Source: an optimization exercise on an open RTL-to-GDS flow (aim: small area, a short achievable clock period and few clock cycles). Production flows keep margins and buffers that such runs may drop.
At most, simulation tests tie the RTL to the original design; equivalence was not proved.
The series may have gaps, and a smaller design here may also do less where the tests do not look.
The RTL of runs 22 to 26 was laid out without a check of its function.
Power is estimated from default activity; no workload was simulated.

$ cat flow/config.mk
export PLATFORM = sky130hd
export DESIGN_NAME = conv_engine
export DESIGN_NICKNAME = conv_engine
export VERILOG_FILES = /design/flow/design.v
export SDC_FILE = /design/flow/constraint.sdc
export NUM_CORES = 4
export LEC_CHECK = 0
export CAP_MARGIN = 20
export CORE_MARGIN = 2
export CORE_UTILIZATION = 40
export CTS_BUF_LIST = sky130_fd_sc_hd__clkbuf_8
export CTS_CLUSTER_SIZE = 30
export SLEW_MARGIN = 20
$ cat flow/constraint.sdc
create_clock -name core_clock -period 10.0 [get_ports {clk}]
set_input_delay 2.0000 -clock core_clock [delete_from_list [all_inputs] [get_ports {clk}]]
set_output_delay 2.0000 -clock core_clock [all_outputs]
set_load 0.01 [all_outputs]
$ cat flow/design.v
module conv_engine(
    input         clk,
    input         reset,
    input         en_ctrl,
    output [15:0] s_addr,
    output [15:0] w_addr,
    output [15:0] b_addr,
    input  [7:0]  signal,
    input  [7:0]  weight,
    input  [7:0]  bias,
    output [15:0] save_addr,
    output [7:0]  convout,
    output        en_write,
    output        finish
);
    reg        go;           
    reg        done;         
    reg        stall;        
    reg [11:0] sa, wa;       
    reg [2:0]  j;            
    reg [1:0]  c;            
    reg [2:0]  r;            
    reg        inb;          
    reg        jend, rend;   
    reg [4:0]  o, y;         
    reg [3:0]  xp;
    reg        last_out;     
    reg p0, p15, ya, yb, y01;    
    wire [2:0] jpen = (p0 | p15) ? 3'd2 : 3'd4;
    wire [2:0] rpen = ya ? 3'd1 : yb ? 3'd2 : 3'd3;
    wire cend = (c == 2'd2);
    wire last_pos = p15 & ya & ~y01;
    wire adv = go & ~done & ~stall;
    wire hold = ~inb & jend & cend & rend;
    wire inb_n  = adv ? hold : inb;
    wire jend_n = adv ? (~inb & (~jend ? (j == jpen) : (cend & rend))) : jend;
    wire cend_n = adv ? (~inb & (~jend ? cend : ~cend ? (c == 2'd1) : ~rend ? 1'b0 : 1'b1)) : cend;
    wire rend_n = adv ? (~inb & ((jend & cend & ~rend) ? (r == rpen) : rend)) : rend;
    wire last_out_n = w2 ? (o == 5'd30) : last_out;
    wire stall_n = (w2 & last_out) ? 1'b0 : (adv & inb & last_out) ? 1'b1 : stall;
    wire done_n = done | (adv & inb & last_out & last_pos);
    wire adv_n = en_ctrl & ~done_n & ~stall_n;
    reg a_inc, a_ch, a_row, a_back, a_pos;
    always @(posedge clk) begin
        if (reset) begin
            a_inc <= 1'b0;
            a_ch <= 1'b0;
            a_row <= 1'b0;
            a_back <= 1'b0;
            a_pos <= 1'b0;
        end else begin
            a_inc <= adv_n & ~inb_n & ~jend_n;
            a_ch <= adv_n & ~inb_n & jend_n & ~cend_n;
            a_row <= adv_n & ~inb_n & jend_n & cend_n & ~rend_n;
            a_back <= adv_n & inb_n & ~last_out_n;
            a_pos <= adv_n & inb_n & last_out_n;
        end
    end
    wire [11:0] ds, dw;
    assign ds = ({12{a_inc & (~p0 & ~p15)}} & 12'd3)
        | ({12{a_inc & (p0)}} & 12'd4093)
        | ({12{a_inc & (p15)}} & 12'd3)
        | ({12{a_ch & (~p0 & ~p15)}} & 12'd4082)
        | ({12{a_ch & (p0)}} & 12'd10)
        | ({12{a_ch & (p15)}} & 12'd4088)
        | ({12{a_row & (~p0 & ~p15)}} & 12'd79)
        | ({12{a_row & (p0)}} & 12'd103)
        | ({12{a_row & (p15)}} & 12'd85)
        | ({12{a_back & (~p0 & ~p15) & (ya)}} & 12'd3887)
        | ({12{a_back & (~p0 & ~p15) & (yb)}} & 12'd3791)
        | ({12{a_back & (~p0 & ~p15) & (~ya & ~yb)}} & 12'd3695)
        | ({12{a_back & (p0) & (ya)}} & 12'd3911)
        | ({12{a_back & (p0) & (yb)}} & 12'd3815)
        | ({12{a_back & (p0) & (~ya & ~yb)}} & 12'd3719)
        | ({12{a_back & (p15) & (ya)}} & 12'd3893)
        | ({12{a_back & (p15) & (yb)}} & 12'd3797)
        | ({12{a_back & (p15) & (~ya & ~yb)}} & 12'd3701)
        | ({12{a_pos & (~p0 & ~p15) & (ya)}} & 12'd3893)
        | ({12{a_pos & (~p0 & ~p15) & (yb)}} & 12'd3797)
        | ({12{a_pos & (~p0 & ~p15) & (~ya & ~yb)}} & 12'd3701)
        | ({12{a_pos & (p0) & (ya)}} & 12'd3902)
        | ({12{a_pos & (p0) & (yb)}} & 12'd3806)
        | ({12{a_pos & (p0) & (~ya & ~yb)}} & 12'd3710)
        | ({12{a_pos & (p15) & (~ya & ~yb)}} & 12'd3722)
        | ({12{a_pos & (p15) & (ya & y01)}} & 12'd3818)
        | ({12{a_pos & (p15) & (yb & y01)}} & 12'd3722)
        | ({12{a_pos & (p15) & (yb & ~y01)}} & 12'd3818);
    assign dw = ({12{a_inc & (~p0 & ~p15)}} & 12'd3)
        | ({12{a_inc & (p0)}} & 12'd4093)
        | ({12{a_inc & (p15)}} & 12'd3)
        | ({12{a_ch & (~p0 & ~p15)}} & 12'd4082)
        | ({12{a_ch & (p0)}} & 12'd10)
        | ({12{a_ch & (p15)}} & 12'd4088)
        | ({12{a_row & (~p0 & ~p15)}} & 12'd4094)
        | ({12{a_row & (p0)}} & 12'd22)
        | ({12{a_row & (p15)}} & 12'd4)
        | ({12{a_back & (~p0 & ~p15) & (ya)}} & 12'd28)
        | ({12{a_back & (~p0 & ~p15) & (yb)}} & 12'd13)
        | ({12{a_back & (~p0 & ~p15) & (~ya & ~yb)}} & 12'd4094)
        | ({12{a_back & (p0) & (ya)}} & 12'd52)
        | ({12{a_back & (p0) & (yb)}} & 12'd37)
        | ({12{a_back & (p0) & (~ya & ~yb)}} & 12'd22)
        | ({12{a_back & (p15) & (ya)}} & 12'd34)
        | ({12{a_back & (p15) & (yb)}} & 12'd19)
        | ({12{a_back & (p15) & (~ya & ~yb)}} & 12'd4)
        | ({12{a_pos & (~p0 & ~p15) & (ya)}} & 12'd1724)
        | ({12{a_pos & (~p0 & ~p15) & (yb)}} & 12'd1709)
        | ({12{a_pos & (~p0 & ~p15) & (~ya & ~yb)}} & 12'd1694)
        | ({12{a_pos & (p0) & (ya)}} & 12'd1736)
        | ({12{a_pos & (p0) & (yb)}} & 12'd1721)
        | ({12{a_pos & (p0) & (~ya & ~yb)}} & 12'd1706)
        | ({12{a_pos & (p15) & (~ya & ~yb)}} & 12'd1712)
        | ({12{a_pos & (p15) & (ya & y01)}} & 12'd1727)
        | ({12{a_pos & (p15) & (yb & y01)}} & 12'd1712)
        | ({12{a_pos & (p15) & (yb & ~y01)}} & 12'd1727);
    reg first1, b1, ga1, gb1;
    reg first2, b2, first3, b3, b4, wr_en, w2, lsb, fin;
    always @(posedge clk) begin
        if (reset) begin
            go <= 1'b0;
            done <= 1'b0;
            stall <= 1'b0;
            sa <= 12'd9;
            wa <= 12'd42;
            j <= 3'd0;
            c <= 2'd0;
            r <= 3'd0;
            inb <= 1'b0;
            jend <= 1'b0;
            rend <= 1'b0;
        end else begin
            go <= en_ctrl;
            sa <= sa + ds;
            wa <= wa + dw;
            if (adv) begin
                if (inb) begin
                    inb <= 1'b0;
                    j <= 3'd0;
                    c <= 2'd0;
                    r <= 3'd0;
                    jend <= 1'b0;
                    rend <= 1'b0;
                    if (last_out) begin
                        stall <= 1'b1;
                        if (last_pos) done <= 1'b1;
                    end
                end else if (~jend) begin
                    j <= j + 3'd1;
                    jend <= (j == jpen);
                end else if (~cend) begin
                    j <= 3'd0;
                    c <= c + 2'd1;
                    jend <= 1'b0;
                end else if (~rend) begin
                    j <= 3'd0;
                    c <= 2'd0;
                    r <= r + 3'd1;
                    jend <= 1'b0;
                    rend <= (r == rpen);
                end else begin
                    inb <= 1'b1;
                end
            end
            if (w2 & last_out) stall <= 1'b0;
        end
    end
    always @(posedge clk) begin
        if (reset) begin
            o <= 5'd0;
            xp <= 4'd0;
            y <= 5'd0;
            p0 <= 1'b1;
            p15 <= 1'b0;
            ya <= 1'b1;
            yb <= 1'b0;
            y01 <= 1'b1;
            last_out <= 1'b0;
        end else if (w2) begin
            o <= o + 5'd1;
            last_out <= (o == 5'd30);
            if (last_out) begin
                xp <= xp + 4'd1;
                p0 <= p15;
                p15 <= (xp == 4'd14);
                if (p15) begin
                    y <= y + 5'd1;
                    ya <= (y == 5'd30);
                    yb <= (y == 5'd0) | (y == 5'd29);
                    y01 <= (y == 5'd0);
                end
            end
        end
    end
    always @(posedge clk) begin
        if (reset) begin
            first1 <= 1'b0;
            b1 <= 1'b0;
            ga1 <= 1'b0;
            gb1 <= 1'b1;
            first2 <= 1'b0;
            b2 <= 1'b0;
            first3 <= 1'b0;
            b3 <= 1'b0;
            b4 <= 1'b0;
            wr_en <= 1'b0;
            w2 <= 1'b0;
            lsb <= 1'b0;
            fin <= 1'b0;
        end else begin
            first1 <= adv & ~inb & (j == 3'd0) & (c == 2'd0) & (r == 3'd0);
            b1 <= adv & inb;
            ga1 <= jend & ~p15 & ~p0;
            gb1 <= ~adv | inb | (j == 3'd0);
            first2 <= first1;
            b2 <= b1;
            first3 <= first2;
            b3 <= b2;
            b4 <= b3;
            wr_en <= b3 | b4;
            w2 <= b4;
            lsb <= p0 ? b3 : b4;
            if (b4 & last_out & last_pos) fin <= 1'b1;
        end
    end
    reg  [7:0]  sr;               
    reg  [3:0]  onea, twoa, nega;    
    reg  [3:0]  oneb, twob, negb;    
    wire [7:0]  wd = b1 ? 8'd64 : ga1 ? 8'd0 : weight;
    always @(posedge clk) begin
        sr <= b1 ? bias : signal;
        onea <= {wd[6] ^ wd[5], wd[4] ^ wd[3], wd[2] ^ wd[1], wd[0]};
        twoa <= {(wd[7] & ~wd[6] & ~wd[5]) | (~wd[7] & wd[6] & wd[5]),
                 (wd[5] & ~wd[4] & ~wd[3]) | (~wd[5] & wd[4] & wd[3]),
                 (wd[3] & ~wd[2] & ~wd[1]) | (~wd[3] & wd[2] & wd[1]),
                 (wd[1] & ~wd[0])};
        nega <= {wd[7], wd[5], wd[3], wd[1]};
        oneb <= b1 ? 4'b1000 : gb1 ? 4'b0000 : onea;
        twob <= (b1 | gb1) ? 4'b0000 : twoa;
        negb <= (b1 | gb1) ? 4'b0000 : nega;
    end
    wire [9:0]  sx = {{2{sr[7]}}, sr};
    wire [10:0] sx2 = {sx, 1'b0};
    wire [8:0] ea0;
    assign ea0[0] = ((onea[0] & sx[0]) | (twoa[0] & sx2[0])) ^ nega[0];
    assign ea0[1] = ((onea[0] & sx[1]) | (twoa[0] & sx2[1])) ^ nega[0];
    assign ea0[2] = ((onea[0] & sx[2]) | (twoa[0] & sx2[2])) ^ nega[0];
    assign ea0[3] = ((onea[0] & sx[3]) | (twoa[0] & sx2[3])) ^ nega[0];
    assign ea0[4] = ((onea[0] & sx[4]) | (twoa[0] & sx2[4])) ^ nega[0];
    assign ea0[5] = ((onea[0] & sx[5]) | (twoa[0] & sx2[5])) ^ nega[0];
    assign ea0[6] = ((onea[0] & sx[6]) | (twoa[0] & sx2[6])) ^ nega[0];
    assign ea0[7] = ((onea[0] & sx[7]) | (twoa[0] & sx2[7])) ^ nega[0];
    assign ea0[8] = ((onea[0] & sx[8]) | (twoa[0] & sx2[8])) ^ nega[0];
    wire [8:0] ea1;
    assign ea1[0] = ((onea[1] & sx[0]) | (twoa[1] & sx2[0])) ^ nega[1];
    assign ea1[1] = ((onea[1] & sx[1]) | (twoa[1] & sx2[1])) ^ nega[1];
    assign ea1[2] = ((onea[1] & sx[2]) | (twoa[1] & sx2[2])) ^ nega[1];
    assign ea1[3] = ((onea[1] & sx[3]) | (twoa[1] & sx2[3])) ^ nega[1];
    assign ea1[4] = ((onea[1] & sx[4]) | (twoa[1] & sx2[4])) ^ nega[1];
    assign ea1[5] = ((onea[1] & sx[5]) | (twoa[1] & sx2[5])) ^ nega[1];
    assign ea1[6] = ((onea[1] & sx[6]) | (twoa[1] & sx2[6])) ^ nega[1];
    assign ea1[7] = ((onea[1] & sx[7]) | (twoa[1] & sx2[7])) ^ nega[1];
    assign ea1[8] = ((onea[1] & sx[8]) | (twoa[1] & sx2[8])) ^ nega[1];
    wire [8:0] ea2;
    assign ea2[0] = ((onea[2] & sx[0]) | (twoa[2] & sx2[0])) ^ nega[2];
    assign ea2[1] = ((onea[2] & sx[1]) | (twoa[2] & sx2[1])) ^ nega[2];
    assign ea2[2] = ((onea[2] & sx[2]) | (twoa[2] & sx2[2])) ^ nega[2];
    assign ea2[3] = ((onea[2] & sx[3]) | (twoa[2] & sx2[3])) ^ nega[2];
    assign ea2[4] = ((onea[2] & sx[4]) | (twoa[2] & sx2[4])) ^ nega[2];
    assign ea2[5] = ((onea[2] & sx[5]) | (twoa[2] & sx2[5])) ^ nega[2];
    assign ea2[6] = ((onea[2] & sx[6]) | (twoa[2] & sx2[6])) ^ nega[2];
    assign ea2[7] = ((onea[2] & sx[7]) | (twoa[2] & sx2[7])) ^ nega[2];
    assign ea2[8] = ((onea[2] & sx[8]) | (twoa[2] & sx2[8])) ^ nega[2];
    wire [8:0] ea3;
    assign ea3[0] = ((onea[3] & sx[0]) | (twoa[3] & sx2[0])) ^ nega[3];
    assign ea3[1] = ((onea[3] & sx[1]) | (twoa[3] & sx2[1])) ^ nega[3];
    assign ea3[2] = ((onea[3] & sx[2]) | (twoa[3] & sx2[2])) ^ nega[3];
    assign ea3[3] = ((onea[3] & sx[3]) | (twoa[3] & sx2[3])) ^ nega[3];
    assign ea3[4] = ((onea[3] & sx[4]) | (twoa[3] & sx2[4])) ^ nega[3];
    assign ea3[5] = ((onea[3] & sx[5]) | (twoa[3] & sx2[5])) ^ nega[3];
    assign ea3[6] = ((onea[3] & sx[6]) | (twoa[3] & sx2[6])) ^ nega[3];
    assign ea3[7] = ((onea[3] & sx[7]) | (twoa[3] & sx2[7])) ^ nega[3];
    assign ea3[8] = ((onea[3] & sx[8]) | (twoa[3] & sx2[8])) ^ nega[3];
    reg  [17:0] Sa, Ca;
    wire [17:0] Sag = first2 ? 18'd0 : Sa;
    wire [17:0] Cag = first2 ? 18'd0 : Ca;
    wire fas0 = nega[0] ^ Sag[0] ^ ea0[0];
    wire fac0 = (nega[0] & Sag[0]) | (nega[0] & ea0[0]) | (Sag[0] & ea0[0]);
    wire fas1 = Sag[1] ^ Cag[1] ^ ea0[1];
    wire fac1 = (Sag[1] & Cag[1]) | (Sag[1] & ea0[1]) | (Cag[1] & ea0[1]);
    wire fas2 = nega[1] ^ Sag[2] ^ Cag[2];
    wire fac2 = (nega[1] & Sag[2]) | (nega[1] & Cag[2]) | (Sag[2] & Cag[2]);
    wire fas3 = ea0[2] ^ ea1[0] ^ fas2;
    wire fac3 = (ea0[2] & ea1[0]) | (ea0[2] & fas2) | (ea1[0] & fas2);
    wire fas4 = Sag[3] ^ Cag[3] ^ ea0[3];
    wire fac4 = (Sag[3] & Cag[3]) | (Sag[3] & ea0[3]) | (Cag[3] & ea0[3]);
    wire fas5 = ea1[1] ^ fac2 ^ fas4;
    wire fac5 = (ea1[1] & fac2) | (ea1[1] & fas4) | (fac2 & fas4);
    wire fas6 = nega[2] ^ Sag[4] ^ Cag[4];
    wire fac6 = (nega[2] & Sag[4]) | (nega[2] & Cag[4]) | (Sag[4] & Cag[4]);
    wire fas7 = ea0[4] ^ ea1[2] ^ ea2[0];
    wire fac7 = (ea0[4] & ea1[2]) | (ea0[4] & ea2[0]) | (ea1[2] & ea2[0]);
    wire fas8 = fas6 ^ fac4 ^ fas7;
    wire fac8 = (fas6 & fac4) | (fas6 & fas7) | (fac4 & fas7);
    wire fas9 = Sag[5] ^ Cag[5] ^ ea0[5];
    wire fac9 = (Sag[5] & Cag[5]) | (Sag[5] & ea0[5]) | (Cag[5] & ea0[5]);
    wire fas10 = ea1[3] ^ ea2[1] ^ fac6;
    wire fac10 = (ea1[3] & ea2[1]) | (ea1[3] & fac6) | (ea2[1] & fac6);
    wire fas11 = fac7 ^ fas9 ^ fas10;
    wire fac11 = (fac7 & fas9) | (fac7 & fas10) | (fas9 & fas10);
    wire fas12 = nega[3] ^ Sag[6] ^ Cag[6];
    wire fac12 = (nega[3] & Sag[6]) | (nega[3] & Cag[6]) | (Sag[6] & Cag[6]);
    wire fas13 = ea0[6] ^ ea1[4] ^ ea2[2];
    wire fac13 = (ea0[6] & ea1[4]) | (ea0[6] & ea2[2]) | (ea1[4] & ea2[2]);
    wire fas14 = ea3[0] ^ fas12 ^ fac9;
    wire fac14 = (ea3[0] & fas12) | (ea3[0] & fac9) | (fas12 & fac9);
    wire fas15 = fas13 ^ fac10 ^ fas14;
    wire fac15 = (fas13 & fac10) | (fas13 & fas14) | (fac10 & fas14);
    wire fas16 = Sag[7] ^ Cag[7] ^ ea0[7];
    wire fac16 = (Sag[7] & Cag[7]) | (Sag[7] & ea0[7]) | (Cag[7] & ea0[7]);
    wire fas17 = ea1[5] ^ ea2[3] ^ ea3[1];
    wire fac17 = (ea1[5] & ea2[3]) | (ea1[5] & ea3[1]) | (ea2[3] & ea3[1]);
    wire fas18 = fac12 ^ fac13 ^ fas16;
    wire fac18 = (fac12 & fac13) | (fac12 & fas16) | (fac13 & fas16);
    wire fas19 = fas17 ^ fac14 ^ fas18;
    wire fac19 = (fas17 & fac14) | (fas17 & fas18) | (fac14 & fas18);
    wire fas20 = ~(Sag[8] ^ Cag[8]);
    wire fac20 = Sag[8] | Cag[8];
    wire fas21 = ~ea0[8] ^ ea1[6] ^ ea2[4];
    wire fac21 = (~ea0[8] & ea1[6]) | (~ea0[8] & ea2[4]) | (ea1[6] & ea2[4]);
    wire fas22 = ea3[2] ^ fas20 ^ fac16;
    wire fac22 = (ea3[2] & fas20) | (ea3[2] & fac16) | (fas20 & fac16);
    wire fas23 = fac17 ^ fas21 ^ fac18;
    wire fac23 = (fac17 & fas21) | (fac17 & fac18) | (fas21 & fac18);
    wire fas24 = fas22 ^ fac19 ^ fas23;
    wire fac24 = (fas22 & fac19) | (fas22 & fas23) | (fac19 & fas23);
    wire fas25 = ~(Sag[9] ^ Cag[9]);
    wire fac25 = Sag[9] | Cag[9];
    wire fas26 = ea1[7] ^ ea2[5] ^ ea3[3];
    wire fac26 = (ea1[7] & ea2[5]) | (ea1[7] & ea3[3]) | (ea2[5] & ea3[3]);
    wire fas27 = fac20 ^ fas25 ^ fac21;
    wire fac27 = (fac20 & fas25) | (fac20 & fac21) | (fas25 & fac21);
    wire fas28 = fas26 ^ fac22 ^ fas27;
    wire fac28 = (fas26 & fac22) | (fas26 & fas27) | (fac22 & fas27);
    wire fas29 = fac23 ^ fas28 ^ fac24;
    wire fac29 = (fac23 & fas28) | (fac23 & fac24) | (fas28 & fac24);
    wire fas30 = Sag[10] ^ Cag[10] ^ ~ea1[8];
    wire fac30 = (Sag[10] & Cag[10]) | (Sag[10] & ~ea1[8]) | (Cag[10] & ~ea1[8]);
    wire fas31 = ea2[6] ^ ea3[4] ^ fac25;
    wire fac31 = (ea2[6] & ea3[4]) | (ea2[6] & fac25) | (ea3[4] & fac25);
    wire fas32 = fac26 ^ fas30 ^ fas31;
    wire fac32 = (fac26 & fas30) | (fac26 & fas31) | (fas30 & fas31);
    wire fas33 = fac27 ^ fas32 ^ fac28;
    wire fac33 = (fac27 & fas32) | (fac27 & fac28) | (fas32 & fac28);
    wire fas34 = ~(Sag[11] ^ Cag[11]);
    wire fac34 = Sag[11] | Cag[11];
    wire fas35 = ea2[7] ^ ea3[5] ^ fas34;
    wire fac35 = (ea2[7] & ea3[5]) | (ea2[7] & fas34) | (ea3[5] & fas34);
    wire fas36 = fac30 ^ fac31 ^ fas35;
    wire fac36 = (fac30 & fac31) | (fac30 & fas35) | (fac31 & fas35);
    wire fas37 = fac32 ^ fas36 ^ fac33;
    wire fac37 = (fac32 & fas36) | (fac32 & fac33) | (fas36 & fac33);
    wire fas38 = Sag[12] ^ Cag[12] ^ ~ea2[8];
    wire fac38 = (Sag[12] & Cag[12]) | (Sag[12] & ~ea2[8]) | (Cag[12] & ~ea2[8]);
    wire fas39 = ea3[6] ^ fac34 ^ fas38;
    wire fac39 = (ea3[6] & fac34) | (ea3[6] & fas38) | (fac34 & fas38);
    wire fas40 = fac35 ^ fas39 ^ fac36;
    wire fac40 = (fac35 & fas39) | (fac35 & fac36) | (fas39 & fac36);
    wire fas41 = ~(Sag[13] ^ Cag[13]);
    wire fac41 = Sag[13] | Cag[13];
    wire fas42 = ea3[7] ^ fas41 ^ fac38;
    wire fac42 = (ea3[7] & fas41) | (ea3[7] & fac38) | (fas41 & fac38);
    wire fas43 = fac39 ^ fas42 ^ fac40;
    wire fac43 = (fac39 & fas42) | (fac39 & fac40) | (fas42 & fac40);
    wire fas44 = Sag[14] ^ Cag[14] ^ ~ea3[8];
    wire fac44 = (Sag[14] & Cag[14]) | (Sag[14] & ~ea3[8]) | (Cag[14] & ~ea3[8]);
    wire fas45 = fac41 ^ fas44 ^ fac42;
    wire fac45 = (fac41 & fas44) | (fac41 & fac42) | (fas44 & fac42);
    wire fas46 = ~(Sag[15] ^ Cag[15]);
    wire fac46 = Sag[15] | Cag[15];
    wire fas47 = fas46 ^ fac44 ^ fac45;
    wire fac47 = (fas46 & fac44) | (fas46 & fac45) | (fac44 & fac45);
    wire fas48 = ~(Sag[16] ^ Cag[16]);
    wire fac48 = Sag[16] | Cag[16];
    wire fas49 = fac46 ^ fas48 ^ fac47;
    wire fac49 = (fac46 & fas48) | (fac46 & fac47) | (fas48 & fac47);
    wire fas50 = ~(Sag[17] ^ Cag[17]);
    wire fac50 = Sag[17] | Cag[17];
    wire fas51 = fac48 ^ fas50 ^ fac49;
    wire fac51 = (fac48 & fas50) | (fac48 & fac49) | (fas50 & fac49);
    always @(posedge clk) begin
        Sa <= {fas51, fas49, fas47, fac43, fas43, fac37, fas37, fac29, fas29, fas24, fac15, fac11, fac8, fac5, fac3, fac1, fac0, fas0};
        Ca <= {1'b0, 1'b0, 1'b0, fas45, 1'b0, fas40, 1'b0, fas33, 1'b0, 1'b0, fas19, fas15, fas11, fas8, fas5, fas3, fas1, 1'b0};
    end
    wire [8:0] eb0;
    assign eb0[0] = ((oneb[0] & sx[0]) | (twob[0] & sx2[0])) ^ negb[0];
    assign eb0[1] = ((oneb[0] & sx[1]) | (twob[0] & sx2[1])) ^ negb[0];
    assign eb0[2] = ((oneb[0] & sx[2]) | (twob[0] & sx2[2])) ^ negb[0];
    assign eb0[3] = ((oneb[0] & sx[3]) | (twob[0] & sx2[3])) ^ negb[0];
    assign eb0[4] = ((oneb[0] & sx[4]) | (twob[0] & sx2[4])) ^ negb[0];
    assign eb0[5] = ((oneb[0] & sx[5]) | (twob[0] & sx2[5])) ^ negb[0];
    assign eb0[6] = ((oneb[0] & sx[6]) | (twob[0] & sx2[6])) ^ negb[0];
    assign eb0[7] = ((oneb[0] & sx[7]) | (twob[0] & sx2[7])) ^ negb[0];
    assign eb0[8] = ((oneb[0] & sx[8]) | (twob[0] & sx2[8])) ^ negb[0];
    wire [8:0] eb1;
    assign eb1[0] = ((oneb[1] & sx[0]) | (twob[1] & sx2[0])) ^ negb[1];
    assign eb1[1] = ((oneb[1] & sx[1]) | (twob[1] & sx2[1])) ^ negb[1];
    assign eb1[2] = ((oneb[1] & sx[2]) | (twob[1] & sx2[2])) ^ negb[1];
    assign eb1[3] = ((oneb[1] & sx[3]) | (twob[1] & sx2[3])) ^ negb[1];
    assign eb1[4] = ((oneb[1] & sx[4]) | (twob[1] & sx2[4])) ^ negb[1];
    assign eb1[5] = ((oneb[1] & sx[5]) | (twob[1] & sx2[5])) ^ negb[1];
    assign eb1[6] = ((oneb[1] & sx[6]) | (twob[1] & sx2[6])) ^ negb[1];
    assign eb1[7] = ((oneb[1] & sx[7]) | (twob[1] & sx2[7])) ^ negb[1];
    assign eb1[8] = ((oneb[1] & sx[8]) | (twob[1] & sx2[8])) ^ negb[1];
    wire [8:0] eb2;
    assign eb2[0] = ((oneb[2] & sx[0]) | (twob[2] & sx2[0])) ^ negb[2];
    assign eb2[1] = ((oneb[2] & sx[1]) | (twob[2] & sx2[1])) ^ negb[2];
    assign eb2[2] = ((oneb[2] & sx[2]) | (twob[2] & sx2[2])) ^ negb[2];
    assign eb2[3] = ((oneb[2] & sx[3]) | (twob[2] & sx2[3])) ^ negb[2];
    assign eb2[4] = ((oneb[2] & sx[4]) | (twob[2] & sx2[4])) ^ negb[2];
    assign eb2[5] = ((oneb[2] & sx[5]) | (twob[2] & sx2[5])) ^ negb[2];
    assign eb2[6] = ((oneb[2] & sx[6]) | (twob[2] & sx2[6])) ^ negb[2];
    assign eb2[7] = ((oneb[2] & sx[7]) | (twob[2] & sx2[7])) ^ negb[2];
    assign eb2[8] = ((oneb[2] & sx[8]) | (twob[2] & sx2[8])) ^ negb[2];
    wire [8:0] eb3;
    assign eb3[0] = ((oneb[3] & sx[0]) | (twob[3] & sx2[0])) ^ negb[3];
    assign eb3[1] = ((oneb[3] & sx[1]) | (twob[3] & sx2[1])) ^ negb[3];
    assign eb3[2] = ((oneb[3] & sx[2]) | (twob[3] & sx2[2])) ^ negb[3];
    assign eb3[3] = ((oneb[3] & sx[3]) | (twob[3] & sx2[3])) ^ negb[3];
    assign eb3[4] = ((oneb[3] & sx[4]) | (twob[3] & sx2[4])) ^ negb[3];
    assign eb3[5] = ((oneb[3] & sx[5]) | (twob[3] & sx2[5])) ^ negb[3];
    assign eb3[6] = ((oneb[3] & sx[6]) | (twob[3] & sx2[6])) ^ negb[3];
    assign eb3[7] = ((oneb[3] & sx[7]) | (twob[3] & sx2[7])) ^ negb[3];
    assign eb3[8] = ((oneb[3] & sx[8]) | (twob[3] & sx2[8])) ^ negb[3];
    reg  [17:0] Sb, Cb;
    wire [17:0] Sbg = first3 ? 18'd0 : Sb;
    wire [17:0] Cbg = first3 ? 18'd0 : Cb;
    wire fbs0 = negb[0] ^ Sbg[0] ^ eb0[0];
    wire fbc0 = (negb[0] & Sbg[0]) | (negb[0] & eb0[0]) | (Sbg[0] & eb0[0]);
    wire fbs1 = Sbg[1] ^ Cbg[1] ^ eb0[1];
    wire fbc1 = (Sbg[1] & Cbg[1]) | (Sbg[1] & eb0[1]) | (Cbg[1] & eb0[1]);
    wire fbs2 = negb[1] ^ Sbg[2] ^ Cbg[2];
    wire fbc2 = (negb[1] & Sbg[2]) | (negb[1] & Cbg[2]) | (Sbg[2] & Cbg[2]);
    wire fbs3 = eb0[2] ^ eb1[0] ^ fbs2;
    wire fbc3 = (eb0[2] & eb1[0]) | (eb0[2] & fbs2) | (eb1[0] & fbs2);
    wire fbs4 = Sbg[3] ^ Cbg[3] ^ eb0[3];
    wire fbc4 = (Sbg[3] & Cbg[3]) | (Sbg[3] & eb0[3]) | (Cbg[3] & eb0[3]);
    wire fbs5 = eb1[1] ^ fbc2 ^ fbs4;
    wire fbc5 = (eb1[1] & fbc2) | (eb1[1] & fbs4) | (fbc2 & fbs4);
    wire fbs6 = negb[2] ^ Sbg[4] ^ Cbg[4];
    wire fbc6 = (negb[2] & Sbg[4]) | (negb[2] & Cbg[4]) | (Sbg[4] & Cbg[4]);
    wire fbs7 = eb0[4] ^ eb1[2] ^ eb2[0];
    wire fbc7 = (eb0[4] & eb1[2]) | (eb0[4] & eb2[0]) | (eb1[2] & eb2[0]);
    wire fbs8 = fbs6 ^ fbc4 ^ fbs7;
    wire fbc8 = (fbs6 & fbc4) | (fbs6 & fbs7) | (fbc4 & fbs7);
    wire fbs9 = Sbg[5] ^ Cbg[5] ^ eb0[5];
    wire fbc9 = (Sbg[5] & Cbg[5]) | (Sbg[5] & eb0[5]) | (Cbg[5] & eb0[5]);
    wire fbs10 = eb1[3] ^ eb2[1] ^ fbc6;
    wire fbc10 = (eb1[3] & eb2[1]) | (eb1[3] & fbc6) | (eb2[1] & fbc6);
    wire fbs11 = fbc7 ^ fbs9 ^ fbs10;
    wire fbc11 = (fbc7 & fbs9) | (fbc7 & fbs10) | (fbs9 & fbs10);
    wire fbs12 = negb[3] ^ Sbg[6] ^ Cbg[6];
    wire fbc12 = (negb[3] & Sbg[6]) | (negb[3] & Cbg[6]) | (Sbg[6] & Cbg[6]);
    wire fbs13 = eb0[6] ^ eb1[4] ^ eb2[2];
    wire fbc13 = (eb0[6] & eb1[4]) | (eb0[6] & eb2[2]) | (eb1[4] & eb2[2]);
    wire fbs14 = eb3[0] ^ fbs12 ^ fbc9;
    wire fbc14 = (eb3[0] & fbs12) | (eb3[0] & fbc9) | (fbs12 & fbc9);
    wire fbs15 = fbs13 ^ fbc10 ^ fbs14;
    wire fbc15 = (fbs13 & fbc10) | (fbs13 & fbs14) | (fbc10 & fbs14);
    wire fbs16 = Sbg[7] ^ Cbg[7] ^ eb0[7];
    wire fbc16 = (Sbg[7] & Cbg[7]) | (Sbg[7] & eb0[7]) | (Cbg[7] & eb0[7]);
    wire fbs17 = eb1[5] ^ eb2[3] ^ eb3[1];
    wire fbc17 = (eb1[5] & eb2[3]) | (eb1[5] & eb3[1]) | (eb2[3] & eb3[1]);
    wire fbs18 = fbc12 ^ fbc13 ^ fbs16;
    wire fbc18 = (fbc12 & fbc13) | (fbc12 & fbs16) | (fbc13 & fbs16);
    wire fbs19 = fbs17 ^ fbc14 ^ fbs18;
    wire fbc19 = (fbs17 & fbc14) | (fbs17 & fbs18) | (fbc14 & fbs18);
    wire fbs20 = ~(Sbg[8] ^ Cbg[8]);
    wire fbc20 = Sbg[8] | Cbg[8];
    wire fbs21 = ~eb0[8] ^ eb1[6] ^ eb2[4];
    wire fbc21 = (~eb0[8] & eb1[6]) | (~eb0[8] & eb2[4]) | (eb1[6] & eb2[4]);
    wire fbs22 = eb3[2] ^ fbs20 ^ fbc16;
    wire fbc22 = (eb3[2] & fbs20) | (eb3[2] & fbc16) | (fbs20 & fbc16);
    wire fbs23 = fbc17 ^ fbs21 ^ fbc18;
    wire fbc23 = (fbc17 & fbs21) | (fbc17 & fbc18) | (fbs21 & fbc18);
    wire fbs24 = fbs22 ^ fbc19 ^ fbs23;
    wire fbc24 = (fbs22 & fbc19) | (fbs22 & fbs23) | (fbc19 & fbs23);
    wire fbs25 = ~(Sbg[9] ^ Cbg[9]);
    wire fbc25 = Sbg[9] | Cbg[9];
    wire fbs26 = eb1[7] ^ eb2[5] ^ eb3[3];
    wire fbc26 = (eb1[7] & eb2[5]) | (eb1[7] & eb3[3]) | (eb2[5] & eb3[3]);
    wire fbs27 = fbc20 ^ fbs25 ^ fbc21;
    wire fbc27 = (fbc20 & fbs25) | (fbc20 & fbc21) | (fbs25 & fbc21);
    wire fbs28 = fbs26 ^ fbc22 ^ fbs27;
    wire fbc28 = (fbs26 & fbc22) | (fbs26 & fbs27) | (fbc22 & fbs27);
    wire fbs29 = fbc23 ^ fbs28 ^ fbc24;
    wire fbc29 = (fbc23 & fbs28) | (fbc23 & fbc24) | (fbs28 & fbc24);
    wire fbs30 = Sbg[10] ^ Cbg[10] ^ ~eb1[8];
    wire fbc30 = (Sbg[10] & Cbg[10]) | (Sbg[10] & ~eb1[8]) | (Cbg[10] & ~eb1[8]);
    wire fbs31 = eb2[6] ^ eb3[4] ^ fbc25;
    wire fbc31 = (eb2[6] & eb3[4]) | (eb2[6] & fbc25) | (eb3[4] & fbc25);
    wire fbs32 = fbc26 ^ fbs30 ^ fbs31;
    wire fbc32 = (fbc26 & fbs30) | (fbc26 & fbs31) | (fbs30 & fbs31);
    wire fbs33 = fbc27 ^ fbs32 ^ fbc28;
    wire fbc33 = (fbc27 & fbs32) | (fbc27 & fbc28) | (fbs32 & fbc28);
    wire fbs34 = ~(Sbg[11] ^ Cbg[11]);
    wire fbc34 = Sbg[11] | Cbg[11];
    wire fbs35 = eb2[7] ^ eb3[5] ^ fbs34;
    wire fbc35 = (eb2[7] & eb3[5]) | (eb2[7] & fbs34) | (eb3[5] & fbs34);
    wire fbs36 = fbc30 ^ fbc31 ^ fbs35;
    wire fbc36 = (fbc30 & fbc31) | (fbc30 & fbs35) | (fbc31 & fbs35);
    wire fbs37 = fbc32 ^ fbs36 ^ fbc33;
    wire fbc37 = (fbc32 & fbs36) | (fbc32 & fbc33) | (fbs36 & fbc33);
    wire fbs38 = Sbg[12] ^ Cbg[12] ^ ~eb2[8];
    wire fbc38 = (Sbg[12] & Cbg[12]) | (Sbg[12] & ~eb2[8]) | (Cbg[12] & ~eb2[8]);
    wire fbs39 = eb3[6] ^ fbc34 ^ fbs38;
    wire fbc39 = (eb3[6] & fbc34) | (eb3[6] & fbs38) | (fbc34 & fbs38);
    wire fbs40 = fbc35 ^ fbs39 ^ fbc36;
    wire fbc40 = (fbc35 & fbs39) | (fbc35 & fbc36) | (fbs39 & fbc36);
    wire fbs41 = ~(Sbg[13] ^ Cbg[13]);
    wire fbc41 = Sbg[13] | Cbg[13];
    wire fbs42 = eb3[7] ^ fbs41 ^ fbc38;
    wire fbc42 = (eb3[7] & fbs41) | (eb3[7] & fbc38) | (fbs41 & fbc38);
    wire fbs43 = fbc39 ^ fbs42 ^ fbc40;
    wire fbc43 = (fbc39 & fbs42) | (fbc39 & fbc40) | (fbs42 & fbc40);
    wire fbs44 = Sbg[14] ^ Cbg[14] ^ ~eb3[8];
    wire fbc44 = (Sbg[14] & Cbg[14]) | (Sbg[14] & ~eb3[8]) | (Cbg[14] & ~eb3[8]);
    wire fbs45 = fbc41 ^ fbs44 ^ fbc42;
    wire fbc45 = (fbc41 & fbs44) | (fbc41 & fbc42) | (fbs44 & fbc42);
    wire fbs46 = ~(Sbg[15] ^ Cbg[15]);
    wire fbc46 = Sbg[15] | Cbg[15];
    wire fbs47 = fbs46 ^ fbc44 ^ fbc45;
    wire fbc47 = (fbs46 & fbc44) | (fbs46 & fbc45) | (fbc44 & fbc45);
    wire fbs48 = ~(Sbg[16] ^ Cbg[16]);
    wire fbc48 = Sbg[16] | Cbg[16];
    wire fbs49 = fbc46 ^ fbs48 ^ fbc47;
    wire fbc49 = (fbc46 & fbs48) | (fbc46 & fbc47) | (fbs48 & fbc47);
    wire fbs50 = ~(Sbg[17] ^ Cbg[17]);
    wire fbc50 = Sbg[17] | Cbg[17];
    wire fbs51 = fbc48 ^ fbs50 ^ fbc49;
    wire fbc51 = (fbc48 & fbs50) | (fbc48 & fbc49) | (fbs50 & fbc49);
    always @(posedge clk) begin
        Sb <= {fbs51, fbs49, fbs47, fbc43, fbs43, fbc37, fbs37, fbc29, fbs29, fbs24, fbc15, fbc11, fbc8, fbc5, fbc3, fbc1, fbc0, fbs0};
        Cb <= {1'b0, 1'b0, 1'b0, fbs45, 1'b0, fbs40, 1'b0, fbs33, 1'b0, 1'b0, fbs19, fbs15, fbs11, fbs8, fbs5, fbs3, fbs1, 1'b0};
    end
    wire [17:0] acc = b3 ? (Sa + Ca) : (Sb + Cb);
    wire [8:0]  t = acc[17:9];
    reg  [7:0]  cout_r;
    always @(posedge clk)
        cout_r <= (t[8] != t[7]) ? {t[8], {7{~t[8]}}} : t[7:0];
    assign s_addr = {4'd0, sa};
    assign w_addr = {4'd0, wa};
    assign b_addr = {11'd0, o};
    assign save_addr = {1'b0, y, xp, lsb, o};
    assign convout = cout_r;
    assign en_write = wr_en;
    assign finish = fin;
endmodule
$ cat flow/flow/run.sh
#!/bin/bash
set -uo pipefail
MARGIN=$(cat flow/margin 2>/dev/null || echo 7)
bash standard.sh "SETUP_SLACK_MARGIN=$MARGIN" \
    "BUFFER_PORTS_ARGS=-buffer_cell sky130_fd_sc_hd__buf_1" finish > run_make.log 2>&1
status=$?
tail -5 run_make.log
exit $status
$ cat flow/flow/margin
7
$ cat flow/standard.sh
#!/bin/bash
# synth_recipe.tcl (not shown) runs the flow's synth.tcl, then flattens the netlist and writes it again
# the make line also repeats each setting of config.mk as NAME=value (left out here)
make -C /OpenROAD-flow-scripts/flow DESIGN_CONFIG=/design/flow/config.mk WORK_HOME=/design/flow/orfs CLKGATE_MAP_FILE= SYNTH_SCRIPT=/design/flow/synth_recipe.tcl "${@:-finish}"
Figure 1. Gate-type map (run 1).
(3 px per um)
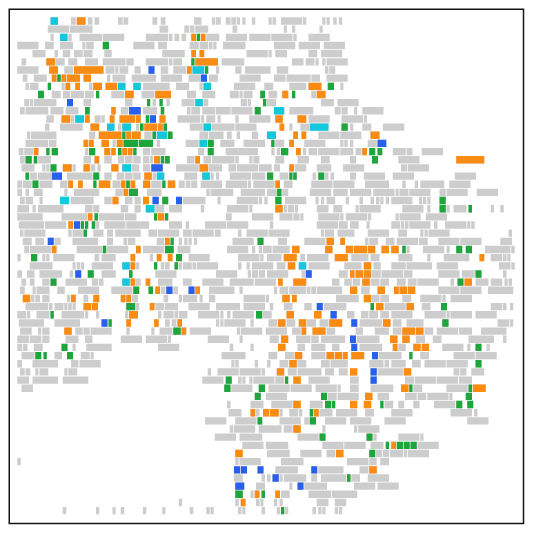
NAND gates -> green  # cells 128, most used nand2_1, where widely spread
AND-OR and OR-AND gates -> cyan  # cells 24, most used a21o_1
AND and OR gates -> blue  # cells 32, most used and2_1
inverting AOI/OAI gates -> orange  # cells 180, most used a22oi_1

Figure 2. Final layout (run 1).
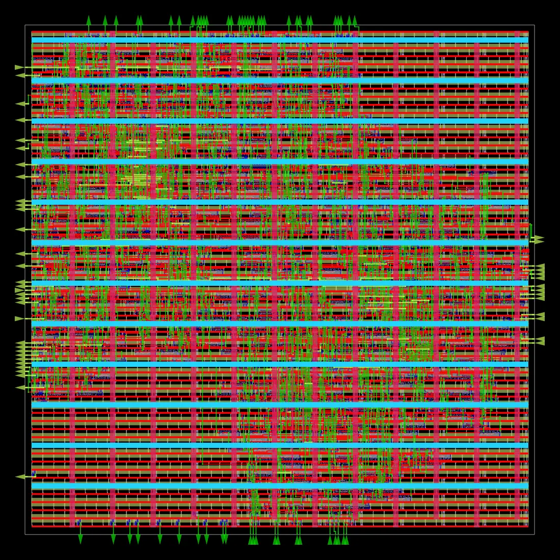
Detailed Route WL: 23.4 mm
overall die height: 171 um
final standard cell utilization of the core: 46.8%
cell area after layout: 12,900 um^2
total I/O pin count: 101

==> reports/summary.json, run 1 <==
{
  "run_status": {
    "status": "complete, no violations"
  },
  "cells_and_area": {
    "commonest_non_fill_non_tap_cells_in_the_layout": "inv_1 (116), dfxtp_1 (102), nor2_1 (87)",
    "syn_to_final_growth_pct": 16.0,
    "multi_input_area_share_pct": 55.1,
    "final-instance-count-excl-fill": 1672,
    "final-nonclk-buf-share_pct": 6.64,
    "flops_and_latches": 172,
    "flip_flop_and_latch_area_um2": 3610,
    "multi_input_area_um2": 7130,
    "layout.nets": 1448
  },
  "floorplanning": {
    "placement_rows": 61,
    "floorplan.die_area_um2": 29200
  },
  "worst_hold_path": {
    "min_to": "first2$_SDFF_PP0_"
  },
  "critical_path": {
    "cp_data_arrival_time_ps": 3360,
    "worstReg2RegEnd": "wa[11]$_SDFF_PP0_",
    "start_kind": "flop",
    "register_to_register_path_setup_slack_ps": 6980,
    "worst-path-buf-inv": 0
  },
  "pwr": {
    "comb_power_share_pct": 47.0,
    "power_switching_w": 0.00112,
    "p_seq_share_pct": 35.0,
    "power_top_consumer": "combinational logic",
    "power_clock_w": 0.000502,
    "powerComb_w": 0.00131
  },
  "route": {
    "drt_first_iter_violations": 381,
    "drc": 0,
    "maxUsedRoutingLayer": "met4"
  },
  "cts": {
    "cts_inserted_buffers": 17,
    "cts_sinks": 172,
    "cts_root_buf": "clkbuf_8",
    "cts_buffer_depth": 2
  },
  "logic_synthesis": {
    "avgSynthCellArea_um2": 9.26,
    "post-synth-top-count-cell": "dfxtp_1",
    "synth_adder_area_share_pct": 22.2,
    "yosysSeqAreaShare_pct": 30.9,
    "netlist_instances": 1204,
    "number_of_warning_messages_in_the_yosys_log": 1,
    "synth_compound_gate_area_share_pct": 12.3
  },
  "sta": {
    "rsz_0062_raised_after_global_routing": "true",
    "whs_ps": 438,
    "finalSetupTns_ps": 0,
    "finalSetupViolations": 0
  },
  "global_route": {
    "first_global_vias": 8097,
    "busiest_layer": "met2",
    "grt_use_met3_pct": 2.64,
    "total_global_routing_overflow": 0,
    "first_pass_grt_wire_length_mm": 38.9
  },
  "place": {
    "dp_worst_setup_slack_ps": 6220
  }
}
Testbench counts for the RTL of run 1, summed over its fixed seeds: cycles 4,137,219.
Figure 3. Routing view (run 1).
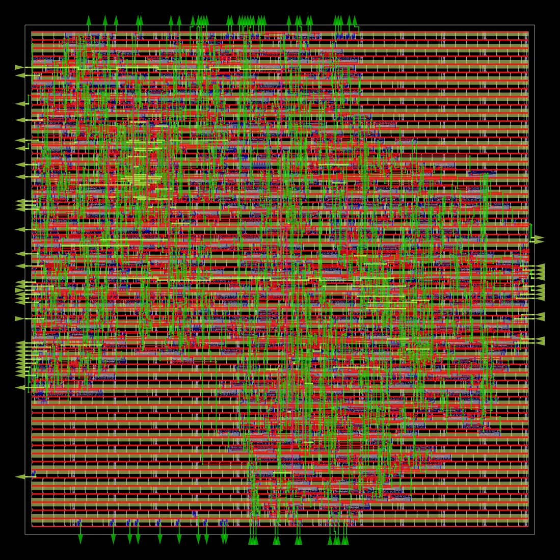
WL met2: 11.9 mm
Routed WL per cell: 14.0 um
Overall Global Routing Usage: 16.5%
Met3 Wirelength: 727 um

Figure 4. Register map, names as in the netlist (run 1).
(2 px per um) Other sequential cells in the stronger grey, the rest of the logic in the fainter grey.
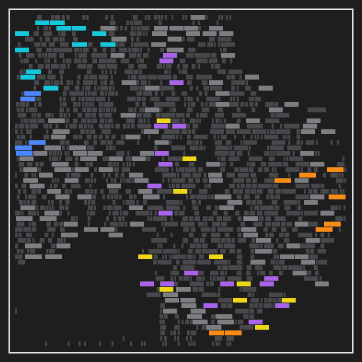

## Run 2: what changed since run 1
==> flow/flow/margin (replaced) <==
6.8
--- a/flow/config.mk
+++ b/flow/config.mk
@@ -9,5 +9,3 @@
 export CORE_MARGIN = 2
 export CORE_UTILIZATION = 40
-export CTS_BUF_LIST = sky130_fd_sc_hd__clkbuf_8
-export CTS_CLUSTER_SIZE = 30
 export SLEW_MARGIN = 20
Figure 5. Register map, names as in the netlist (run 2).
(2 px per um) Other sequential cells in the stronger grey, the rest of the logic in the fainter grey.
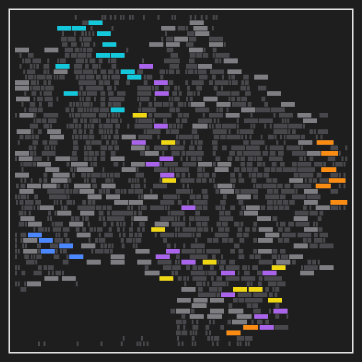
`wa` -> cyan  # placed flops 12, where top left
`Sa` -> purple  # placed flops 18
`sr` -> orange  # placed flops 8
`y` -> blue  # placed flops 5
`Ca` -> yellow  # placed flops 10
not coloured = 119
register share of the cell area: 28.2%
power in sequential cells: 0.000982 W

Figure 6. Routing view (run 2).
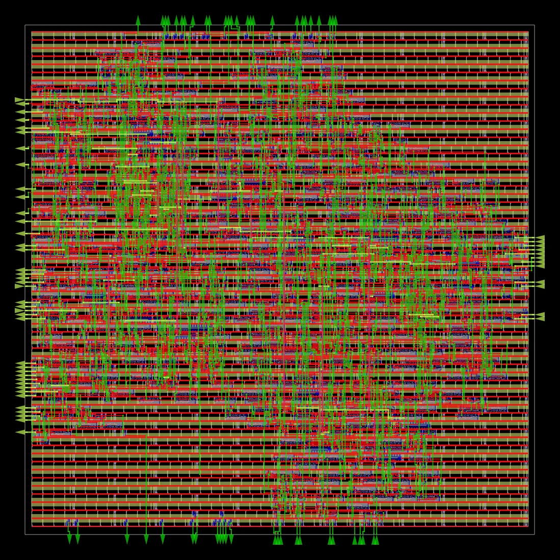
sum of routed wire segments on met1: 10.3 mm
Overall Global Routing Usage: 16.2%
Met3 Wirelength: 716 um

Figure 7. Cell classes on the final placement (run 2).
(3 px per um)
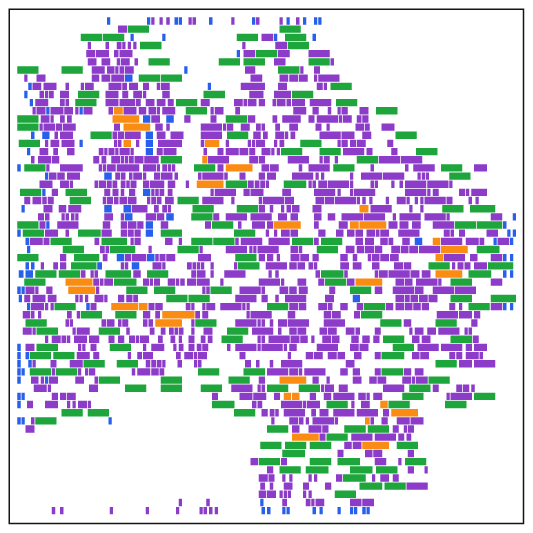
other buffers and delay cells -> blue  # cells 102, share of their area 3.9%
all other logic -> purple  # cells 951, share of their area 62%
clock drivers and dummy loads -> orange  # cells 31, share of their area 4.7%
flip-flops -> green  # cells 172, share of their area 29%

Figure 8. Gate-type map (run 2).
(3 px per um)
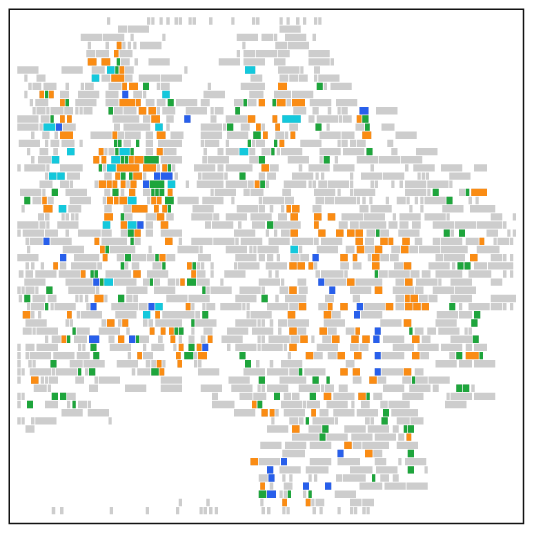
AND-OR and OR-AND gates -> cyan  # cells 24, most used a21o_1
AND and OR gates -> blue  # cells 32, most used and2_1
inverting AOI/OAI gates -> orange  # cells 180, most used a22oi_1
NAND gates -> green  # cells 128, most used nand2_1

==> reports/summary.json, run 2 <==
{
  "cells_and_area": {
    "syn_to_final_growth_pct": 11.3,
    "flops_and_latches": {"value": 172, "change": "unchanged"},
    "multi_input_area_share": {"value": 56.0, "unit": "%", "change": "+0.89 points"},
    "commonest_non_fill_non_tap_cells_in_the_layout": "dfxtp_1 (149), inv_1 (120), nor2_1 (89)",
    "final-nonclk-buf-share": {"value": 3.74, "unit": "%", "change": "-2.9 points"},
    "final-instance-count-excl-fill": {"value": 1634, "change": "-2.3%"}
  },
  "route": {
    "drt_first_iter_violations": {"value": 445, "change": "+17%"},
    "drt-total-wl": {"value": 22.6, "unit": "mm", "change": "-3.5%"},
    "maxUsedRoutingLayer": "met4"
  },
  "run_status": {
    "status": "complete, no violations"
  },
  "sta": {
    "finalSetupViolations": {"value": 0, "change": "unchanged"},
    "finalSetupTns": {"value": 0, "unit": "ps", "change": "unchanged"}
  },
  "pwr": {
    "comb_power_share": {"value": 43.7, "unit": "%", "change": "-3.3 points"}
  },
  "logic_synthesis": {
    "avgSynthCellArea": {"value": 9.26, "unit": "um^2", "change": "unchanged"},
    "netlist_instances": {"value": 1204, "change": "unchanged"},
    "synth_adder_area_share": {"value": 22.2, "unit": "%", "change": "unchanged"},
    "synth_compound_gate_area_share": {"value": 12.3, "unit": "%", "change": "unchanged"}
  },
  "global_route": {
    "total_global_routing_overflow": {"value": 0, "change": "unchanged"},
    "first_global_vias": {"value": 7719, "change": "-4.7%"}
  },
  "floorplanning": {
    "floorplan.die_area": {"value": 29200, "unit": "um^2", "change": "unchanged"},
    "die_height": {"value": 171, "unit": "um", "change": "unchanged"}
  },
  "critical_path": {
    "worst-path-buf-inv": {"value": 0, "change": "unchanged"},
    "worstReg2RegEnd": "wa[11]$_SDFF_PP0_",
    "register_to_register_path_setup_slack": {"value": 6900, "unit": "ps", "change": "-80 ps"}
  },
  "cts": {
    "cts_buffer_depth": {"value": 2, "change": "unchanged"},
    "cts_root_buf": "clkbuf_16"
  }
}
Figure 9. Metal layers overlaid (run 2).
(3 px per um) Only two layers are drawn.
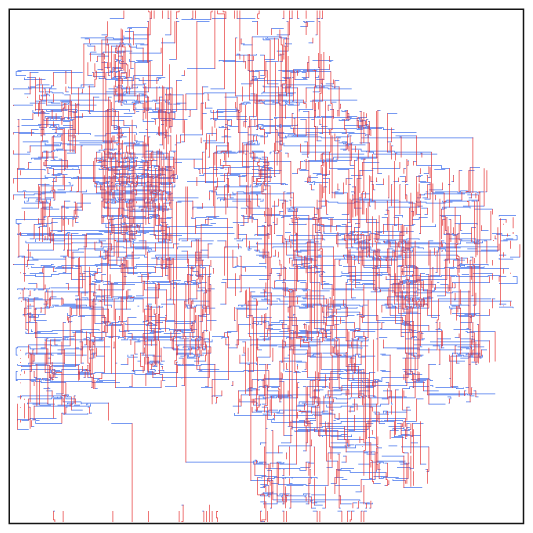

## Run 3: what changed since run 2
==> flow/flow/margin (replaced) <==
6.5
Figure 10. Metal layers overlaid (run 3).
(3 px per um) Only two layers are drawn.
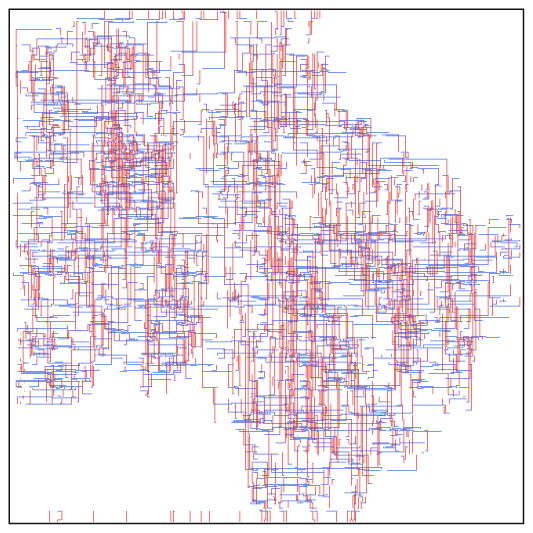
met1 -> blue  # wire length 10,000 um
met2 -> red  # wire length 11,200 um
routed vias: 7,851
Detailed Route WL: 22.3 mm
Routed WL per cell: 13.8 um

Figure 11. Routing view (run 3).
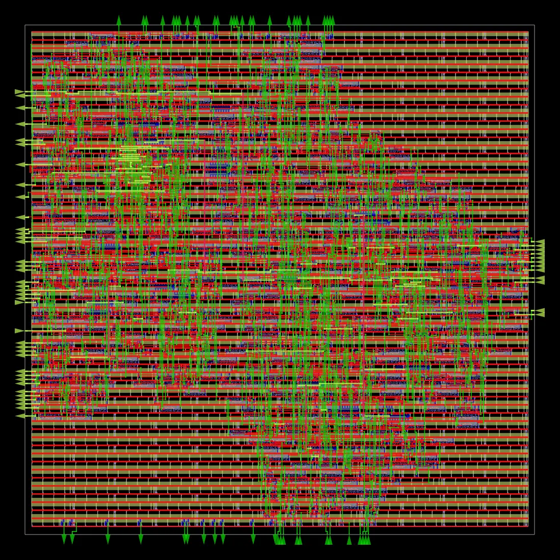
top sig layer: met4
Overall Global Routing Usage: 16.3%
Met3 Wirelength: 825 um
WL met2: 11.2 mm
sum of routed wire segments on met1: 10.0 mm

==> reports/summary.json, run 3 <==
{
  "cts": {
    "cts_tree": "yes",
    "cts_buffer_depth": {"value": 2, "change": "unchanged"},
    "post-cts-setup-buffer-count": 0,
    "cts_root_buf": "clkbuf_16"
  },
  "pwr": {
    "comb_power_share": {"value": 42.7, "unit": "%", "change": "-1.0 points"},
    "seq_cell_power": {"value": 0.000982, "unit": "W", "change": "about the same"},
    "p_seq_share_pct": 33.4
  },
  "global_route": {
    "total_global_routing_overflow": {"value": 0, "change": "unchanged"},
    "met2_usage_pct": 28.7,
    "first_pass_grt_wire_length_mm": 38.4,
    "first_global_vias": {"value": 7899, "change": "+2.3%"}
  },
  "cells_and_area": {
    "area_share_clock_buf_inv_pct": 5.10,
    "syn_to_final_growth_pct": 9.61,
    "commonest_non_fill_non_tap_cells_in_the_layout": "dfxtp_1 (162), inv_1 (120), nor2_1 (90)",
    "flops_and_latches": {"value": 172, "change": "unchanged"},
    "layout.nets": 1391,
    "final-nonclk-buf-share": {"value": 2.59, "unit": "%", "change": "-1.2 points"}
  },
  "sta": {
    "whs_ps": 438,
    "finalSetupTns": {"value": 0, "unit": "ps", "change": "unchanged"},
    "finalSetupViolations": {"value": 0, "change": "unchanged"},
    "rsz_0062_raised_after_global_routing": "false"
  },
  "floorplanning": {
    "die_height": {"value": 171, "unit": "um", "change": "unchanged"},
    "fp.dieW_um": 171,
    "floorplan.die_area": {"value": 29200, "unit": "um^2", "change": "unchanged"}
  },
  "critical_path": {
    "cell_repeated_most_along_the_worst_path": "fa_1",
    "register_to_register_path_setup_slack": {"value": 6670, "unit": "ps", "change": "-230 ps"},
    "critical-path-top-delay-family": "adder cells",
    "worst-path-buf-inv": {"value": 2, "change": "+2"},
    "worstReg2RegEnd": "Sa[9]$_DFF_P_",
    "critical_path_class": "flop to flop"
  },
  "route": {
    "drt_first_iter_violations": {"value": 455, "change": "+2.2%"}
  },
  "logic_synthesis": {
    "postSynthRegisterBits": 172,
    "synth_compound_gate_area_share": {"value": 12.3, "unit": "%", "change": "unchanged"},
    "netlist_instances": {"value": 1204, "change": "unchanged"},
    "synth_adder_area_share": {"value": 22.2, "unit": "%", "change": "unchanged"}
  },
  "run_status": {
    "status": "complete, no violations"
  }
}
Figure 12. Cell classes on the final placement (run 3).
(3 px per um)
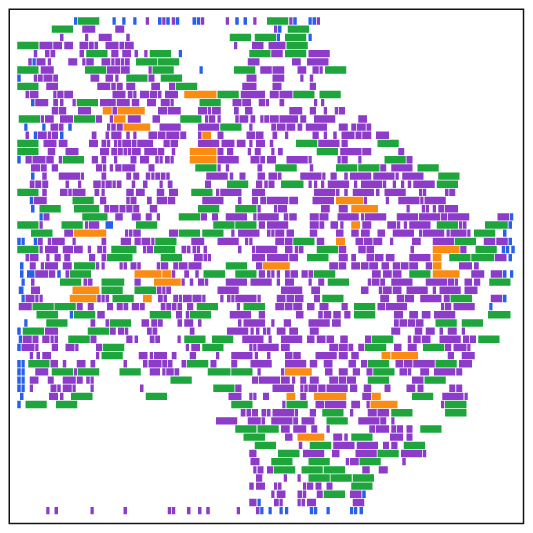
clock drivers and dummy loads -> orange  # cells 32, share of their area 5.3%
all other logic -> purple  # cells 951, share of their area 62%
flip-flops -> green  # cells 172, share of their area 30%
other buffers and delay cells -> blue  # cells 82, share of their area 2.7%
final standard cell utilization of the core: 44.2%
register share of the cell area: 28.4%
cell area after layout: 12,200 um^2

Figure 13. Gate-type map (run 3).
(3 px per um)
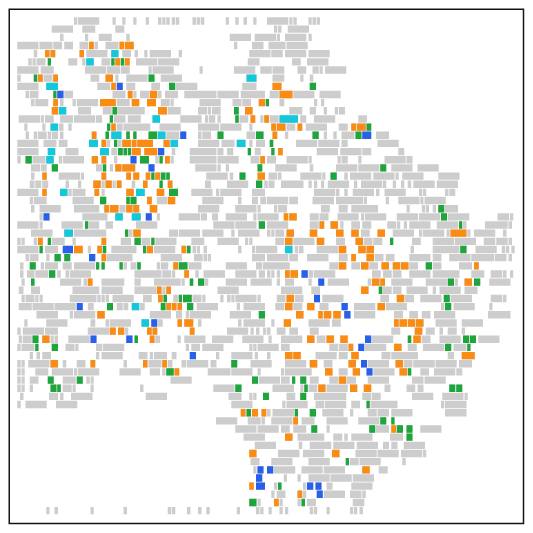
AND-OR and OR-AND gates -> cyan  # cells 24, most used a21o_1
inverting AOI/OAI gates -> orange  # cells 180, most used a22oi_1
AND and OR gates -> blue  # cells 32, most used and2_1
NAND gates -> green  # cells 128, most used nand2_1
commonest non-fill, non-tap cell in the layout: dfxtp_1
fraction of area in multi-input gates: 56.3%
final standard cell count with taps included and fillers excluded: 1,615

Figure 14. Register map, names as in the netlist (run 3).
(2 px per um) Other sequential cells in the stronger grey, the rest of the logic in the fainter grey.
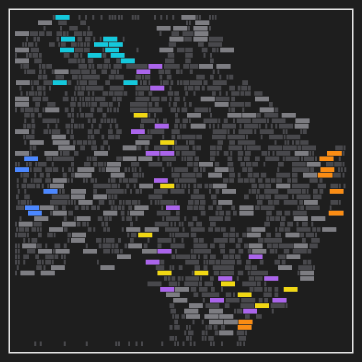

## Run 4: what changed since run 3
==> flow/flow/margin (replaced) <==
6.0
Figure 15. Register map, names as in the netlist (run 4).
(2 px per um) Other sequential cells in the stronger grey, the rest of the logic in the fainter grey.
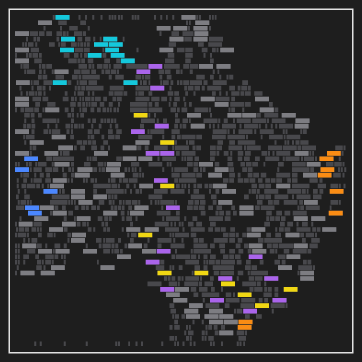
`Sa` -> purple  # placed flops 18
`wa` -> cyan  # placed flops 12, where top left
`y` -> blue  # placed flops 5, where left middle
`Ca` -> yellow  # placed flops 10
`sr` -> orange  # placed flops 8
register share of the cell area: 28.4%
final standard cell utilization of the core: 44.0%
flip-flop and latch area: 3450 um^2

Figure 16. Routing view (run 4).
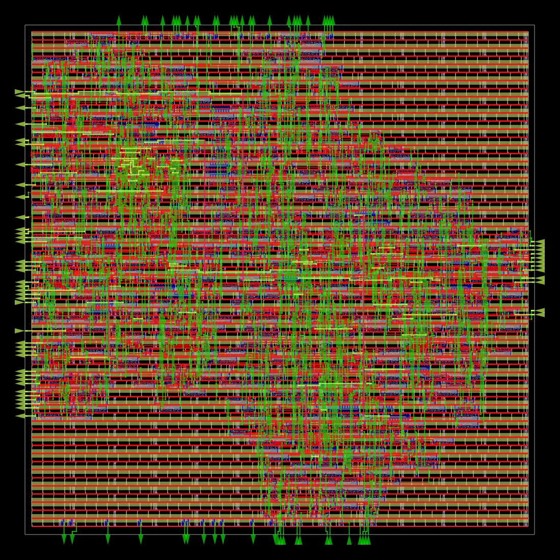
Overall Global Routing Usage: 16.3%
Routed WL per cell: 13.7 um
WL met2: 11.1 mm
Met3 Wirelength: 761 um
sum of routed wire segments on met1: 10.1 mm

Figure 17. Final layout (run 4).
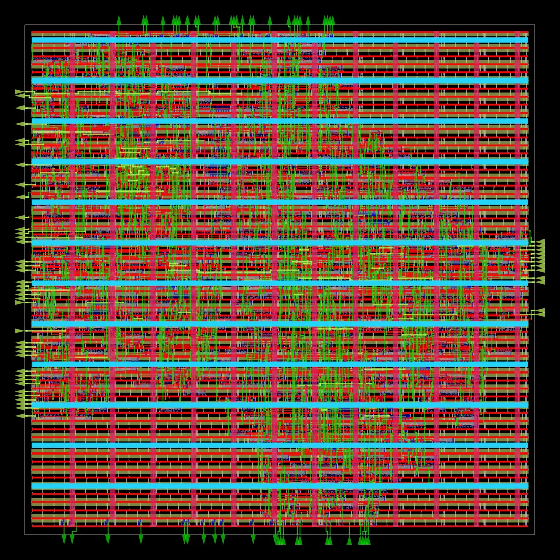
Die Width: 171 um
Die ar.: 29,200 um^2
cell area after layout: 12,200 um^2
Detailed Route WL: 22.2 mm
number of placement rows: 61

Figure 18. Gate-type map (run 4).
(3 px per um)
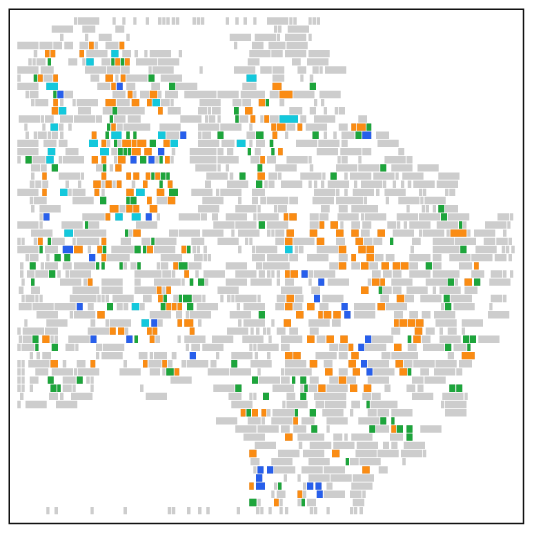
NAND gates -> green  # cells 128, most used nand2_1
AND-OR and OR-AND gates -> cyan  # cells 24, most used a21o_1
inverting AOI/OAI gates -> orange  # cells 180, most used a22oi_1
AND and OR gates -> blue  # cells 32, most used and2_1

==> reports/summary.json, run 4 <==
{
  "run_status": {
    "status": "complete, no violations"
  },
  "critical_path": {
    "worst-path-buf-inv": {"value": 0, "change": "-2"},
    "path_cells": "nand2b_1, nand2_1, a21oi_1, or3_1, ha_1, a21o_1, a21oi_1, o21bai_1, a2111oi_1, o31ai_1, a21o_1, a21oi_1, xnor2_1, nor2_1",
    "register_to_register_path_setup_slack": {"value": 6400, "unit": "ps", "change": "-270 ps"},
    "cell_repeated_most_along_the_worst_path": "a21oi_1",
    "critical-path-top-delay-family": "compound AO/OA/AOI/OAI gates",
    "critical-path-max-stage-delay_ps": 610,
    "worstReg2RegEnd": "wa[11]$_SDFF_PP0_",
    "crit_path_end": "wa[11]$_SDFF_PP0_",
    "critical_path_class": "flop to flop"
  },
  "cells_and_area": {
    "biggestCellCategory": "multi-input combinational cells",
    "multi_input_area_share": {"value": 56.3, "unit": "%", "change": "about the same"},
    "final-nonclk-buf-share": {"value": 2.54, "unit": "%", "change": "-0.048 points"},
    "syn_to_final_growth_pct": 9.04,
    "commonest_non_fill_non_tap_cells_in_the_layout": "dfxtp_1 (168), inv_1 (120), nor2_1 (90)",
    "signal_buffers": 81,
    "mostFrequentLayoutCell": "dfxtp_1",
    "drive_above_1_share_pct": 6.15,
    "flops_and_latches": {"value": 172, "change": "unchanged"},
    "final-instance-count-excl-fill": {"value": 1614, "change": "-0.062%"},
    "area_share_clock_buf_inv": {"value": 5.13, "unit": "%", "change": "+0.026 points"},
    "layout.nets": {"value": 1390, "change": "-0.072%"}
  },
  "cts": {
    "cts_buffer_depth": {"value": 2, "change": "unchanged"},
    "cts_tree": "yes",
    "cts_root_buf": "clkbuf_16"
  },
  "floorplanning": {
    "well_tap_count": 378
  },
  "pwr": {
    "seq_cell_power": {"value": 0.000983, "unit": "W", "change": "about the same"},
    "p_seq_share": {"value": 33.4, "unit": "%", "change": "about the same"},
    "comb_power_share": {"value": 42.6, "unit": "%", "change": "about the same"}
  },
  "logic_synthesis": {
    "postSynthRegisterBits": {"value": 172, "change": "unchanged"},
    "yosysTopAreaCell": "dfxtp_1",
    "netlist_instances": {"value": 1204, "change": "unchanged"},
    "synth_compound_gate_area_share": {"value": 12.3, "unit": "%", "change": "unchanged"},
    "number_of_enable_flip_flop_cells_after_synthesis": 0,
    "synth_adder_area_share": {"value": 22.2, "unit": "%", "change": "unchanged"}
  },
  "route": {
    "dr_total_vias": {"value": 7862, "change": "+0.14%"},
    "drt_first_iter_violations": {"value": 405, "change": "-11%"},
    "maxUsedRoutingLayer": "met4"
  },
  "sta": {
    "finalSetupTns": {"value": 0, "unit": "ps", "change": "unchanged"},
    "rsz_0062_raised_after_global_routing": "false",
    "whs": {"value": 438, "unit": "ps", "change": "+0.117 ps"},
    "fin_worst_skew_ps": 8.88
  },
  "global_route": {
    "busiest_layer": "met2",
    "met2_usage": {"value": 28.6, "unit": "%", "change": "-0.053 points"},
    "first_pass_grt_wire_length": {"value": 38.3, "unit": "mm", "change": "-0.11%"},
    "grt_use_met3_pct": 3.15,
    "total_global_routing_overflow": {"value": 0, "change": "unchanged"},
    "first_global_vias": {"value": 7894, "change": "-0.063%"}
  }
}
Figure 19. Cell classes on the final placement (run 4).
(3 px per um)
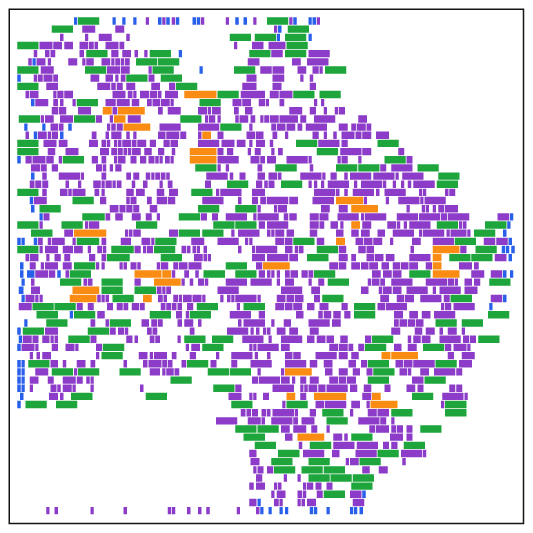

## Run 5: what changed since run 4
==> flow/flow/margin (replaced) <==
7.2
Figure 20. Cell classes on the final placement (run 5).
(3 px per um)
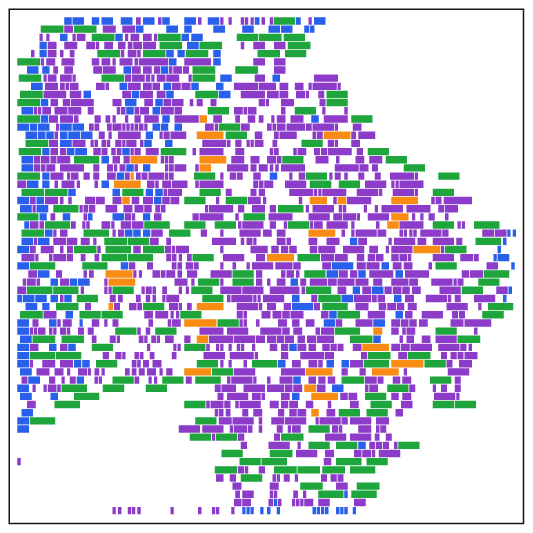
all other logic -> purple  # cells 951, share of their area 57%
other buffers and delay cells -> blue  # cells 198, share of their area 12%
flip-flops -> green  # cells 172, share of their area 27%
clock drivers and dummy loads -> orange  # cells 32, share of their area 4.5%
final standard cell utilization of the core: 51.3%
floorplan core area: 27,600 um^2
register share of the cell area: 25.6%

Figure 21. Register map, names as in the netlist (run 5).
(2 px per um) Other sequential cells in the stronger grey, the rest of the logic in the fainter grey.
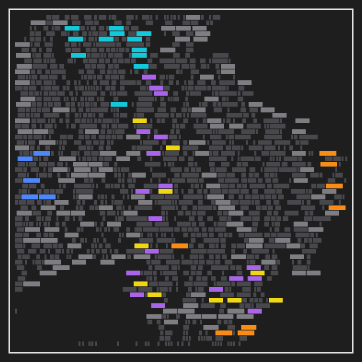
`Sa` -> purple  # placed flops 18
`y` -> blue  # placed flops 5, where left middle
`sr` -> orange  # placed flops 8
`wa` -> cyan  # placed flops 12
`Ca` -> yellow  # placed flops 10

==> reports/summary.json, run 5 <==
{
  "route": {
    "wl_per_cell": {"value": 14.9, "unit": "um", "change": "+8.4%"},
    "maxUsedRoutingLayer": "met4",
    "detailroute.wirelength.met2": {"value": 13.2, "unit": "mm", "change": "+19%"},
    "drt_first_iter_violations": {"value": 559, "change": "+38%"},
    "met3_wirelength": {"value": 1.08, "unit": "mm", "change": "+42%"}
  },
  "floorplanning": {
    "well_tap_count": {"value": 378, "change": "unchanged"},
    "floorplan.die_area": {"value": 29200, "unit": "um^2", "change": "unchanged"},
    "placement_rows": {"value": 61, "change": "unchanged"}
  },
  "cells_and_area": {
    "drive_above_1_share": {"value": 32.4, "unit": "%", "change": "+26 points"},
    "commonest_non_fill_non_tap_cells_in_the_layout": "inv_1 (101), buf_4 (99), dfxtp_1 (87), nor2_1 (87), xnor2_1 (82)",
    "area_share_clock_buf_inv": {"value": 4.31, "unit": "%", "change": "-0.81 points"},
    "mostFrequentLayoutCell": "inv_1",
    "biggestCellCategory": "multi-input combinational cells",
    "final-nonclk-buf-share": {"value": 11.6, "unit": "%", "change": "+9.0 points"},
    "flip_flop_and_latch_area": {"value": 3640, "unit": "um^2", "change": "+5.5%"},
    "flops_and_latches": {"value": 172, "change": "unchanged"}
  },
  "cts": {
    "cts_root_buf": "clkbuf_16",
    "cts_buffer_depth": {"value": 2, "change": "unchanged"}
  },
  "pwr": {
    "seq_cell_power": {"value": 0.000989, "unit": "W", "change": "+0.6%"},
    "comb_power_share": {"value": 46.4, "unit": "%", "change": "+3.8 points"}
  },
  "critical_path": {
    "register_to_register_path_setup_slack": {"value": 6990, "unit": "ps", "change": "+590 ps"},
    "cell_repeated_most_along_the_worst_path": "fa_2",
    "critical_path_class": "flop to flop",
    "critical-path-top-delay-family": "adder cells",
    "worstReg2RegEnd": "Sb[9]$_DFF_P_",
    "path_cells": "a22oi_2, xor2_2, fa_1, inv_1, fa_2, inv_2, fa_1, inv_2, fa_2, fa_2",
    "worst-path-buf-inv": {"value": 3, "change": "+3"}
  },
  "global_route": {
    "grtUsageTotal": {"value": 18.2, "unit": "%", "change": "+1.9 points"},
    "first_pass_grt_wire_length": {"value": 42.7, "unit": "mm", "change": "+11%"},
    "first_global_vias": {"value": 8744, "change": "+11%"}
  },
  "sta": {
    "finalSetupTns": {"value": 0, "unit": "ps", "change": "unchanged"},
    "fin_worst_skew": {"value": 15.5, "unit": "ps", "change": "+6.66 ps"},
    "whs": {"value": 436, "unit": "ps", "change": "-2.28 ps"}
  },
  "run_status": {
    "status": "complete, no violations"
  },
  "logic_synthesis": {
    "synth_compound_gate_area_share": {"value": 12.3, "unit": "%", "change": "unchanged"},
    "synth_adder_area_share": {"value": 22.2, "unit": "%", "change": "unchanged"}
  }
}
Figure 22. Final layout (run 5).
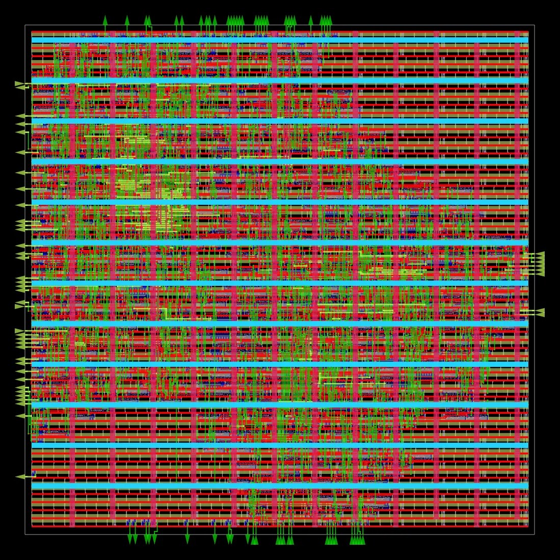
Detailed Route WL: 25.7 mm
final standard cell count with taps included and fillers excluded: 1,731
cell area after layout: 14,200 um^2

Figure 23. Metal layers overlaid (run 5).
(3 px per um) Only two layers are drawn.
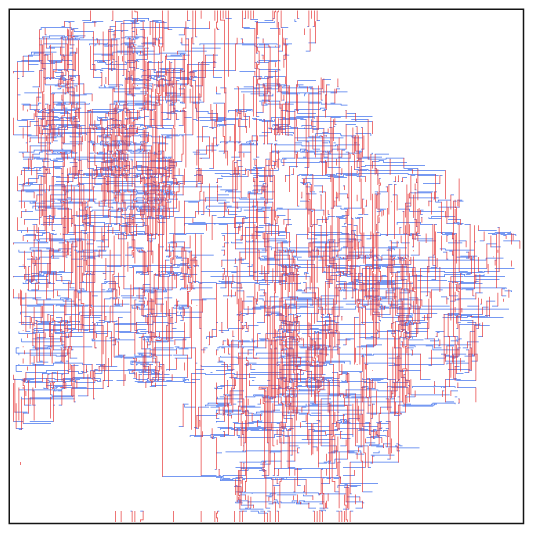
met1 -> blue  # wire length 10,900 um
met2 -> red  # wire length 13,200 um

Figure 24. Gate-type map (run 5).
(3 px per um)
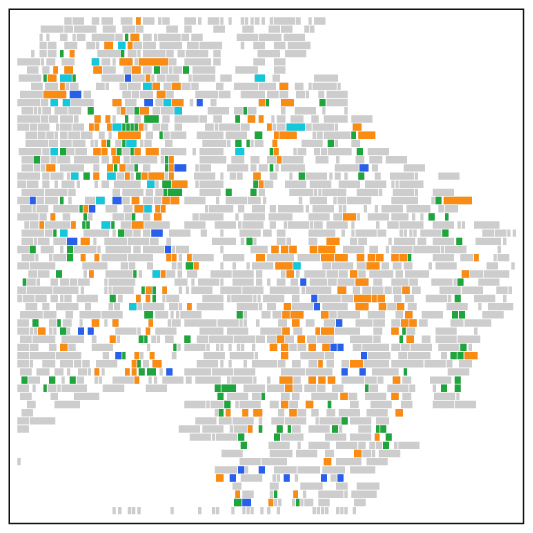

## Run 6: what changed since run 5
==> flow/flow/margin (replaced) <==
7
Figure 25. Gate-type map (run 6).
(3 px per um)
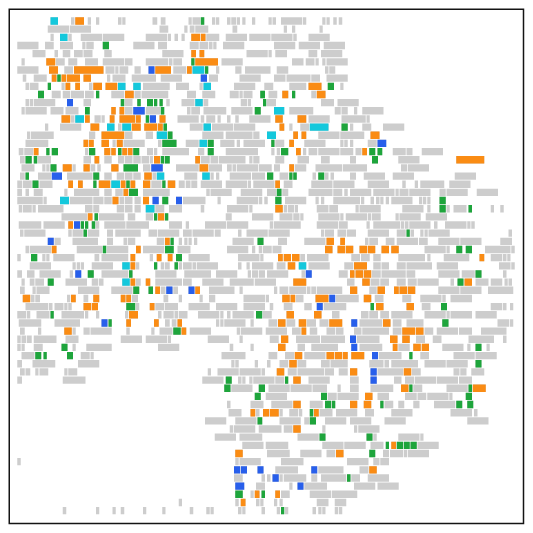
AND-OR and OR-AND gates -> cyan  # cells 24, most used a21o_1
inverting AOI/OAI gates -> orange  # cells 180, most used a22oi_1
AND and OR gates -> blue  # cells 32, most used and2_1
NAND gates -> green  # cells 128, most used nand2_1, where widely spread
final standard cell count with taps included and fillers excluded: 1,661
fraction of area in multi-input gates: 55.1%

Figure 26. Register map, names as in the netlist (run 6).
(2 px per um) Other sequential cells in the stronger grey, the rest of the logic in the fainter grey.
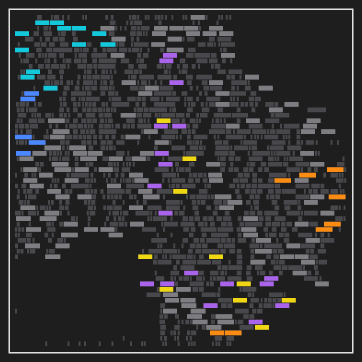
`y` -> blue  # placed flops 5
`sr` -> orange  # placed flops 8
`wa` -> cyan  # placed flops 12, where top left
`Sa` -> purple  # placed flops 18
`Ca` -> yellow  # placed flops 10
not coloured = 119

==> reports/summary.json, run 6 <==
{
  "run_status": {
    "status": "complete, no violations"
  },
  "cells_and_area": {
    "fin_util": {"value": 46.8, "unit": "%", "change": "-4.5 points"},
    "final-nonclk-buf-share": {"value": 5.44, "unit": "%", "change": "-6.2 points"},
    "flops_and_latches": {"value": 172, "change": "unchanged"},
    "biggestCellCategory": "multi-input combinational cells",
    "drive_above_1_share": {"value": 19.4, "unit": "%", "change": "-13 points"},
    "seq-cell-share": {"value": 27.6, "unit": "%", "change": "+2.0 points"},
    "fin_area": {"value": 12900, "unit": "um^2", "change": "-8.8%"},
    "area_share_clock_buf_inv": {"value": 4.56, "unit": "%", "change": "+0.24 points"},
    "mostFrequentLayoutCell": "dfxtp_1"
  },
  "sta": {
    "whs": {"value": 435, "unit": "ps", "change": "-1.08 ps"},
    "finalSetupTns": {"value": 0, "unit": "ps", "change": "unchanged"},
    "fin_worst_skew": {"value": 12.8, "unit": "ps", "change": "-2.72 ps"}
  },
  "pwr": {
    "seq_cell_power": {"value": 0.000979, "unit": "W", "change": "-1%"},
    "comb_power_share": {"value": 44.3, "unit": "%", "change": "-2.1 points"}
  },
  "critical_path": {
    "register_to_register_path_setup_slack": {"value": 7010, "unit": "ps", "change": "+30 ps"},
    "critical-path-top-delay-family": "compound AO/OA/AOI/OAI gates",
    "worstReg2RegEnd": "wa[11]$_SDFF_PP0_",
    "worst-path-buf-inv": {"value": 1, "change": "-2"}
  },
  "floorplanning": {
    "placement_rows": {"value": 61, "change": "unchanged"},
    "core-area": {"value": 27600, "unit": "um^2", "change": "unchanged"},
    "floorplan.die_area": {"value": 29200, "unit": "um^2", "change": "unchanged"},
    "well_tap_count": {"value": 378, "change": "unchanged"}
  },
  "logic_synthesis": {
    "synth_compound_gate_area_share": {"value": 12.3, "unit": "%", "change": "unchanged"}
  },
  "global_route": {
    "first_pass_grt_wire_length": {"value": 38.8, "unit": "mm", "change": "-9.3%"},
    "first_global_vias": {"value": 8041, "change": "-8.0%"}
  },
  "cts": {
    "cts_buffer_depth": {"value": 2, "change": "unchanged"}
  }
}
Figure 27. Metal layers overlaid (run 6).
(3 px per um) Only two layers are drawn.
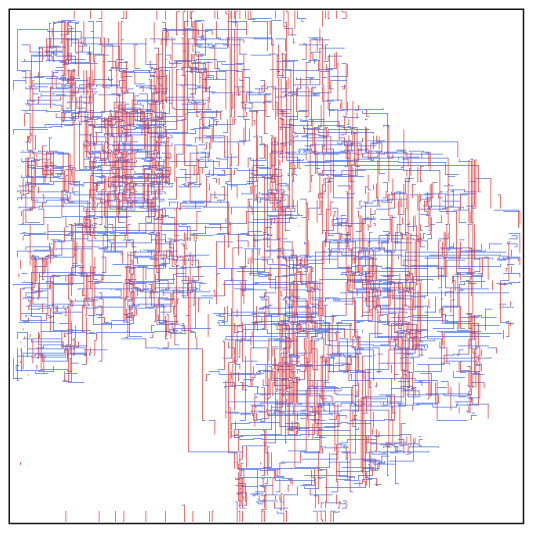
met1 -> blue  # wire length 10,500 um
met2 -> red  # wire length 11,800 um

Figure 28. Routing view (run 6).
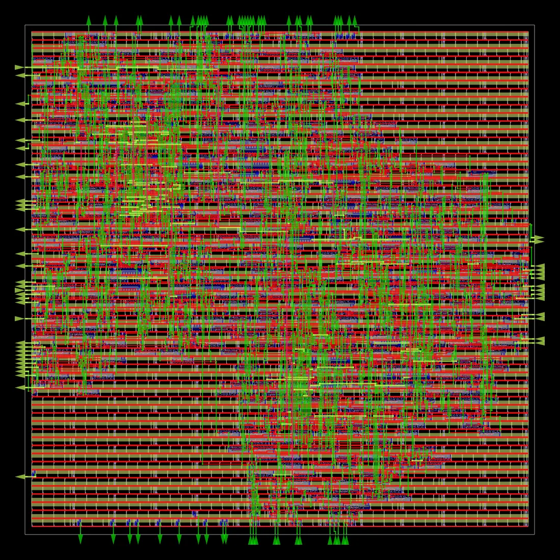
WL met2: 11.8 mm
Detailed Route WL: 23.4 mm
Overall Global Routing Usage: 16.4%
sum of routed wire segments on met1: 10.5 mm

Figure 29. Final layout (run 6).
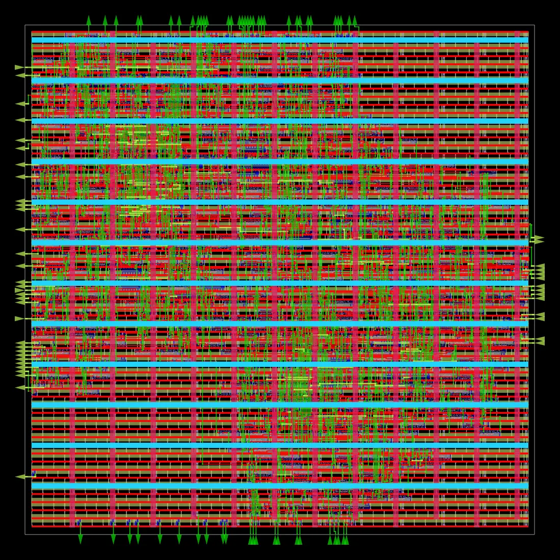

## Run 7: what changed since run 6
==> flow/flow/run.sh (replaced) <==
#!/bin/bash
set -uo pipefail
MARGIN=$(cat flow/margin 2>/dev/null || echo 7)
EXTRA=()
if [[ -f flow/extra ]]; then
    while IFS= read -r line; do
        [[ -n "$line" ]] && EXTRA+=("$line")
    done < flow/extra
fi
bash standard.sh "SETUP_SLACK_MARGIN=$MARGIN" \
    "BUFFER_PORTS_ARGS=-buffer_cell sky130_fd_sc_hd__buf_1" "${EXTRA[@]}" finish > run_make.log 2>&1
status=$?
tail -5 run_make.log
exit $status
==> flow/flow/extra (new file) <==
SKIP_REPAIR_TIE_FANOUT=1
==> flow/flow/margin (replaced) <==
6.9
Figure 30. Final layout (run 7).
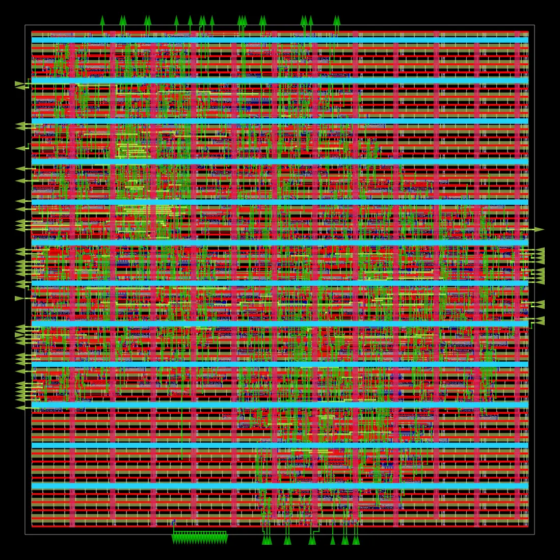
cell area after layout: 12,600 um^2
final standard cell count with taps included and fillers excluded: 1,629
Detailed Route WL: 23.4 mm
final standard cell utilization of the core: 45.8%

Figure 31. Gate-type map (run 7).
(3 px per um)
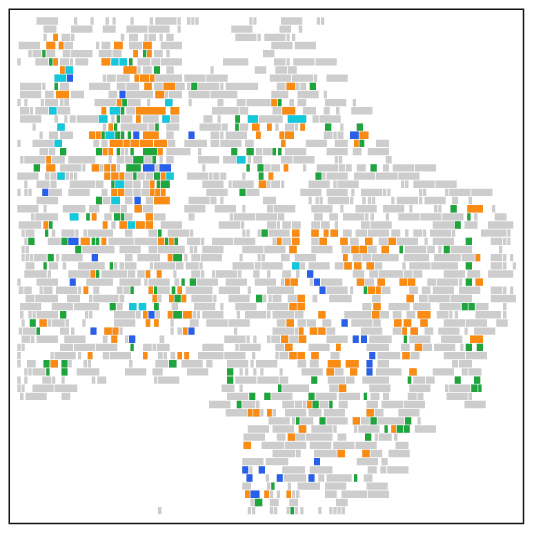
AND-OR and OR-AND gates -> cyan  # cells 24, most used a21o_1
inverting AOI/OAI gates -> orange  # cells 180, most used a22oi_1
NAND gates -> green  # cells 128, most used nand2_1
AND and OR gates -> blue  # cells 32, most used and2_1
fraction of area in multi-input gates: 55.3%

Figure 32. Register map, names as in the netlist (run 7).
(2 px per um) Other sequential cells in the stronger grey, the rest of the logic in the fainter grey.
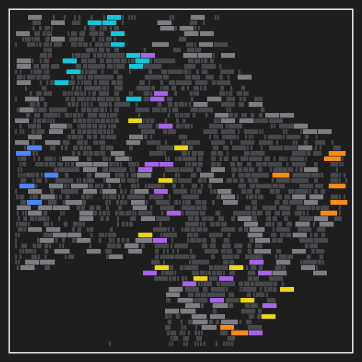
`sr` -> orange  # placed flops 8
`Sa` -> purple  # placed flops 18
`y` -> blue  # placed flops 5, where left middle
`Ca` -> yellow  # placed flops 10
`wa` -> cyan  # placed flops 12

Figure 33. Cell classes on the final placement (run 7).
(3 px per um)
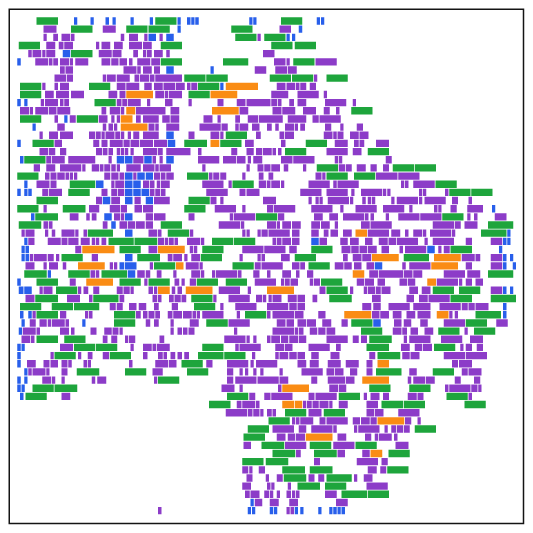
all other logic -> purple  # cells 932, share of their area 61%
flip-flops -> green  # cells 172, share of their area 29%
clock drivers and dummy loads -> orange  # cells 32, share of their area 5.1%
other buffers and delay cells -> blue  # cells 115, share of their area 4.6%

==> reports/summary.json, run 7 <==
{
  "sta": {
    "finalSetupTns": {"value": 0, "unit": "ps", "change": "unchanged"},
    "slew_viol_final": 0,
    "post-route-min-period_ps": 3060,
    "fin_worst_skew": {"value": 8.10, "unit": "ps", "change": "-4.71 ps"},
    "whs": {"value": 447, "unit": "ps", "change": "+11.5 ps"},
    "finalSetupViolations": 0
  },
  "pwr": {
    "ir_drop_mv": 0.132,
    "power.leakage_nw": 5.30,
    "seq_cell_power": {"value": 0.000982, "unit": "W", "change": "about the same"},
    "comb_power_share": {"value": 43.2, "unit": "%", "change": "-1.1 points"}
  },
  "logic_synthesis": {
    "post_synth_num_cell_types": 62,
    "synth_compound_gate_area_share": {"value": 12.3, "unit": "%", "change": "unchanged"},
    "yosysSeqAreaShare_pct": 30.9,
    "synth_simple_gate_area_share_pct": 14.2,
    "synth_top_family_by_area": "adder cells",
    "postSynthRegisterBits": 172,
    "post-synth-top-count-cell": "dfxtp_1"
  },
  "critical_path": {
    "path_cells": "buf_1",
    "register_to_register_path_setup_slack": {"value": 7000, "unit": "ps", "change": "about the same"},
    "worst-path-buf-inv": {"value": 1, "change": "unchanged"},
    "worstReg2RegEnd": "Sa[9]$_DFF_P_",
    "cp_num_cells": 1,
    "depth_of_the_worst_register_to_register_path": 10,
    "critical-path-top-delay-family": "flip-flops"
  },
  "cts": {
    "cts_buffer_depth": {"value": 2, "change": "unchanged"},
    "cts.reportedPaths.clkPinSlew_ps": 70,
    "post_cts_hold_buffer_count": 0
  },
  "cells_and_area": {
    "drive_above_1_share": {"value": 14.8, "unit": "%", "change": "-4.6 points"},
    "inv_count": 124,
    "flops_and_latches": {"value": 172, "change": "unchanged"},
    "area_share_clock_buf_inv": {"value": 4.88, "unit": "%", "change": "+0.32 points"},
    "multi_input_area_um2": 6990,
    "seq-cell-share": {"value": 28.0, "unit": "%", "change": "+0.36 points"},
    "final-nonclk-buf-share": {"value": 4.45, "unit": "%", "change": "-0.98 points"},
    "mostFrequentLayoutCell": "dfxtp_1",
    "antenna-diode-count": 0,
    "biggestCellCategory": "multi-input combinational cells"
  },
  "route": {
    "route.layer.met1.wl": {"value": 10.4, "unit": "mm", "change": "-1.2%"},
    "detailroute.wirelength.met2": {"value": 11.6, "unit": "mm", "change": "-1.7%"},
    "met3_wirelength_mm": 1.08,
    "drtPass1Iterations": 5
  },
  "global_route": {
    "grtUsageTotal": {"value": 16.5, "unit": "%", "change": "+0.12 points"},
    "busiest_layer": "met2",
    "first_pass_grt_wire_length": {"value": 38.8, "unit": "mm", "change": "+0.23%"},
    "first_global_vias": {"value": 7907, "change": "-1.7%"}
  },
  "floorplanning": {
    "fp.dieW_um": 171,
    "well_tap_count": {"value": 378, "change": "unchanged"},
    "floorplan.die_area": {"value": 29200, "unit": "um^2", "change": "unchanged"},
    "core-area": {"value": 27600, "unit": "um^2", "change": "unchanged"},
    "placement_rows": {"value": 61, "change": "unchanged"}
  },
  "run_status": {
    "status": "complete, no violations"
  },
  "place": {
    "routabilityCongestion": 0.872
  }
}
Figure 34. Metal layers overlaid (run 7).
(3 px per um) Only two layers are drawn.
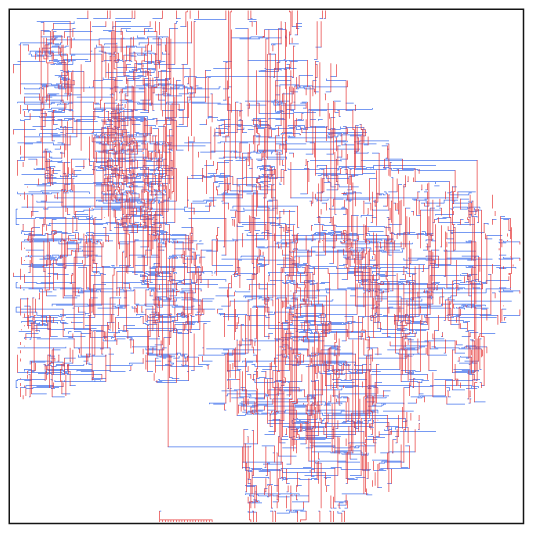

## Run 8: what changed since run 7
==> flow/flow/margin (replaced) <==
6.8
Figure 35. Metal layers overlaid (run 8).
(3 px per um) Only two layers are drawn.
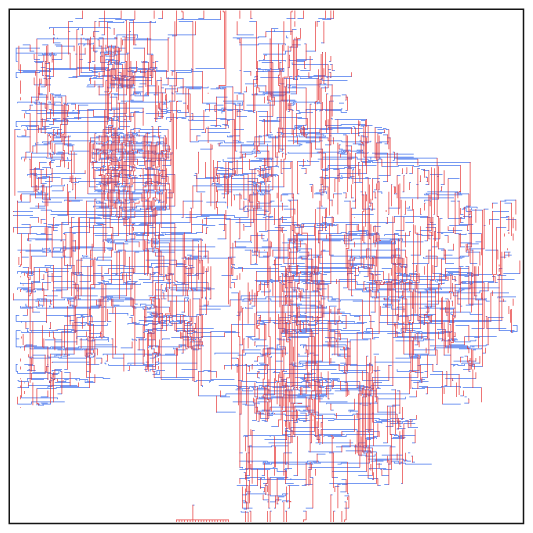
met1 -> blue  # wire length 10,300 um
met2 -> red  # wire length 11,500 um

Figure 36. Gate-type map (run 8).
(3 px per um)
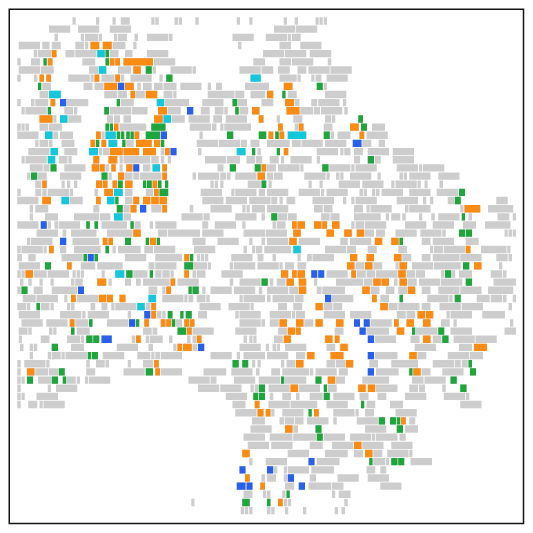
AND-OR and OR-AND gates -> cyan  # cells 24, most used a21o_1
inverting AOI/OAI gates -> orange  # cells 180, most used a22oi_1
NAND gates -> green  # cells 128, most used nand2_1
AND and OR gates -> blue  # cells 32, most used and2_1
final standard cell count with taps included and fillers excluded: 1,606
fraction of area in multi-input gates: 56.0%

Figure 37. Final layout (run 8).
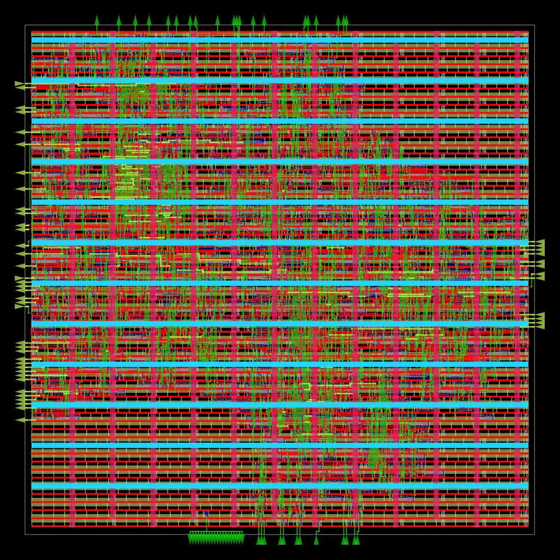
Detailed Route WL: 23.1 mm
cell area after layout: 12,300 um^2
final standard cell utilization of the core: 44.5%

Figure 38. Register map, names as in the netlist (run 8).
(2 px per um) Other sequential cells in the stronger grey, the rest of the logic in the fainter grey.
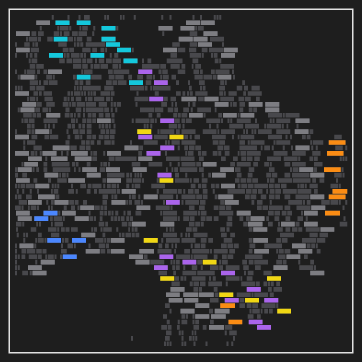
`wa` -> cyan  # placed flops 12, where top left
`sr` -> orange  # placed flops 8
`Sa` -> purple  # placed flops 18
`Ca` -> yellow  # placed flops 10
`y` -> blue  # placed flops 5
power in sequential cells: 0.000984 W
register share of the cell area: 28.5%

==> reports/summary.json, run 8 <==
{
  "critical_path": {
    "path_cells": "buf_1",
    "depth_of_the_worst_register_to_register_path": {"value": 9, "change": "-1"},
    "register_to_register_path_setup_slack": {"value": 6920, "unit": "ps", "change": "-80 ps"},
    "cp_num_cells": {"value": 1, "change": "unchanged"}
  },
  "cts": {
    "cts.reportedPaths.clkPinSlew": {"value": 70, "unit": "ps", "change": "about the same"},
    "post_cts_hold_buffer_count": {"value": 0, "change": "unchanged"},
    "cts_buffer_depth": {"value": 2, "change": "unchanged"}
  },
  "global_route": {
    "first_pass_grt_wire_length": {"value": 39.0, "unit": "mm", "change": "+0.32%"},
    "grtUsageTotal": {"value": 16.5, "unit": "%", "change": "+0.035 points"}
  },
  "cells_and_area": {
    "final-nonclk-buf-share": {"value": 3.19, "unit": "%", "change": "-1.3 points"},
    "area_share_clock_buf_inv": {"value": 4.66, "unit": "%", "change": "-0.22 points"},
    "mostFrequentLayoutCell": "dfxtp_1",
    "biggestCellCategory": "multi-input combinational cells",
    "antenna-diode-count": {"value": 0, "change": "unchanged"},
    "inv_count": {"value": 124, "change": "unchanged"}
  },
  "pwr": {
    "ir_drop": {"value": 0.146, "unit": "mV", "change": "+11%"},
    "comb_power_share": {"value": 43.6, "unit": "%", "change": "+0.4 points"},
    "power.leakage": {"value": 5.12, "unit": "nW", "change": "-3.3%"}
  },
  "floorplanning": {
    "fp.dieW": {"value": 171, "unit": "um", "change": "unchanged"},
    "placement_rows": {"value": 61, "change": "unchanged"},
    "floorplan.die_area": {"value": 29200, "unit": "um^2", "change": "unchanged"}
  },
  "route": {
    "route.layer.met1.wl": {"value": 10.3, "unit": "mm", "change": "-0.66%"},
    "drtPass1Iterations": {"value": 5, "change": "unchanged"},
    "detailroute.wirelength.met2": {"value": 11.5, "unit": "mm", "change": "-1.0%"},
    "met3_wirelength": {"value": 870, "unit": "um", "change": "-20%"}
  },
  "sta": {
    "fin_worst_skew": {"value": 11.7, "unit": "ps", "change": "+3.60 ps"},
    "slew_viol_final": {"value": 0, "change": "unchanged"}
  },
  "logic_synthesis": {
    "postSynthRegisterBits": {"value": 172, "change": "unchanged"},
    "synth_simple_gate_area_share": {"value": 14.2, "unit": "%", "change": "unchanged"}
  },
  "place": {
    "routabilityCongestion": {"value": 0.780, "change": "-11%"}
  },
  "run_status": {
    "status": "complete, no violations"
  }
}
Figure 39. Routing view (run 8).
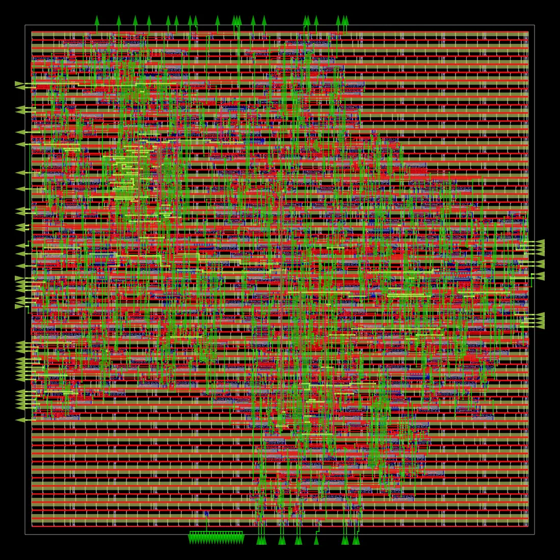

## Run 9: what changed since run 8
--- a/flow/config.mk
+++ b/flow/config.mk
@@ -8,4 +8,4 @@
 export CAP_MARGIN = 20
 export CORE_MARGIN = 2
-export CORE_UTILIZATION = 40
+export CORE_UTILIZATION = 60
 export SLEW_MARGIN = 20
Figure 40. Routing view (run 9).
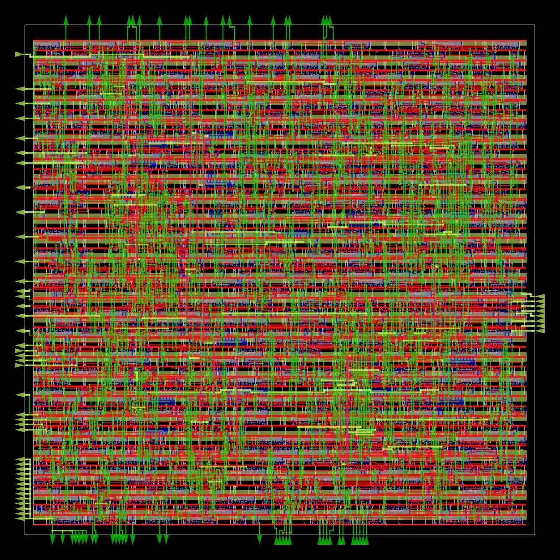
Routed WL per cell: 15.6 um
routed vias: 7,993
Overall Global Routing Usage: 24.5%
Detailed Route WL: 22.8 mm
Met3 Wirelength: 824 um

Figure 41. Gate-type map (run 9).
(4 px per um)
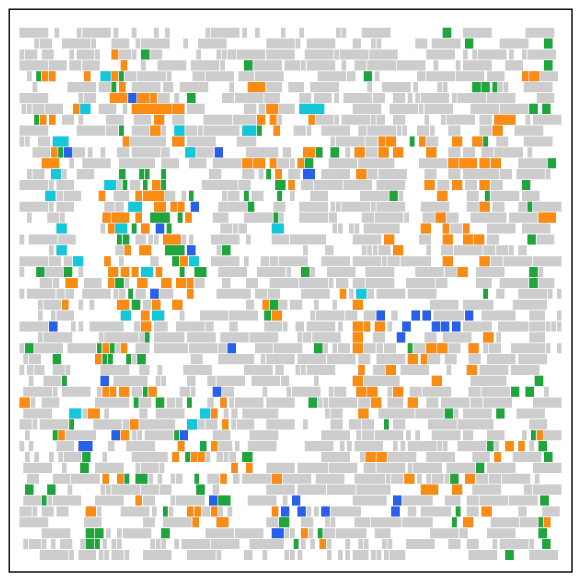
AND and OR gates -> blue  # cells 32, most used and2_1
inverting AOI/OAI gates -> orange  # cells 180, most used a22oi_1, where widely spread
AND-OR and OR-AND gates -> cyan  # cells 24, most used a21o_1
NAND gates -> green  # cells 128, most used nand2_1, where widely spread

Figure 42. Final layout (run 9).
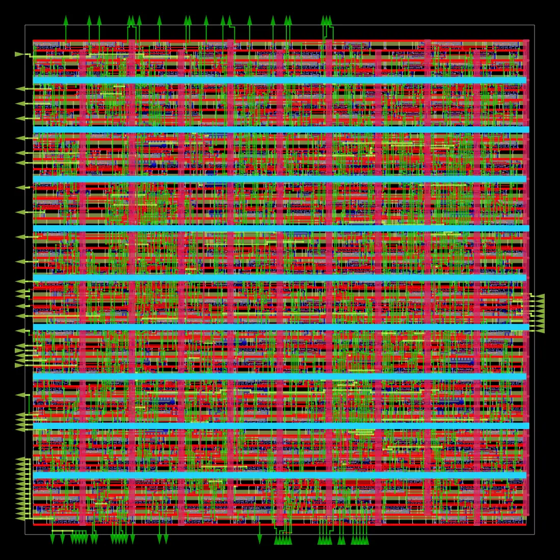
final standard cell count with taps included and fillers excluded: 1,456
cell area after layout: 12,100 um^2
number of placement rows: 49

Figure 43. Metal layers overlaid (run 9).
(3 px per um) Only two layers are drawn.
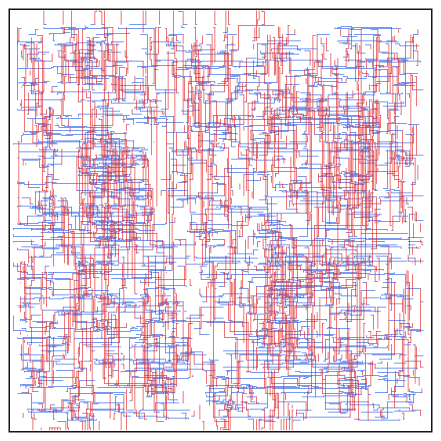
met1 -> blue  # wire length 10,100 um
met2 -> red  # wire length 11,500 um

==> reports/summary.json, run 9 <==
{
  "cells_and_area": {
    "antenna-diode-count": {"value": 0, "change": "unchanged"},
    "fin_util": {"value": 66.7, "unit": "%", "change": "+22 points"},
    "commonest_non_fill_non_tap_cells_in_the_layout": "dfxtp_1 (146), inv_1 (120), nor2_1 (89)",
    "biggestCellCategory": "multi-input combinational cells",
    "inv_count": {"value": 124, "change": "unchanged"},
    "multi_input_area_share": {"value": 56.9, "unit": "%", "change": "+0.91 points"},
    "area_share_clock_buf_inv": {"value": 4.59, "unit": "%", "change": "-0.076 points"},
    "layout.nets": 1381,
    "mostFrequentLayoutCell": "dfxtp_1",
    "seq-cell-share": {"value": 29.1, "unit": "%", "change": "+0.60 points"},
    "final-nonclk-buf-share": {"value": 3.14, "unit": "%", "change": "-0.042 points"}
  },
  "route": {
    "detailroute.wirelength.met2": {"value": 11.5, "unit": "mm", "change": "+0.41%"},
    "drtAntennaViolNets": 0,
    "route.layer.met1.wl": {"value": 10.1, "unit": "mm", "change": "-2.5%"},
    "drtPass1Iterations": {"value": 5, "change": "unchanged"},
    "drt_first_iter_violations": 423
  },
  "place": {
    "post_dp_cell_area_um2": 11300,
    "port-buffer-count": 80,
    "routabilityCongestion": {"value": 0.855, "change": "+9.5%"}
  },
  "floorplanning": {
    "well_tap_count": 229,
    "floorplan.die_area": {"value": 19700, "unit": "um^2", "change": "-33%"},
    "fp.dieW": {"value": 140, "unit": "um", "change": "-18%"},
    "core-area_um2": 18100
  },
  "critical_path": {
    "start_kind": "flop",
    "path_cells": "a22oi_1, xnor2_1, fa_1, fa_1, inv_1, fa_1, inv_1, fa_1, fa_1",
    "worstReg2RegEnd": "Sb[9]$_DFF_P_",
    "register_to_register_path_setup_slack": {"value": 6900, "unit": "ps", "change": "-20 ps"},
    "depth_of_the_worst_register_to_register_path": {"value": 9, "change": "unchanged"},
    "critPathCaptureType": "flop",
    "cp_num_cells": {"value": 9, "change": "+8"}
  },
  "logic_synthesis": {
    "netlist_instances": 1204,
    "post-synth-top-count-cell": "dfxtp_1",
    "postSynthRegisterBits": {"value": 172, "change": "unchanged"},
    "synth_simple_gate_area_share": {"value": 14.2, "unit": "%", "change": "unchanged"}
  },
  "global_route": {
    "grt_use_met3_pct": 4.58,
    "first_pass_grt_wire_length": {"value": 39.2, "unit": "mm", "change": "+0.48%"}
  },
  "pwr": {
    "power_switching_w": 0.00113,
    "ir_drop": {"value": 0.118, "unit": "mV", "change": "-19%"},
    "comb_power_share": {"value": 44.4, "unit": "%", "change": "+0.8 points"},
    "seq_cell_power": {"value": 0.000983, "unit": "W", "change": "about the same"},
    "power.switching_fraction_pct": 39.2,
    "power.leakage": {"value": 5.11, "unit": "nW", "change": "-0.20%"}
  },
  "sta": {
    "maxSlewHeadroom_pct": 49.7,
    "rsz_0062_raised_after_global_routing": "true",
    "fin_worst_skew": {"value": 11.8, "unit": "ps", "change": "+0.0638 ps"},
    "worst_slew_pin_slew_ps": 753,
    "fin_crit_sh_pct": 31.0,
    "slew_viol_final": {"value": 0, "change": "unchanged"}
  },
  "cts": {
    "cts.reportedPaths.clkPinSlew": {"value": 70, "unit": "ps", "change": "about the same"},
    "cts_buffer_depth": {"value": 2, "change": "unchanged"},
    "cts_sinks": 172,
    "post_cts_hold_buffer_count": {"value": 0, "change": "unchanged"}
  },
  "worst_hold_path": {
    "hold_path.class": "flop to flop",
    "hold_path_startpoint": "b2$_SDFF_PP0_"
  },
  "run_status": {
    "status": "complete, no violations"
  }
}
Figure 44. Cell classes on the final placement (run 9).
(3 px per um)
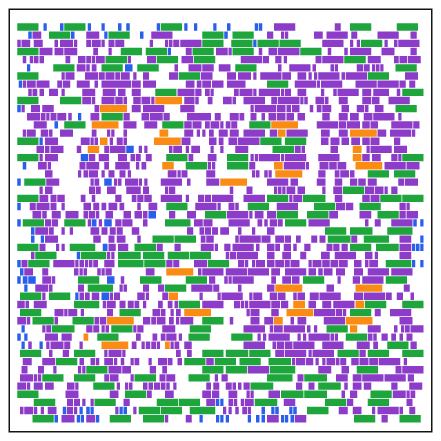

## Run 10: what changed since run 9
--- a/flow/config.mk
+++ b/flow/config.mk
@@ -8,4 +8,5 @@
 export CAP_MARGIN = 20
 export CORE_MARGIN = 2
-export CORE_UTILIZATION = 60
+export CORE_UTILIZATION = 40
+export GPL_TIMING_DRIVEN = 1
 export SLEW_MARGIN = 20
Figure 45. Cell classes on the final placement (run 10).
(3 px per um)
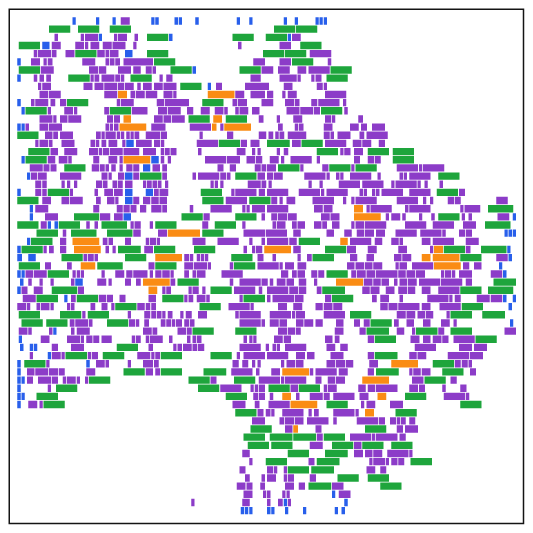
other buffers and delay cells -> blue  # cells 92, share of their area 3.3%
clock drivers and dummy loads -> orange  # cells 32, share of their area 4.8%
flip-flops -> green  # cells 172, share of their area 30%
all other logic -> purple  # cells 932, share of their area 62%
number of placement rows: 61
cell area after layout: 12,300 um^2

==> reports/summary.json, run 10 <==
{
  "floorplanning": {
    "core-area": {"value": 27600, "unit": "um^2", "change": "+53%"},
    "floorplan.die_area": {"value": 29200, "unit": "um^2", "change": "+48%"},
    "well_tap_count": {"value": 378, "change": "+65%"}
  },
  "run_status": {
    "status": "complete, no violations"
  },
  "cts": {
    "cts_sinks": {"value": 172, "change": "unchanged"},
    "cts_buffer_depth": {"value": 2, "change": "unchanged"},
    "post_cts_hold_buffer_count": {"value": 0, "change": "unchanged"},
    "post-cts-setup-buffer-count": 1,
    "cts.reportedPaths.clkPinSlew": {"value": 70, "unit": "ps", "change": "about the same"}
  },
  "pwr": {
    "power_switching": {"value": 0.00113, "unit": "W", "change": "-0.20%"},
    "power.leakage": {"value": 5.12, "unit": "nW", "change": "+0.20%"},
    "ir_drop": {"value": 0.146, "unit": "mV", "change": "+24%"},
    "power.switching_fraction": {"value": 38.8, "unit": "%", "change": "-0.35 points"}
  },
  "worst_hold_path": {
    "hold_path.class": "flop to flop",
    "hold_path_startpoint": "first1$_SDFF_PP0_"
  },
  "cells_and_area": {
    "multi_input_area_share": {"value": 56.0, "unit": "%", "change": "-0.91 points"},
    "biggestCellCategory": "multi-input combinational cells",
    "antenna-diode-count": {"value": 0, "change": "unchanged"},
    "inv_count": {"value": 124, "change": "unchanged"},
    "area_share_clock_buf_inv": {"value": 4.66, "unit": "%", "change": "+0.076 points"},
    "final-nonclk-buf-share": {"value": 3.19, "unit": "%", "change": "+0.042 points"},
    "commonest_non_fill_non_tap_cells_in_the_layout": "dfxtp_1 (147), inv_1 (120), nor2_1 (88), xnor2_1 (88), fa_1 (87)",
    "fin_util": {"value": 44.5, "unit": "%", "change": "-22 points"},
    "seq-cell-share": {"value": 28.5, "unit": "%", "change": "-0.60 points"}
  },
  "route": {
    "detailroute.wirelength.met2": {"value": 11.5, "unit": "mm", "change": "-0.41%"},
    "drtPass1Iterations": {"value": 5, "change": "unchanged"},
    "met3_wirelength": {"value": 870, "unit": "um", "change": "+5.6%"},
    "dr_total_vias": {"value": 7942, "change": "-0.64%"},
    "route.layer.met1.wl": {"value": 10.3, "unit": "mm", "change": "+2.5%"},
    "drt-total-wl": {"value": 23.1, "unit": "mm", "change": "+1.3%"},
    "drtAntennaViolNets": {"value": 0, "change": "unchanged"},
    "wl_per_cell": {"value": 14.4, "unit": "um", "change": "-8.1%"}
  },
  "logic_synthesis": {
    "yosysTopAreaCell": "dfxtp_1",
    "synth_common_cells": "dfxtp_1 (172), inv_1 (120), nor2_1 (90)",
    "post-synth-top-count-cell": "dfxtp_1",
    "synth_simple_gate_area_share": {"value": 14.2, "unit": "%", "change": "unchanged"},
    "postSynthRegisterBits": {"value": 172, "change": "unchanged"},
    "synth_top_family_by_area": "adder cells",
    "post_synth_num_cell_types": 62,
    "netlist_instances": {"value": 1204, "change": "unchanged"}
  },
  "place": {
    "routabilityCongestion": {"value": 0.780, "change": "-8.7%"},
    "port-buffer-count": {"value": 80, "change": "unchanged"},
    "dp.final_hpwl_mm": 16.5
  },
  "global_route": {
    "grtUsageTotal": {"value": 16.5, "unit": "%", "change": "-8.0 points"},
    "grt_use_met3": {"value": 3.01, "unit": "%", "change": "-1.6 points"}
  },
  "critical_path": {
    "path_cells": "buf_1",
    "critPathCaptureType": "primary output",
    "worstReg2RegEnd": "Sa[9]$_DFF_P_",
    "required_ps": 8000,
    "register_to_register_path_setup_slack": {"value": 6920, "unit": "ps", "change": "+20 ps"}
  },
  "sta": {
    "slew_viol_final": {"value": 0, "change": "unchanged"},
    "maxSlewHeadroom": {"value": 44.9, "unit": "%", "change": "-4.8 points"},
    "rsz_0062_raised_after_global_routing": "true",
    "fin_worst_skew": {"value": 11.7, "unit": "ps", "change": "-0.0638 ps"}
  }
}
## Run 11: what changed since run 10
--- a/flow/config.mk
+++ b/flow/config.mk
@@ -9,4 +9,5 @@
 export CORE_MARGIN = 2
 export CORE_UTILIZATION = 40
+export GPL_ROUTABILITY_DRIVEN = 1
 export GPL_TIMING_DRIVEN = 1
 export SLEW_MARGIN = 20
==> reports/summary.json, run 11 <==
{
  "floorplanning": {
    "well_tap_count": {"value": 378, "change": "unchanged"},
    "core-area": {"value": 27600, "unit": "um^2", "change": "unchanged"},
    "floorplan.die_area": {"value": 29200, "unit": "um^2", "change": "unchanged"},
    "placement_rows": {"value": 61, "change": "unchanged"}
  },
  "cells_and_area": {
    "final-nonclk-buf-share": {"value": 3.19, "unit": "%", "change": "unchanged"},
    "area_share_clock_buf_inv": {"value": 4.66, "unit": "%", "change": "unchanged"},
    "fin_util": {"value": 44.5, "unit": "%", "change": "unchanged"},
    "seq-cell-share": {"value": 28.5, "unit": "%", "change": "unchanged"},
    "biggestCellCategory": "multi-input combinational cells",
    "fin_area": {"value": 12300, "unit": "um^2", "change": "unchanged"}
  },
  "critical_path": {
    "critPathCaptureType": "primary output",
    "worstReg2RegEnd": "Sa[9]$_DFF_P_"
  },
  "route": {
    "wl_per_cell": {"value": 14.4, "unit": "um", "change": "unchanged"},
    "drt-total-wl": {"value": 23.1, "unit": "mm", "change": "unchanged"}
  },
  "sta": {
    "fin_worst_skew": {"value": 11.7, "unit": "ps", "change": "unchanged"},
    "slew_viol_final": {"value": 0, "change": "unchanged"}
  },
  "logic_synthesis": {
    "postSynthRegisterBits": {"value": 172, "change": "unchanged"},
    "post_synth_num_cell_types": {"value": 62, "change": "unchanged"}
  },
  "run_status": {
    "status": "complete, no violations"
  },
  "cts": {
    "cts.reportedPaths.clkPinSlew": {"value": 70, "unit": "ps", "change": "about the same"},
    "cts_buffer_depth": {"value": 2, "change": "unchanged"},
    "post-cts-setup-buffer-count": {"value": 1, "change": "unchanged"}
  },
  "worst_hold_path": {
    "hold_path.class": "flop to flop",
    "hold_path_startpoint": "first1$_SDFF_PP0_"
  },
  "pwr": {
    "power.switching_fraction": {"value": 38.8, "unit": "%", "change": "unchanged"},
    "ir_drop": {"value": 0.146, "unit": "mV", "change": "unchanged"}
  },
  "global_route": {
    "grtUsageTotal": {"value": 16.5, "unit": "%", "change": "unchanged"}
  },
  "place": {
    "port-buffer-count": {"value": 80, "change": "unchanged"},
    "routabilityCongestion": {"value": 0.780, "change": "unchanged"},
    "dp.final_hpwl": {"value": 16.5, "unit": "mm", "change": "unchanged"}
  }
}
## Run 12: what changed since run 11
==> flow/flow/extra (replaced) <==
SKIP_REPAIR_TIE_FANOUT=1
SETUP_MOVE_SEQUENCE=sizeup,swap
==> flow/flow/margin (replaced) <==
7
--- a/flow/config.mk
+++ b/flow/config.mk
@@ -9,5 +9,3 @@
 export CORE_MARGIN = 2
 export CORE_UTILIZATION = 40
-export GPL_ROUTABILITY_DRIVEN = 1
-export GPL_TIMING_DRIVEN = 1
 export SLEW_MARGIN = 20
Figure 46. Cell classes on the final placement (run 12).
(3 px per um)
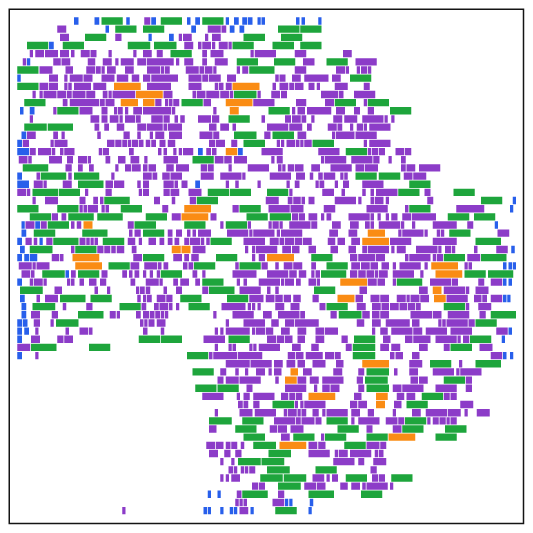
flip-flops -> green  # cells 172, share of their area 30%
all other logic -> purple  # cells 932, share of their area 62%
clock drivers and dummy loads -> orange  # cells 32, share of their area 4.9%
other buffers and delay cells -> blue  # cells 81, share of their area 3.0%

Figure 47. Gate-type map (run 12).
(3 px per um)
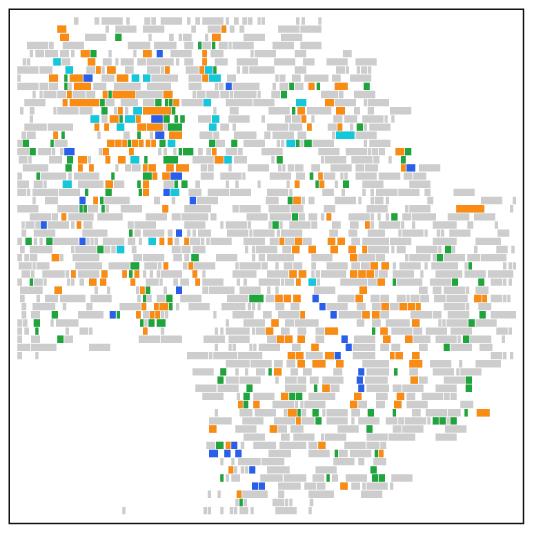
AND-OR and OR-AND gates -> cyan  # cells 24, most used a21o_1
AND and OR gates -> blue  # cells 32, most used and2_1
inverting AOI/OAI gates -> orange  # cells 180, most used a22oi_1
NAND gates -> green  # cells 128, most used nand2_1, where widely spread

Figure 48. Register map, names as in the netlist (run 12).
(2 px per um) Other sequential cells in the stronger grey, the rest of the logic in the fainter grey.
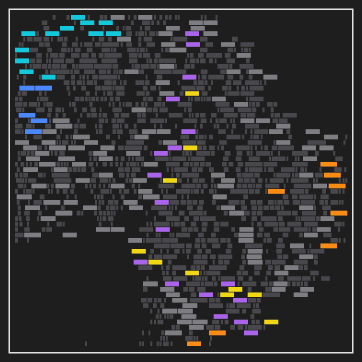
`sr` -> orange  # placed flops 8
`Ca` -> yellow  # placed flops 10
`wa` -> cyan  # placed flops 12, where top left
`y` -> blue  # placed flops 5
`Sa` -> purple  # placed flops 18

Figure 49. Final layout (run 12).
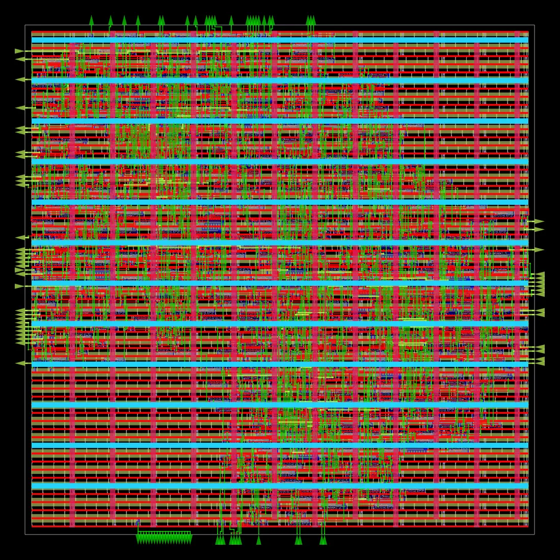
Detailed Route WL: 23.2 mm
final standard cell utilization of the core: 45.4%

==> reports/summary.json, run 12 <==
{
  "run_status": {
    "status": "complete, no violations"
  },
  "cts": {
    "post-cts-setup-buffer-count": {"value": 0, "change": "-1"},
    "cts_buffer_depth": {"value": 2, "change": "unchanged"},
    "cts.reportedPaths.clkPinSlew": {"value": 80, "unit": "ps", "change": "about the same"}
  },
  "logic_synthesis": {
    "synth.cell_area_um2": 11100,
    "netlist_top_cells_area": "dfxtp_1 (31%), fa_1 (16%), xnor2_1 (6.9%)",
    "postSynthRegisterBits": {"value": 172, "change": "unchanged"}
  },
  "floorplanning": {
    "well_tap_count": {"value": 378, "change": "unchanged"},
    "core-area": {"value": 27600, "unit": "um^2", "change": "unchanged"},
    "placement_rows": {"value": 61, "change": "unchanged"},
    "floorplan.die_area": {"value": 29200, "unit": "um^2", "change": "unchanged"}
  },
  "cells_and_area": {
    "final-nonclk-buf-share": {"value": 2.92, "unit": "%", "change": "-0.26 points"},
    "fin_area": {"value": 12500, "unit": "um^2", "change": "+2.0%"},
    "biggestCellCategory": "multi-input combinational cells",
    "seq-cell-share": {"value": 28.5, "unit": "%", "change": "about the same"},
    "area_share_clock_buf_inv": {"value": 4.71, "unit": "%", "change": "+0.047 points"}
  },
  "sta": {
    "finalHoldViolations": 0,
    "slew_viol_final": {"value": 0, "change": "unchanged"},
    "fin_worst_skew": {"value": 9.34, "unit": "ps", "change": "-2.36 ps"}
  },
  "pwr": {
    "power.switching_fraction": {"value": 39.8, "unit": "%", "change": "+1.0 points"},
    "seq_cell_power_w": 0.000982,
    "ir_drop": {"value": 0.137, "unit": "mV", "change": "-6.5%"},
    "power_top_consumer": "combinational logic"
  },
  "worst_hold_path": {
    "hold_path_startpoint": "first1$_SDFF_PP0_",
    "hold_path.class": "flop to flop"
  },
  "route": {
    "maxUsedRoutingLayer": "met4",
    "wl_per_cell": {"value": 14.5, "unit": "um", "change": "+1.3%"}
  },
  "global_route": {
    "met2_usage_pct": 28.9,
    "total_global_routing_overflow": 0,
    "grtUsageTotal": {"value": 16.6, "unit": "%", "change": "+0.090 points"},
    "gr-usage-met1_pct": 21.0
  },
  "critical_path": {
    "worstReg2RegEnd": "wa[11]$_SDFF_PP0_",
    "critPathCaptureType": "flop",
    "cp_data_arrival_time_ps": 3360,
    "cp_num_cells": 14,
    "critical-path-top-delay-family": "compound AO/OA/AOI/OAI gates"
  },
  "place": {
    "routabilityCongestion": {"value": 0.853, "change": "+9.3%"},
    "port-buffer-count": {"value": 80, "change": "unchanged"},
    "dp.final_hpwl": {"value": 16.6, "unit": "mm", "change": "+0.43%"}
  }
}
Figure 50. Routing view (run 12).
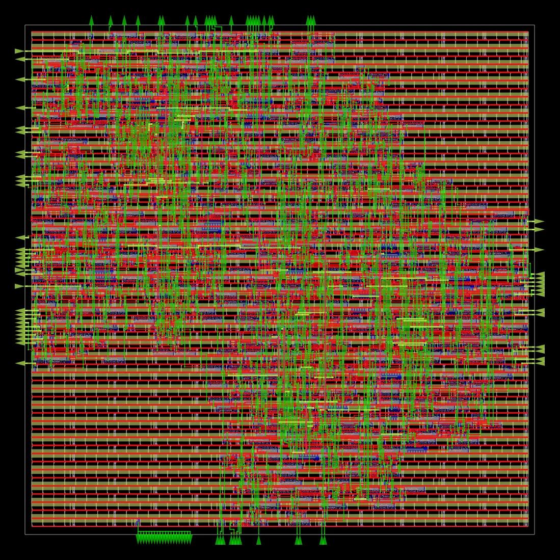

## Run 13: what changed since run 12
==> flow/flow/extra (replaced) <==
SKIP_REPAIR_TIE_FANOUT=1
SKIP_GATE_CLONING=1
Figure 51. Routing view (run 13).
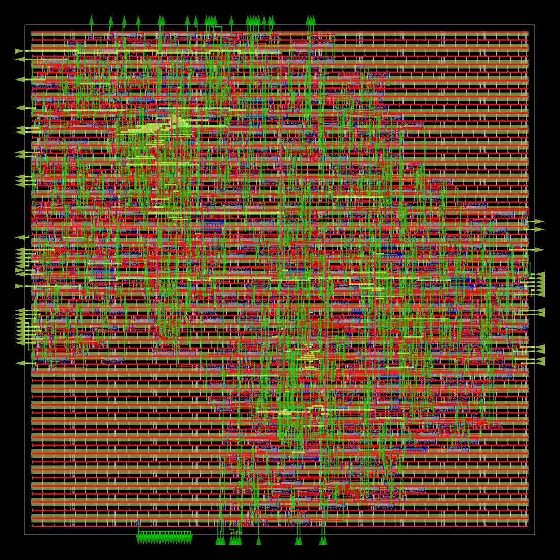
Detailed Route WL: 24.2 mm
Met3 Wirelength: 968 um
WL met2: 12.0 mm
Routed WL per cell: 14.7 um
routed vias: 8,156

Figure 52. Final layout (run 13).
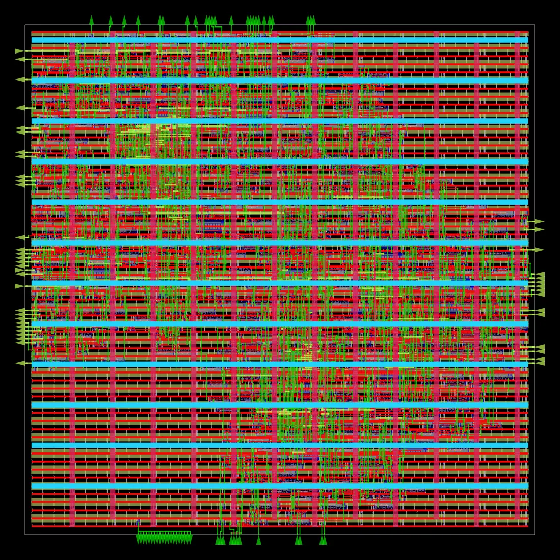
final standard cell count with taps included and fillers excluded: 1,652
final standard cell utilization of the core: 47.0%
cell area after layout: 13,000 um^2

==> reports/summary.json, run 13 <==
{
  "place": {
    "dp.final_hpwl": {"value": 16.6, "unit": "mm", "change": "unchanged"},
    "placed_cells": 1563,
    "routabilityCongestion": {"value": 0.853, "change": "unchanged"},
    "port-buffer-count": {"value": 80, "change": "unchanged"}
  },
  "sta": {
    "finalSetupViolations": 0,
    "finalHoldViolations": {"value": 0, "change": "unchanged"},
    "fin_worst_skew": {"value": 9.27, "unit": "ps", "change": "-0.0654 ps"},
    "slew_viol_final": {"value": 0, "change": "unchanged"}
  },
  "pwr": {
    "power.switching_fraction": {"value": 39.7, "unit": "%", "change": "-0.12 points"},
    "power_clock_w": 0.000665,
    "ir_drop": {"value": 0.135, "unit": "mV", "change": "-0.88%"},
    "power_top_consumer": "combinational logic"
  },
  "critical_path": {
    "worstReg2RegEnd": "wa[11]$_SDFF_PP0_",
    "critPathCaptureType": "flop",
    "critical-path-top-delay-family": "compound AO/OA/AOI/OAI gates",
    "standard_cell_with_the_maximum_stage_delay_on_the_critical_path": "a2111oi_2",
    "cp_data_arrival_time": {"value": 3320, "unit": "ps", "change": "-40 ps"},
    "cp_num_cells": {"value": 14, "change": "unchanged"},
    "cell_repeated_most_along_the_worst_path": "a21oi_2"
  },
  "cells_and_area": {
    "biggestCellCategory": "multi-input combinational cells",
    "commonest_non_fill_non_tap_cells_in_the_layout": "dfxtp_1 (118), inv_1 (117), xnor2_1 (87)",
    "area_share_clock_buf_inv": {"value": 4.55, "unit": "%", "change": "-0.16 points"},
    "final-nonclk-buf-share": {"value": 6.11, "unit": "%", "change": "+3.2 points"},
    "layout.nets": 1428
  },
  "logic_synthesis": {
    "synth_adder_area_share_pct": 22.2,
    "postSynthRegisterBits": {"value": 172, "change": "unchanged"},
    "netlist_top_cells_area": "dfxtp_1 (31%), fa_1 (16%), xnor2_1 (6.9%)",
    "netlist_instances": 1204,
    "avgSynthCellArea_um2": 9.26,
    "synth.cell_area": {"value": 11100, "unit": "um^2", "change": "unchanged"}
  },
  "floorplanning": {
    "placement_rows": {"value": 61, "change": "unchanged"},
    "fp.dieW_um": 171,
    "well_tap_count": {"value": 378, "change": "unchanged"},
    "starting_density_of_the_core_pct": 40.4,
    "floorplan.die_area": {"value": 29200, "unit": "um^2", "change": "unchanged"},
    "core-area": {"value": 27600, "unit": "um^2", "change": "unchanged"}
  },
  "global_route": {
    "total_global_routing_overflow": {"value": 0, "change": "unchanged"},
    "gr-usage-met1": {"value": 21.2, "unit": "%", "change": "+0.15 points"},
    "met2_usage": {"value": 29.3, "unit": "%", "change": "+0.42 points"},
    "grtUsageTotal": {"value": 16.8, "unit": "%", "change": "+0.16 points"},
    "antenna_found_initial": 0,
    "grt_use_met3_pct": 3.12
  },
  "cts": {
    "cts.reportedPaths.clkPinSlew": {"value": 80, "unit": "ps", "change": "about the same"},
    "cts_buffer_depth": {"value": 2, "change": "unchanged"},
    "cts_inserted_buffers": 17,
    "post-cts-setup-buffer-count": {"value": 19, "change": "+19"}
  },
  "worst_hold_path": {
    "hold_path_startpoint": "first1$_SDFF_PP0_",
    "hold_path.class": "flop to flop"
  },
  "route": {
    "maxUsedRoutingLayer": "met4"
  },
  "run_status": {
    "status": "complete, no violations"
  }
}
Figure 53. Gate-type map (run 13).
(3 px per um)
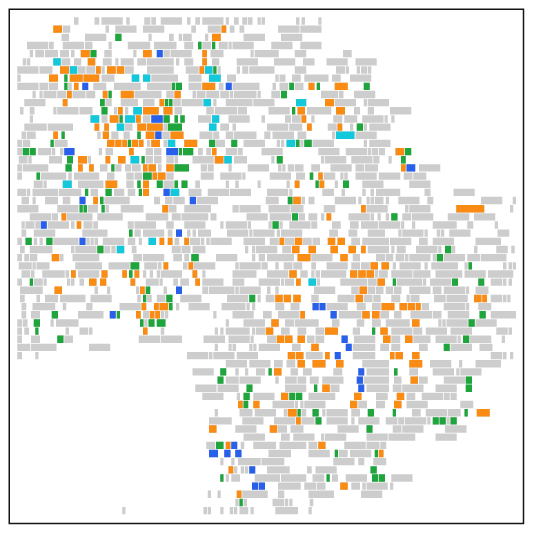
AND and OR gates -> blue  # cells 32, most used and2_1
AND-OR and OR-AND gates -> cyan  # cells 24, most used a21o_1
inverting AOI/OAI gates -> orange  # cells 180, most used a22oi_1
NAND gates -> green  # cells 128, most used nand2_1, where widely spread
fraction of area in multi-input gates: 54.5%

Figure 54. Register map, names as in the netlist (run 13).
(2 px per um) Other sequential cells in the stronger grey, the rest of the logic in the fainter grey.
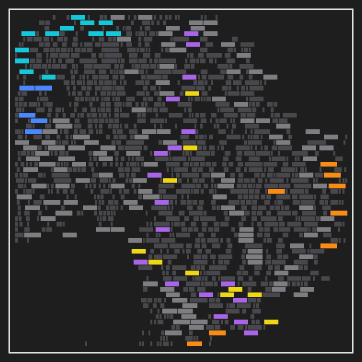
`y` -> blue  # placed flops 5
`Ca` -> yellow  # placed flops 10
`Sa` -> purple  # placed flops 18
`wa` -> cyan  # placed flops 12, where top left
`sr` -> orange  # placed flops 8
not coloured = 119
register share of the cell area: 27.6%
power in sequential cells: 0.000979 W
flip-flop and latch area: 3580 um^2

Figure 55. Metal layers overlaid (run 13).
(3 px per um) Only two layers are drawn.
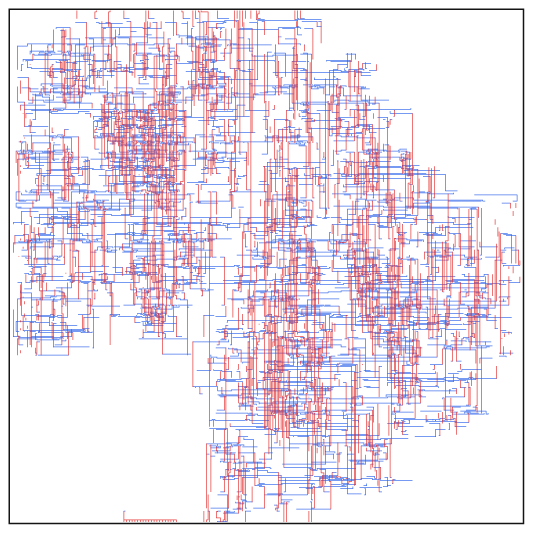

## Run 14: what changed since run 13
==> flow/flow/extra (replaced) <==
SKIP_REPAIR_TIE_FANOUT=1
--- a/flow/config.mk
+++ b/flow/config.mk
@@ -10,2 +10,3 @@
 export CORE_UTILIZATION = 40
 export SLEW_MARGIN = 20
+export TNS_END_PERCENT = 30
Figure 56. Metal layers overlaid (run 14).
(3 px per um) Only two layers are drawn.
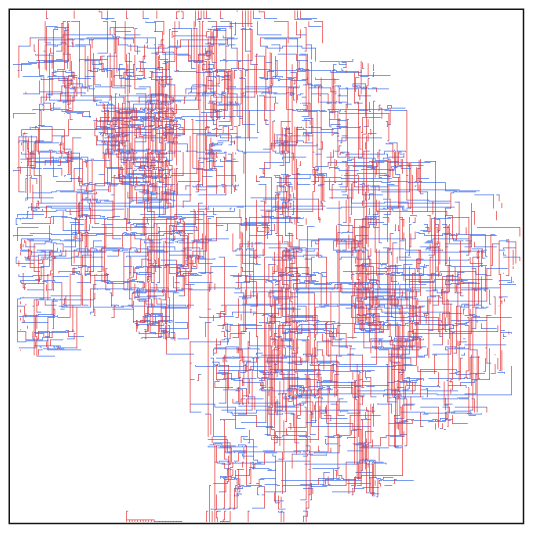
met1 -> blue  # wire length 10,600 um
met2 -> red  # wire length 11,800 um

Figure 57. Register map, names as in the netlist (run 14).
(2 px per um) Other sequential cells in the stronger grey, the rest of the logic in the fainter grey.
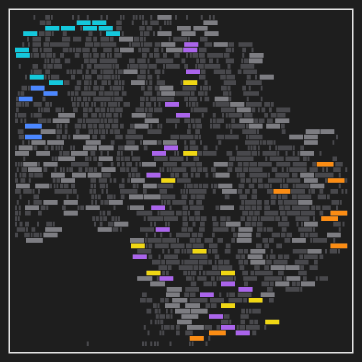
`Ca` -> yellow  # placed flops 10
`wa` -> cyan  # placed flops 12, where top left
`y` -> blue  # placed flops 5, where top left
`sr` -> orange  # placed flops 8
`Sa` -> purple  # placed flops 18
register share of the cell area: 28.0%
flip-flop and latch area: 3550 um^2
final standard cell utilization of the core: 45.9%

==> reports/summary.json, run 14 <==
{
  "critical_path": {
    "standard_cell_with_the_maximum_stage_delay_on_the_critical_path": "dfxtp_1",
    "cp_num_cells": {"value": 1, "change": "-13"},
    "critPathCaptureType": "primary output",
    "worstReg2RegEnd": "Sb[9]$_DFF_P_",
    "register_to_register_path_setup_slack_ps": 7020,
    "critical_path_class": "flop to primary output"
  },
  "cts": {
    "post-cts-setup-buffer-count": {"value": 11, "change": "-8"},
    "cts_inserted_buffers": {"value": 17, "change": "unchanged"},
    "cts_buffer_depth": {"value": 2, "change": "unchanged"},
    "post_cts_resized": 56,
    "cts-htree-levels": 4,
    "cts.reportedPaths.clkPinSlew": {"value": 70, "unit": "ps", "change": "about the same"}
  },
  "route": {
    "wl_per_cell": {"value": 14.5, "unit": "um", "change": "-0.91%"},
    "maxUsedRoutingLayer": "met4",
    "detailroute.wirelength.met2": {"value": 11.8, "unit": "mm", "change": "-1.9%"},
    "met3_wirelength": {"value": 856, "unit": "um", "change": "-12%"},
    "drt-total-wl": {"value": 23.7, "unit": "mm", "change": "-2.2%"}
  },
  "logic_synthesis": {
    "yosysSeqAreaShare_pct": 30.9,
    "netlist_top_cells_area": "dfxtp_1 (31%), fa_1 (16%), xnor2_1 (6.9%)",
    "synth.cell_area": {"value": 11100, "unit": "um^2", "change": "unchanged"},
    "postSynthRegisterBits": {"value": 172, "change": "unchanged"},
    "avgSynthCellArea": {"value": 9.26, "unit": "um^2", "change": "unchanged"},
    "netlist_instances": {"value": 1204, "change": "unchanged"},
    "synth_adder_area_share": {"value": 22.2, "unit": "%", "change": "unchanged"}
  },
  "sta": {
    "slew_viol_final": {"value": 0, "change": "unchanged"},
    "finalHoldViolations": {"value": 0, "change": "unchanged"},
    "finalSetupViolations": {"value": 0, "change": "unchanged"}
  },
  "global_route": {
    "first_pass_grt_wire_length_mm": 38.7,
    "met2_usage": {"value": 29.2, "unit": "%", "change": "-0.14 points"},
    "first_global_vias": 7977,
    "grt_use_met3": {"value": 2.85, "unit": "%", "change": "-0.28 points"},
    "gr-usage-met1": {"value": 20.6, "unit": "%", "change": "-0.55 points"},
    "antenna_found_initial": {"value": 0, "change": "unchanged"}
  },
  "worst_hold_path": {
    "hold_path.class": "flop to flop",
    "min_to": "b3$_SDFF_PP0_"
  },
  "floorplanning": {
    "placement_rows": {"value": 61, "change": "unchanged"},
    "starting_density_of_the_core": {"value": 40.4, "unit": "%", "change": "unchanged"},
    "well_tap_count": {"value": 378, "change": "unchanged"},
    "fp.dieW": {"value": 171, "unit": "um", "change": "unchanged"},
    "core-area": {"value": 27600, "unit": "um^2", "change": "unchanged"}
  },
  "pwr": {
    "power.leakage_nw": 5.31,
    "power.switching_fraction": {"value": 39.6, "unit": "%", "change": "-0.12 points"},
    "power_top_consumer": "combinational logic",
    "cellPowerDensity_nw_per_um2": 232,
    "powerComb_w": 0.00131,
    "ir_drop": {"value": 0.139, "unit": "mV", "change": "+2.8%"},
    "power_clock": {"value": 0.000650, "unit": "W", "change": "-2%"},
    "seq_cell_power": {"value": 0.000979, "unit": "W", "change": "about the same"}
  },
  "place": {
    "routabilityCongestion": {"value": 0.827, "change": "-3.1%"},
    "dp.final_hpwl": {"value": 16.5, "unit": "mm", "change": "-0.33%"},
    "placed_cells": {"value": 1563, "change": "unchanged"}
  },
  "run_status": {
    "status": "complete, no violations"
  },
  "cells_and_area": {
    "reg.largest.list": "Sa: 18 flops, Sb: 18 flops",
    "multi_input_area_share": {"value": 55.3, "unit": "%", "change": "+0.88 points"},
    "biggestCellCategory": "multi-input combinational cells",
    "layout.nets": {"value": 1407, "change": "-1.5%"},
    "commonest_non_fill_non_tap_cells_in_the_layout": "dfxtp_1 (133), inv_1 (118), nor2_1 (87), xnor2_1 (87), fa_1 (80)",
    "drive_above_1_share_pct": 15.9,
    "final-instance-count-excl-fill": {"value": 1631, "change": "-1.3%"},
    "area_share_clock_buf_inv": {"value": 4.42, "unit": "%", "change": "-0.13 points"}
  }
}
Figure 58. Routing view (run 14).
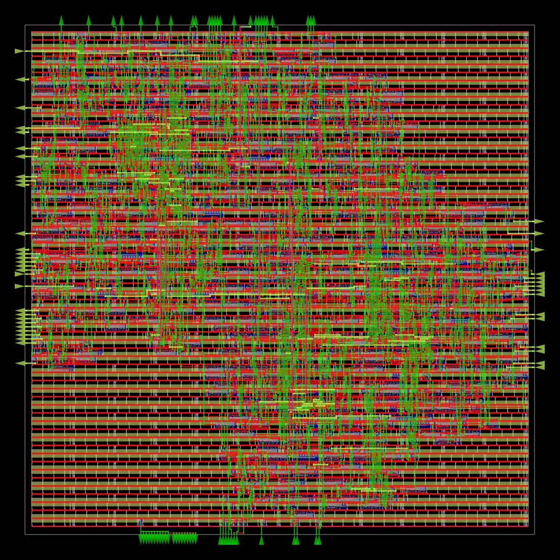
routed vias: 8,061
Overall Global Routing Usage: 16.7%

Figure 59. Cell classes on the final placement (run 14).
(3 px per um)
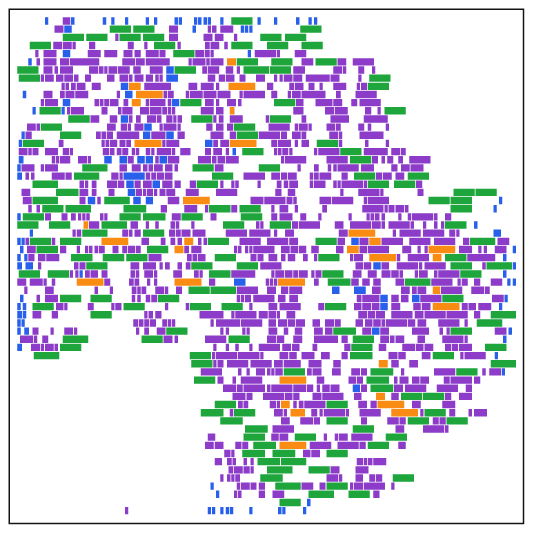
all other logic -> purple  # cells 932, share of their area 61%
clock drivers and dummy loads -> orange  # cells 32, share of their area 4.6%
other buffers and delay cells -> blue  # cells 117, share of their area 5.0%
flip-flops -> green  # cells 172, share of their area 29%
cell area after layout: 12,700 um^2

Figure 60. Gate-type map (run 14).
(3 px per um)
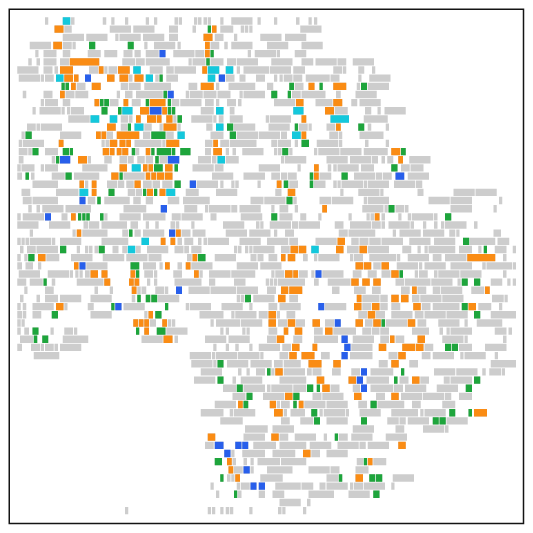

## Run 15: what changed since run 14
==> flow/flow/margin (replaced) <==
6.8
Figure 61. Gate-type map (run 15).
(3 px per um)
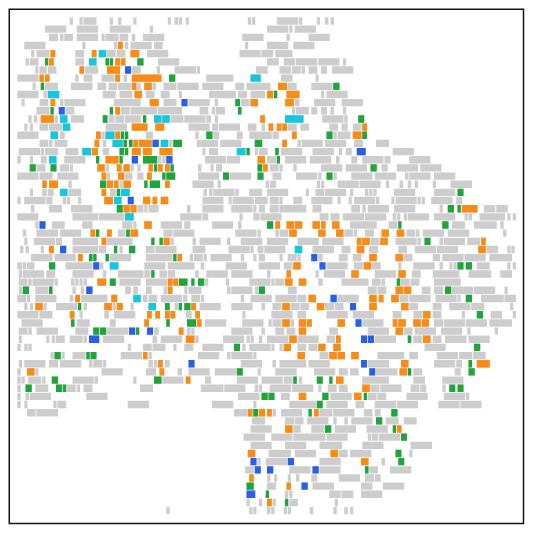
NAND gates -> green  # cells 128, most used nand2_1
inverting AOI/OAI gates -> orange  # cells 180, most used a22oi_1
AND and OR gates -> blue  # cells 32, most used and2_1
AND-OR and OR-AND gates -> cyan  # cells 24, most used a21o_1
final standard cell count with taps included and fillers excluded: 1,600
fraction of area in multi-input gates: 56.3%

Figure 62. Metal layers overlaid (run 15).
(3 px per um) Only two layers are drawn.
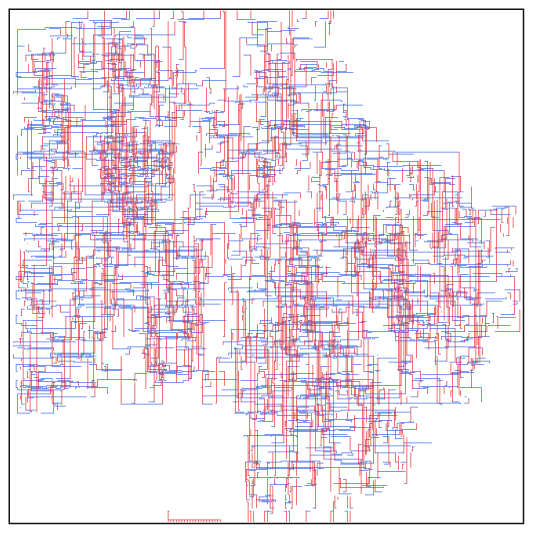
met2 -> red  # wire length 11,100 um
met1 -> blue  # wire length 10,400 um
Detailed Route WL: 22.7 mm
routed vias: 7,865
Overall Global Routing Usage: 16.6%

Figure 63. Routing view (run 15).
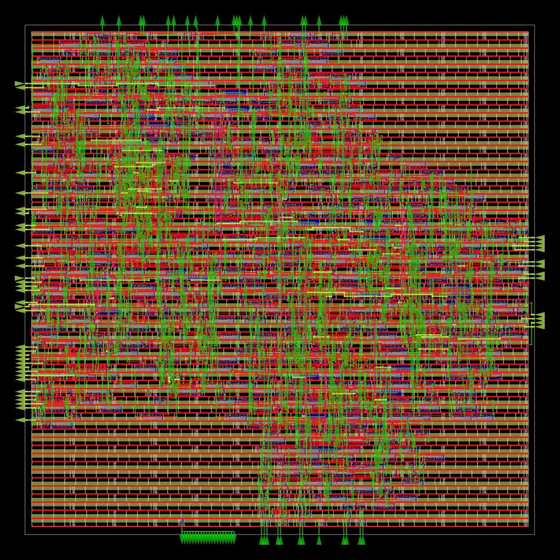
Met3 Wirelength: 696 um
Routed WL per cell: 14.2 um

Figure 64. Register map, names as in the netlist (run 15).
(2 px per um) Other sequential cells in the stronger grey, the rest of the logic in the fainter grey.
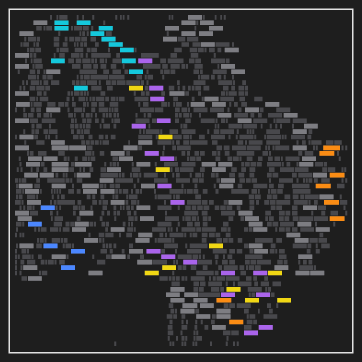
`y` -> blue  # placed flops 5
`sr` -> orange  # placed flops 8
`Sa` -> purple  # placed flops 18
`Ca` -> yellow  # placed flops 10
`wa` -> cyan  # placed flops 12, where top left
not coloured = 119
power in sequential cells: 0.000984 W
register share of the cell area: 28.5%
final standard cell utilization of the core: 44.2%
flip-flop and latch area: 3480 um^2

==> reports/summary.json, run 15 <==
{
  "global_route": {
    "gr-usage-met1": {"value": 21.0, "unit": "%", "change": "+0.40 points"},
    "met2_usage": {"value": 28.6, "unit": "%", "change": "-0.62 points"},
    "grt_max_degree": 69,
    "antenna_found_initial": {"value": 0, "change": "unchanged"},
    "grt_use_met3": {"value": 2.98, "unit": "%", "change": "+0.14 points"},
    "first_pass_grt_wire_length": {"value": 39.1, "unit": "mm", "change": "+0.98%"}
  },
  "sta": {
    "finalSetupViolations": {"value": 0, "change": "unchanged"},
    "fmaxAchievable_mhz": 314,
    "finalSetupTns_ps": 0,
    "slew_viol_final": {"value": 0, "change": "unchanged"}
  },
  "logic_synthesis": {
    "postSynthRegisterBits": {"value": 172, "change": "unchanged"},
    "netlist_instances": {"value": 1204, "change": "unchanged"},
    "yosysSeqAreaShare": {"value": 30.9, "unit": "%", "change": "unchanged"},
    "netlist_top_cells_area": "dfxtp_1 (31%), fa_1 (16%), xnor2_1 (6.9%)",
    "synth_adder_area_share": {"value": 22.2, "unit": "%", "change": "unchanged"},
    "yosysTopAreaCell": "dfxtp_1",
    "synth.cell_area": {"value": 11100, "unit": "um^2", "change": "unchanged"}
  },
  "pwr": {
    "power.leakage": {"value": 5.10, "unit": "nW", "change": "-4.0%"},
    "cellInternalPower_w": 0.00177,
    "power_clock": {"value": 0.000647, "unit": "W", "change": "about the same"},
    "power.switching_fraction": {"value": 38.7, "unit": "%", "change": "-0.86 points"},
    "power_switching_w": 0.00112,
    "power_top_consumer": "combinational logic",
    "cellPowerDensity": {"value": 237, "unit": "nW/um^2", "change": "+1.9%"},
    "powerComb": {"value": 0.00126, "unit": "W", "change": "-4%"},
    "ir_drop": {"value": 0.135, "unit": "mV", "change": "-3.2%"}
  },
  "critical_path": {
    "cp_num_cells": {"value": 14, "change": "+13"},
    "crit_path_end": "wa[11]$_SDFF_PP0_",
    "cp_max_fo": 11,
    "register_to_register_path_setup_slack": {"value": 6820, "unit": "ps", "change": "-200 ps"},
    "worstReg2RegEnd": "wa[11]$_SDFF_PP0_",
    "critPathCaptureType": "flop",
    "critical_path_class": "flop to flop"
  },
  "cts": {
    "post_cts_resized": {"value": 25, "change": "-55%"},
    "cts-htree-levels": {"value": 4, "change": "unchanged"},
    "cts_buffer_depth": {"value": 2, "change": "unchanged"},
    "cts.reportedPaths.clkPinSlew": {"value": 70, "unit": "ps", "change": "about the same"},
    "post-cts-setup-buffer-count": {"value": 1, "change": "-10"},
    "cts_inserted_buffers": {"value": 17, "change": "unchanged"}
  },
  "run_status": {
    "status": "complete, no violations"
  },
  "floorplanning": {
    "starting_density_of_the_core": {"value": 40.4, "unit": "%", "change": "unchanged"},
    "placement_rows": {"value": 61, "change": "unchanged"},
    "core-area": {"value": 27600, "unit": "um^2", "change": "unchanged"},
    "well_tap_count": {"value": 378, "change": "unchanged"},
    "fp.dieW": {"value": 171, "unit": "um", "change": "unchanged"}
  },
  "cells_and_area": {
    "area_share_clock_buf_inv": {"value": 4.65, "unit": "%", "change": "+0.22 points"},
    "layout.nets": {"value": 1376, "change": "-2.2%"},
    "flops_and_latches": 172,
    "drive_above_1_share": {"value": 9.17, "unit": "%", "change": "-6.7 points"},
    "reg.largest.list": "Sa: 18 flops, Sb: 18 flops",
    "commonest_non_fill_non_tap_cells_in_the_layout": "dfxtp_1 (156), inv_1 (120), nor2_1 (89)",
    "biggestCellCategory": "multi-input combinational cells"
  },
  "place": {
    "routabilityCongestion": {"value": 0.795, "change": "-3.8%"},
    "placed_cells": {"value": 1563, "change": "unchanged"},
    "port-buffer-count": 80,
    "dp.final_hpwl": {"value": 16.6, "unit": "mm", "change": "+0.52%"}
  },
  "route": {
    "detailroute.wirelength.met2": {"value": 11.1, "unit": "mm", "change": "-6.0%"},
    "maxUsedRoutingLayer": "met4"
  },
  "worst_hold_path": {
    "min_to": "b3$_SDFF_PP0_"
  }
}
Figure 65. Cell classes on the final placement (run 15).
(3 px per um)
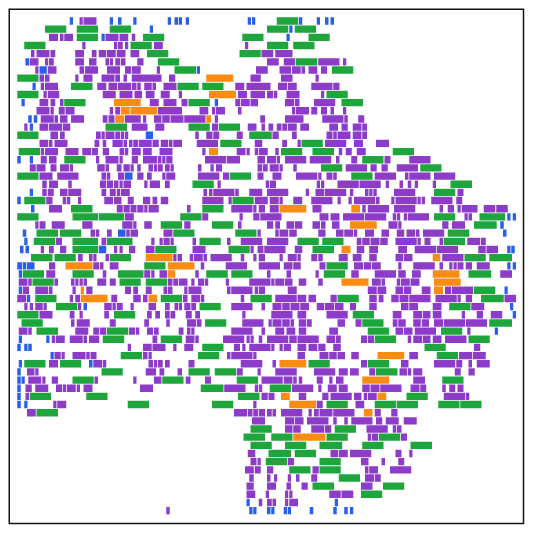

## Run 16: what changed since run 15
==> flow/flow/margin (replaced) <==
7
--- a/flow/config.mk
+++ b/flow/config.mk
@@ -10,3 +10,3 @@
 export CORE_UTILIZATION = 40
 export SLEW_MARGIN = 20
-export TNS_END_PERCENT = 30
+export TNS_END_PERCENT = 60
Figure 66. Cell classes on the final placement (run 16).
(3 px per um)
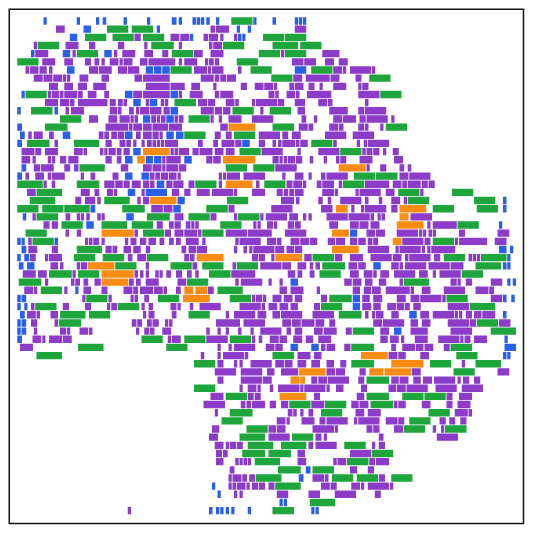
clock drivers and dummy loads -> orange  # cells 31, share of their area 5.2%
other buffers and delay cells -> blue  # cells 129, share of their area 5.6%
all other logic -> purple  # cells 932, share of their area 60%
flip-flops -> green  # cells 172, share of their area 29%

Figure 67. Gate-type map (run 16).
(3 px per um)
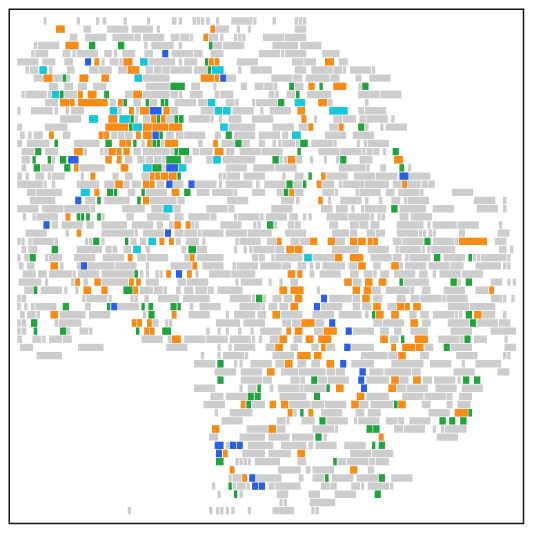
NAND gates -> green  # cells 128, most used nand2_1, where widely spread
AND and OR gates -> blue  # cells 32, most used and2_1
AND-OR and OR-AND gates -> cyan  # cells 24, most used a21o_1
inverting AOI/OAI gates -> orange  # cells 180, most used a22oi_1
fraction of area in multi-input gates: 54.6%
final standard cell count with taps included and fillers excluded: 1,642

Figure 68. Final layout (run 16).
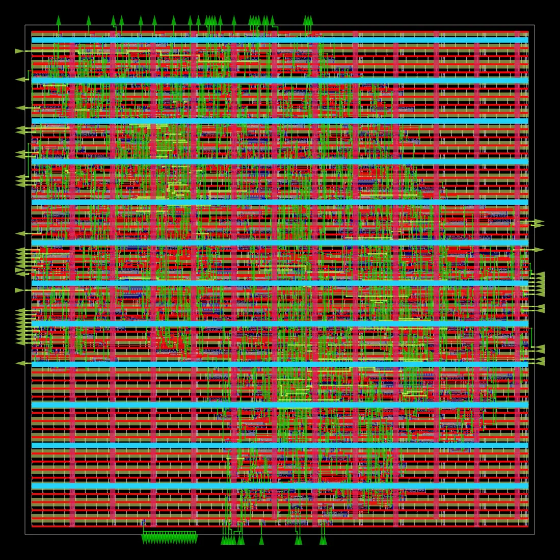
cell area after layout: 12,900 um^2
final standard cell utilization of the core: 46.7%

Figure 69. Metal layers overlaid (run 16).
(3 px per um) Only two layers are drawn.
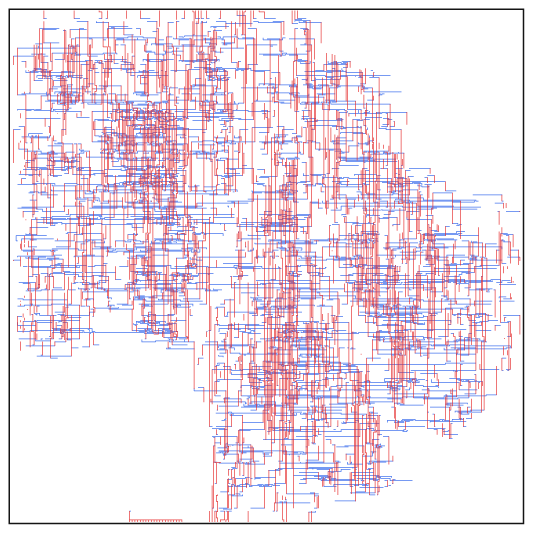
met1 -> blue  # wire length 10,700 um
met2 -> red  # wire length 12,500 um
Detailed Route WL: 24.3 mm
routed vias: 8,168
Overall Global Routing Usage: 16.8%

==> reports/summary.json, run 16 <==
{
  "sta": {
    "finalSetupTns": {"value": 0, "unit": "ps", "change": "unchanged"},
    "slew_viol_final": {"value": 0, "change": "unchanged"},
    "finalSetupViolations": {"value": 0, "change": "unchanged"},
    "fmaxAchievable": {"value": 333, "unit": "MHz", "change": "+6.1%"}
  },
  "critical_path": {
    "critical_path_class": "flop to primary output",
    "worstReg2RegEnd": "wa[11]$_SDFF_PP0_",
    "critPathCaptureType": "primary output",
    "register_to_register_path_setup_slack": {"value": 7010, "unit": "ps", "change": "+190 ps"}
  },
  "cells_and_area": {
    "flip_flop_and_latch_area": {"value": 3570, "unit": "um^2", "change": "+2.6%"},
    "flops_and_latches": {"value": 172, "change": "unchanged"},
    "reg.largest.list": "Sa: 18 flops, Sb: 18 flops"
  },
  "pwr": {
    "cellInternalPower": {"value": 0.00188, "unit": "W", "change": "+6.3%"},
    "power.switching_fraction": {"value": 38.1, "unit": "%", "change": "-0.59 points"},
    "power_top_consumer": "combinational logic",
    "powerComb": {"value": 0.00132, "unit": "W", "change": "+5%"},
    "power_switching": {"value": 0.00116, "unit": "W", "change": "+3.7%"},
    "power_clock": {"value": 0.000733, "unit": "W", "change": "+13%"},
    "cellPowerDensity": {"value": 235, "unit": "nW/um^2", "change": "-0.46%"},
    "ir_drop": {"value": 0.149, "unit": "mV", "change": "+11%"}
  },
  "route": {
    "detailroute.wirelength.met2": {"value": 12.5, "unit": "mm", "change": "+13%"},
    "maxUsedRoutingLayer": "met4",
    "wl_per_cell": {"value": 14.8, "unit": "um", "change": "+4.5%"}
  },
  "global_route": {
    "met2_usage": {"value": 29.7, "unit": "%", "change": "+1.1 points"},
    "first_pass_grt_wire_length": {"value": 39.3, "unit": "mm", "change": "+0.62%"},
    "antenna_found_initial": {"value": 0, "change": "unchanged"},
    "grt_max_degree": {"value": 69, "change": "unchanged"},
    "gr-usage-met1": {"value": 20.9, "unit": "%", "change": "-0.076 points"},
    "grt_use_met3": {"value": 2.78, "unit": "%", "change": "-0.21 points"}
  },
  "run_status": {
    "status": "complete, no violations"
  },
  "floorplanning": {
    "placement_rows": {"value": 61, "change": "unchanged"},
    "starting_density_of_the_core": {"value": 40.4, "unit": "%", "change": "unchanged"},
    "core-area": {"value": 27600, "unit": "um^2", "change": "unchanged"},
    "well_tap_count": {"value": 378, "change": "unchanged"}
  },
  "logic_synthesis": {
    "netlist_instances": {"value": 1204, "change": "unchanged"},
    "synth_adder_area_share": {"value": 22.2, "unit": "%", "change": "unchanged"},
    "netlist_top_cells_area": "dfxtp_1 (31%), fa_1 (16%), xnor2_1 (6.9%)"
  },
  "place": {
    "port-buffer-count": {"value": 80, "change": "unchanged"},
    "placed_cells": {"value": 1563, "change": "unchanged"}
  },
  "cts": {
    "cts.reportedPaths.clkPinSlew": {"value": 70, "unit": "ps", "change": "about the same"},
    "cts-htree-levels": {"value": 4, "change": "unchanged"}
  },
  "worst_hold_path": {
    "min_to": "first2$_SDFF_PP0_"
  }
}
Figure 70. Register map, names as in the netlist (run 16).
(2 px per um) Other sequential cells in the stronger grey, the rest of the logic in the fainter grey.
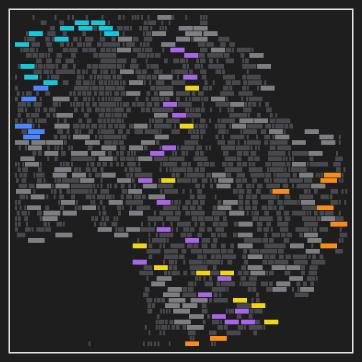

## Run 17: what changed since run 16
==> flow/flow/margin (replaced) <==
7.0
--- a/flow/config.mk
+++ b/flow/config.mk
@@ -9,4 +9,4 @@
 export CORE_MARGIN = 2
 export CORE_UTILIZATION = 40
+export CTS_BUF_LIST = sky130_fd_sc_hd__clkbuf_8
 export SLEW_MARGIN = 20
-export TNS_END_PERCENT = 60
Figure 71. Register map, names as in the netlist (run 17).
(2 px per um) Other sequential cells in the stronger grey, the rest of the logic in the fainter grey.
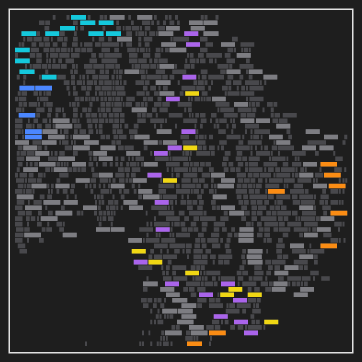
`wa` -> cyan  # placed flops 12, where top left
`sr` -> orange  # placed flops 8
`y` -> blue  # placed flops 5
`Ca` -> yellow  # placed flops 10
`Sa` -> purple  # placed flops 18
not coloured = 119
flip-flop and latch area: 3610 um^2
register share of the cell area: 27.5%
power in sequential cells: 0.000981 W
final standard cell utilization of the core: 47.6%

Figure 72. Cell classes on the final placement (run 17).
(3 px per um)
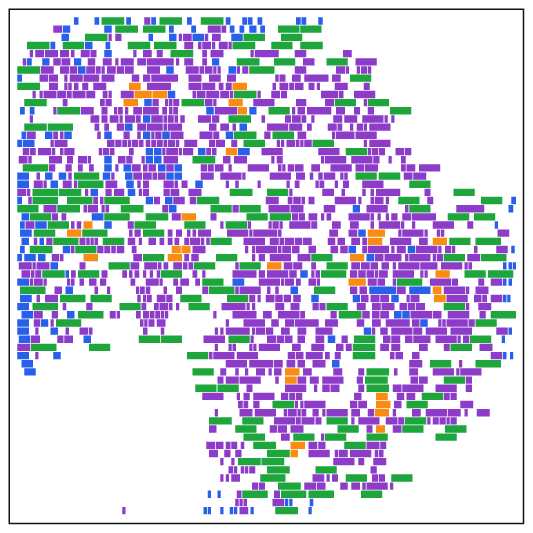
other buffers and delay cells -> blue  # cells 160, share of their area 8.9%
flip-flops -> green  # cells 172, share of their area 29%
all other logic -> purple  # cells 932, share of their area 59%
clock drivers and dummy loads -> orange  # cells 32, share of their area 3.1%

==> reports/summary.json, run 17 <==
{
  "logic_synthesis": {
    "netlist_instances": {"value": 1204, "change": "unchanged"},
    "ys_async_sr_fraction_pct": 0,
    "netlist_top_cells_area": "dfxtp_1 (31%), fa_1 (16%), xnor2_1 (6.9%)",
    "post_synth_num_cell_types": 62,
    "synth_adder_area_share": {"value": 22.2, "unit": "%", "change": "unchanged"},
    "postSynth.topFlopCell": "dfxtp_1"
  },
  "pwr": {
    "cellInternalPower": {"value": 0.00166, "unit": "W", "change": "-12%"},
    "cellPowerDensity": {"value": 214, "unit": "nW/um^2", "change": "-9.1%"},
    "power_clock": {"value": 0.000493, "unit": "W", "change": "-33%"},
    "powerComb": {"value": 0.00134, "unit": "W", "change": "about the same"},
    "power_top_consumer": "combinational logic",
    "power.switching_fraction": {"value": 41.0, "unit": "%", "change": "+2.9 points"},
    "comb_power_share_pct": 47.6,
    "power_switching": {"value": 0.00115, "unit": "W", "change": "-0.40%"},
    "ir_drop": {"value": 0.0996, "unit": "mV", "change": "-33%"}
  },
  "place": {
    "placed_cells": {"value": 1563, "change": "unchanged"},
    "port-buffer-count": {"value": 80, "change": "unchanged"}
  },
  "global_route": {
    "gr-usage-met1": {"value": 21.3, "unit": "%", "change": "+0.39 points"},
    "grtUsageTotal": {"value": 17.0, "unit": "%", "change": "+0.19 points"},
    "antenna_found_initial": {"value": 0, "change": "unchanged"},
    "grt_use_met3": {"value": 3.15, "unit": "%", "change": "+0.37 points"},
    "first_pass_grt_wire_length": {"value": 39.7, "unit": "mm", "change": "+0.93%"},
    "met2_usage": {"value": 29.7, "unit": "%", "change": "+0.035 points"},
    "grt_max_degree": {"value": 69, "change": "unchanged"}
  },
  "sta": {
    "slew_viol_final": {"value": 0, "change": "unchanged"},
    "finalSetupTns": {"value": 0, "unit": "ps", "change": "unchanged"},
    "maxSlewHeadroom_pct": 46.8,
    "fin_worst_skew_ps": 13.2,
    "finalSetupViolations": {"value": 0, "change": "unchanged"},
    "fmaxAchievable": {"value": 328, "unit": "MHz", "change": "-1.5%"}
  },
  "cells_and_area": {
    "reg.largest.list": "Sa: 18 flops, Sb: 18 flops",
    "multi_input_area_share": {"value": 53.7, "unit": "%", "change": "-0.90 points"},
    "flops_and_latches": {"value": 172, "change": "unchanged"},
    "layout.clock_buffers": 17
  },
  "route": {
    "wl_per_cell": {"value": 14.5, "unit": "um", "change": "-2.1%"},
    "route.layer.met1.wl_mm": 10.8,
    "dr_total_vias": {"value": 8211, "change": "+0.53%"},
    "detailroute.wirelength.met2": {"value": 12.1, "unit": "mm", "change": "-2.9%"},
    "maxUsedRoutingLayer": "met4",
    "drt-total-wl": {"value": 24.3, "unit": "mm", "change": "-0.20%"}
  },
  "floorplanning": {
    "placement_rows": {"value": 61, "change": "unchanged"},
    "starting_density_of_the_core": {"value": 40.4, "unit": "%", "change": "unchanged"},
    "well_tap_count": {"value": 378, "change": "unchanged"}
  },
  "cts": {
    "cts.reportedPaths.clkPinSlew": {"value": 110, "unit": "ps", "change": "+40 ps"},
    "cts-htree-levels": {"value": 4, "change": "unchanged"},
    "cts_tree": "yes",
    "post-cts-setup-buffer-count": 29
  },
  "critical_path": {
    "worstReg2RegEnd": "wa[11]$_SDFF_PP0_",
    "critPathCaptureType": "flop",
    "register_to_register_path_setup_slack": {"value": 6950, "unit": "ps", "change": "-60 ps"},
    "critical_path_class": "flop to flop"
  },
  "worst_hold_path": {
    "min_to": "b3$_SDFF_PP0_"
  },
  "run_status": {
    "status": "complete, no violations"
  }
}
Figure 73. Final layout (run 17).
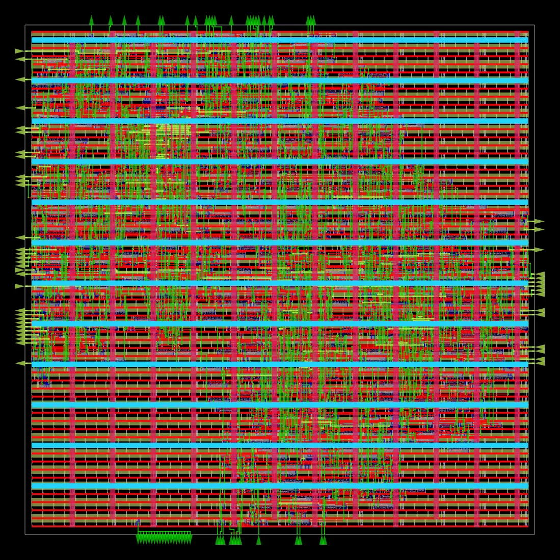
final standard cell count with taps included and fillers excluded: 1,674
cell area after layout: 13,100 um^2

Figure 74. Metal layers overlaid (run 17).
(3 px per um) Only two layers are drawn.
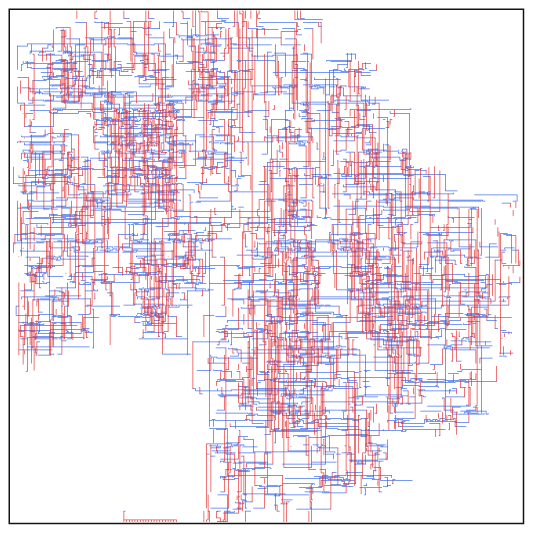
met1 -> blue  # wire length 10,800 um
met2 -> red  # wire length 12,100 um

Figure 75. Gate-type map (run 17).
(3 px per um)
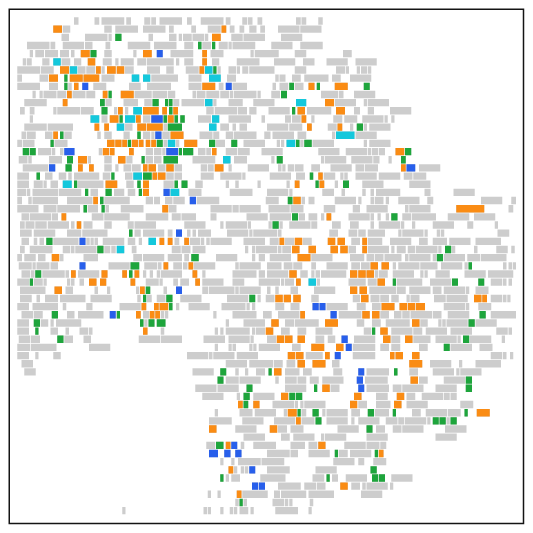

## Run 18: what changed since run 17
==> flow/flow/margin (replaced) <==
6.9
Figure 76. Gate-type map (run 18).
(3 px per um)
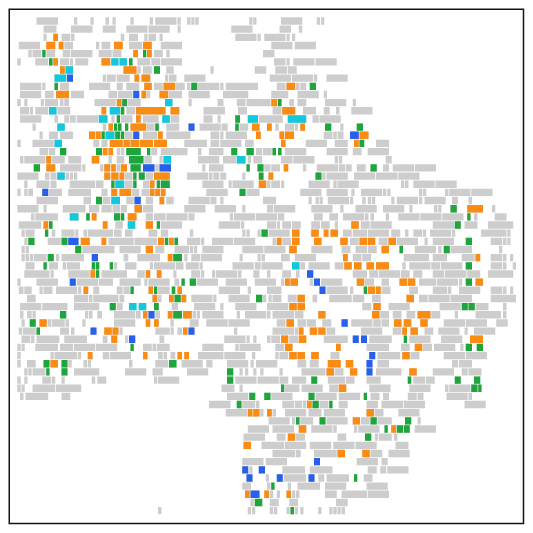
AND-OR and OR-AND gates -> cyan  # cells 24, most used a21o_1
NAND gates -> green  # cells 128, most used nand2_1
inverting AOI/OAI gates -> orange  # cells 180, most used a22oi_1
AND and OR gates -> blue  # cells 32, most used and2_1

Figure 77. Metal layers overlaid (run 18).
(3 px per um) Only two layers are drawn.
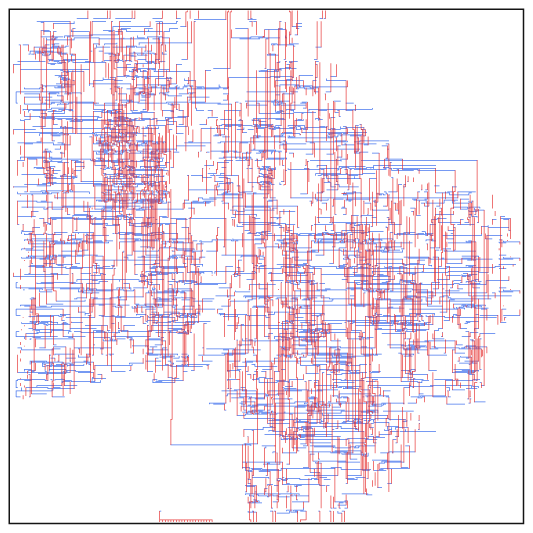
met2 -> red  # wire length 11,300 um
met1 -> blue  # wire length 10,300 um
Routed WL per cell: 14.2 um
routed vias: 8,092
Overall Global Routing Usage: 16.5%
Detailed Route WL: 23.1 mm

==> reports/summary.json, run 18 <==
{
  "floorplanning": {
    "starting_density_of_the_core": {"value": 40.4, "unit": "%", "change": "unchanged"},
    "well_tap_count": {"value": 378, "change": "unchanged"},
    "placement_rows": {"value": 61, "change": "unchanged"}
  },
  "sta": {
    "finalSetupViolations": {"value": 0, "change": "unchanged"},
    "maxSlewHeadroom": {"value": 45.2, "unit": "%", "change": "-1.6 points"},
    "slew_viol_final": {"value": 0, "change": "unchanged"},
    "post-route-min-period_ps": 3070,
    "fmaxAchievable": {"value": 325, "unit": "MHz", "change": "-0.92%"},
    "fin_worst_skew": {"value": 9.93, "unit": "ps", "change": "-3.26 ps"},
    "finalSetupTns": {"value": 0, "unit": "ps", "change": "unchanged"}
  },
  "global_route": {
    "gr-usage-met1": {"value": 21.0, "unit": "%", "change": "-0.36 points"},
    "antenna_found_initial": {"value": 0, "change": "unchanged"},
    "grt_max_degree": {"value": 69, "change": "unchanged"},
    "first_pass_grt_wire_length": {"value": 38.8, "unit": "mm", "change": "-2.1%"},
    "met2_usage": {"value": 28.6, "unit": "%", "change": "-1.1 points"},
    "grt_use_met3": {"value": 2.96, "unit": "%", "change": "-0.19 points"}
  },
  "logic_synthesis": {
    "post_synth_num_cell_types": {"value": 62, "change": "unchanged"},
    "synth.cell_area_um2": 11100,
    "postSynth.topFlopCell": "dfxtp_1",
    "ys_async_sr_fraction": {"value": 0, "unit": "%", "change": "unchanged"},
    "synth_adder_area_share": {"value": 22.2, "unit": "%", "change": "unchanged"},
    "number_of_enable_flip_flop_cells_after_synthesis": 0,
    "netlist_instances": {"value": 1204, "change": "unchanged"},
    "netlist_top_cells_area": "dfxtp_1 (31%), fa_1 (16%), xnor2_1 (6.9%)"
  },
  "cts": {
    "cts_sinks": 172,
    "cts_tree": "yes",
    "post-cts-setup-buffer-count": {"value": 9, "change": "-69%"},
    "cts-htree-levels": {"value": 4, "change": "unchanged"}
  },
  "cells_and_area": {
    "final-nonclk-buf-share_pct": 4.38,
    "layout.clock_buffers": {"value": 17, "change": "unchanged"},
    "multi_input_area_share": {"value": 56.1, "unit": "%", "change": "+2.4 points"},
    "final-instance-count-excl-fill": {"value": 1626, "change": "-2.9%"},
    "biggestCellCategory": "multi-input combinational cells",
    "reg.largest.list": "Sa: 18 flops, Sb: 18 flops",
    "syn_to_final_growth_pct": 11.6,
    "flops_and_latches": {"value": 172, "change": "unchanged"}
  },
  "route": {
    "detailroute.wirelength.met2": {"value": 11.3, "unit": "mm", "change": "-7.1%"},
    "route.layer.met1.wl": {"value": 10.3, "unit": "mm", "change": "-4.6%"},
    "maxUsedRoutingLayer": "met4"
  },
  "critical_path": {
    "register_to_register_path_setup_slack": {"value": 7010, "unit": "ps", "change": "+60 ps"},
    "cp_max_fo": 3,
    "worstReg2RegEnd": "Sa[9]$_DFF_P_",
    "critPathCaptureType": "primary output",
    "crit_path_end": "w_addr[1]",
    "critical_path_class": "flop to primary output"
  },
  "place": {
    "dp_worst_setup_slack_ps": 6150,
    "placed_cells": {"value": 1563, "change": "unchanged"},
    "port-buffer-count": {"value": 80, "change": "unchanged"}
  },
  "pwr": {
    "power_top_consumer": "combinational logic",
    "power_clock": {"value": 0.000534, "unit": "W", "change": "+8.3%"},
    "comb_power_share": {"value": 45.7, "unit": "%", "change": "-1.9 points"},
    "power_switching": {"value": 0.00112, "unit": "W", "change": "-2.6%"},
    "powerComb": {"value": 0.00128, "unit": "W", "change": "-4%"},
    "cellInternalPower": {"value": 0.00167, "unit": "W", "change": "+0.32%"},
    "clkPwrFrac_pct": 19.2,
    "power.switching_fraction": {"value": 40.3, "unit": "%", "change": "-0.71 points"},
    "cellPowerDensity": {"value": 224, "unit": "nW/um^2", "change": "+4.8%"},
    "ir_drop": {"value": 0.0908, "unit": "mV", "change": "-8.9%"}
  },
  "run_status": {
    "status": "complete, no violations"
  },
  "worst_hold_path": {
    "min_to": "first2$_SDFF_PP0_"
  }
}
Figure 78. Cell classes on the final placement (run 18).
(3 px per um)
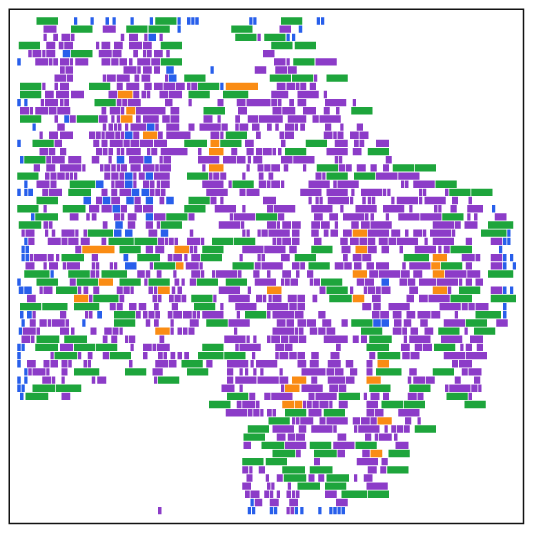
clock drivers and dummy loads -> orange  # cells 32, share of their area 3.6%
other buffers and delay cells -> blue  # cells 112, share of their area 4.5%
all other logic -> purple  # cells 932, share of their area 62%
flip-flops -> green  # cells 172, share of their area 30%
register share of the cell area: 28.5%
cell area after layout: 12,400 um^2

Figure 79. Register map, names as in the netlist (run 18).
(2 px per um) Other sequential cells in the stronger grey, the rest of the logic in the fainter grey.
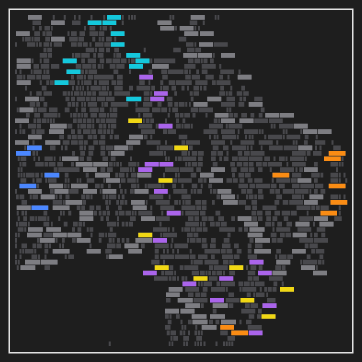
`sr` -> orange  # placed flops 8
`Ca` -> yellow  # placed flops 10
`Sa` -> purple  # placed flops 18
`y` -> blue  # placed flops 5, where left middle
`wa` -> cyan  # placed flops 12
not coloured = 119
flip-flop and latch area: 3550 um^2
final standard cell utilization of the core: 45.0%
power in sequential cells: 0.000980 W

Figure 80. Routing view (run 18).
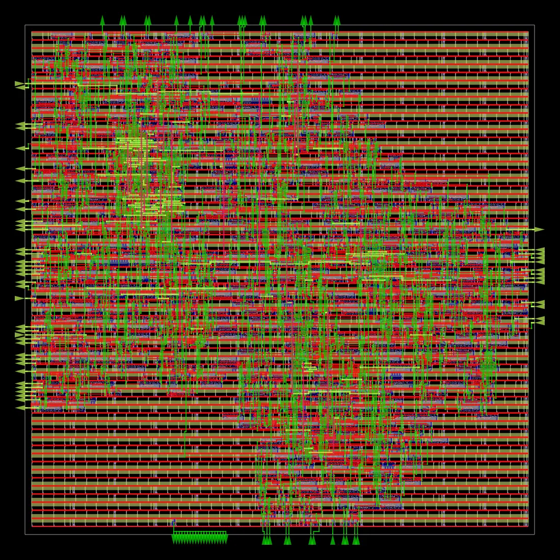

## Run 19: what changed since run 18
==> flow/flow/margin (replaced) <==
6.8
Figure 81. Routing view (run 19).
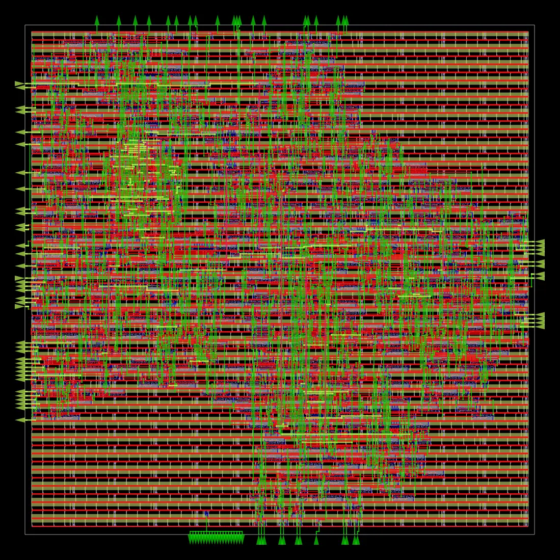
Met3 Wirelength: 822 um
Routed WL per cell: 14.2 um

Figure 82. Metal layers overlaid (run 19).
(3 px per um) Only two layers are drawn.
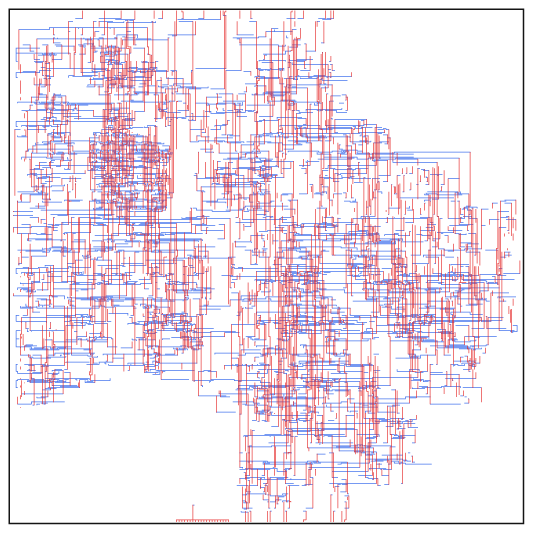
met2 -> red  # wire length 11,400 um
met1 -> blue  # wire length 10,200 um
routed vias: 7,988
Detailed Route WL: 22.9 mm
Overall Global Routing Usage: 16.5%

==> reports/summary.json, run 19 <==
{
  "pwr": {
    "power.switching_fraction": {"value": 40.2, "unit": "%", "change": "-0.046 points"},
    "power_clock": {"value": 0.000486, "unit": "W", "change": "-9.0%"},
    "comb_power_share": {"value": 46.4, "unit": "%", "change": "+0.7 points"},
    "power_top_consumer": "combinational logic",
    "clkPwrFrac": {"value": 17.8, "unit": "%", "change": "-1.4 points"},
    "seq_cell_power": {"value": 0.000982, "unit": "W", "change": "about the same"},
    "cellPowerDensity": {"value": 226, "unit": "nW/um^2", "change": "+0.57%"},
    "cellInternalPower": {"value": 0.00164, "unit": "W", "change": "-1.8%"}
  },
  "cells_and_area": {
    "flops_and_latches": {"value": 172, "change": "unchanged"},
    "multi_input_area_share": {"value": 56.7, "unit": "%", "change": "+0.58 points"},
    "final-nonclk-buf-share": {"value": 3.60, "unit": "%", "change": "-0.78 points"},
    "fin_area": {"value": 12100, "unit": "um^2", "change": "-2.4%"},
    "layout.clock_buffers": {"value": 18, "change": "+1"},
    "syn_to_final_growth_pct": 8.88,
    "fin_util": {"value": 43.9, "unit": "%", "change": "-1.1 points"},
    "final-instance-count-excl-fill": {"value": 1612, "change": "-0.86%"},
    "flip_flop_and_latch_area": {"value": 3500, "unit": "um^2", "change": "-1.4%"},
    "reg.largest.list": "Sa: 18 flops, Sb: 18 flops",
    "biggestCellCategory": "multi-input combinational cells"
  },
  "sta": {
    "fin_worst_skew": {"value": 14.8, "unit": "ps", "change": "+4.83 ps"},
    "slew_viol_final": {"value": 0, "change": "unchanged"},
    "maxSlewHeadroom": {"value": 43.0, "unit": "%", "change": "-2.2 points"},
    "fin_crit_sh_pct": 31.2,
    "finalSetupViolations": {"value": 0, "change": "unchanged"},
    "fmaxAchievable": {"value": 320, "unit": "MHz", "change": "-1.5%"}
  },
  "floorplanning": {
    "starting_density_of_the_core": {"value": 40.4, "unit": "%", "change": "unchanged"},
    "well_tap_count": {"value": 378, "change": "unchanged"},
    "placement_rows": {"value": 61, "change": "unchanged"}
  },
  "global_route": {
    "met2_usage": {"value": 28.8, "unit": "%", "change": "+0.19 points"},
    "gr-usage-met1": {"value": 20.8, "unit": "%", "change": "-0.19 points"},
    "antenna_found_initial": {"value": 0, "change": "unchanged"},
    "grt_use_met3": {"value": 2.82, "unit": "%", "change": "-0.14 points"},
    "grt_max_degree": {"value": 69, "change": "unchanged"},
    "first_pass_grt_wire_length": {"value": 38.9, "unit": "mm", "change": "+0.14%"}
  },
  "route": {
    "maxUsedRoutingLayer": "met4",
    "detailroute.wirelength.met2": {"value": 11.4, "unit": "mm", "change": "+1.5%"}
  },
  "logic_synthesis": {
    "netlist_instances": {"value": 1204, "change": "unchanged"},
    "synth.cell_area": {"value": 11100, "unit": "um^2", "change": "unchanged"},
    "number_of_enable_flip_flop_cells_after_synthesis": {"value": 0, "change": "unchanged"},
    "netlist_top_cells_area": "dfxtp_1 (31%), fa_1 (16%), xnor2_1 (6.9%)",
    "ys_async_sr_fraction": {"value": 0, "unit": "%", "change": "unchanged"}
  },
  "critical_path": {
    "cp_max_fo": {"value": 6, "change": "+3"},
    "critical_path_class": "flop to primary output",
    "worstReg2RegEnd": "Sa[9]$_DFF_P_",
    "crit_path_end": "save_addr[10]"
  },
  "cts": {
    "cts_sinks": {"value": 172, "change": "unchanged"},
    "post-cts-setup-buffer-count": {"value": 1, "change": "-8"}
  },
  "place": {
    "dp_worst_setup_slack": {"value": 6140, "unit": "ps", "change": "-10.9 ps"},
    "placed_cells": {"value": 1563, "change": "unchanged"}
  },
  "run_status": {
    "status": "complete, no violations"
  }
}
Figure 83. Gate-type map (run 19).
(3 px per um)
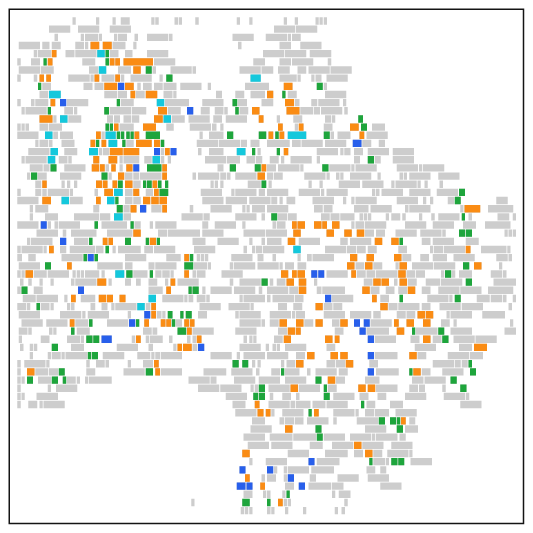
inverting AOI/OAI gates -> orange  # cells 180, most used a22oi_1
AND-OR and OR-AND gates -> cyan  # cells 24, most used a21o_1
AND and OR gates -> blue  # cells 32, most used and2_1
NAND gates -> green  # cells 128, most used nand2_1

Figure 84. Cell classes on the final placement (run 19).
(3 px per um)
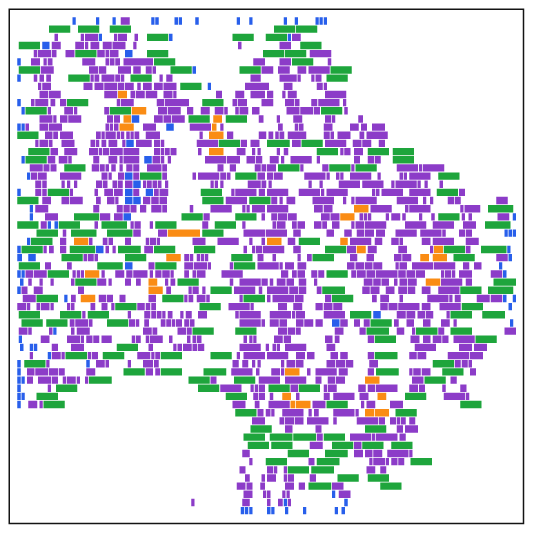
other buffers and delay cells -> blue  # cells 98, share of their area 3.7%
flip-flops -> green  # cells 172, share of their area 30%
all other logic -> purple  # cells 932, share of their area 63%
clock drivers and dummy loads -> orange  # cells 32, share of their area 3.3%

Figure 85. Register map, names as in the netlist (run 19).
(2 px per um) Other sequential cells in the stronger grey, the rest of the logic in the fainter grey.
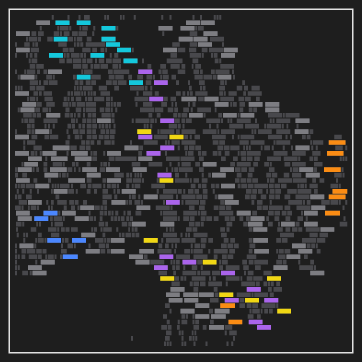

## Run 20: what changed since run 19
--- a/flow/design.v
+++ b/flow/design.v
@@ -26,4 +26,6 @@
     reg [3:0]  xp;
     reg        last_out;     
+    reg first1, b1, ga1, gb1;
+    reg first2, b2, first3, b3, b4, wr_en, w2, lsb, fin;
     reg p0, p15, ya, yb, y01;    
     wire [2:0] jpen = (p0 | p15) ? 3'd2 : 3'd4;
@@ -114,6 +116,4 @@
         | ({12{a_pos & (p15) & (yb & y01)}} & 12'd1712)
         | ({12{a_pos & (p15) & (yb & ~y01)}} & 12'd1727);
-    reg first1, b1, ga1, gb1;
-    reg first2, b2, first3, b3, b4, wr_en, w2, lsb, fin;
     always @(posedge clk) begin
         if (reset) begin
Figure 86. Register map, names as in the netlist (run 20).
(2 px per um) Other sequential cells in the stronger grey, the rest of the logic in the fainter grey.
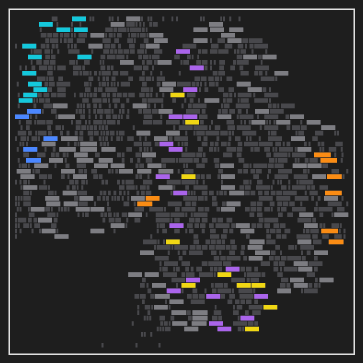
`Sa` -> purple  # placed flops 18
`Ca` -> yellow  # placed flops 10
`sr` -> orange  # placed flops 8
`wa` -> cyan  # placed flops 12, where top left
`y` -> blue  # placed flops 5
not coloured = 119

Figure 87. Routing view (run 20).
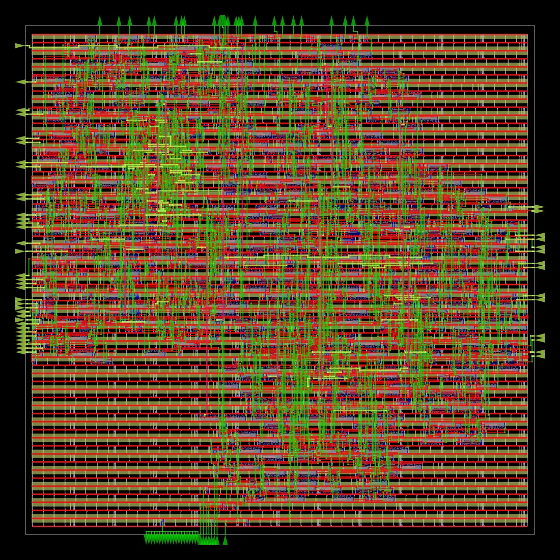
Met3 Wirelength: 827 um
Routed WL per cell: 14.4 um
sum of routed wire segments on met1: 10.9 mm
WL met2: 11.4 mm

Figure 88. Final layout (run 20).
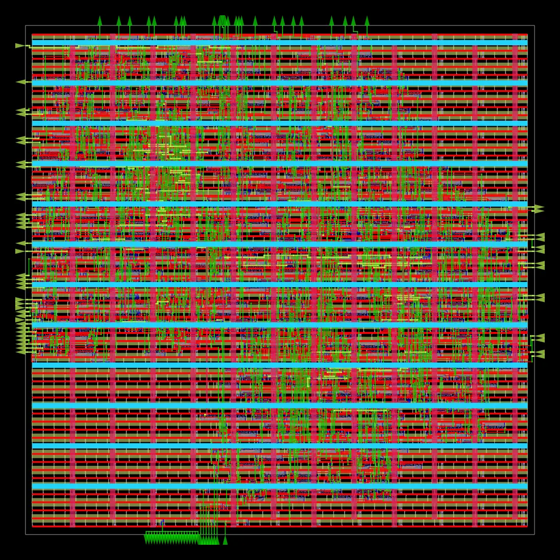
Detailed Route WL: 23.6 mm
Die ar.: 29,500 um^2
Die Width: 172 um

Figure 89. Gate-type map (run 20).
(3 px per um)
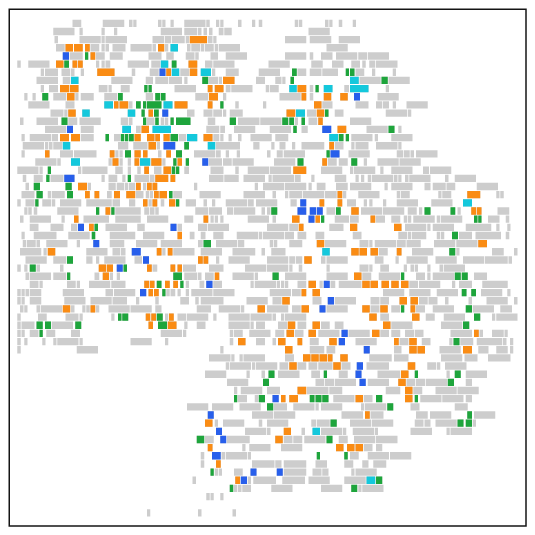
AND-OR and OR-AND gates -> cyan  # cells 26, most used a21o_1
AND and OR gates -> blue  # cells 40, most used and2_1
NAND gates -> green  # cells 129, most used nand2_1, where widely spread
inverting AOI/OAI gates -> orange  # cells 185, most used a22oi_1

==> reports/summary.json, run 20 <==
{
  "sta": {
    "fmaxAchievable": {"value": 324, "unit": "MHz", "change": "+1.2%"},
    "slew_viol_final": {"value": 0, "change": "unchanged"},
    "maxSlewHeadroom": {"value": 42.0, "unit": "%", "change": "-1.1 points"}
  },
  "global_route": {
    "grt_use_met3": {"value": 2.67, "unit": "%", "change": "-0.15 points"},
    "first_pass_grt_wire_length": {"value": 40.1, "unit": "mm", "change": "+3.1%"},
    "gr-usage-met1": {"value": 22.0, "unit": "%", "change": "+1.2 points"},
    "met2_usage": {"value": 29.0, "unit": "%", "change": "+0.26 points"},
    "grtUsageTotal": {"value": 17.0, "unit": "%", "change": "+0.51 points"},
    "antenna_found_initial": {"value": 0, "change": "unchanged"}
  },
  "pwr": {
    "seq_cell_power": {"value": 0.000974, "unit": "W", "change": "-0.8%"},
    "power.switching_fraction": {"value": 40.7, "unit": "%", "change": "+0.43 points"},
    "cellInternalPower": {"value": 0.00162, "unit": "W", "change": "-0.81%"},
    "comb_power_share": {"value": 47.6, "unit": "%", "change": "+1.2 points"},
    "power_top_consumer": "combinational logic",
    "cellPowerDensity": {"value": 224, "unit": "nW/um^2", "change": "-0.68%"},
    "clkPwrFrac": {"value": 16.8, "unit": "%", "change": "-1.0 points"}
  },
  "place": {
    "dp_worst_setup_slack": {"value": 6100, "unit": "ps", "change": "-45.8 ps"},
    "placed_cells": {"value": 1590, "change": "+1.7%"}
  },
  "cells_and_area": {
    "final-instance-count-excl-fill": {"value": 1639, "change": "+1.7%"},
    "multi_input_area_share": {"value": 56.7, "unit": "%", "change": "+0.068 points"},
    "flops_and_latches": {"value": 172, "change": "unchanged"},
    "reg.largest.list": "Sa: 18 flops, Sb: 18 flops",
    "biggestCellCategory": "multi-input combinational cells"
  },
  "critical_path": {
    "cp_max_fo": {"value": 6, "change": "unchanged"},
    "critical_path_class": "flop to primary output",
    "worstReg2RegEnd": "sa[11]$_SDFF_PP0_"
  },
  "route": {
    "maxUsedRoutingLayer": "met4",
    "dr_total_vias": {"value": 8194, "change": "+2.6%"}
  },
  "floorplanning": {
    "placement_rows": {"value": 61, "change": "unchanged"},
    "starting_density_of_the_core": {"value": 40.6, "unit": "%", "change": "+0.26 points"},
    "well_tap_count": {"value": 378, "change": "unchanged"}
  },
  "cts": {
    "cts_sinks": {"value": 172, "change": "unchanged"},
    "post-cts-setup-buffer-count": {"value": 10, "change": "+9"}
  },
  "logic_synthesis": {
    "synth.cell_area": {"value": 11300, "unit": "um^2", "change": "+0.92%"},
    "number_of_enable_flip_flop_cells_after_synthesis": {"value": 0, "change": "unchanged"}
  },
  "run_status": {
    "status": "complete, no violations"
  }
}
Testbench counts for the RTL of run 20, summed over its fixed seeds: cycles 4,137,219.
Figure 90. Cell classes on the final placement (run 20).
(3 px per um)
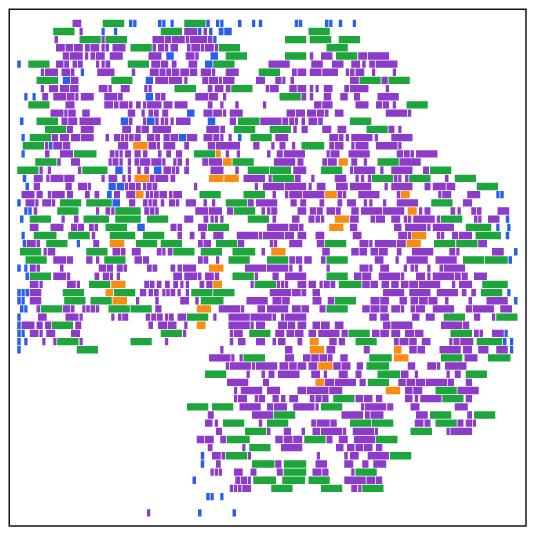

## Run 21: what changed since run 20
--- a/flow/design.v
+++ b/flow/design.v
@@ -26,6 +26,4 @@
     reg [3:0]  xp;
     reg        last_out;     
-    reg first1, b1, ga1, gb1;
-    reg first2, b2, first3, b3, b4, wr_en, w2, lsb, fin;
     reg p0, p15, ya, yb, y01;    
     wire [2:0] jpen = (p0 | p15) ? 3'd2 : 3'd4;
@@ -116,4 +114,6 @@
         | ({12{a_pos & (p15) & (yb & y01)}} & 12'd1712)
         | ({12{a_pos & (p15) & (yb & ~y01)}} & 12'd1727);
+    reg first1, b1, ga1, gb1;
+    reg first2, b2, first3, b3, b4, wr_en, w2, lsb, fin;
     always @(posedge clk) begin
         if (reset) begin
==> flow/flow/run.sh (replaced) <==
#!/bin/bash
set -uo pipefail
MARGIN=$(cat flow/margin 2>/dev/null || echo 7)
PORTBUF=$(cat flow/portbuf 2>/dev/null || echo sky130_fd_sc_hd__buf_1)
EXTRA=()
if [[ -f flow/extra ]]; then
    while IFS= read -r line; do
        [[ -n "$line" ]] && EXTRA+=("$line")
    done < flow/extra
fi
bash standard.sh "SETUP_SLACK_MARGIN=$MARGIN" \
    "BUFFER_PORTS_ARGS=-buffer_cell $PORTBUF" "${EXTRA[@]}" finish > run_make.log 2>&1
status=$?
tail -5 run_make.log
exit $status
==> flow/flow/portbuf (new file) <==
sky130_fd_sc_hd__buf_2
--- a/flow/config.mk
+++ b/flow/config.mk
@@ -9,4 +9,3 @@
 export CORE_MARGIN = 2
 export CORE_UTILIZATION = 40
-export CTS_BUF_LIST = sky130_fd_sc_hd__clkbuf_8
 export SLEW_MARGIN = 20
Figure 91. Cell classes on the final placement (run 21).
(3 px per um)
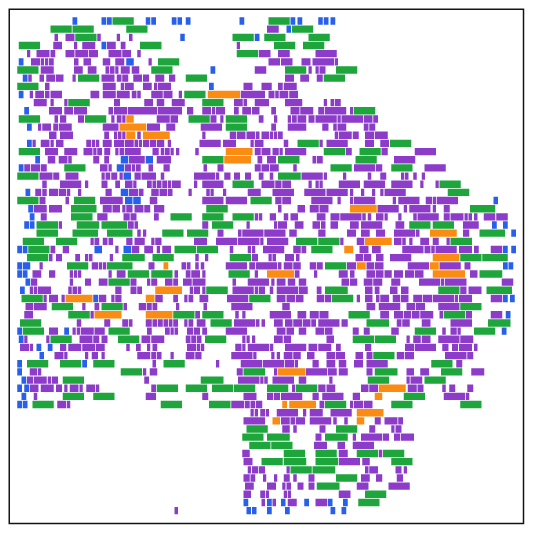
other buffers and delay cells -> blue  # cells 91, share of their area 4.1%
clock drivers and dummy loads -> orange  # cells 30, share of their area 4.8%
all other logic -> purple  # cells 932, share of their area 62%
flip-flops -> green  # cells 172, share of their area 29%

Figure 92. Register map, names as in the netlist (run 21).
(2 px per um) Other sequential cells in the stronger grey, the rest of the logic in the fainter grey.
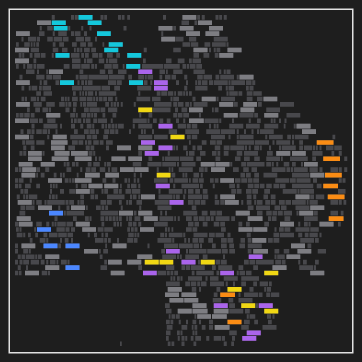
`Ca` -> yellow  # placed flops 10
`Sa` -> purple  # placed flops 18
`y` -> blue  # placed flops 5
`sr` -> orange  # placed flops 8
`wa` -> cyan  # placed flops 12, where top left
not coloured = 119

Figure 93. Final layout (run 21).
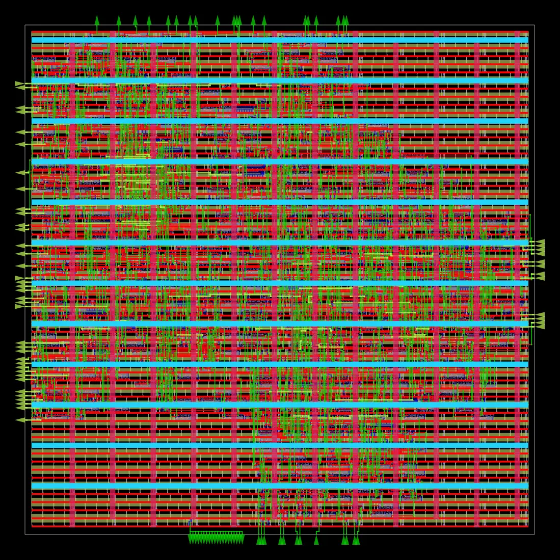
final standard cell count with taps included and fillers excluded: 1,603
final standard cell utilization of the core: 44.8%
Detailed Route WL: 23.0 mm

Figure 94. Metal layers overlaid (run 21).
(3 px per um) Only two layers are drawn.
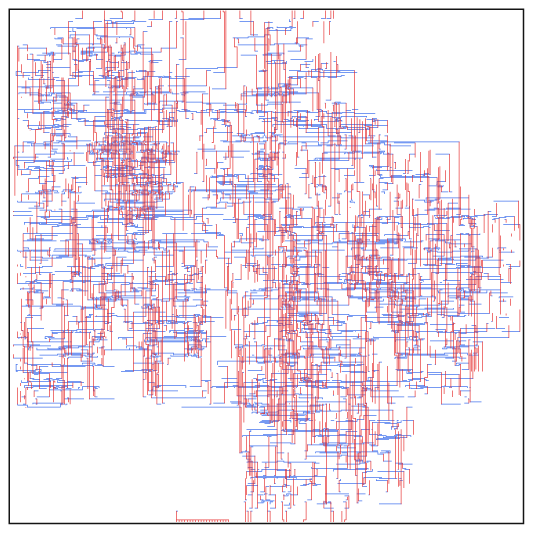
met2 -> red  # wire length 11,700 um
met1 -> blue  # wire length 10,100 um

==> reports/summary.json, run 21 <==
{
  "run_status": {
    "status": "complete, no violations"
  },
  "logic_synthesis": {
    "netlist_top_cells_area": "dfxtp_1 (31%), fa_1 (16%), xnor2_1 (6.9%)",
    "synth.area.mux_share_pct": 1.69,
    "number_of_enable_flip_flop_cells_after_synthesis": {"value": 0, "change": "unchanged"},
    "synth.cell_area": {"value": 11100, "unit": "um^2", "change": "-0.91%"},
    "synth_simple_gate_area_share_pct": 14.2
  },
  "place": {
    "placed_cells": {"value": 1563, "change": "-1.7%"},
    "dp_worst_setup_slack": {"value": 6070, "unit": "ps", "change": "-27.6 ps"}
  },
  "global_route": {
    "antenna_found_initial": {"value": 0, "change": "unchanged"},
    "gr-usage-met1": {"value": 20.7, "unit": "%", "change": "-1.4 points"},
    "first_pass_grt_wire_length": {"value": 38.8, "unit": "mm", "change": "-3.2%"},
    "met2_usage": {"value": 29.3, "unit": "%", "change": "+0.23 points"},
    "grtUsageTotal": {"value": 16.6, "unit": "%", "change": "-0.41 points"},
    "grt_use_met3": {"value": 3.22, "unit": "%", "change": "+0.55 points"}
  },
  "pwr": {
    "power.switching_fraction": {"value": 38.2, "unit": "%", "change": "-2.5 points"},
    "seq_cell_power": {"value": 0.000983, "unit": "W", "change": "+0.9%"},
    "p_seq_share_pct": 33.7,
    "power_top_consumer": "combinational logic",
    "cellPowerDensity": {"value": 236, "unit": "nW/um^2", "change": "+5.3%"},
    "power_clock_w": 0.000658,
    "clkPwrFrac": {"value": 22.5, "unit": "%", "change": "+5.7 points"},
    "comb_power_share": {"value": 43.8, "unit": "%", "change": "-3.8 points"},
    "cellInternalPower": {"value": 0.00180, "unit": "W", "change": "+11%"}
  },
  "worst_hold_path": {
    "hold_path_depth": 1
  },
  "cells_and_area": {
    "reg.largest.list": "Sa: 18 flops, Sb: 18 flops",
    "syn_to_final_growth_pct": 11.0,
    "layout.clock_buffers": 17,
    "multi_input_area_share": {"value": 55.7, "unit": "%", "change": "-1.1 points"},
    "flops_and_latches": {"value": 172, "change": "unchanged"},
    "biggestCellCategory": "multi-input combinational cells"
  },
  "route": {
    "drt_first_iter_violations": 437,
    "met3_wirelength": {"value": 896, "unit": "um", "change": "+8.3%"},
    "wl_per_cell": {"value": 14.4, "unit": "um", "change": "-0.41%"},
    "dr_total_vias": {"value": 7910, "change": "-3.5%"},
    "route.layer.met1.wl": {"value": 10.1, "unit": "mm", "change": "-7.3%"},
    "detailroute.wirelength.met2": {"value": 11.7, "unit": "mm", "change": "+2.9%"},
    "maxUsedRoutingLayer": "met4"
  },
  "cts": {
    "cts-htree-levels": 4,
    "cts_sinks": {"value": 172, "change": "unchanged"},
    "post_cts_resized": 27,
    "cts_root_buf": "clkbuf_16",
    "post-cts-setup-buffer-count": {"value": 1, "change": "-9"},
    "cts_tree": "yes"
  },
  "sta": {
    "maxSlewHeadroom": {"value": 46.7, "unit": "%", "change": "+4.7 points"},
    "fmaxAchievable": {"value": 323, "unit": "MHz", "change": "-0.36%"},
    "slew_viol_final": {"value": 0, "change": "unchanged"},
    "whs_ps": 436
  },
  "critical_path": {
    "cp_max_fo": {"value": 7, "change": "+1"},
    "worstReg2RegEnd": "wa[11]$_SDFF_PP0_",
    "critical_path_class": "flop to primary output",
    "worst-path-buf-inv": 1
  },
  "floorplanning": {
    "placement_rows": {"value": 61, "change": "unchanged"},
    "fp.dieW": {"value": 171, "unit": "um", "change": "-0.45%"},
    "floorplan.die_area": {"value": 29200, "unit": "um^2", "change": "-0.89%"},
    "starting_density_of_the_core": {"value": 40.4, "unit": "%", "change": "-0.26 points"},
    "well_tap_count": {"value": 378, "change": "unchanged"}
  }
}
Testbench counts for the RTL of run 21, summed over its fixed seeds: cycles 4,137,219.
Figure 95. Routing view (run 21).
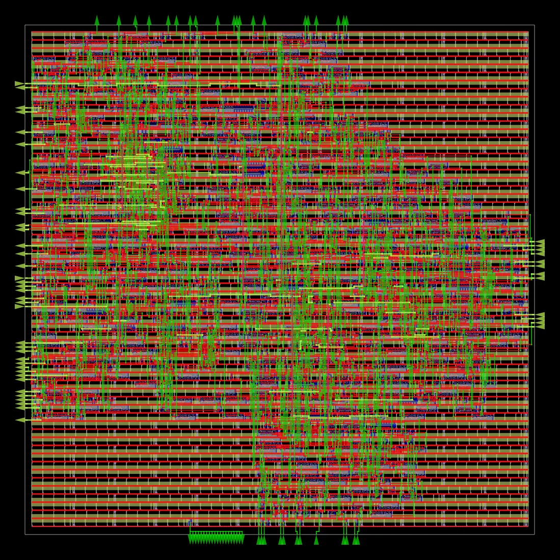

--- run 22: outline of the changes from run 21 ---
flow/design.v: 557 -> 561 lines; modules unchanged: 0
  conv_engine: edited, 557 -> 557 lines
  conv_fa: new, 4 lines
==> module conv_fa as of run 22 <==
module conv_fa(input a, input b, input c, output s, output co);
    assign s = a ^ b ^ c;
    assign co = (a & b) | (a & c) | (b & c);
endmodule
==> flow/flow/run.sh (replaced) <==
#!/bin/bash
set -uo pipefail
MARGIN=$(cat flow/margin 2>/dev/null || echo 7)
bash standard.sh "SETUP_SLACK_MARGIN=$MARGIN" \
    "BUFFER_PORTS_ARGS=-buffer_cell sky130_fd_sc_hd__buf_1" finish > run_make.log 2>&1
status=$?
tail -5 run_make.log
exit $status
==> flow/flow/margin (replaced) <==
7
--- a/flow/config.mk
+++ b/flow/config.mk
@@ -10,2 +10,3 @@
 export CORE_UTILIZATION = 40
 export SLEW_MARGIN = 20
+export SYNTH_HIERARCHICAL = 1
removed: flow/flow/extra
removed: flow/flow/portbuf
Figure 96. Routing view (run 22).
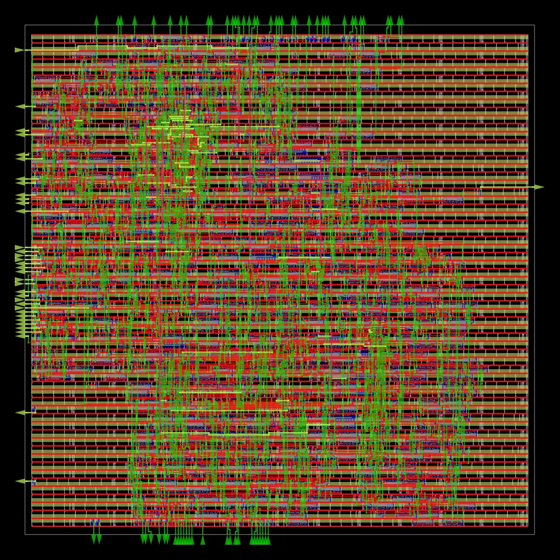
Detailed Route WL: 24.5 mm
Met3 Wirelength: 675 um
routed vias: 8,090
sum of routed wire segments on met1: 11.3 mm

Figure 97. Gate-type map (run 22).
(3 px per um)
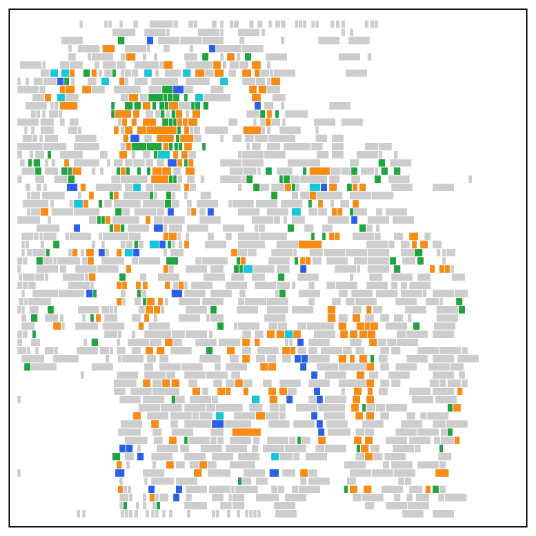
AND and OR gates -> blue  # cells 40, most used and2_1
AND-OR and OR-AND gates -> cyan  # cells 20, most used a21o_1
NAND gates -> green  # cells 129, most used nand2_1
inverting AOI/OAI gates -> orange  # cells 194, most used a22oi_1
final standard cell count with taps included and fillers excluded: 1,614
fraction of area in multi-input gates: 57.7%

==> reports/summary.json, run 22 <==
{
  "logic_synthesis": {
    "synth.cell_area": {"value": 11300, "unit": "um^2", "change": "+1.3%"},
    "synth.area.mux_share": {"value": 1.26, "unit": "%", "change": "-0.43 points"},
    "number_of_enable_flip_flop_cells_after_synthesis": {"value": 0, "change": "unchanged"},
    "netlist_top_cells_area": "dfxtp_1 (32%), fa_1 (15%), ha_1 (8.0%)"
  },
  "cells_and_area": {
    "reg.largest.list": "Sa: 18 flops, Sb: 18 flops",
    "layout.clock_buffers": {"value": 18, "change": "+1"},
    "syn_to_final_growth_pct": 13.8,
    "flops_and_latches": {"value": 180, "change": "+4.7%"},
    "biggestCellCategory": "multi-input combinational cells"
  },
  "floorplanning": {
    "well_tap_count": {"value": 378, "change": "unchanged"},
    "placement_rows": {"value": 61, "change": "unchanged"},
    "starting_density_of_the_core": {"value": 40.6, "unit": "%", "change": "+0.29 points"}
  },
  "global_route": {
    "met2_usage": {"value": 30.1, "unit": "%", "change": "+0.80 points"},
    "gr-usage-met1": {"value": 21.8, "unit": "%", "change": "+1.1 points"},
    "first_pass_grt_wire_length": {"value": 40.1, "unit": "mm", "change": "+3.1%"},
    "grt_use_met3": {"value": 2.38, "unit": "%", "change": "-0.83 points"}
  },
  "pwr": {
    "seq_cell_power": {"value": 0.00103, "unit": "W", "change": "+5%"},
    "power.switching_fraction": {"value": 37.9, "unit": "%", "change": "-0.24 points"},
    "power_clock": {"value": 0.000665, "unit": "W", "change": "+1%"},
    "comb_power_share": {"value": 44.8, "unit": "%", "change": "+1.0 points"},
    "cellPowerDensity": {"value": 239, "unit": "nW/um^2", "change": "+1.3%"}
  },
  "critical_path": {
    "cp_max_fo": {"value": 6, "change": "-1"},
    "worst-path-buf-inv": {"value": 1, "change": "unchanged"}
  },
  "place": {
    "placed_cells": {"value": 1559, "change": "-0.26%"},
    "dp_worst_setup_slack": {"value": 6410, "unit": "ps", "change": "+341 ps"}
  },
  "cts": {
    "post-cts-setup-buffer-count": {"value": 11, "change": "+10"},
    "cts_sinks": {"value": 180, "change": "+4.7%"},
    "post_cts_resized": {"value": 71, "change": "+160%"}
  },
  "run_status": {
    "status": "complete, no violations"
  },
  "worst_hold_path": {
    "hold_path_depth": {"value": 1, "change": "unchanged"}
  },
  "sta": {
    "fmaxAchievable": {"value": 333, "unit": "MHz", "change": "+3.0%"}
  },
  "route": {
    "drt_first_iter_violations": {"value": 493, "change": "+13%"}
  }
}
Figure 98. Final layout (run 22).
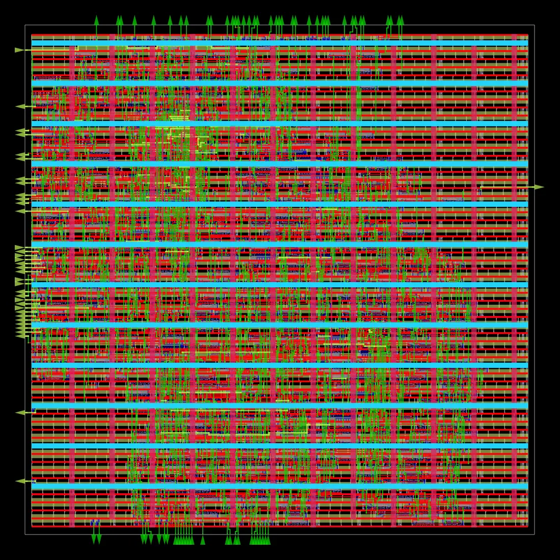
final standard cell utilization of the core: 46.3%
Die ar.: 29,600 um^2
Die Width: 172 um
cell area after layout: 12,800 um^2

Figure 99. Metal layers overlaid (run 22).
(3 px per um) Only two layers are drawn.
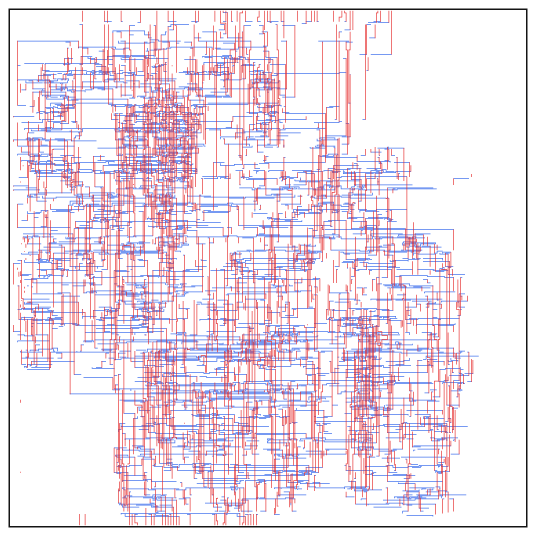
met1 -> blue  # wire length 11,300 um
met2 -> red  # wire length 12,200 um
Routed WL per cell: 15.2 um
Overall Global Routing Usage: 17.0%

Figure 100. Register map, names as in the netlist (run 22).
(2 px per um) Other sequential cells in the stronger grey, the rest of the logic in the fainter grey.
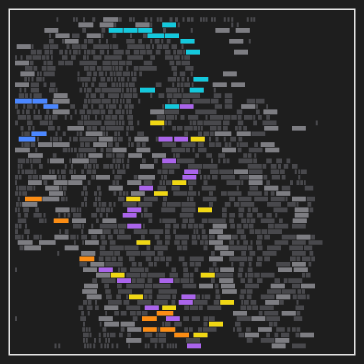

## Run 23: what changed since run 22
==> flow/flow/run.sh (replaced) <==
#!/bin/bash
set -uo pipefail
MARGIN=$(cat flow/margin 2>/dev/null || echo 7)
EXTRA=()
if [[ -f flow/extra ]]; then
    while IFS= read -r line; do
        [[ -n "$line" ]] && EXTRA+=("$line")
    done < flow/extra
fi
bash standard.sh "SETUP_SLACK_MARGIN=$MARGIN" \
    "BUFFER_PORTS_ARGS=-buffer_cell sky130_fd_sc_hd__buf_1" "${EXTRA[@]}" finish > run_make.log 2>&1
status=$?
tail -5 run_make.log
exit $status
==> flow/flow/extra (new file) <==
SKIP_REPAIR_TIE_FANOUT=1
==> flow/flow/margin (replaced) <==
6.8
Figure 101. Register map, names as in the netlist (run 23).
(2 px per um) Other sequential cells in the stronger grey, the rest of the logic in the fainter grey.
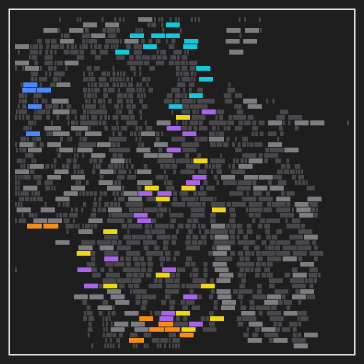
`Sa` -> purple  # placed flops 18
`y` -> blue  # placed flops 5, where top left
`Ca` -> yellow  # placed flops 14
`sr` -> orange  # placed flops 8
`wa` -> cyan  # placed flops 12, where top middle
not coloured = 123
power in sequential cells: 0.00103 W
register share of the cell area: 29.1%
final standard cell utilization of the core: 44.9%
flip-flop and latch area: 3640 um^2

Figure 102. Metal layers overlaid (run 23).
(3 px per um) Only two layers are drawn.
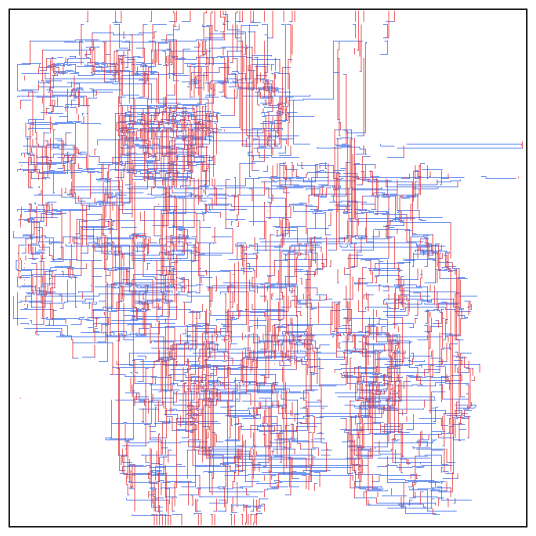
met1 -> blue  # wire length 11,100 um
met2 -> red  # wire length 11,500 um
Routed WL per cell: 14.9 um
Overall Global Routing Usage: 17.0%

==> reports/summary.json, run 23 <==
{
  "floorplanning": {
    "placement_rows": {"value": 61, "change": "unchanged"},
    "starting_density_of_the_core": {"value": 40.6, "unit": "%", "change": "unchanged"},
    "fp.dieW": {"value": 172, "unit": "um", "change": "unchanged"},
    "well_tap_count": {"value": 378, "change": "unchanged"},
    "floorplan.die_area": {"value": 29600, "unit": "um^2", "change": "unchanged"}
  },
  "run_status": {
    "status": "complete, no violations"
  },
  "logic_synthesis": {
    "netlist_top_cells_area": "dfxtp_1 (32%), fa_1 (15%), ha_1 (8.0%)",
    "netlist_instances": 1177,
    "synth.cell_area": {"value": 11300, "unit": "um^2", "change": "unchanged"},
    "number_of_enable_flip_flop_cells_after_synthesis": {"value": 0, "change": "unchanged"},
    "synth.area.mux_share": {"value": 1.26, "unit": "%", "change": "unchanged"}
  },
  "route": {
    "drt-total-wl": {"value": 23.7, "unit": "mm", "change": "-3.3%"},
    "met3_wirelength": {"value": 865, "unit": "um", "change": "+28%"},
    "drt_first_iter_violations": {"value": 535, "change": "+8.5%"}
  },
  "critical_path": {
    "worst-path-buf-inv": {"value": 0, "change": "-1"},
    "critical_path_class": "flop to flop",
    "cp_max_fo": {"value": 16, "change": "+10"},
    "crit-reg2reg-launch": "sr[2]$_DFF_P_"
  },
  "global_route": {
    "gr-usage-met1": {"value": 23.5, "unit": "%", "change": "+1.7 points"},
    "busiest_layer": "met2",
    "first_pass_grt_wire_length": {"value": 40.3, "unit": "mm", "change": "+0.55%"},
    "met2_usage": {"value": 28.3, "unit": "%", "change": "-1.8 points"},
    "grt_use_met3": {"value": 2.40, "unit": "%", "change": "+0.023 points"}
  },
  "place": {
    "dp_worst_setup_slack": {"value": 6350, "unit": "ps", "change": "-60.8 ps"},
    "placed_cells": {"value": 1540, "change": "-1.2%"}
  },
  "pwr": {
    "p_seq_share_pct": 33.3,
    "comb_power_share": {"value": 43.8, "unit": "%", "change": "-1.0 points"},
    "power.switching_fraction": {"value": 37.0, "unit": "%", "change": "-0.96 points"},
    "cellPowerDensity": {"value": 247, "unit": "nW/um^2", "change": "+3.4%"},
    "power_clock": {"value": 0.000706, "unit": "W", "change": "+6.2%"}
  },
  "sta": {
    "fmaxAchievable": {"value": 323, "unit": "MHz", "change": "-2.9%"}
  },
  "worst_hold_path": {
    "hold_path_startpoint": "b2$_SDFF_PP0_",
    "hold_path_depth": {"value": 1, "change": "unchanged"}
  },
  "cts": {
    "post_cts_resized": {"value": 24, "change": "-66%"},
    "post-cts-setup-buffer-count": {"value": 4, "change": "-7"}
  },
  "cells_and_area": {
    "flops_and_latches": {"value": 180, "change": "unchanged"},
    "layout.clock_buffers": {"value": 20, "change": "+2"},
    "syn_to_final_growth_pct": 10.5,
    "reg.largest.list": "Sa: 18 flops, Sb: 18 flops",
    "fin_area": {"value": 12500, "unit": "um^2", "change": "-2.9%"}
  }
}
Figure 103. Gate-type map (run 23).
(3 px per um)
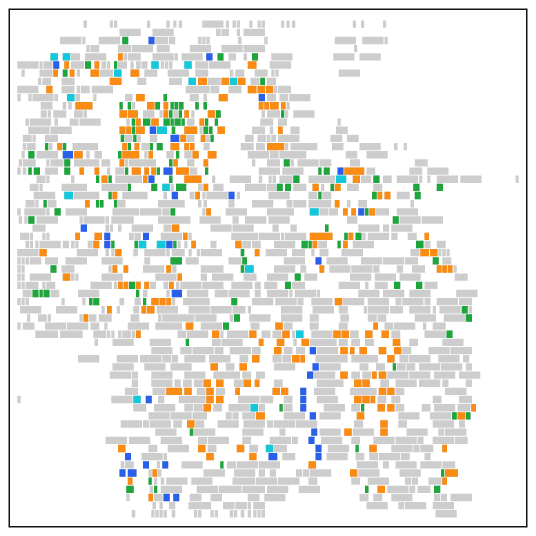
NAND gates -> green  # cells 129, most used nand2_1
AND and OR gates -> blue  # cells 40, most used and2_1
AND-OR and OR-AND gates -> cyan  # cells 20, most used a21o_1
inverting AOI/OAI gates -> orange  # cells 194, most used a22oi_1
fraction of area in multi-input gates: 57.4%
final standard cell count with taps included and fillers excluded: 1,585

Figure 104. Routing view (run 23).
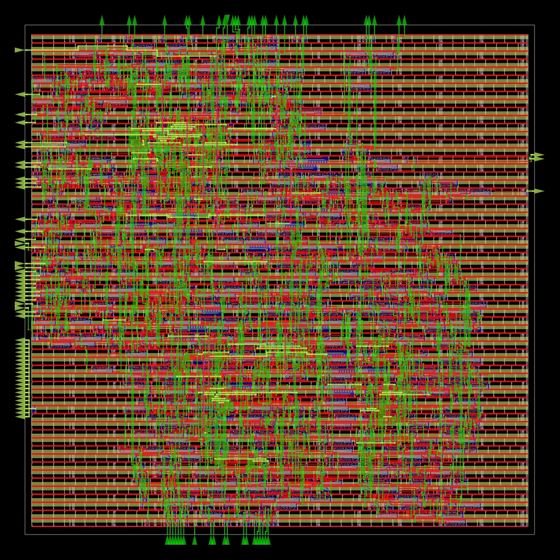
sum of routed wire segments on met1: 11.1 mm
routed vias: 8,007

Figure 105. Final layout (run 23).
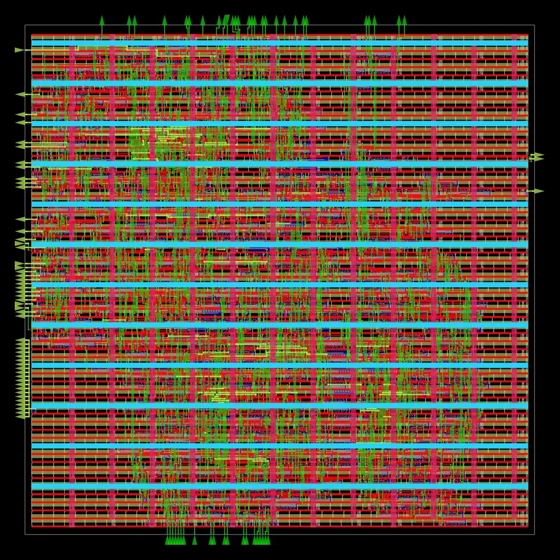

## Run 24: what changed since run 23
--- a/flow/design.v
+++ b/flow/design.v
@@ -342,6 +342,6 @@
     wire fas28, fac28;
     conv_fa u_fas28 (.a(fas26), .b(fac22), .c(fas27), .s(fas28), .co(fac28));
-    wire fas29 = fac23 ^ fas28;
-    wire fac29 = fac23 & fas28;
+    wire fas29, fac29;
+    conv_fa u_fas29 (.a(fac23), .b(fas28), .c(fac24), .s(fas29), .co(fac29));
     wire fas30, fac30;
     conv_fa u_fas30 (.a(Sag[10]), .b(Cag[10]), .c(~ea1[8]), .s(fas30), .co(fac30));
@@ -358,6 +358,6 @@
     wire fas36, fac36;
     conv_fa u_fas36 (.a(fac30), .b(fac31), .c(fas35), .s(fas36), .co(fac36));
-    wire fas37 = fac32 ^ fas36;
-    wire fac37 = fac32 & fas36;
+    wire fas37, fac37;
+    conv_fa u_fas37 (.a(fac32), .b(fas36), .c(fac33), .s(fas37), .co(fac37));
     wire fas38, fac38;
     conv_fa u_fas38 (.a(Sag[12]), .b(Cag[12]), .c(~ea2[8]), .s(fas38), .co(fac38));
@@ -382,6 +382,6 @@
     wire fas48 = ~(Sag[16] ^ Cag[16]);
     wire fac48 = Sag[16] | Cag[16];
-    wire fas49 = fac46 ^ fas48;
-    wire fac49 = fac46 & fas48;
+    wire fas49, fac49;
+    conv_fa u_fas49 (.a(fac46), .b(fas48), .c(fac47), .s(fas49), .co(fac49));
     wire fas50 = ~(Sag[17] ^ Cag[17]);
     wire fac50 = Sag[17] | Cag[17];
@@ -389,6 +389,6 @@
     conv_fa u_fas51 (.a(fac48), .b(fas50), .c(fac49), .s(fas51), .co(fac51));
     always @(posedge clk) begin
-        Sa <= {fas51, fac47, fas47, fac43, fas43, fac37, fac33, fac29, fac24, fas24, fac15, fac11, fac8, fac5, fac3, fac1, fac0, ea0[0]};
-        Ca <= {1'b0, fas49, 1'b0, fas45, 1'b0, fas40, fas37, fas33, fas29, 1'b0, fas19, fas15, fas11, fas8, fas5, fas3, fas1, fas0};
+        Sa <= {fas51, fas49, fas47, fac43, fas43, fac37, fas37, fac29, fas29, fas24, fac15, fac11, fac8, fac5, fac3, fac1, fac0, ea0[0]};
+        Ca <= {1'b0, 1'b0, 1'b0, fas45, 1'b0, fas40, 1'b0, fas33, 1'b0, 1'b0, fas19, fas15, fas11, fas8, fas5, fas3, fas1, fas0};
     end
     wire [8:0] eb0;
@@ -493,6 +493,6 @@
     wire fbs28, fbc28;
     conv_fa u_fbs28 (.a(fbs26), .b(fbc22), .c(fbs27), .s(fbs28), .co(fbc28));
-    wire fbs29 = fbc23 ^ fbs28;
-    wire fbc29 = fbc23 & fbs28;
+    wire fbs29, fbc29;
+    conv_fa u_fbs29 (.a(fbc23), .b(fbs28), .c(fbc24), .s(fbs29), .co(fbc29));
     wire fbs30, fbc30;
     conv_fa u_fbs30 (.a(Sbg[10]), .b(Cbg[10]), .c(~eb1[8]), .s(fbs30), .co(fbc30));
@@ -509,6 +509,6 @@
     wire fbs36, fbc36;
     conv_fa u_fbs36 (.a(fbc30), .b(fbc31), .c(fbs35), .s(fbs36), .co(fbc36));
-    wire fbs37 = fbc32 ^ fbs36;
-    wire fbc37 = fbc32 & fbs36;
+    wire fbs37, fbc37;
+    conv_fa u_fbs37 (.a(fbc32), .b(fbs36), .c(fbc33), .s(fbs37), .co(fbc37));
     wire fbs38, fbc38;
     conv_fa u_fbs38 (.a(Sbg[12]), .b(Cbg[12]), .c(~eb2[8]), .s(fbs38), .co(fbc38));
@@ -533,6 +533,6 @@
     wire fbs48 = ~(Sbg[16] ^ Cbg[16]);
     wire fbc48 = Sbg[16] | Cbg[16];
-    wire fbs49 = fbc46 ^ fbs48;
-    wire fbc49 = fbc46 & fbs48;
+    wire fbs49, fbc49;
+    conv_fa u_fbs49 (.a(fbc46), .b(fbs48), .c(fbc47), .s(fbs49), .co(fbc49));
     wire fbs50 = ~(Sbg[17] ^ Cbg[17]);
     wire fbc50 = Sbg[17] | Cbg[17];
@@ -540,6 +540,6 @@
     conv_fa u_fbs51 (.a(fbc48), .b(fbs50), .c(fbc49), .s(fbs51), .co(fbc51));
     always @(posedge clk) begin
-        Sb <= {fbs51, fbc47, fbs47, fbc43, fbs43, fbc37, fbc33, fbc29, fbc24, fbs24, fbc15, fbc11, fbc8, fbc5, fbc3, fbc1, fbc0, eb0[0]};
-        Cb <= {1'b0, fbs49, 1'b0, fbs45, 1'b0, fbs40, fbs37, fbs33, fbs29, 1'b0, fbs19, fbs15, fbs11, fbs8, fbs5, fbs3, fbs1, fbs0};
+        Sb <= {fbs51, fbs49, fbs47, fbc43, fbs43, fbc37, fbs37, fbc29, fbs29, fbs24, fbc15, fbc11, fbc8, fbc5, fbc3, fbc1, fbc0, eb0[0]};
+        Cb <= {1'b0, 1'b0, 1'b0, fbs45, 1'b0, fbs40, 1'b0, fbs33, 1'b0, 1'b0, fbs19, fbs15, fbs11, fbs8, fbs5, fbs3, fbs1, fbs0};
     end
     wire [17:0] acc = b3 ? (Sa + Ca) : (Sb + Cb);
==> flow/flow/run.sh (replaced) <==
#!/bin/bash
set -uo pipefail
MARGIN=$(cat flow/margin 2>/dev/null || echo 7)
bash standard.sh "SETUP_SLACK_MARGIN=$MARGIN" \
    "BUFFER_PORTS_ARGS=-buffer_cell sky130_fd_sc_hd__buf_1" finish > run_make.log 2>&1
status=$?
tail -5 run_make.log
exit $status
==> flow/flow/margin (replaced) <==
7
removed: flow/flow/extra
Figure 106. Final layout (run 24).
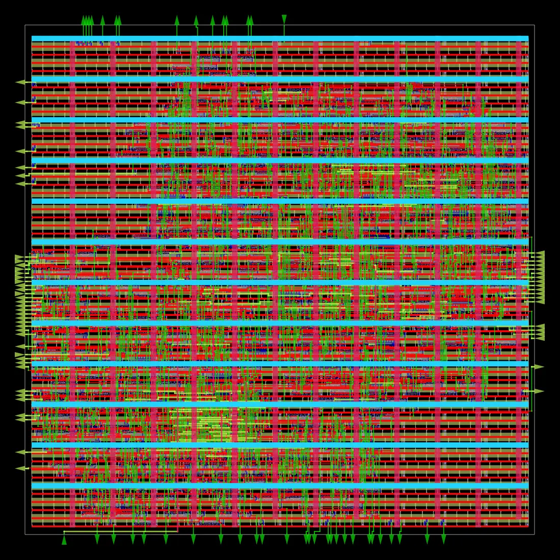
Die ar.: 29,100 um^2
final standard cell utilization of the core: 48.1%
final standard cell count with taps included and fillers excluded: 1,613
overall die height: 170 um
cell area after layout: 13,000 um^2

Figure 107. Cell classes on the final placement (run 24).
(3 px per um)
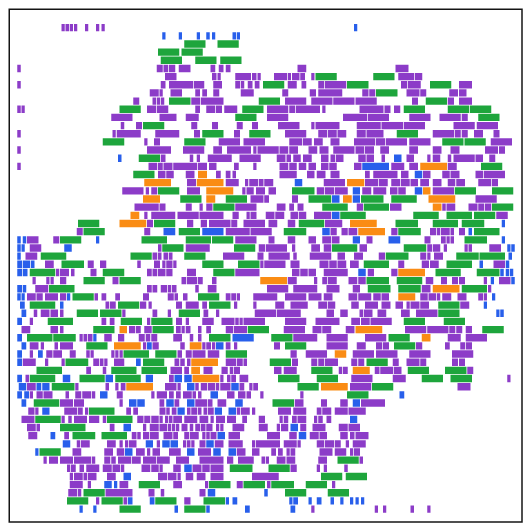
other buffers and delay cells -> blue  # cells 140, share of their area 6.6%
clock drivers and dummy loads -> orange  # cells 32, share of their area 4.7%
all other logic -> purple  # cells 894, share of their area 60%
flip-flops -> green  # cells 174, share of their area 29%
register share of the cell area: 28.0%
floorplan core area: 27,100 um^2

==> reports/summary.json, run 24 <==
{
  "run_status": {
    "status": "complete, no violations"
  },
  "pwr": {
    "power.switching_fraction": {"value": 38.2, "unit": "%", "change": "+1.2 points"},
    "cellPowerDensity": {"value": 228, "unit": "nW/um^2", "change": "-7.7%"},
    "p_seq_share": {"value": 33.3, "unit": "%", "change": "about the same"},
    "power_clock": {"value": 0.000670, "unit": "W", "change": "-5.1%"},
    "comb_power_share": {"value": 44.2, "unit": "%", "change": "+0.4 points"}
  },
  "route": {
    "dr_total_vias": {"value": 8137, "change": "+1.6%"},
    "wl_per_cell": {"value": 15.6, "unit": "um", "change": "+4.4%"},
    "drt-total-wl": {"value": 25.2, "unit": "mm", "change": "+6.2%"},
    "drt_first_iter_violations": {"value": 548, "change": "+2.4%"},
    "met3_wirelength": {"value": 1.37, "unit": "mm", "change": "+59%"},
    "route.layer.met1.wl": {"value": 11.7, "unit": "mm", "change": "+5.2%"}
  },
  "cells_and_area": {
    "syn_to_final_growth_pct": 17.7,
    "reg.largest.list": "Sa: 18 flops, Sb: 18 flops",
    "layout.clock_buffers": {"value": 17, "change": "-15%"},
    "flip_flop_and_latch_area": {"value": 3650, "unit": "um^2", "change": "+0.34%"},
    "flops_and_latches": {"value": 174, "change": "-3.3%"}
  },
  "logic_synthesis": {
    "netlist_instances": {"value": 1148, "change": "-2.5%"},
    "synth.cell_area": {"value": 11100, "unit": "um^2", "change": "-1.9%"},
    "synth.area.mux_share": {"value": 1.59, "unit": "%", "change": "+0.33 points"},
    "netlist_top_cells_area": "dfxtp_1 (31%), fa_1 (17%), xnor2_1 (7.1%)",
    "number_of_enable_flip_flop_cells_after_synthesis": {"value": 0, "change": "unchanged"}
  },
  "floorplanning": {
    "placement_rows": {"value": 60, "change": "-1.6%"},
    "well_tap_count": {"value": 372, "change": "-1.6%"}
  },
  "global_route": {
    "busiest_layer": "met2",
    "met2_usage": {"value": 28.5, "unit": "%", "change": "+0.20 points"},
    "grtUsageTotal": {"value": 17.5, "unit": "%", "change": "+0.55 points"},
    "first_pass_grt_wire_length": {"value": 40.3, "unit": "mm", "change": "about the same"}
  },
  "critical_path": {
    "crit-reg2reg-launch": "p15$_SDFFE_PP0P_",
    "worst-path-buf-inv": {"value": 0, "change": "unchanged"},
    "required_ps": 10330
  },
  "cts": {
    "post_cts_resized": {"value": 117, "change": "+390%"},
    "post-cts-setup-buffer-count": {"value": 27, "change": "+23"}
  },
  "place": {
    "placed_cells": {"value": 1522, "change": "-1.2%"},
    "dp_worst_setup_slack": {"value": 6270, "unit": "ps", "change": "-77.7 ps"}
  },
  "sta": {
    "fmaxAchievable": {"value": 326, "unit": "MHz", "change": "+0.75%"}
  },
  "worst_hold_path": {
    "hold_path_startpoint": "b2$_SDFF_PP0_"
  }
}
Figure 108. Metal layers overlaid (run 24).
(3 px per um) Only two layers are drawn.
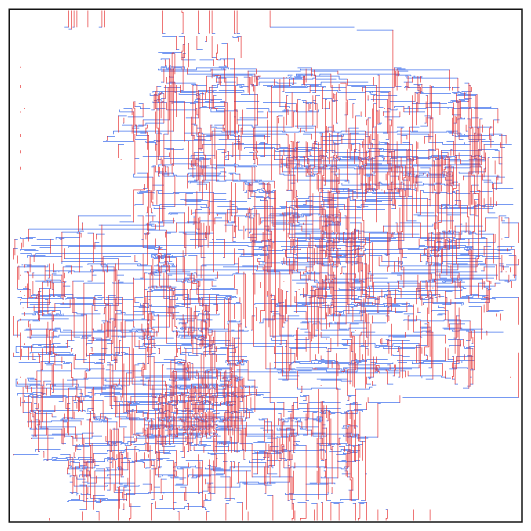
met1 -> blue  # wire length 11,700 um
met2 -> red  # wire length 11,800 um

Figure 109. Register map, names as in the netlist (run 24).
(2 px per um) Other sequential cells in the stronger grey, the rest of the logic in the fainter grey.
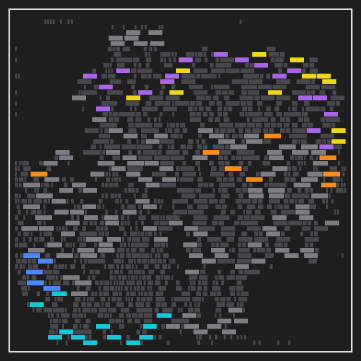
`Ca` -> yellow  # placed flops 11
`Sa` -> purple  # placed flops 18
`y` -> blue  # placed flops 5, where bottom left
`wa` -> cyan  # placed flops 12, where bottom left
`sr` -> orange  # placed flops 8
not coloured = 120

Figure 110. Routing view (run 24).
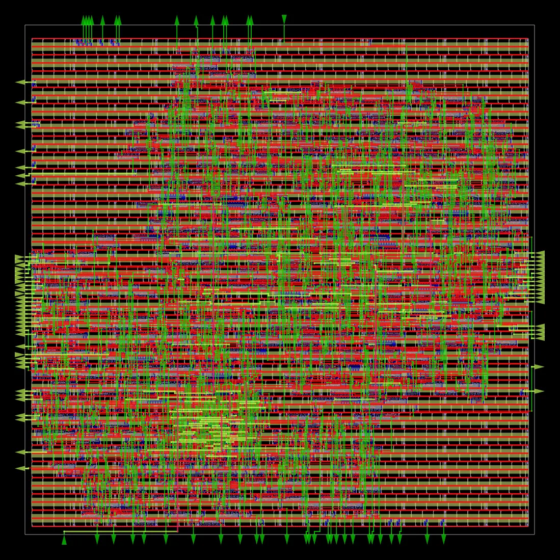

## Run 25: what changed since run 24
--- a/flow/design.v
+++ b/flow/design.v
@@ -342,6 +342,6 @@
     wire fas28, fac28;
     conv_fa u_fas28 (.a(fas26), .b(fac22), .c(fas27), .s(fas28), .co(fac28));
-    wire fas29, fac29;
-    conv_fa u_fas29 (.a(fac23), .b(fas28), .c(fac24), .s(fas29), .co(fac29));
+    wire fas29 = fac23 ^ fas28;
+    wire fac29 = fac23 & fas28;
     wire fas30, fac30;
     conv_fa u_fas30 (.a(Sag[10]), .b(Cag[10]), .c(~ea1[8]), .s(fas30), .co(fac30));
@@ -358,6 +358,6 @@
     wire fas36, fac36;
     conv_fa u_fas36 (.a(fac30), .b(fac31), .c(fas35), .s(fas36), .co(fac36));
-    wire fas37, fac37;
-    conv_fa u_fas37 (.a(fac32), .b(fas36), .c(fac33), .s(fas37), .co(fac37));
+    wire fas37 = fac32 ^ fas36;
+    wire fac37 = fac32 & fas36;
     wire fas38, fac38;
     conv_fa u_fas38 (.a(Sag[12]), .b(Cag[12]), .c(~ea2[8]), .s(fas38), .co(fac38));
@@ -386,9 +386,9 @@
     wire fas50 = ~(Sag[17] ^ Cag[17]);
     wire fac50 = Sag[17] | Cag[17];
-    wire fas51, fac51;
-    conv_fa u_fas51 (.a(fac48), .b(fas50), .c(fac49), .s(fas51), .co(fac51));
+    wire fas51 = fac48 ^ fas50;
+    wire fac51 = fac48 & fas50;
     always @(posedge clk) begin
-        Sa <= {fas51, fas49, fas47, fac43, fas43, fac37, fas37, fac29, fas29, fas24, fac15, fac11, fac8, fac5, fac3, fac1, fac0, ea0[0]};
-        Ca <= {1'b0, 1'b0, 1'b0, fas45, 1'b0, fas40, 1'b0, fas33, 1'b0, 1'b0, fas19, fas15, fas11, fas8, fas5, fas3, fas1, fas0};
+        Sa <= {fac49, fas49, fas47, fac43, fas43, fac37, fac33, fac29, fac24, fas24, fac15, fac11, fac8, fac5, fac3, fac1, fac0, ea0[0]};
+        Ca <= {fas51, 1'b0, 1'b0, fas45, 1'b0, fas40, fas37, fas33, fas29, 1'b0, fas19, fas15, fas11, fas8, fas5, fas3, fas1, fas0};
     end
     wire [8:0] eb0;
@@ -493,6 +493,6 @@
     wire fbs28, fbc28;
     conv_fa u_fbs28 (.a(fbs26), .b(fbc22), .c(fbs27), .s(fbs28), .co(fbc28));
-    wire fbs29, fbc29;
-    conv_fa u_fbs29 (.a(fbc23), .b(fbs28), .c(fbc24), .s(fbs29), .co(fbc29));
+    wire fbs29 = fbc23 ^ fbs28;
+    wire fbc29 = fbc23 & fbs28;
     wire fbs30, fbc30;
     conv_fa u_fbs30 (.a(Sbg[10]), .b(Cbg[10]), .c(~eb1[8]), .s(fbs30), .co(fbc30));
@@ -509,6 +509,6 @@
     wire fbs36, fbc36;
     conv_fa u_fbs36 (.a(fbc30), .b(fbc31), .c(fbs35), .s(fbs36), .co(fbc36));
-    wire fbs37, fbc37;
-    conv_fa u_fbs37 (.a(fbc32), .b(fbs36), .c(fbc33), .s(fbs37), .co(fbc37));
+    wire fbs37 = fbc32 ^ fbs36;
+    wire fbc37 = fbc32 & fbs36;
     wire fbs38, fbc38;
     conv_fa u_fbs38 (.a(Sbg[12]), .b(Cbg[12]), .c(~eb2[8]), .s(fbs38), .co(fbc38));
@@ -537,9 +537,9 @@
     wire fbs50 = ~(Sbg[17] ^ Cbg[17]);
     wire fbc50 = Sbg[17] | Cbg[17];
-    wire fbs51, fbc51;
-    conv_fa u_fbs51 (.a(fbc48), .b(fbs50), .c(fbc49), .s(fbs51), .co(fbc51));
+    wire fbs51 = fbc48 ^ fbs50;
+    wire fbc51 = fbc48 & fbs50;
     always @(posedge clk) begin
-        Sb <= {fbs51, fbs49, fbs47, fbc43, fbs43, fbc37, fbs37, fbc29, fbs29, fbs24, fbc15, fbc11, fbc8, fbc5, fbc3, fbc1, fbc0, eb0[0]};
-        Cb <= {1'b0, 1'b0, 1'b0, fbs45, 1'b0, fbs40, 1'b0, fbs33, 1'b0, 1'b0, fbs19, fbs15, fbs11, fbs8, fbs5, fbs3, fbs1, fbs0};
+        Sb <= {fbc49, fbs49, fbs47, fbc43, fbs43, fbc37, fbc33, fbc29, fbc24, fbs24, fbc15, fbc11, fbc8, fbc5, fbc3, fbc1, fbc0, eb0[0]};
+        Cb <= {fbs51, 1'b0, 1'b0, fbs45, 1'b0, fbs40, fbs37, fbs33, fbs29, 1'b0, fbs19, fbs15, fbs11, fbs8, fbs5, fbs3, fbs1, fbs0};
     end
     wire [17:0] acc = b3 ? (Sa + Ca) : (Sb + Cb);
Figure 111. Routing view (run 25).
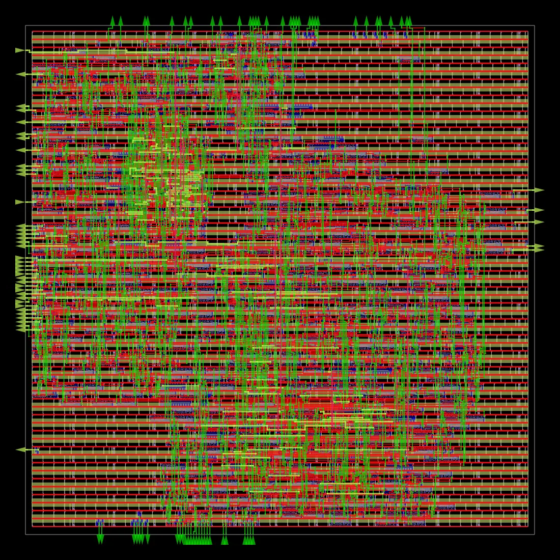
Met3 Wirelength: 1.40 mm
Overall Global Routing Usage: 17.8%
WL met2: 12.6 mm
Routed WL per cell: 15.9 um

Figure 112. Gate-type map (run 25).
(3 px per um)
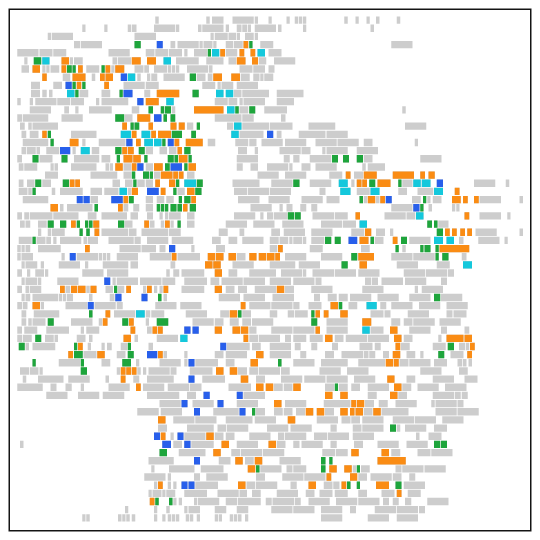
inverting AOI/OAI gates -> orange  # cells 202, most used a22oi_1
NAND gates -> green  # cells 138, most used nand2_1
AND-OR and OR-AND gates -> cyan  # cells 34, most used a21o_1
AND and OR gates -> blue  # cells 45, most used and2_1

==> reports/summary.json, run 25 <==
{
  "run_status": {
    "status": "complete, no violations"
  },
  "logic_synthesis": {
    "number_of_enable_flip_flop_cells_after_synthesis": {"value": 0, "change": "unchanged"},
    "yosysTopAreaCell": "dfxtp_1",
    "synth.area.mux_share": {"value": 1.28, "unit": "%", "change": "-0.32 points"},
    "synth.cell_area": {"value": 11500, "unit": "um^2", "change": "+3.5%"},
    "netlist_top_cells_area": "dfxtp_1 (31%), fa_1 (15%), ha_1 (7.2%)",
    "netlist_instances": {"value": 1201, "change": "+4.6%"}
  },
  "pwr": {
    "power_clock": {"value": 0.000695, "unit": "W", "change": "+3.7%"},
    "p_seq_share": {"value": 33.5, "unit": "%", "change": "+0.2 points"},
    "cellPowerDensity": {"value": 233, "unit": "nW/um^2", "change": "+2.2%"},
    "comb_power_share": {"value": 43.9, "unit": "%", "change": "-0.3 points"},
    "power.switching_fraction": {"value": 38.2, "unit": "%", "change": "about the same"}
  },
  "critical_path": {
    "required": {"value": 10330, "unit": "ps", "change": "about the same"},
    "worst-path-buf-inv": {"value": 0, "change": "unchanged"},
    "crit-reg2reg-launch": "p15$_SDFFE_PP0P_"
  },
  "worst_hold_path": {
    "hold_path_startpoint": "b2$_SDFF_PP0_"
  },
  "cells_and_area": {
    "flip_flop_and_latch_area": {"value": 3710, "unit": "um^2", "change": "+1.6%"},
    "layout.clock_buffers": {"value": 18, "change": "+1"},
    "fin_area": {"value": 13100, "unit": "um^2", "change": "+0.82%"},
    "flops_and_latches": {"value": 180, "change": "+3.4%"},
    "syn_to_final_growth_pct": 14.6,
    "reg.largest.list": "Sa: 18 flops, Sb: 18 flops",
    "fin_util": {"value": 46.2, "unit": "%", "change": "-1.9 points"}
  },
  "sta": {
    "fmaxAchievable": {"value": 319, "unit": "MHz", "change": "-2.1%"},
    "maxSlewHeadroom_pct": 52.1
  },
  "place": {
    "placed_cells": {"value": 1586, "change": "+4.2%"},
    "dp_worst_setup_slack": {"value": 6440, "unit": "ps", "change": "+168 ps"},
    "dp.final_hpwl_mm": 18.1
  },
  "route": {
    "drt_first_iter_violations": {"value": 606, "change": "+11%"},
    "route.layer.met1.wl": {"value": 11.9, "unit": "mm", "change": "+1.7%"}
  },
  "floorplanning": {
    "placement_rows": {"value": 62, "change": "+3.3%"},
    "core-area": {"value": 28500, "unit": "um^2", "change": "+5.1%"},
    "well_tap_count": {"value": 384, "change": "+3.2%"},
    "die_height": {"value": 173, "unit": "um", "change": "+1.7%"},
    "floorplan.die_area": {"value": 30100, "unit": "um^2", "change": "+3.4%"}
  },
  "global_route": {
    "busiest_layer": "met2",
    "first_pass_grt_wire_length": {"value": 43.3, "unit": "mm", "change": "+7.6%"}
  }
}
Figure 113. Cell classes on the final placement (run 25).
(3 px per um)
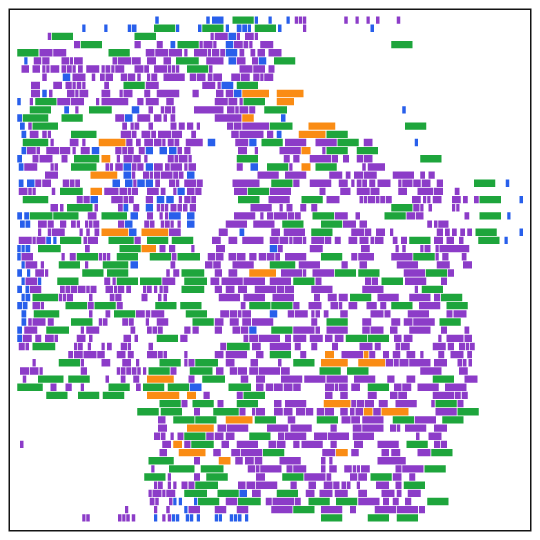
other buffers and delay cells -> blue  # cells 125, share of their area 5.5%
all other logic -> purple  # cells 939, share of their area 61%
flip-flops -> green  # cells 180, share of their area 29%
clock drivers and dummy loads -> orange  # cells 32, share of their area 4.7%

Figure 114. Metal layers overlaid (run 25).
(3 px per um) Only two layers are drawn.
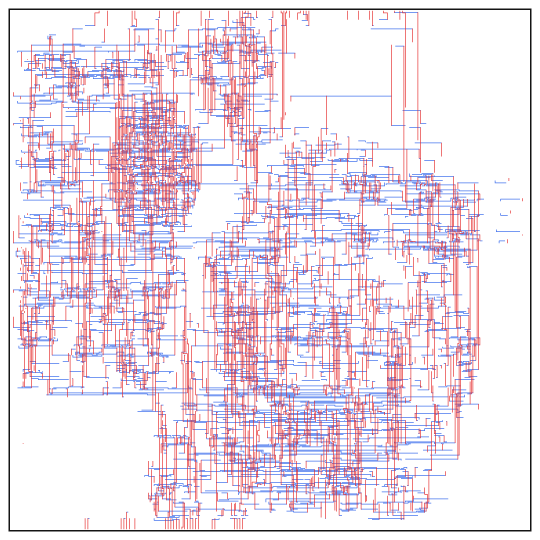
met2 -> red  # wire length 12,600 um
met1 -> blue  # wire length 11,900 um
routed vias: 8,583
Detailed Route WL: 26.4 mm

Figure 115. Register map, names as in the netlist (run 25).
(2 px per um) Other sequential cells in the stronger grey, the rest of the logic in the fainter grey.
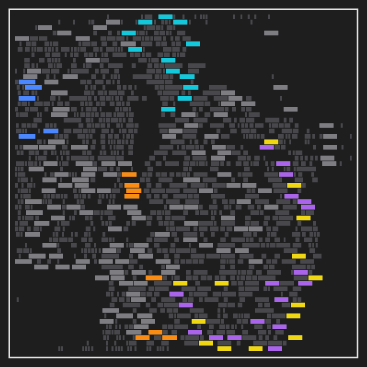

--- run 26: outline of the changes from run 25 ---
flow/design.v: 561 -> 564 lines; modules unchanged: 1
  conv_engine: edited, 557 -> 560 lines
==> flow/flow/run.sh (replaced) <==
#!/bin/bash
set -uo pipefail
MARGIN=$(cat flow/margin 2>/dev/null || echo 7)
EXTRA=()
if [[ -f flow/extra ]]; then
    while IFS= read -r line; do
        [[ -n "$line" ]] && EXTRA+=("$line")
    done < flow/extra
fi
bash standard.sh "SETUP_SLACK_MARGIN=$MARGIN" \
    "BUFFER_PORTS_ARGS=-buffer_cell sky130_fd_sc_hd__buf_1" "${EXTRA[@]}" finish > run_make.log 2>&1
status=$?
tail -5 run_make.log
exit $status
==> flow/flow/extra (new file) <==
SKIP_REPAIR_TIE_FANOUT=1
==> flow/flow/margin (replaced) <==
6.8
Figure 116. Register map, names as in the netlist (run 26).
(2 px per um) Other sequential cells in the stronger grey, the rest of the logic in the fainter grey.
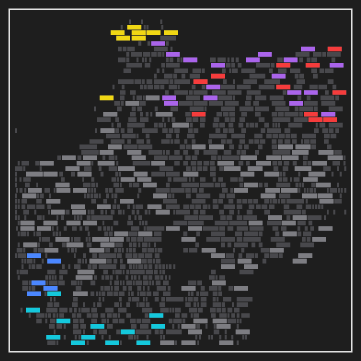
`Ca` -> red  # placed flops 11
`cout_r` -> yellow  # placed flops 8
`y` -> blue  # placed flops 5, where bottom left
`Sa` -> purple  # placed flops 18
`wa` -> cyan  # placed flops 12, where bottom left

Figure 117. Routing view (run 26).
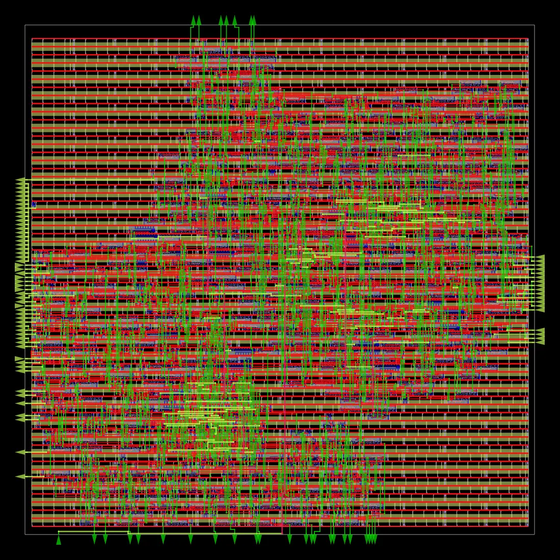
sum of routed wire segments on met1: 11.4 mm
Met3 Wirelength: 1.11 mm
routed vias: 7,941
Overall Global Routing Usage: 17.1%
Routed WL per cell: 15.1 um

==> reports/summary.json, run 26 <==
{
  "route": {
    "drt-total-wl": {"value": 23.8, "unit": "mm", "change": "-10%"},
    "detailroute.wirelength.met2": {"value": 11.0, "unit": "mm", "change": "-13%"},
    "maxUsedRoutingLayer": "met4",
    "drt_first_iter_violations": {"value": 435, "change": "-28%"}
  },
  "cts": {
    "cts_inserted_buffers": 17,
    "cts_tree": "yes"
  },
  "place": {
    "routabilityCongestion": 0.865,
    "dp.final_hpwl": {"value": 16.5, "unit": "mm", "change": "-8.7%"},
    "placed_cells": {"value": 1502, "change": "-5.3%"},
    "post_dp_cell_area_um2": 11400,
    "port-buffer-count": 80,
    "dp_worst_setup_slack": {"value": 6050, "unit": "ps", "change": "-394 ps"}
  },
  "critical_path": {
    "start_kind": "flop",
    "depth_of_the_worst_register_to_register_path": 16,
    "required": {"value": 10330, "unit": "ps", "change": "about the same"},
    "path_cells": "buf_6, a32o_2, nand2_2, nand2_2, a211o_1, nand2b_4, ha_4, a21o_1, a21oi_2, o21ai_1, a21o_1, a21oi_2, o21ai_2, o41ai_2, xnor3_1, and2b_1",
    "cp_data_arrival_time_ps": 3510,
    "crit-reg2reg-launch": "p15$_SDFFE_PP0P_",
    "worst-path-buf-inv": {"value": 1, "change": "+1"},
    "cp_num_cells": 16
  },
  "pwr": {
    "p_seq_share": {"value": 33.7, "unit": "%", "change": "+0.2 points"},
    "power_clock": {"value": 0.000683, "unit": "W", "change": "-2%"},
    "comb_power_share": {"value": 43.1, "unit": "%", "change": "-0.8 points"},
    "seq_cell_power_w": 0.000992,
    "cellPowerDensity": {"value": 234, "unit": "nW/um^2", "change": "+0.39%"},
    "power.switching_fraction": {"value": 37.5, "unit": "%", "change": "-0.63 points"}
  },
  "cells_and_area": {
    "fin_util": {"value": 46.4, "unit": "%", "change": "+0.22 points"},
    "layout.clock_buffers": {"value": 18, "change": "unchanged"},
    "reg.largest.list": "Sa: 18 flops, Sb: 18 flops",
    "syn_to_final_growth_pct": 13.5,
    "final-instance-count-excl-fill": 1573,
    "flip_flop_and_latch_area": {"value": 3570, "unit": "um^2", "change": "-3.6%"},
    "fin_area": {"value": 12600, "unit": "um^2", "change": "-4.3%"},
    "drive_above_1_share_pct": 16.2,
    "flops_and_latches": {"value": 174, "change": "-3.3%"}
  },
  "global_route": {
    "first_pass_grt_wire_length": {"value": 39.7, "unit": "mm", "change": "-8.2%"},
    "busiest_layer": "met2",
    "met2_usage_pct": 27.4,
    "grt_max_degree": 73
  },
  "floorplanning": {
    "starting_density_of_the_core_pct": 40.9,
    "placement_rows": {"value": 60, "change": "-3.2%"},
    "well_tap_count": {"value": 372, "change": "-3.1%"},
    "floorplan.die_area": {"value": 29100, "unit": "um^2", "change": "-3.3%"},
    "die_height": {"value": 170, "unit": "um", "change": "-1.7%"},
    "core-area": {"value": 27100, "unit": "um^2", "change": "-4.8%"}
  },
  "logic_synthesis": {
    "netlist.area_leader.share_pct": 31.4,
    "post_synth_num_cell_types": 73,
    "synth.cell_area": {"value": 11100, "unit": "um^2", "change": "-3.4%"},
    "netlist_instances": {"value": 1148, "change": "-4.4%"},
    "number_of_enable_flip_flop_cells_after_synthesis": {"value": 0, "change": "unchanged"},
    "yosysTopAreaCell": "dfxtp_1",
    "netlist_top_cells_area": "dfxtp_1 (31%), fa_1 (17%), xnor2_1 (7.1%)",
    "synth.area.mux_share": {"value": 1.59, "unit": "%", "change": "+0.32 points"}
  },
  "sta": {
    "fmaxAchievable": {"value": 315, "unit": "MHz", "change": "-1.2%"},
    "fin_worst_skew_ps": 13.9,
    "maxSlewHeadroom": {"value": 42.7, "unit": "%", "change": "-9.4 points"},
    "finalSetupTns_ps": 0
  },
  "run_status": {
    "status": "complete, no violations"
  },
  "worst_hold_path": {
    "hold_path_startpoint": "b2$_SDFF_PP0_",
    "hold_path.class": "flop to flop"
  }
}
Figure 118. Gate-type map (run 26).
(3 px per um)
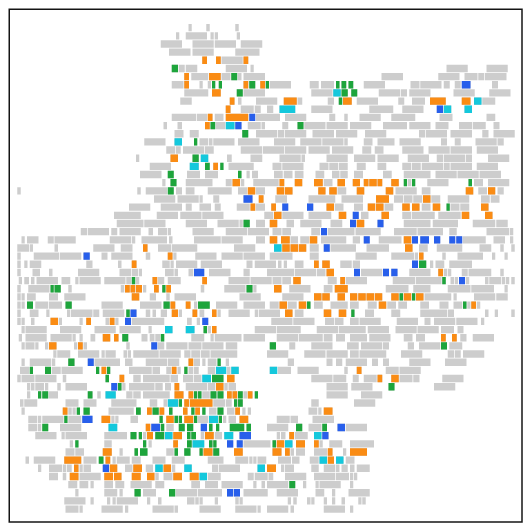
NAND gates -> green  # cells 119, most used nand2_1
AND-OR and OR-AND gates -> cyan  # cells 31, most used a21o_1
inverting AOI/OAI gates -> orange  # cells 177, most used a22oi_1
AND and OR gates -> blue  # cells 42, most used and2_1

Figure 119. Metal layers overlaid (run 26).
(3 px per um) Only two layers are drawn.
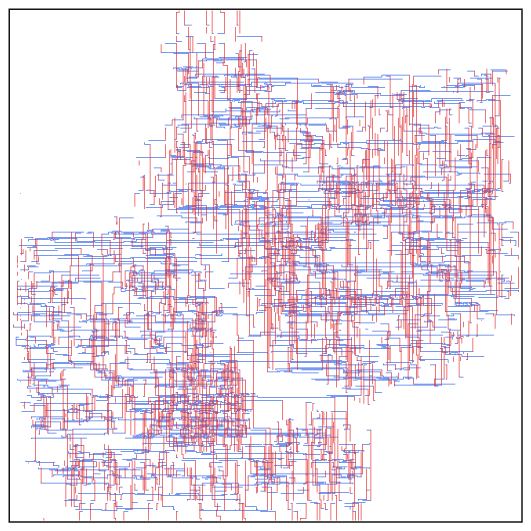
met2 -> red  # wire length 11,000 um
met1 -> blue  # wire length 11,400 um

[re-timing with driven ports]
Ports are ideal in the flow. The routed layouts listed here were re-timed in OpenROAD.
Step 1 assumes that a clkbuf_16 drives the clock port and a buf_2 every other input.
Step 2 moves the port delays by t, midway between the first and last clock arrival at a register: inputs arrive t later, outputs are due t later. That takes back most of the time a late clock gives input paths.
Three values: no drivers, after step 1, after step 2; two values: the first two.
run	shift t [ns]	setup WS [ns]	slew at the worst register clock pin (ns)	worst slew at a driven data input, ns	pins driven straight from the clock port
run 1	0.506	6.983 / 6.949 / 6.700	0.11 / 0.11	0.03	1
run 2	0.478	6.899 / 6.867 / 6.729	0.07 / 0.07	0.04	1
run 3	0.476	6.670 / 6.670 / 6.670	0.07 / 0.07	0.04	1
run 4	0.477	6.395 / 6.395 / 6.395	0.07 / 0.07	0.04	1
run 5	0.486	6.988 / 6.988 / 6.940	0.08 / 0.08	0.04	1
run 6	0.474	7.013 / 6.979 / 6.711	0.07 / 0.07	0.03	1
run 7	0.484	6.943 / 6.895 / 6.727	0.08 / 0.08	0.04	1
run 8	0.486	6.904 / 6.853 / 6.690	0.07 / 0.07	0.04	1
run 9	0.463	6.897 / 6.879 / 6.732	0.07 / 0.07	0.04	1
run 10	0.486	6.904 / 6.853 / 6.690	0.07 / 0.07	0.04	1
run 11	0.486	6.904 / 6.853 / 6.690	0.07 / 0.07	0.04	1
run 12	0.481	6.944 / 6.944 / 6.685	0.08 / 0.08	0.03	1
run 13	0.489	6.988 / 6.949 / 6.682	0.08 / 0.08	0.04	1
run 14	0.490	6.931 / 6.879 / 6.685	0.07 / 0.07	0.04	1
run 15	0.476	6.816 / 6.816 / 6.686	0.07 / 0.07	0.04	1
run 16	0.478	6.999 / 6.950 / 6.680	0.07 / 0.07	0.04	1
run 17	0.516	6.953 / 6.953 / 6.632	0.11 / 0.11	0.04	1
run 18	0.513	6.925 / 6.880 / 6.743	0.11 / 0.11	0.04	1
run 19	0.506	6.880 / 6.837 / 6.700	0.10 / 0.10	0.04	1
run 20	0.504	6.916 / 6.869 / 6.570	0.11 / 0.11	0.04	1
run 21	0.480	6.905 / 6.853 / 6.673	0.07 / 0.07	0.04	1
run 22	0.471	6.995 / 6.959 / 6.768	0.08 / 0.08	0.05	1
run 23	0.471	6.906 / 6.892 / 6.745	0.08 / 0.08	0.04	1
run 24	0.479	6.929 / 6.929 / 6.688	0.08 / 0.08	0.04	1
run 25	0.486	6.864 / 6.864 / 6.773	0.08 / 0.08	0.03	1
run 26	0.475	6.825 / 6.825 / 6.730	0.08 / 0.08	0.04	1
After both steps every run listed still meets setup and hold. For run 20, which loses most, drivers alone change the setup slack by -0.047 ns; drivers and shift together by -0.346 ns.
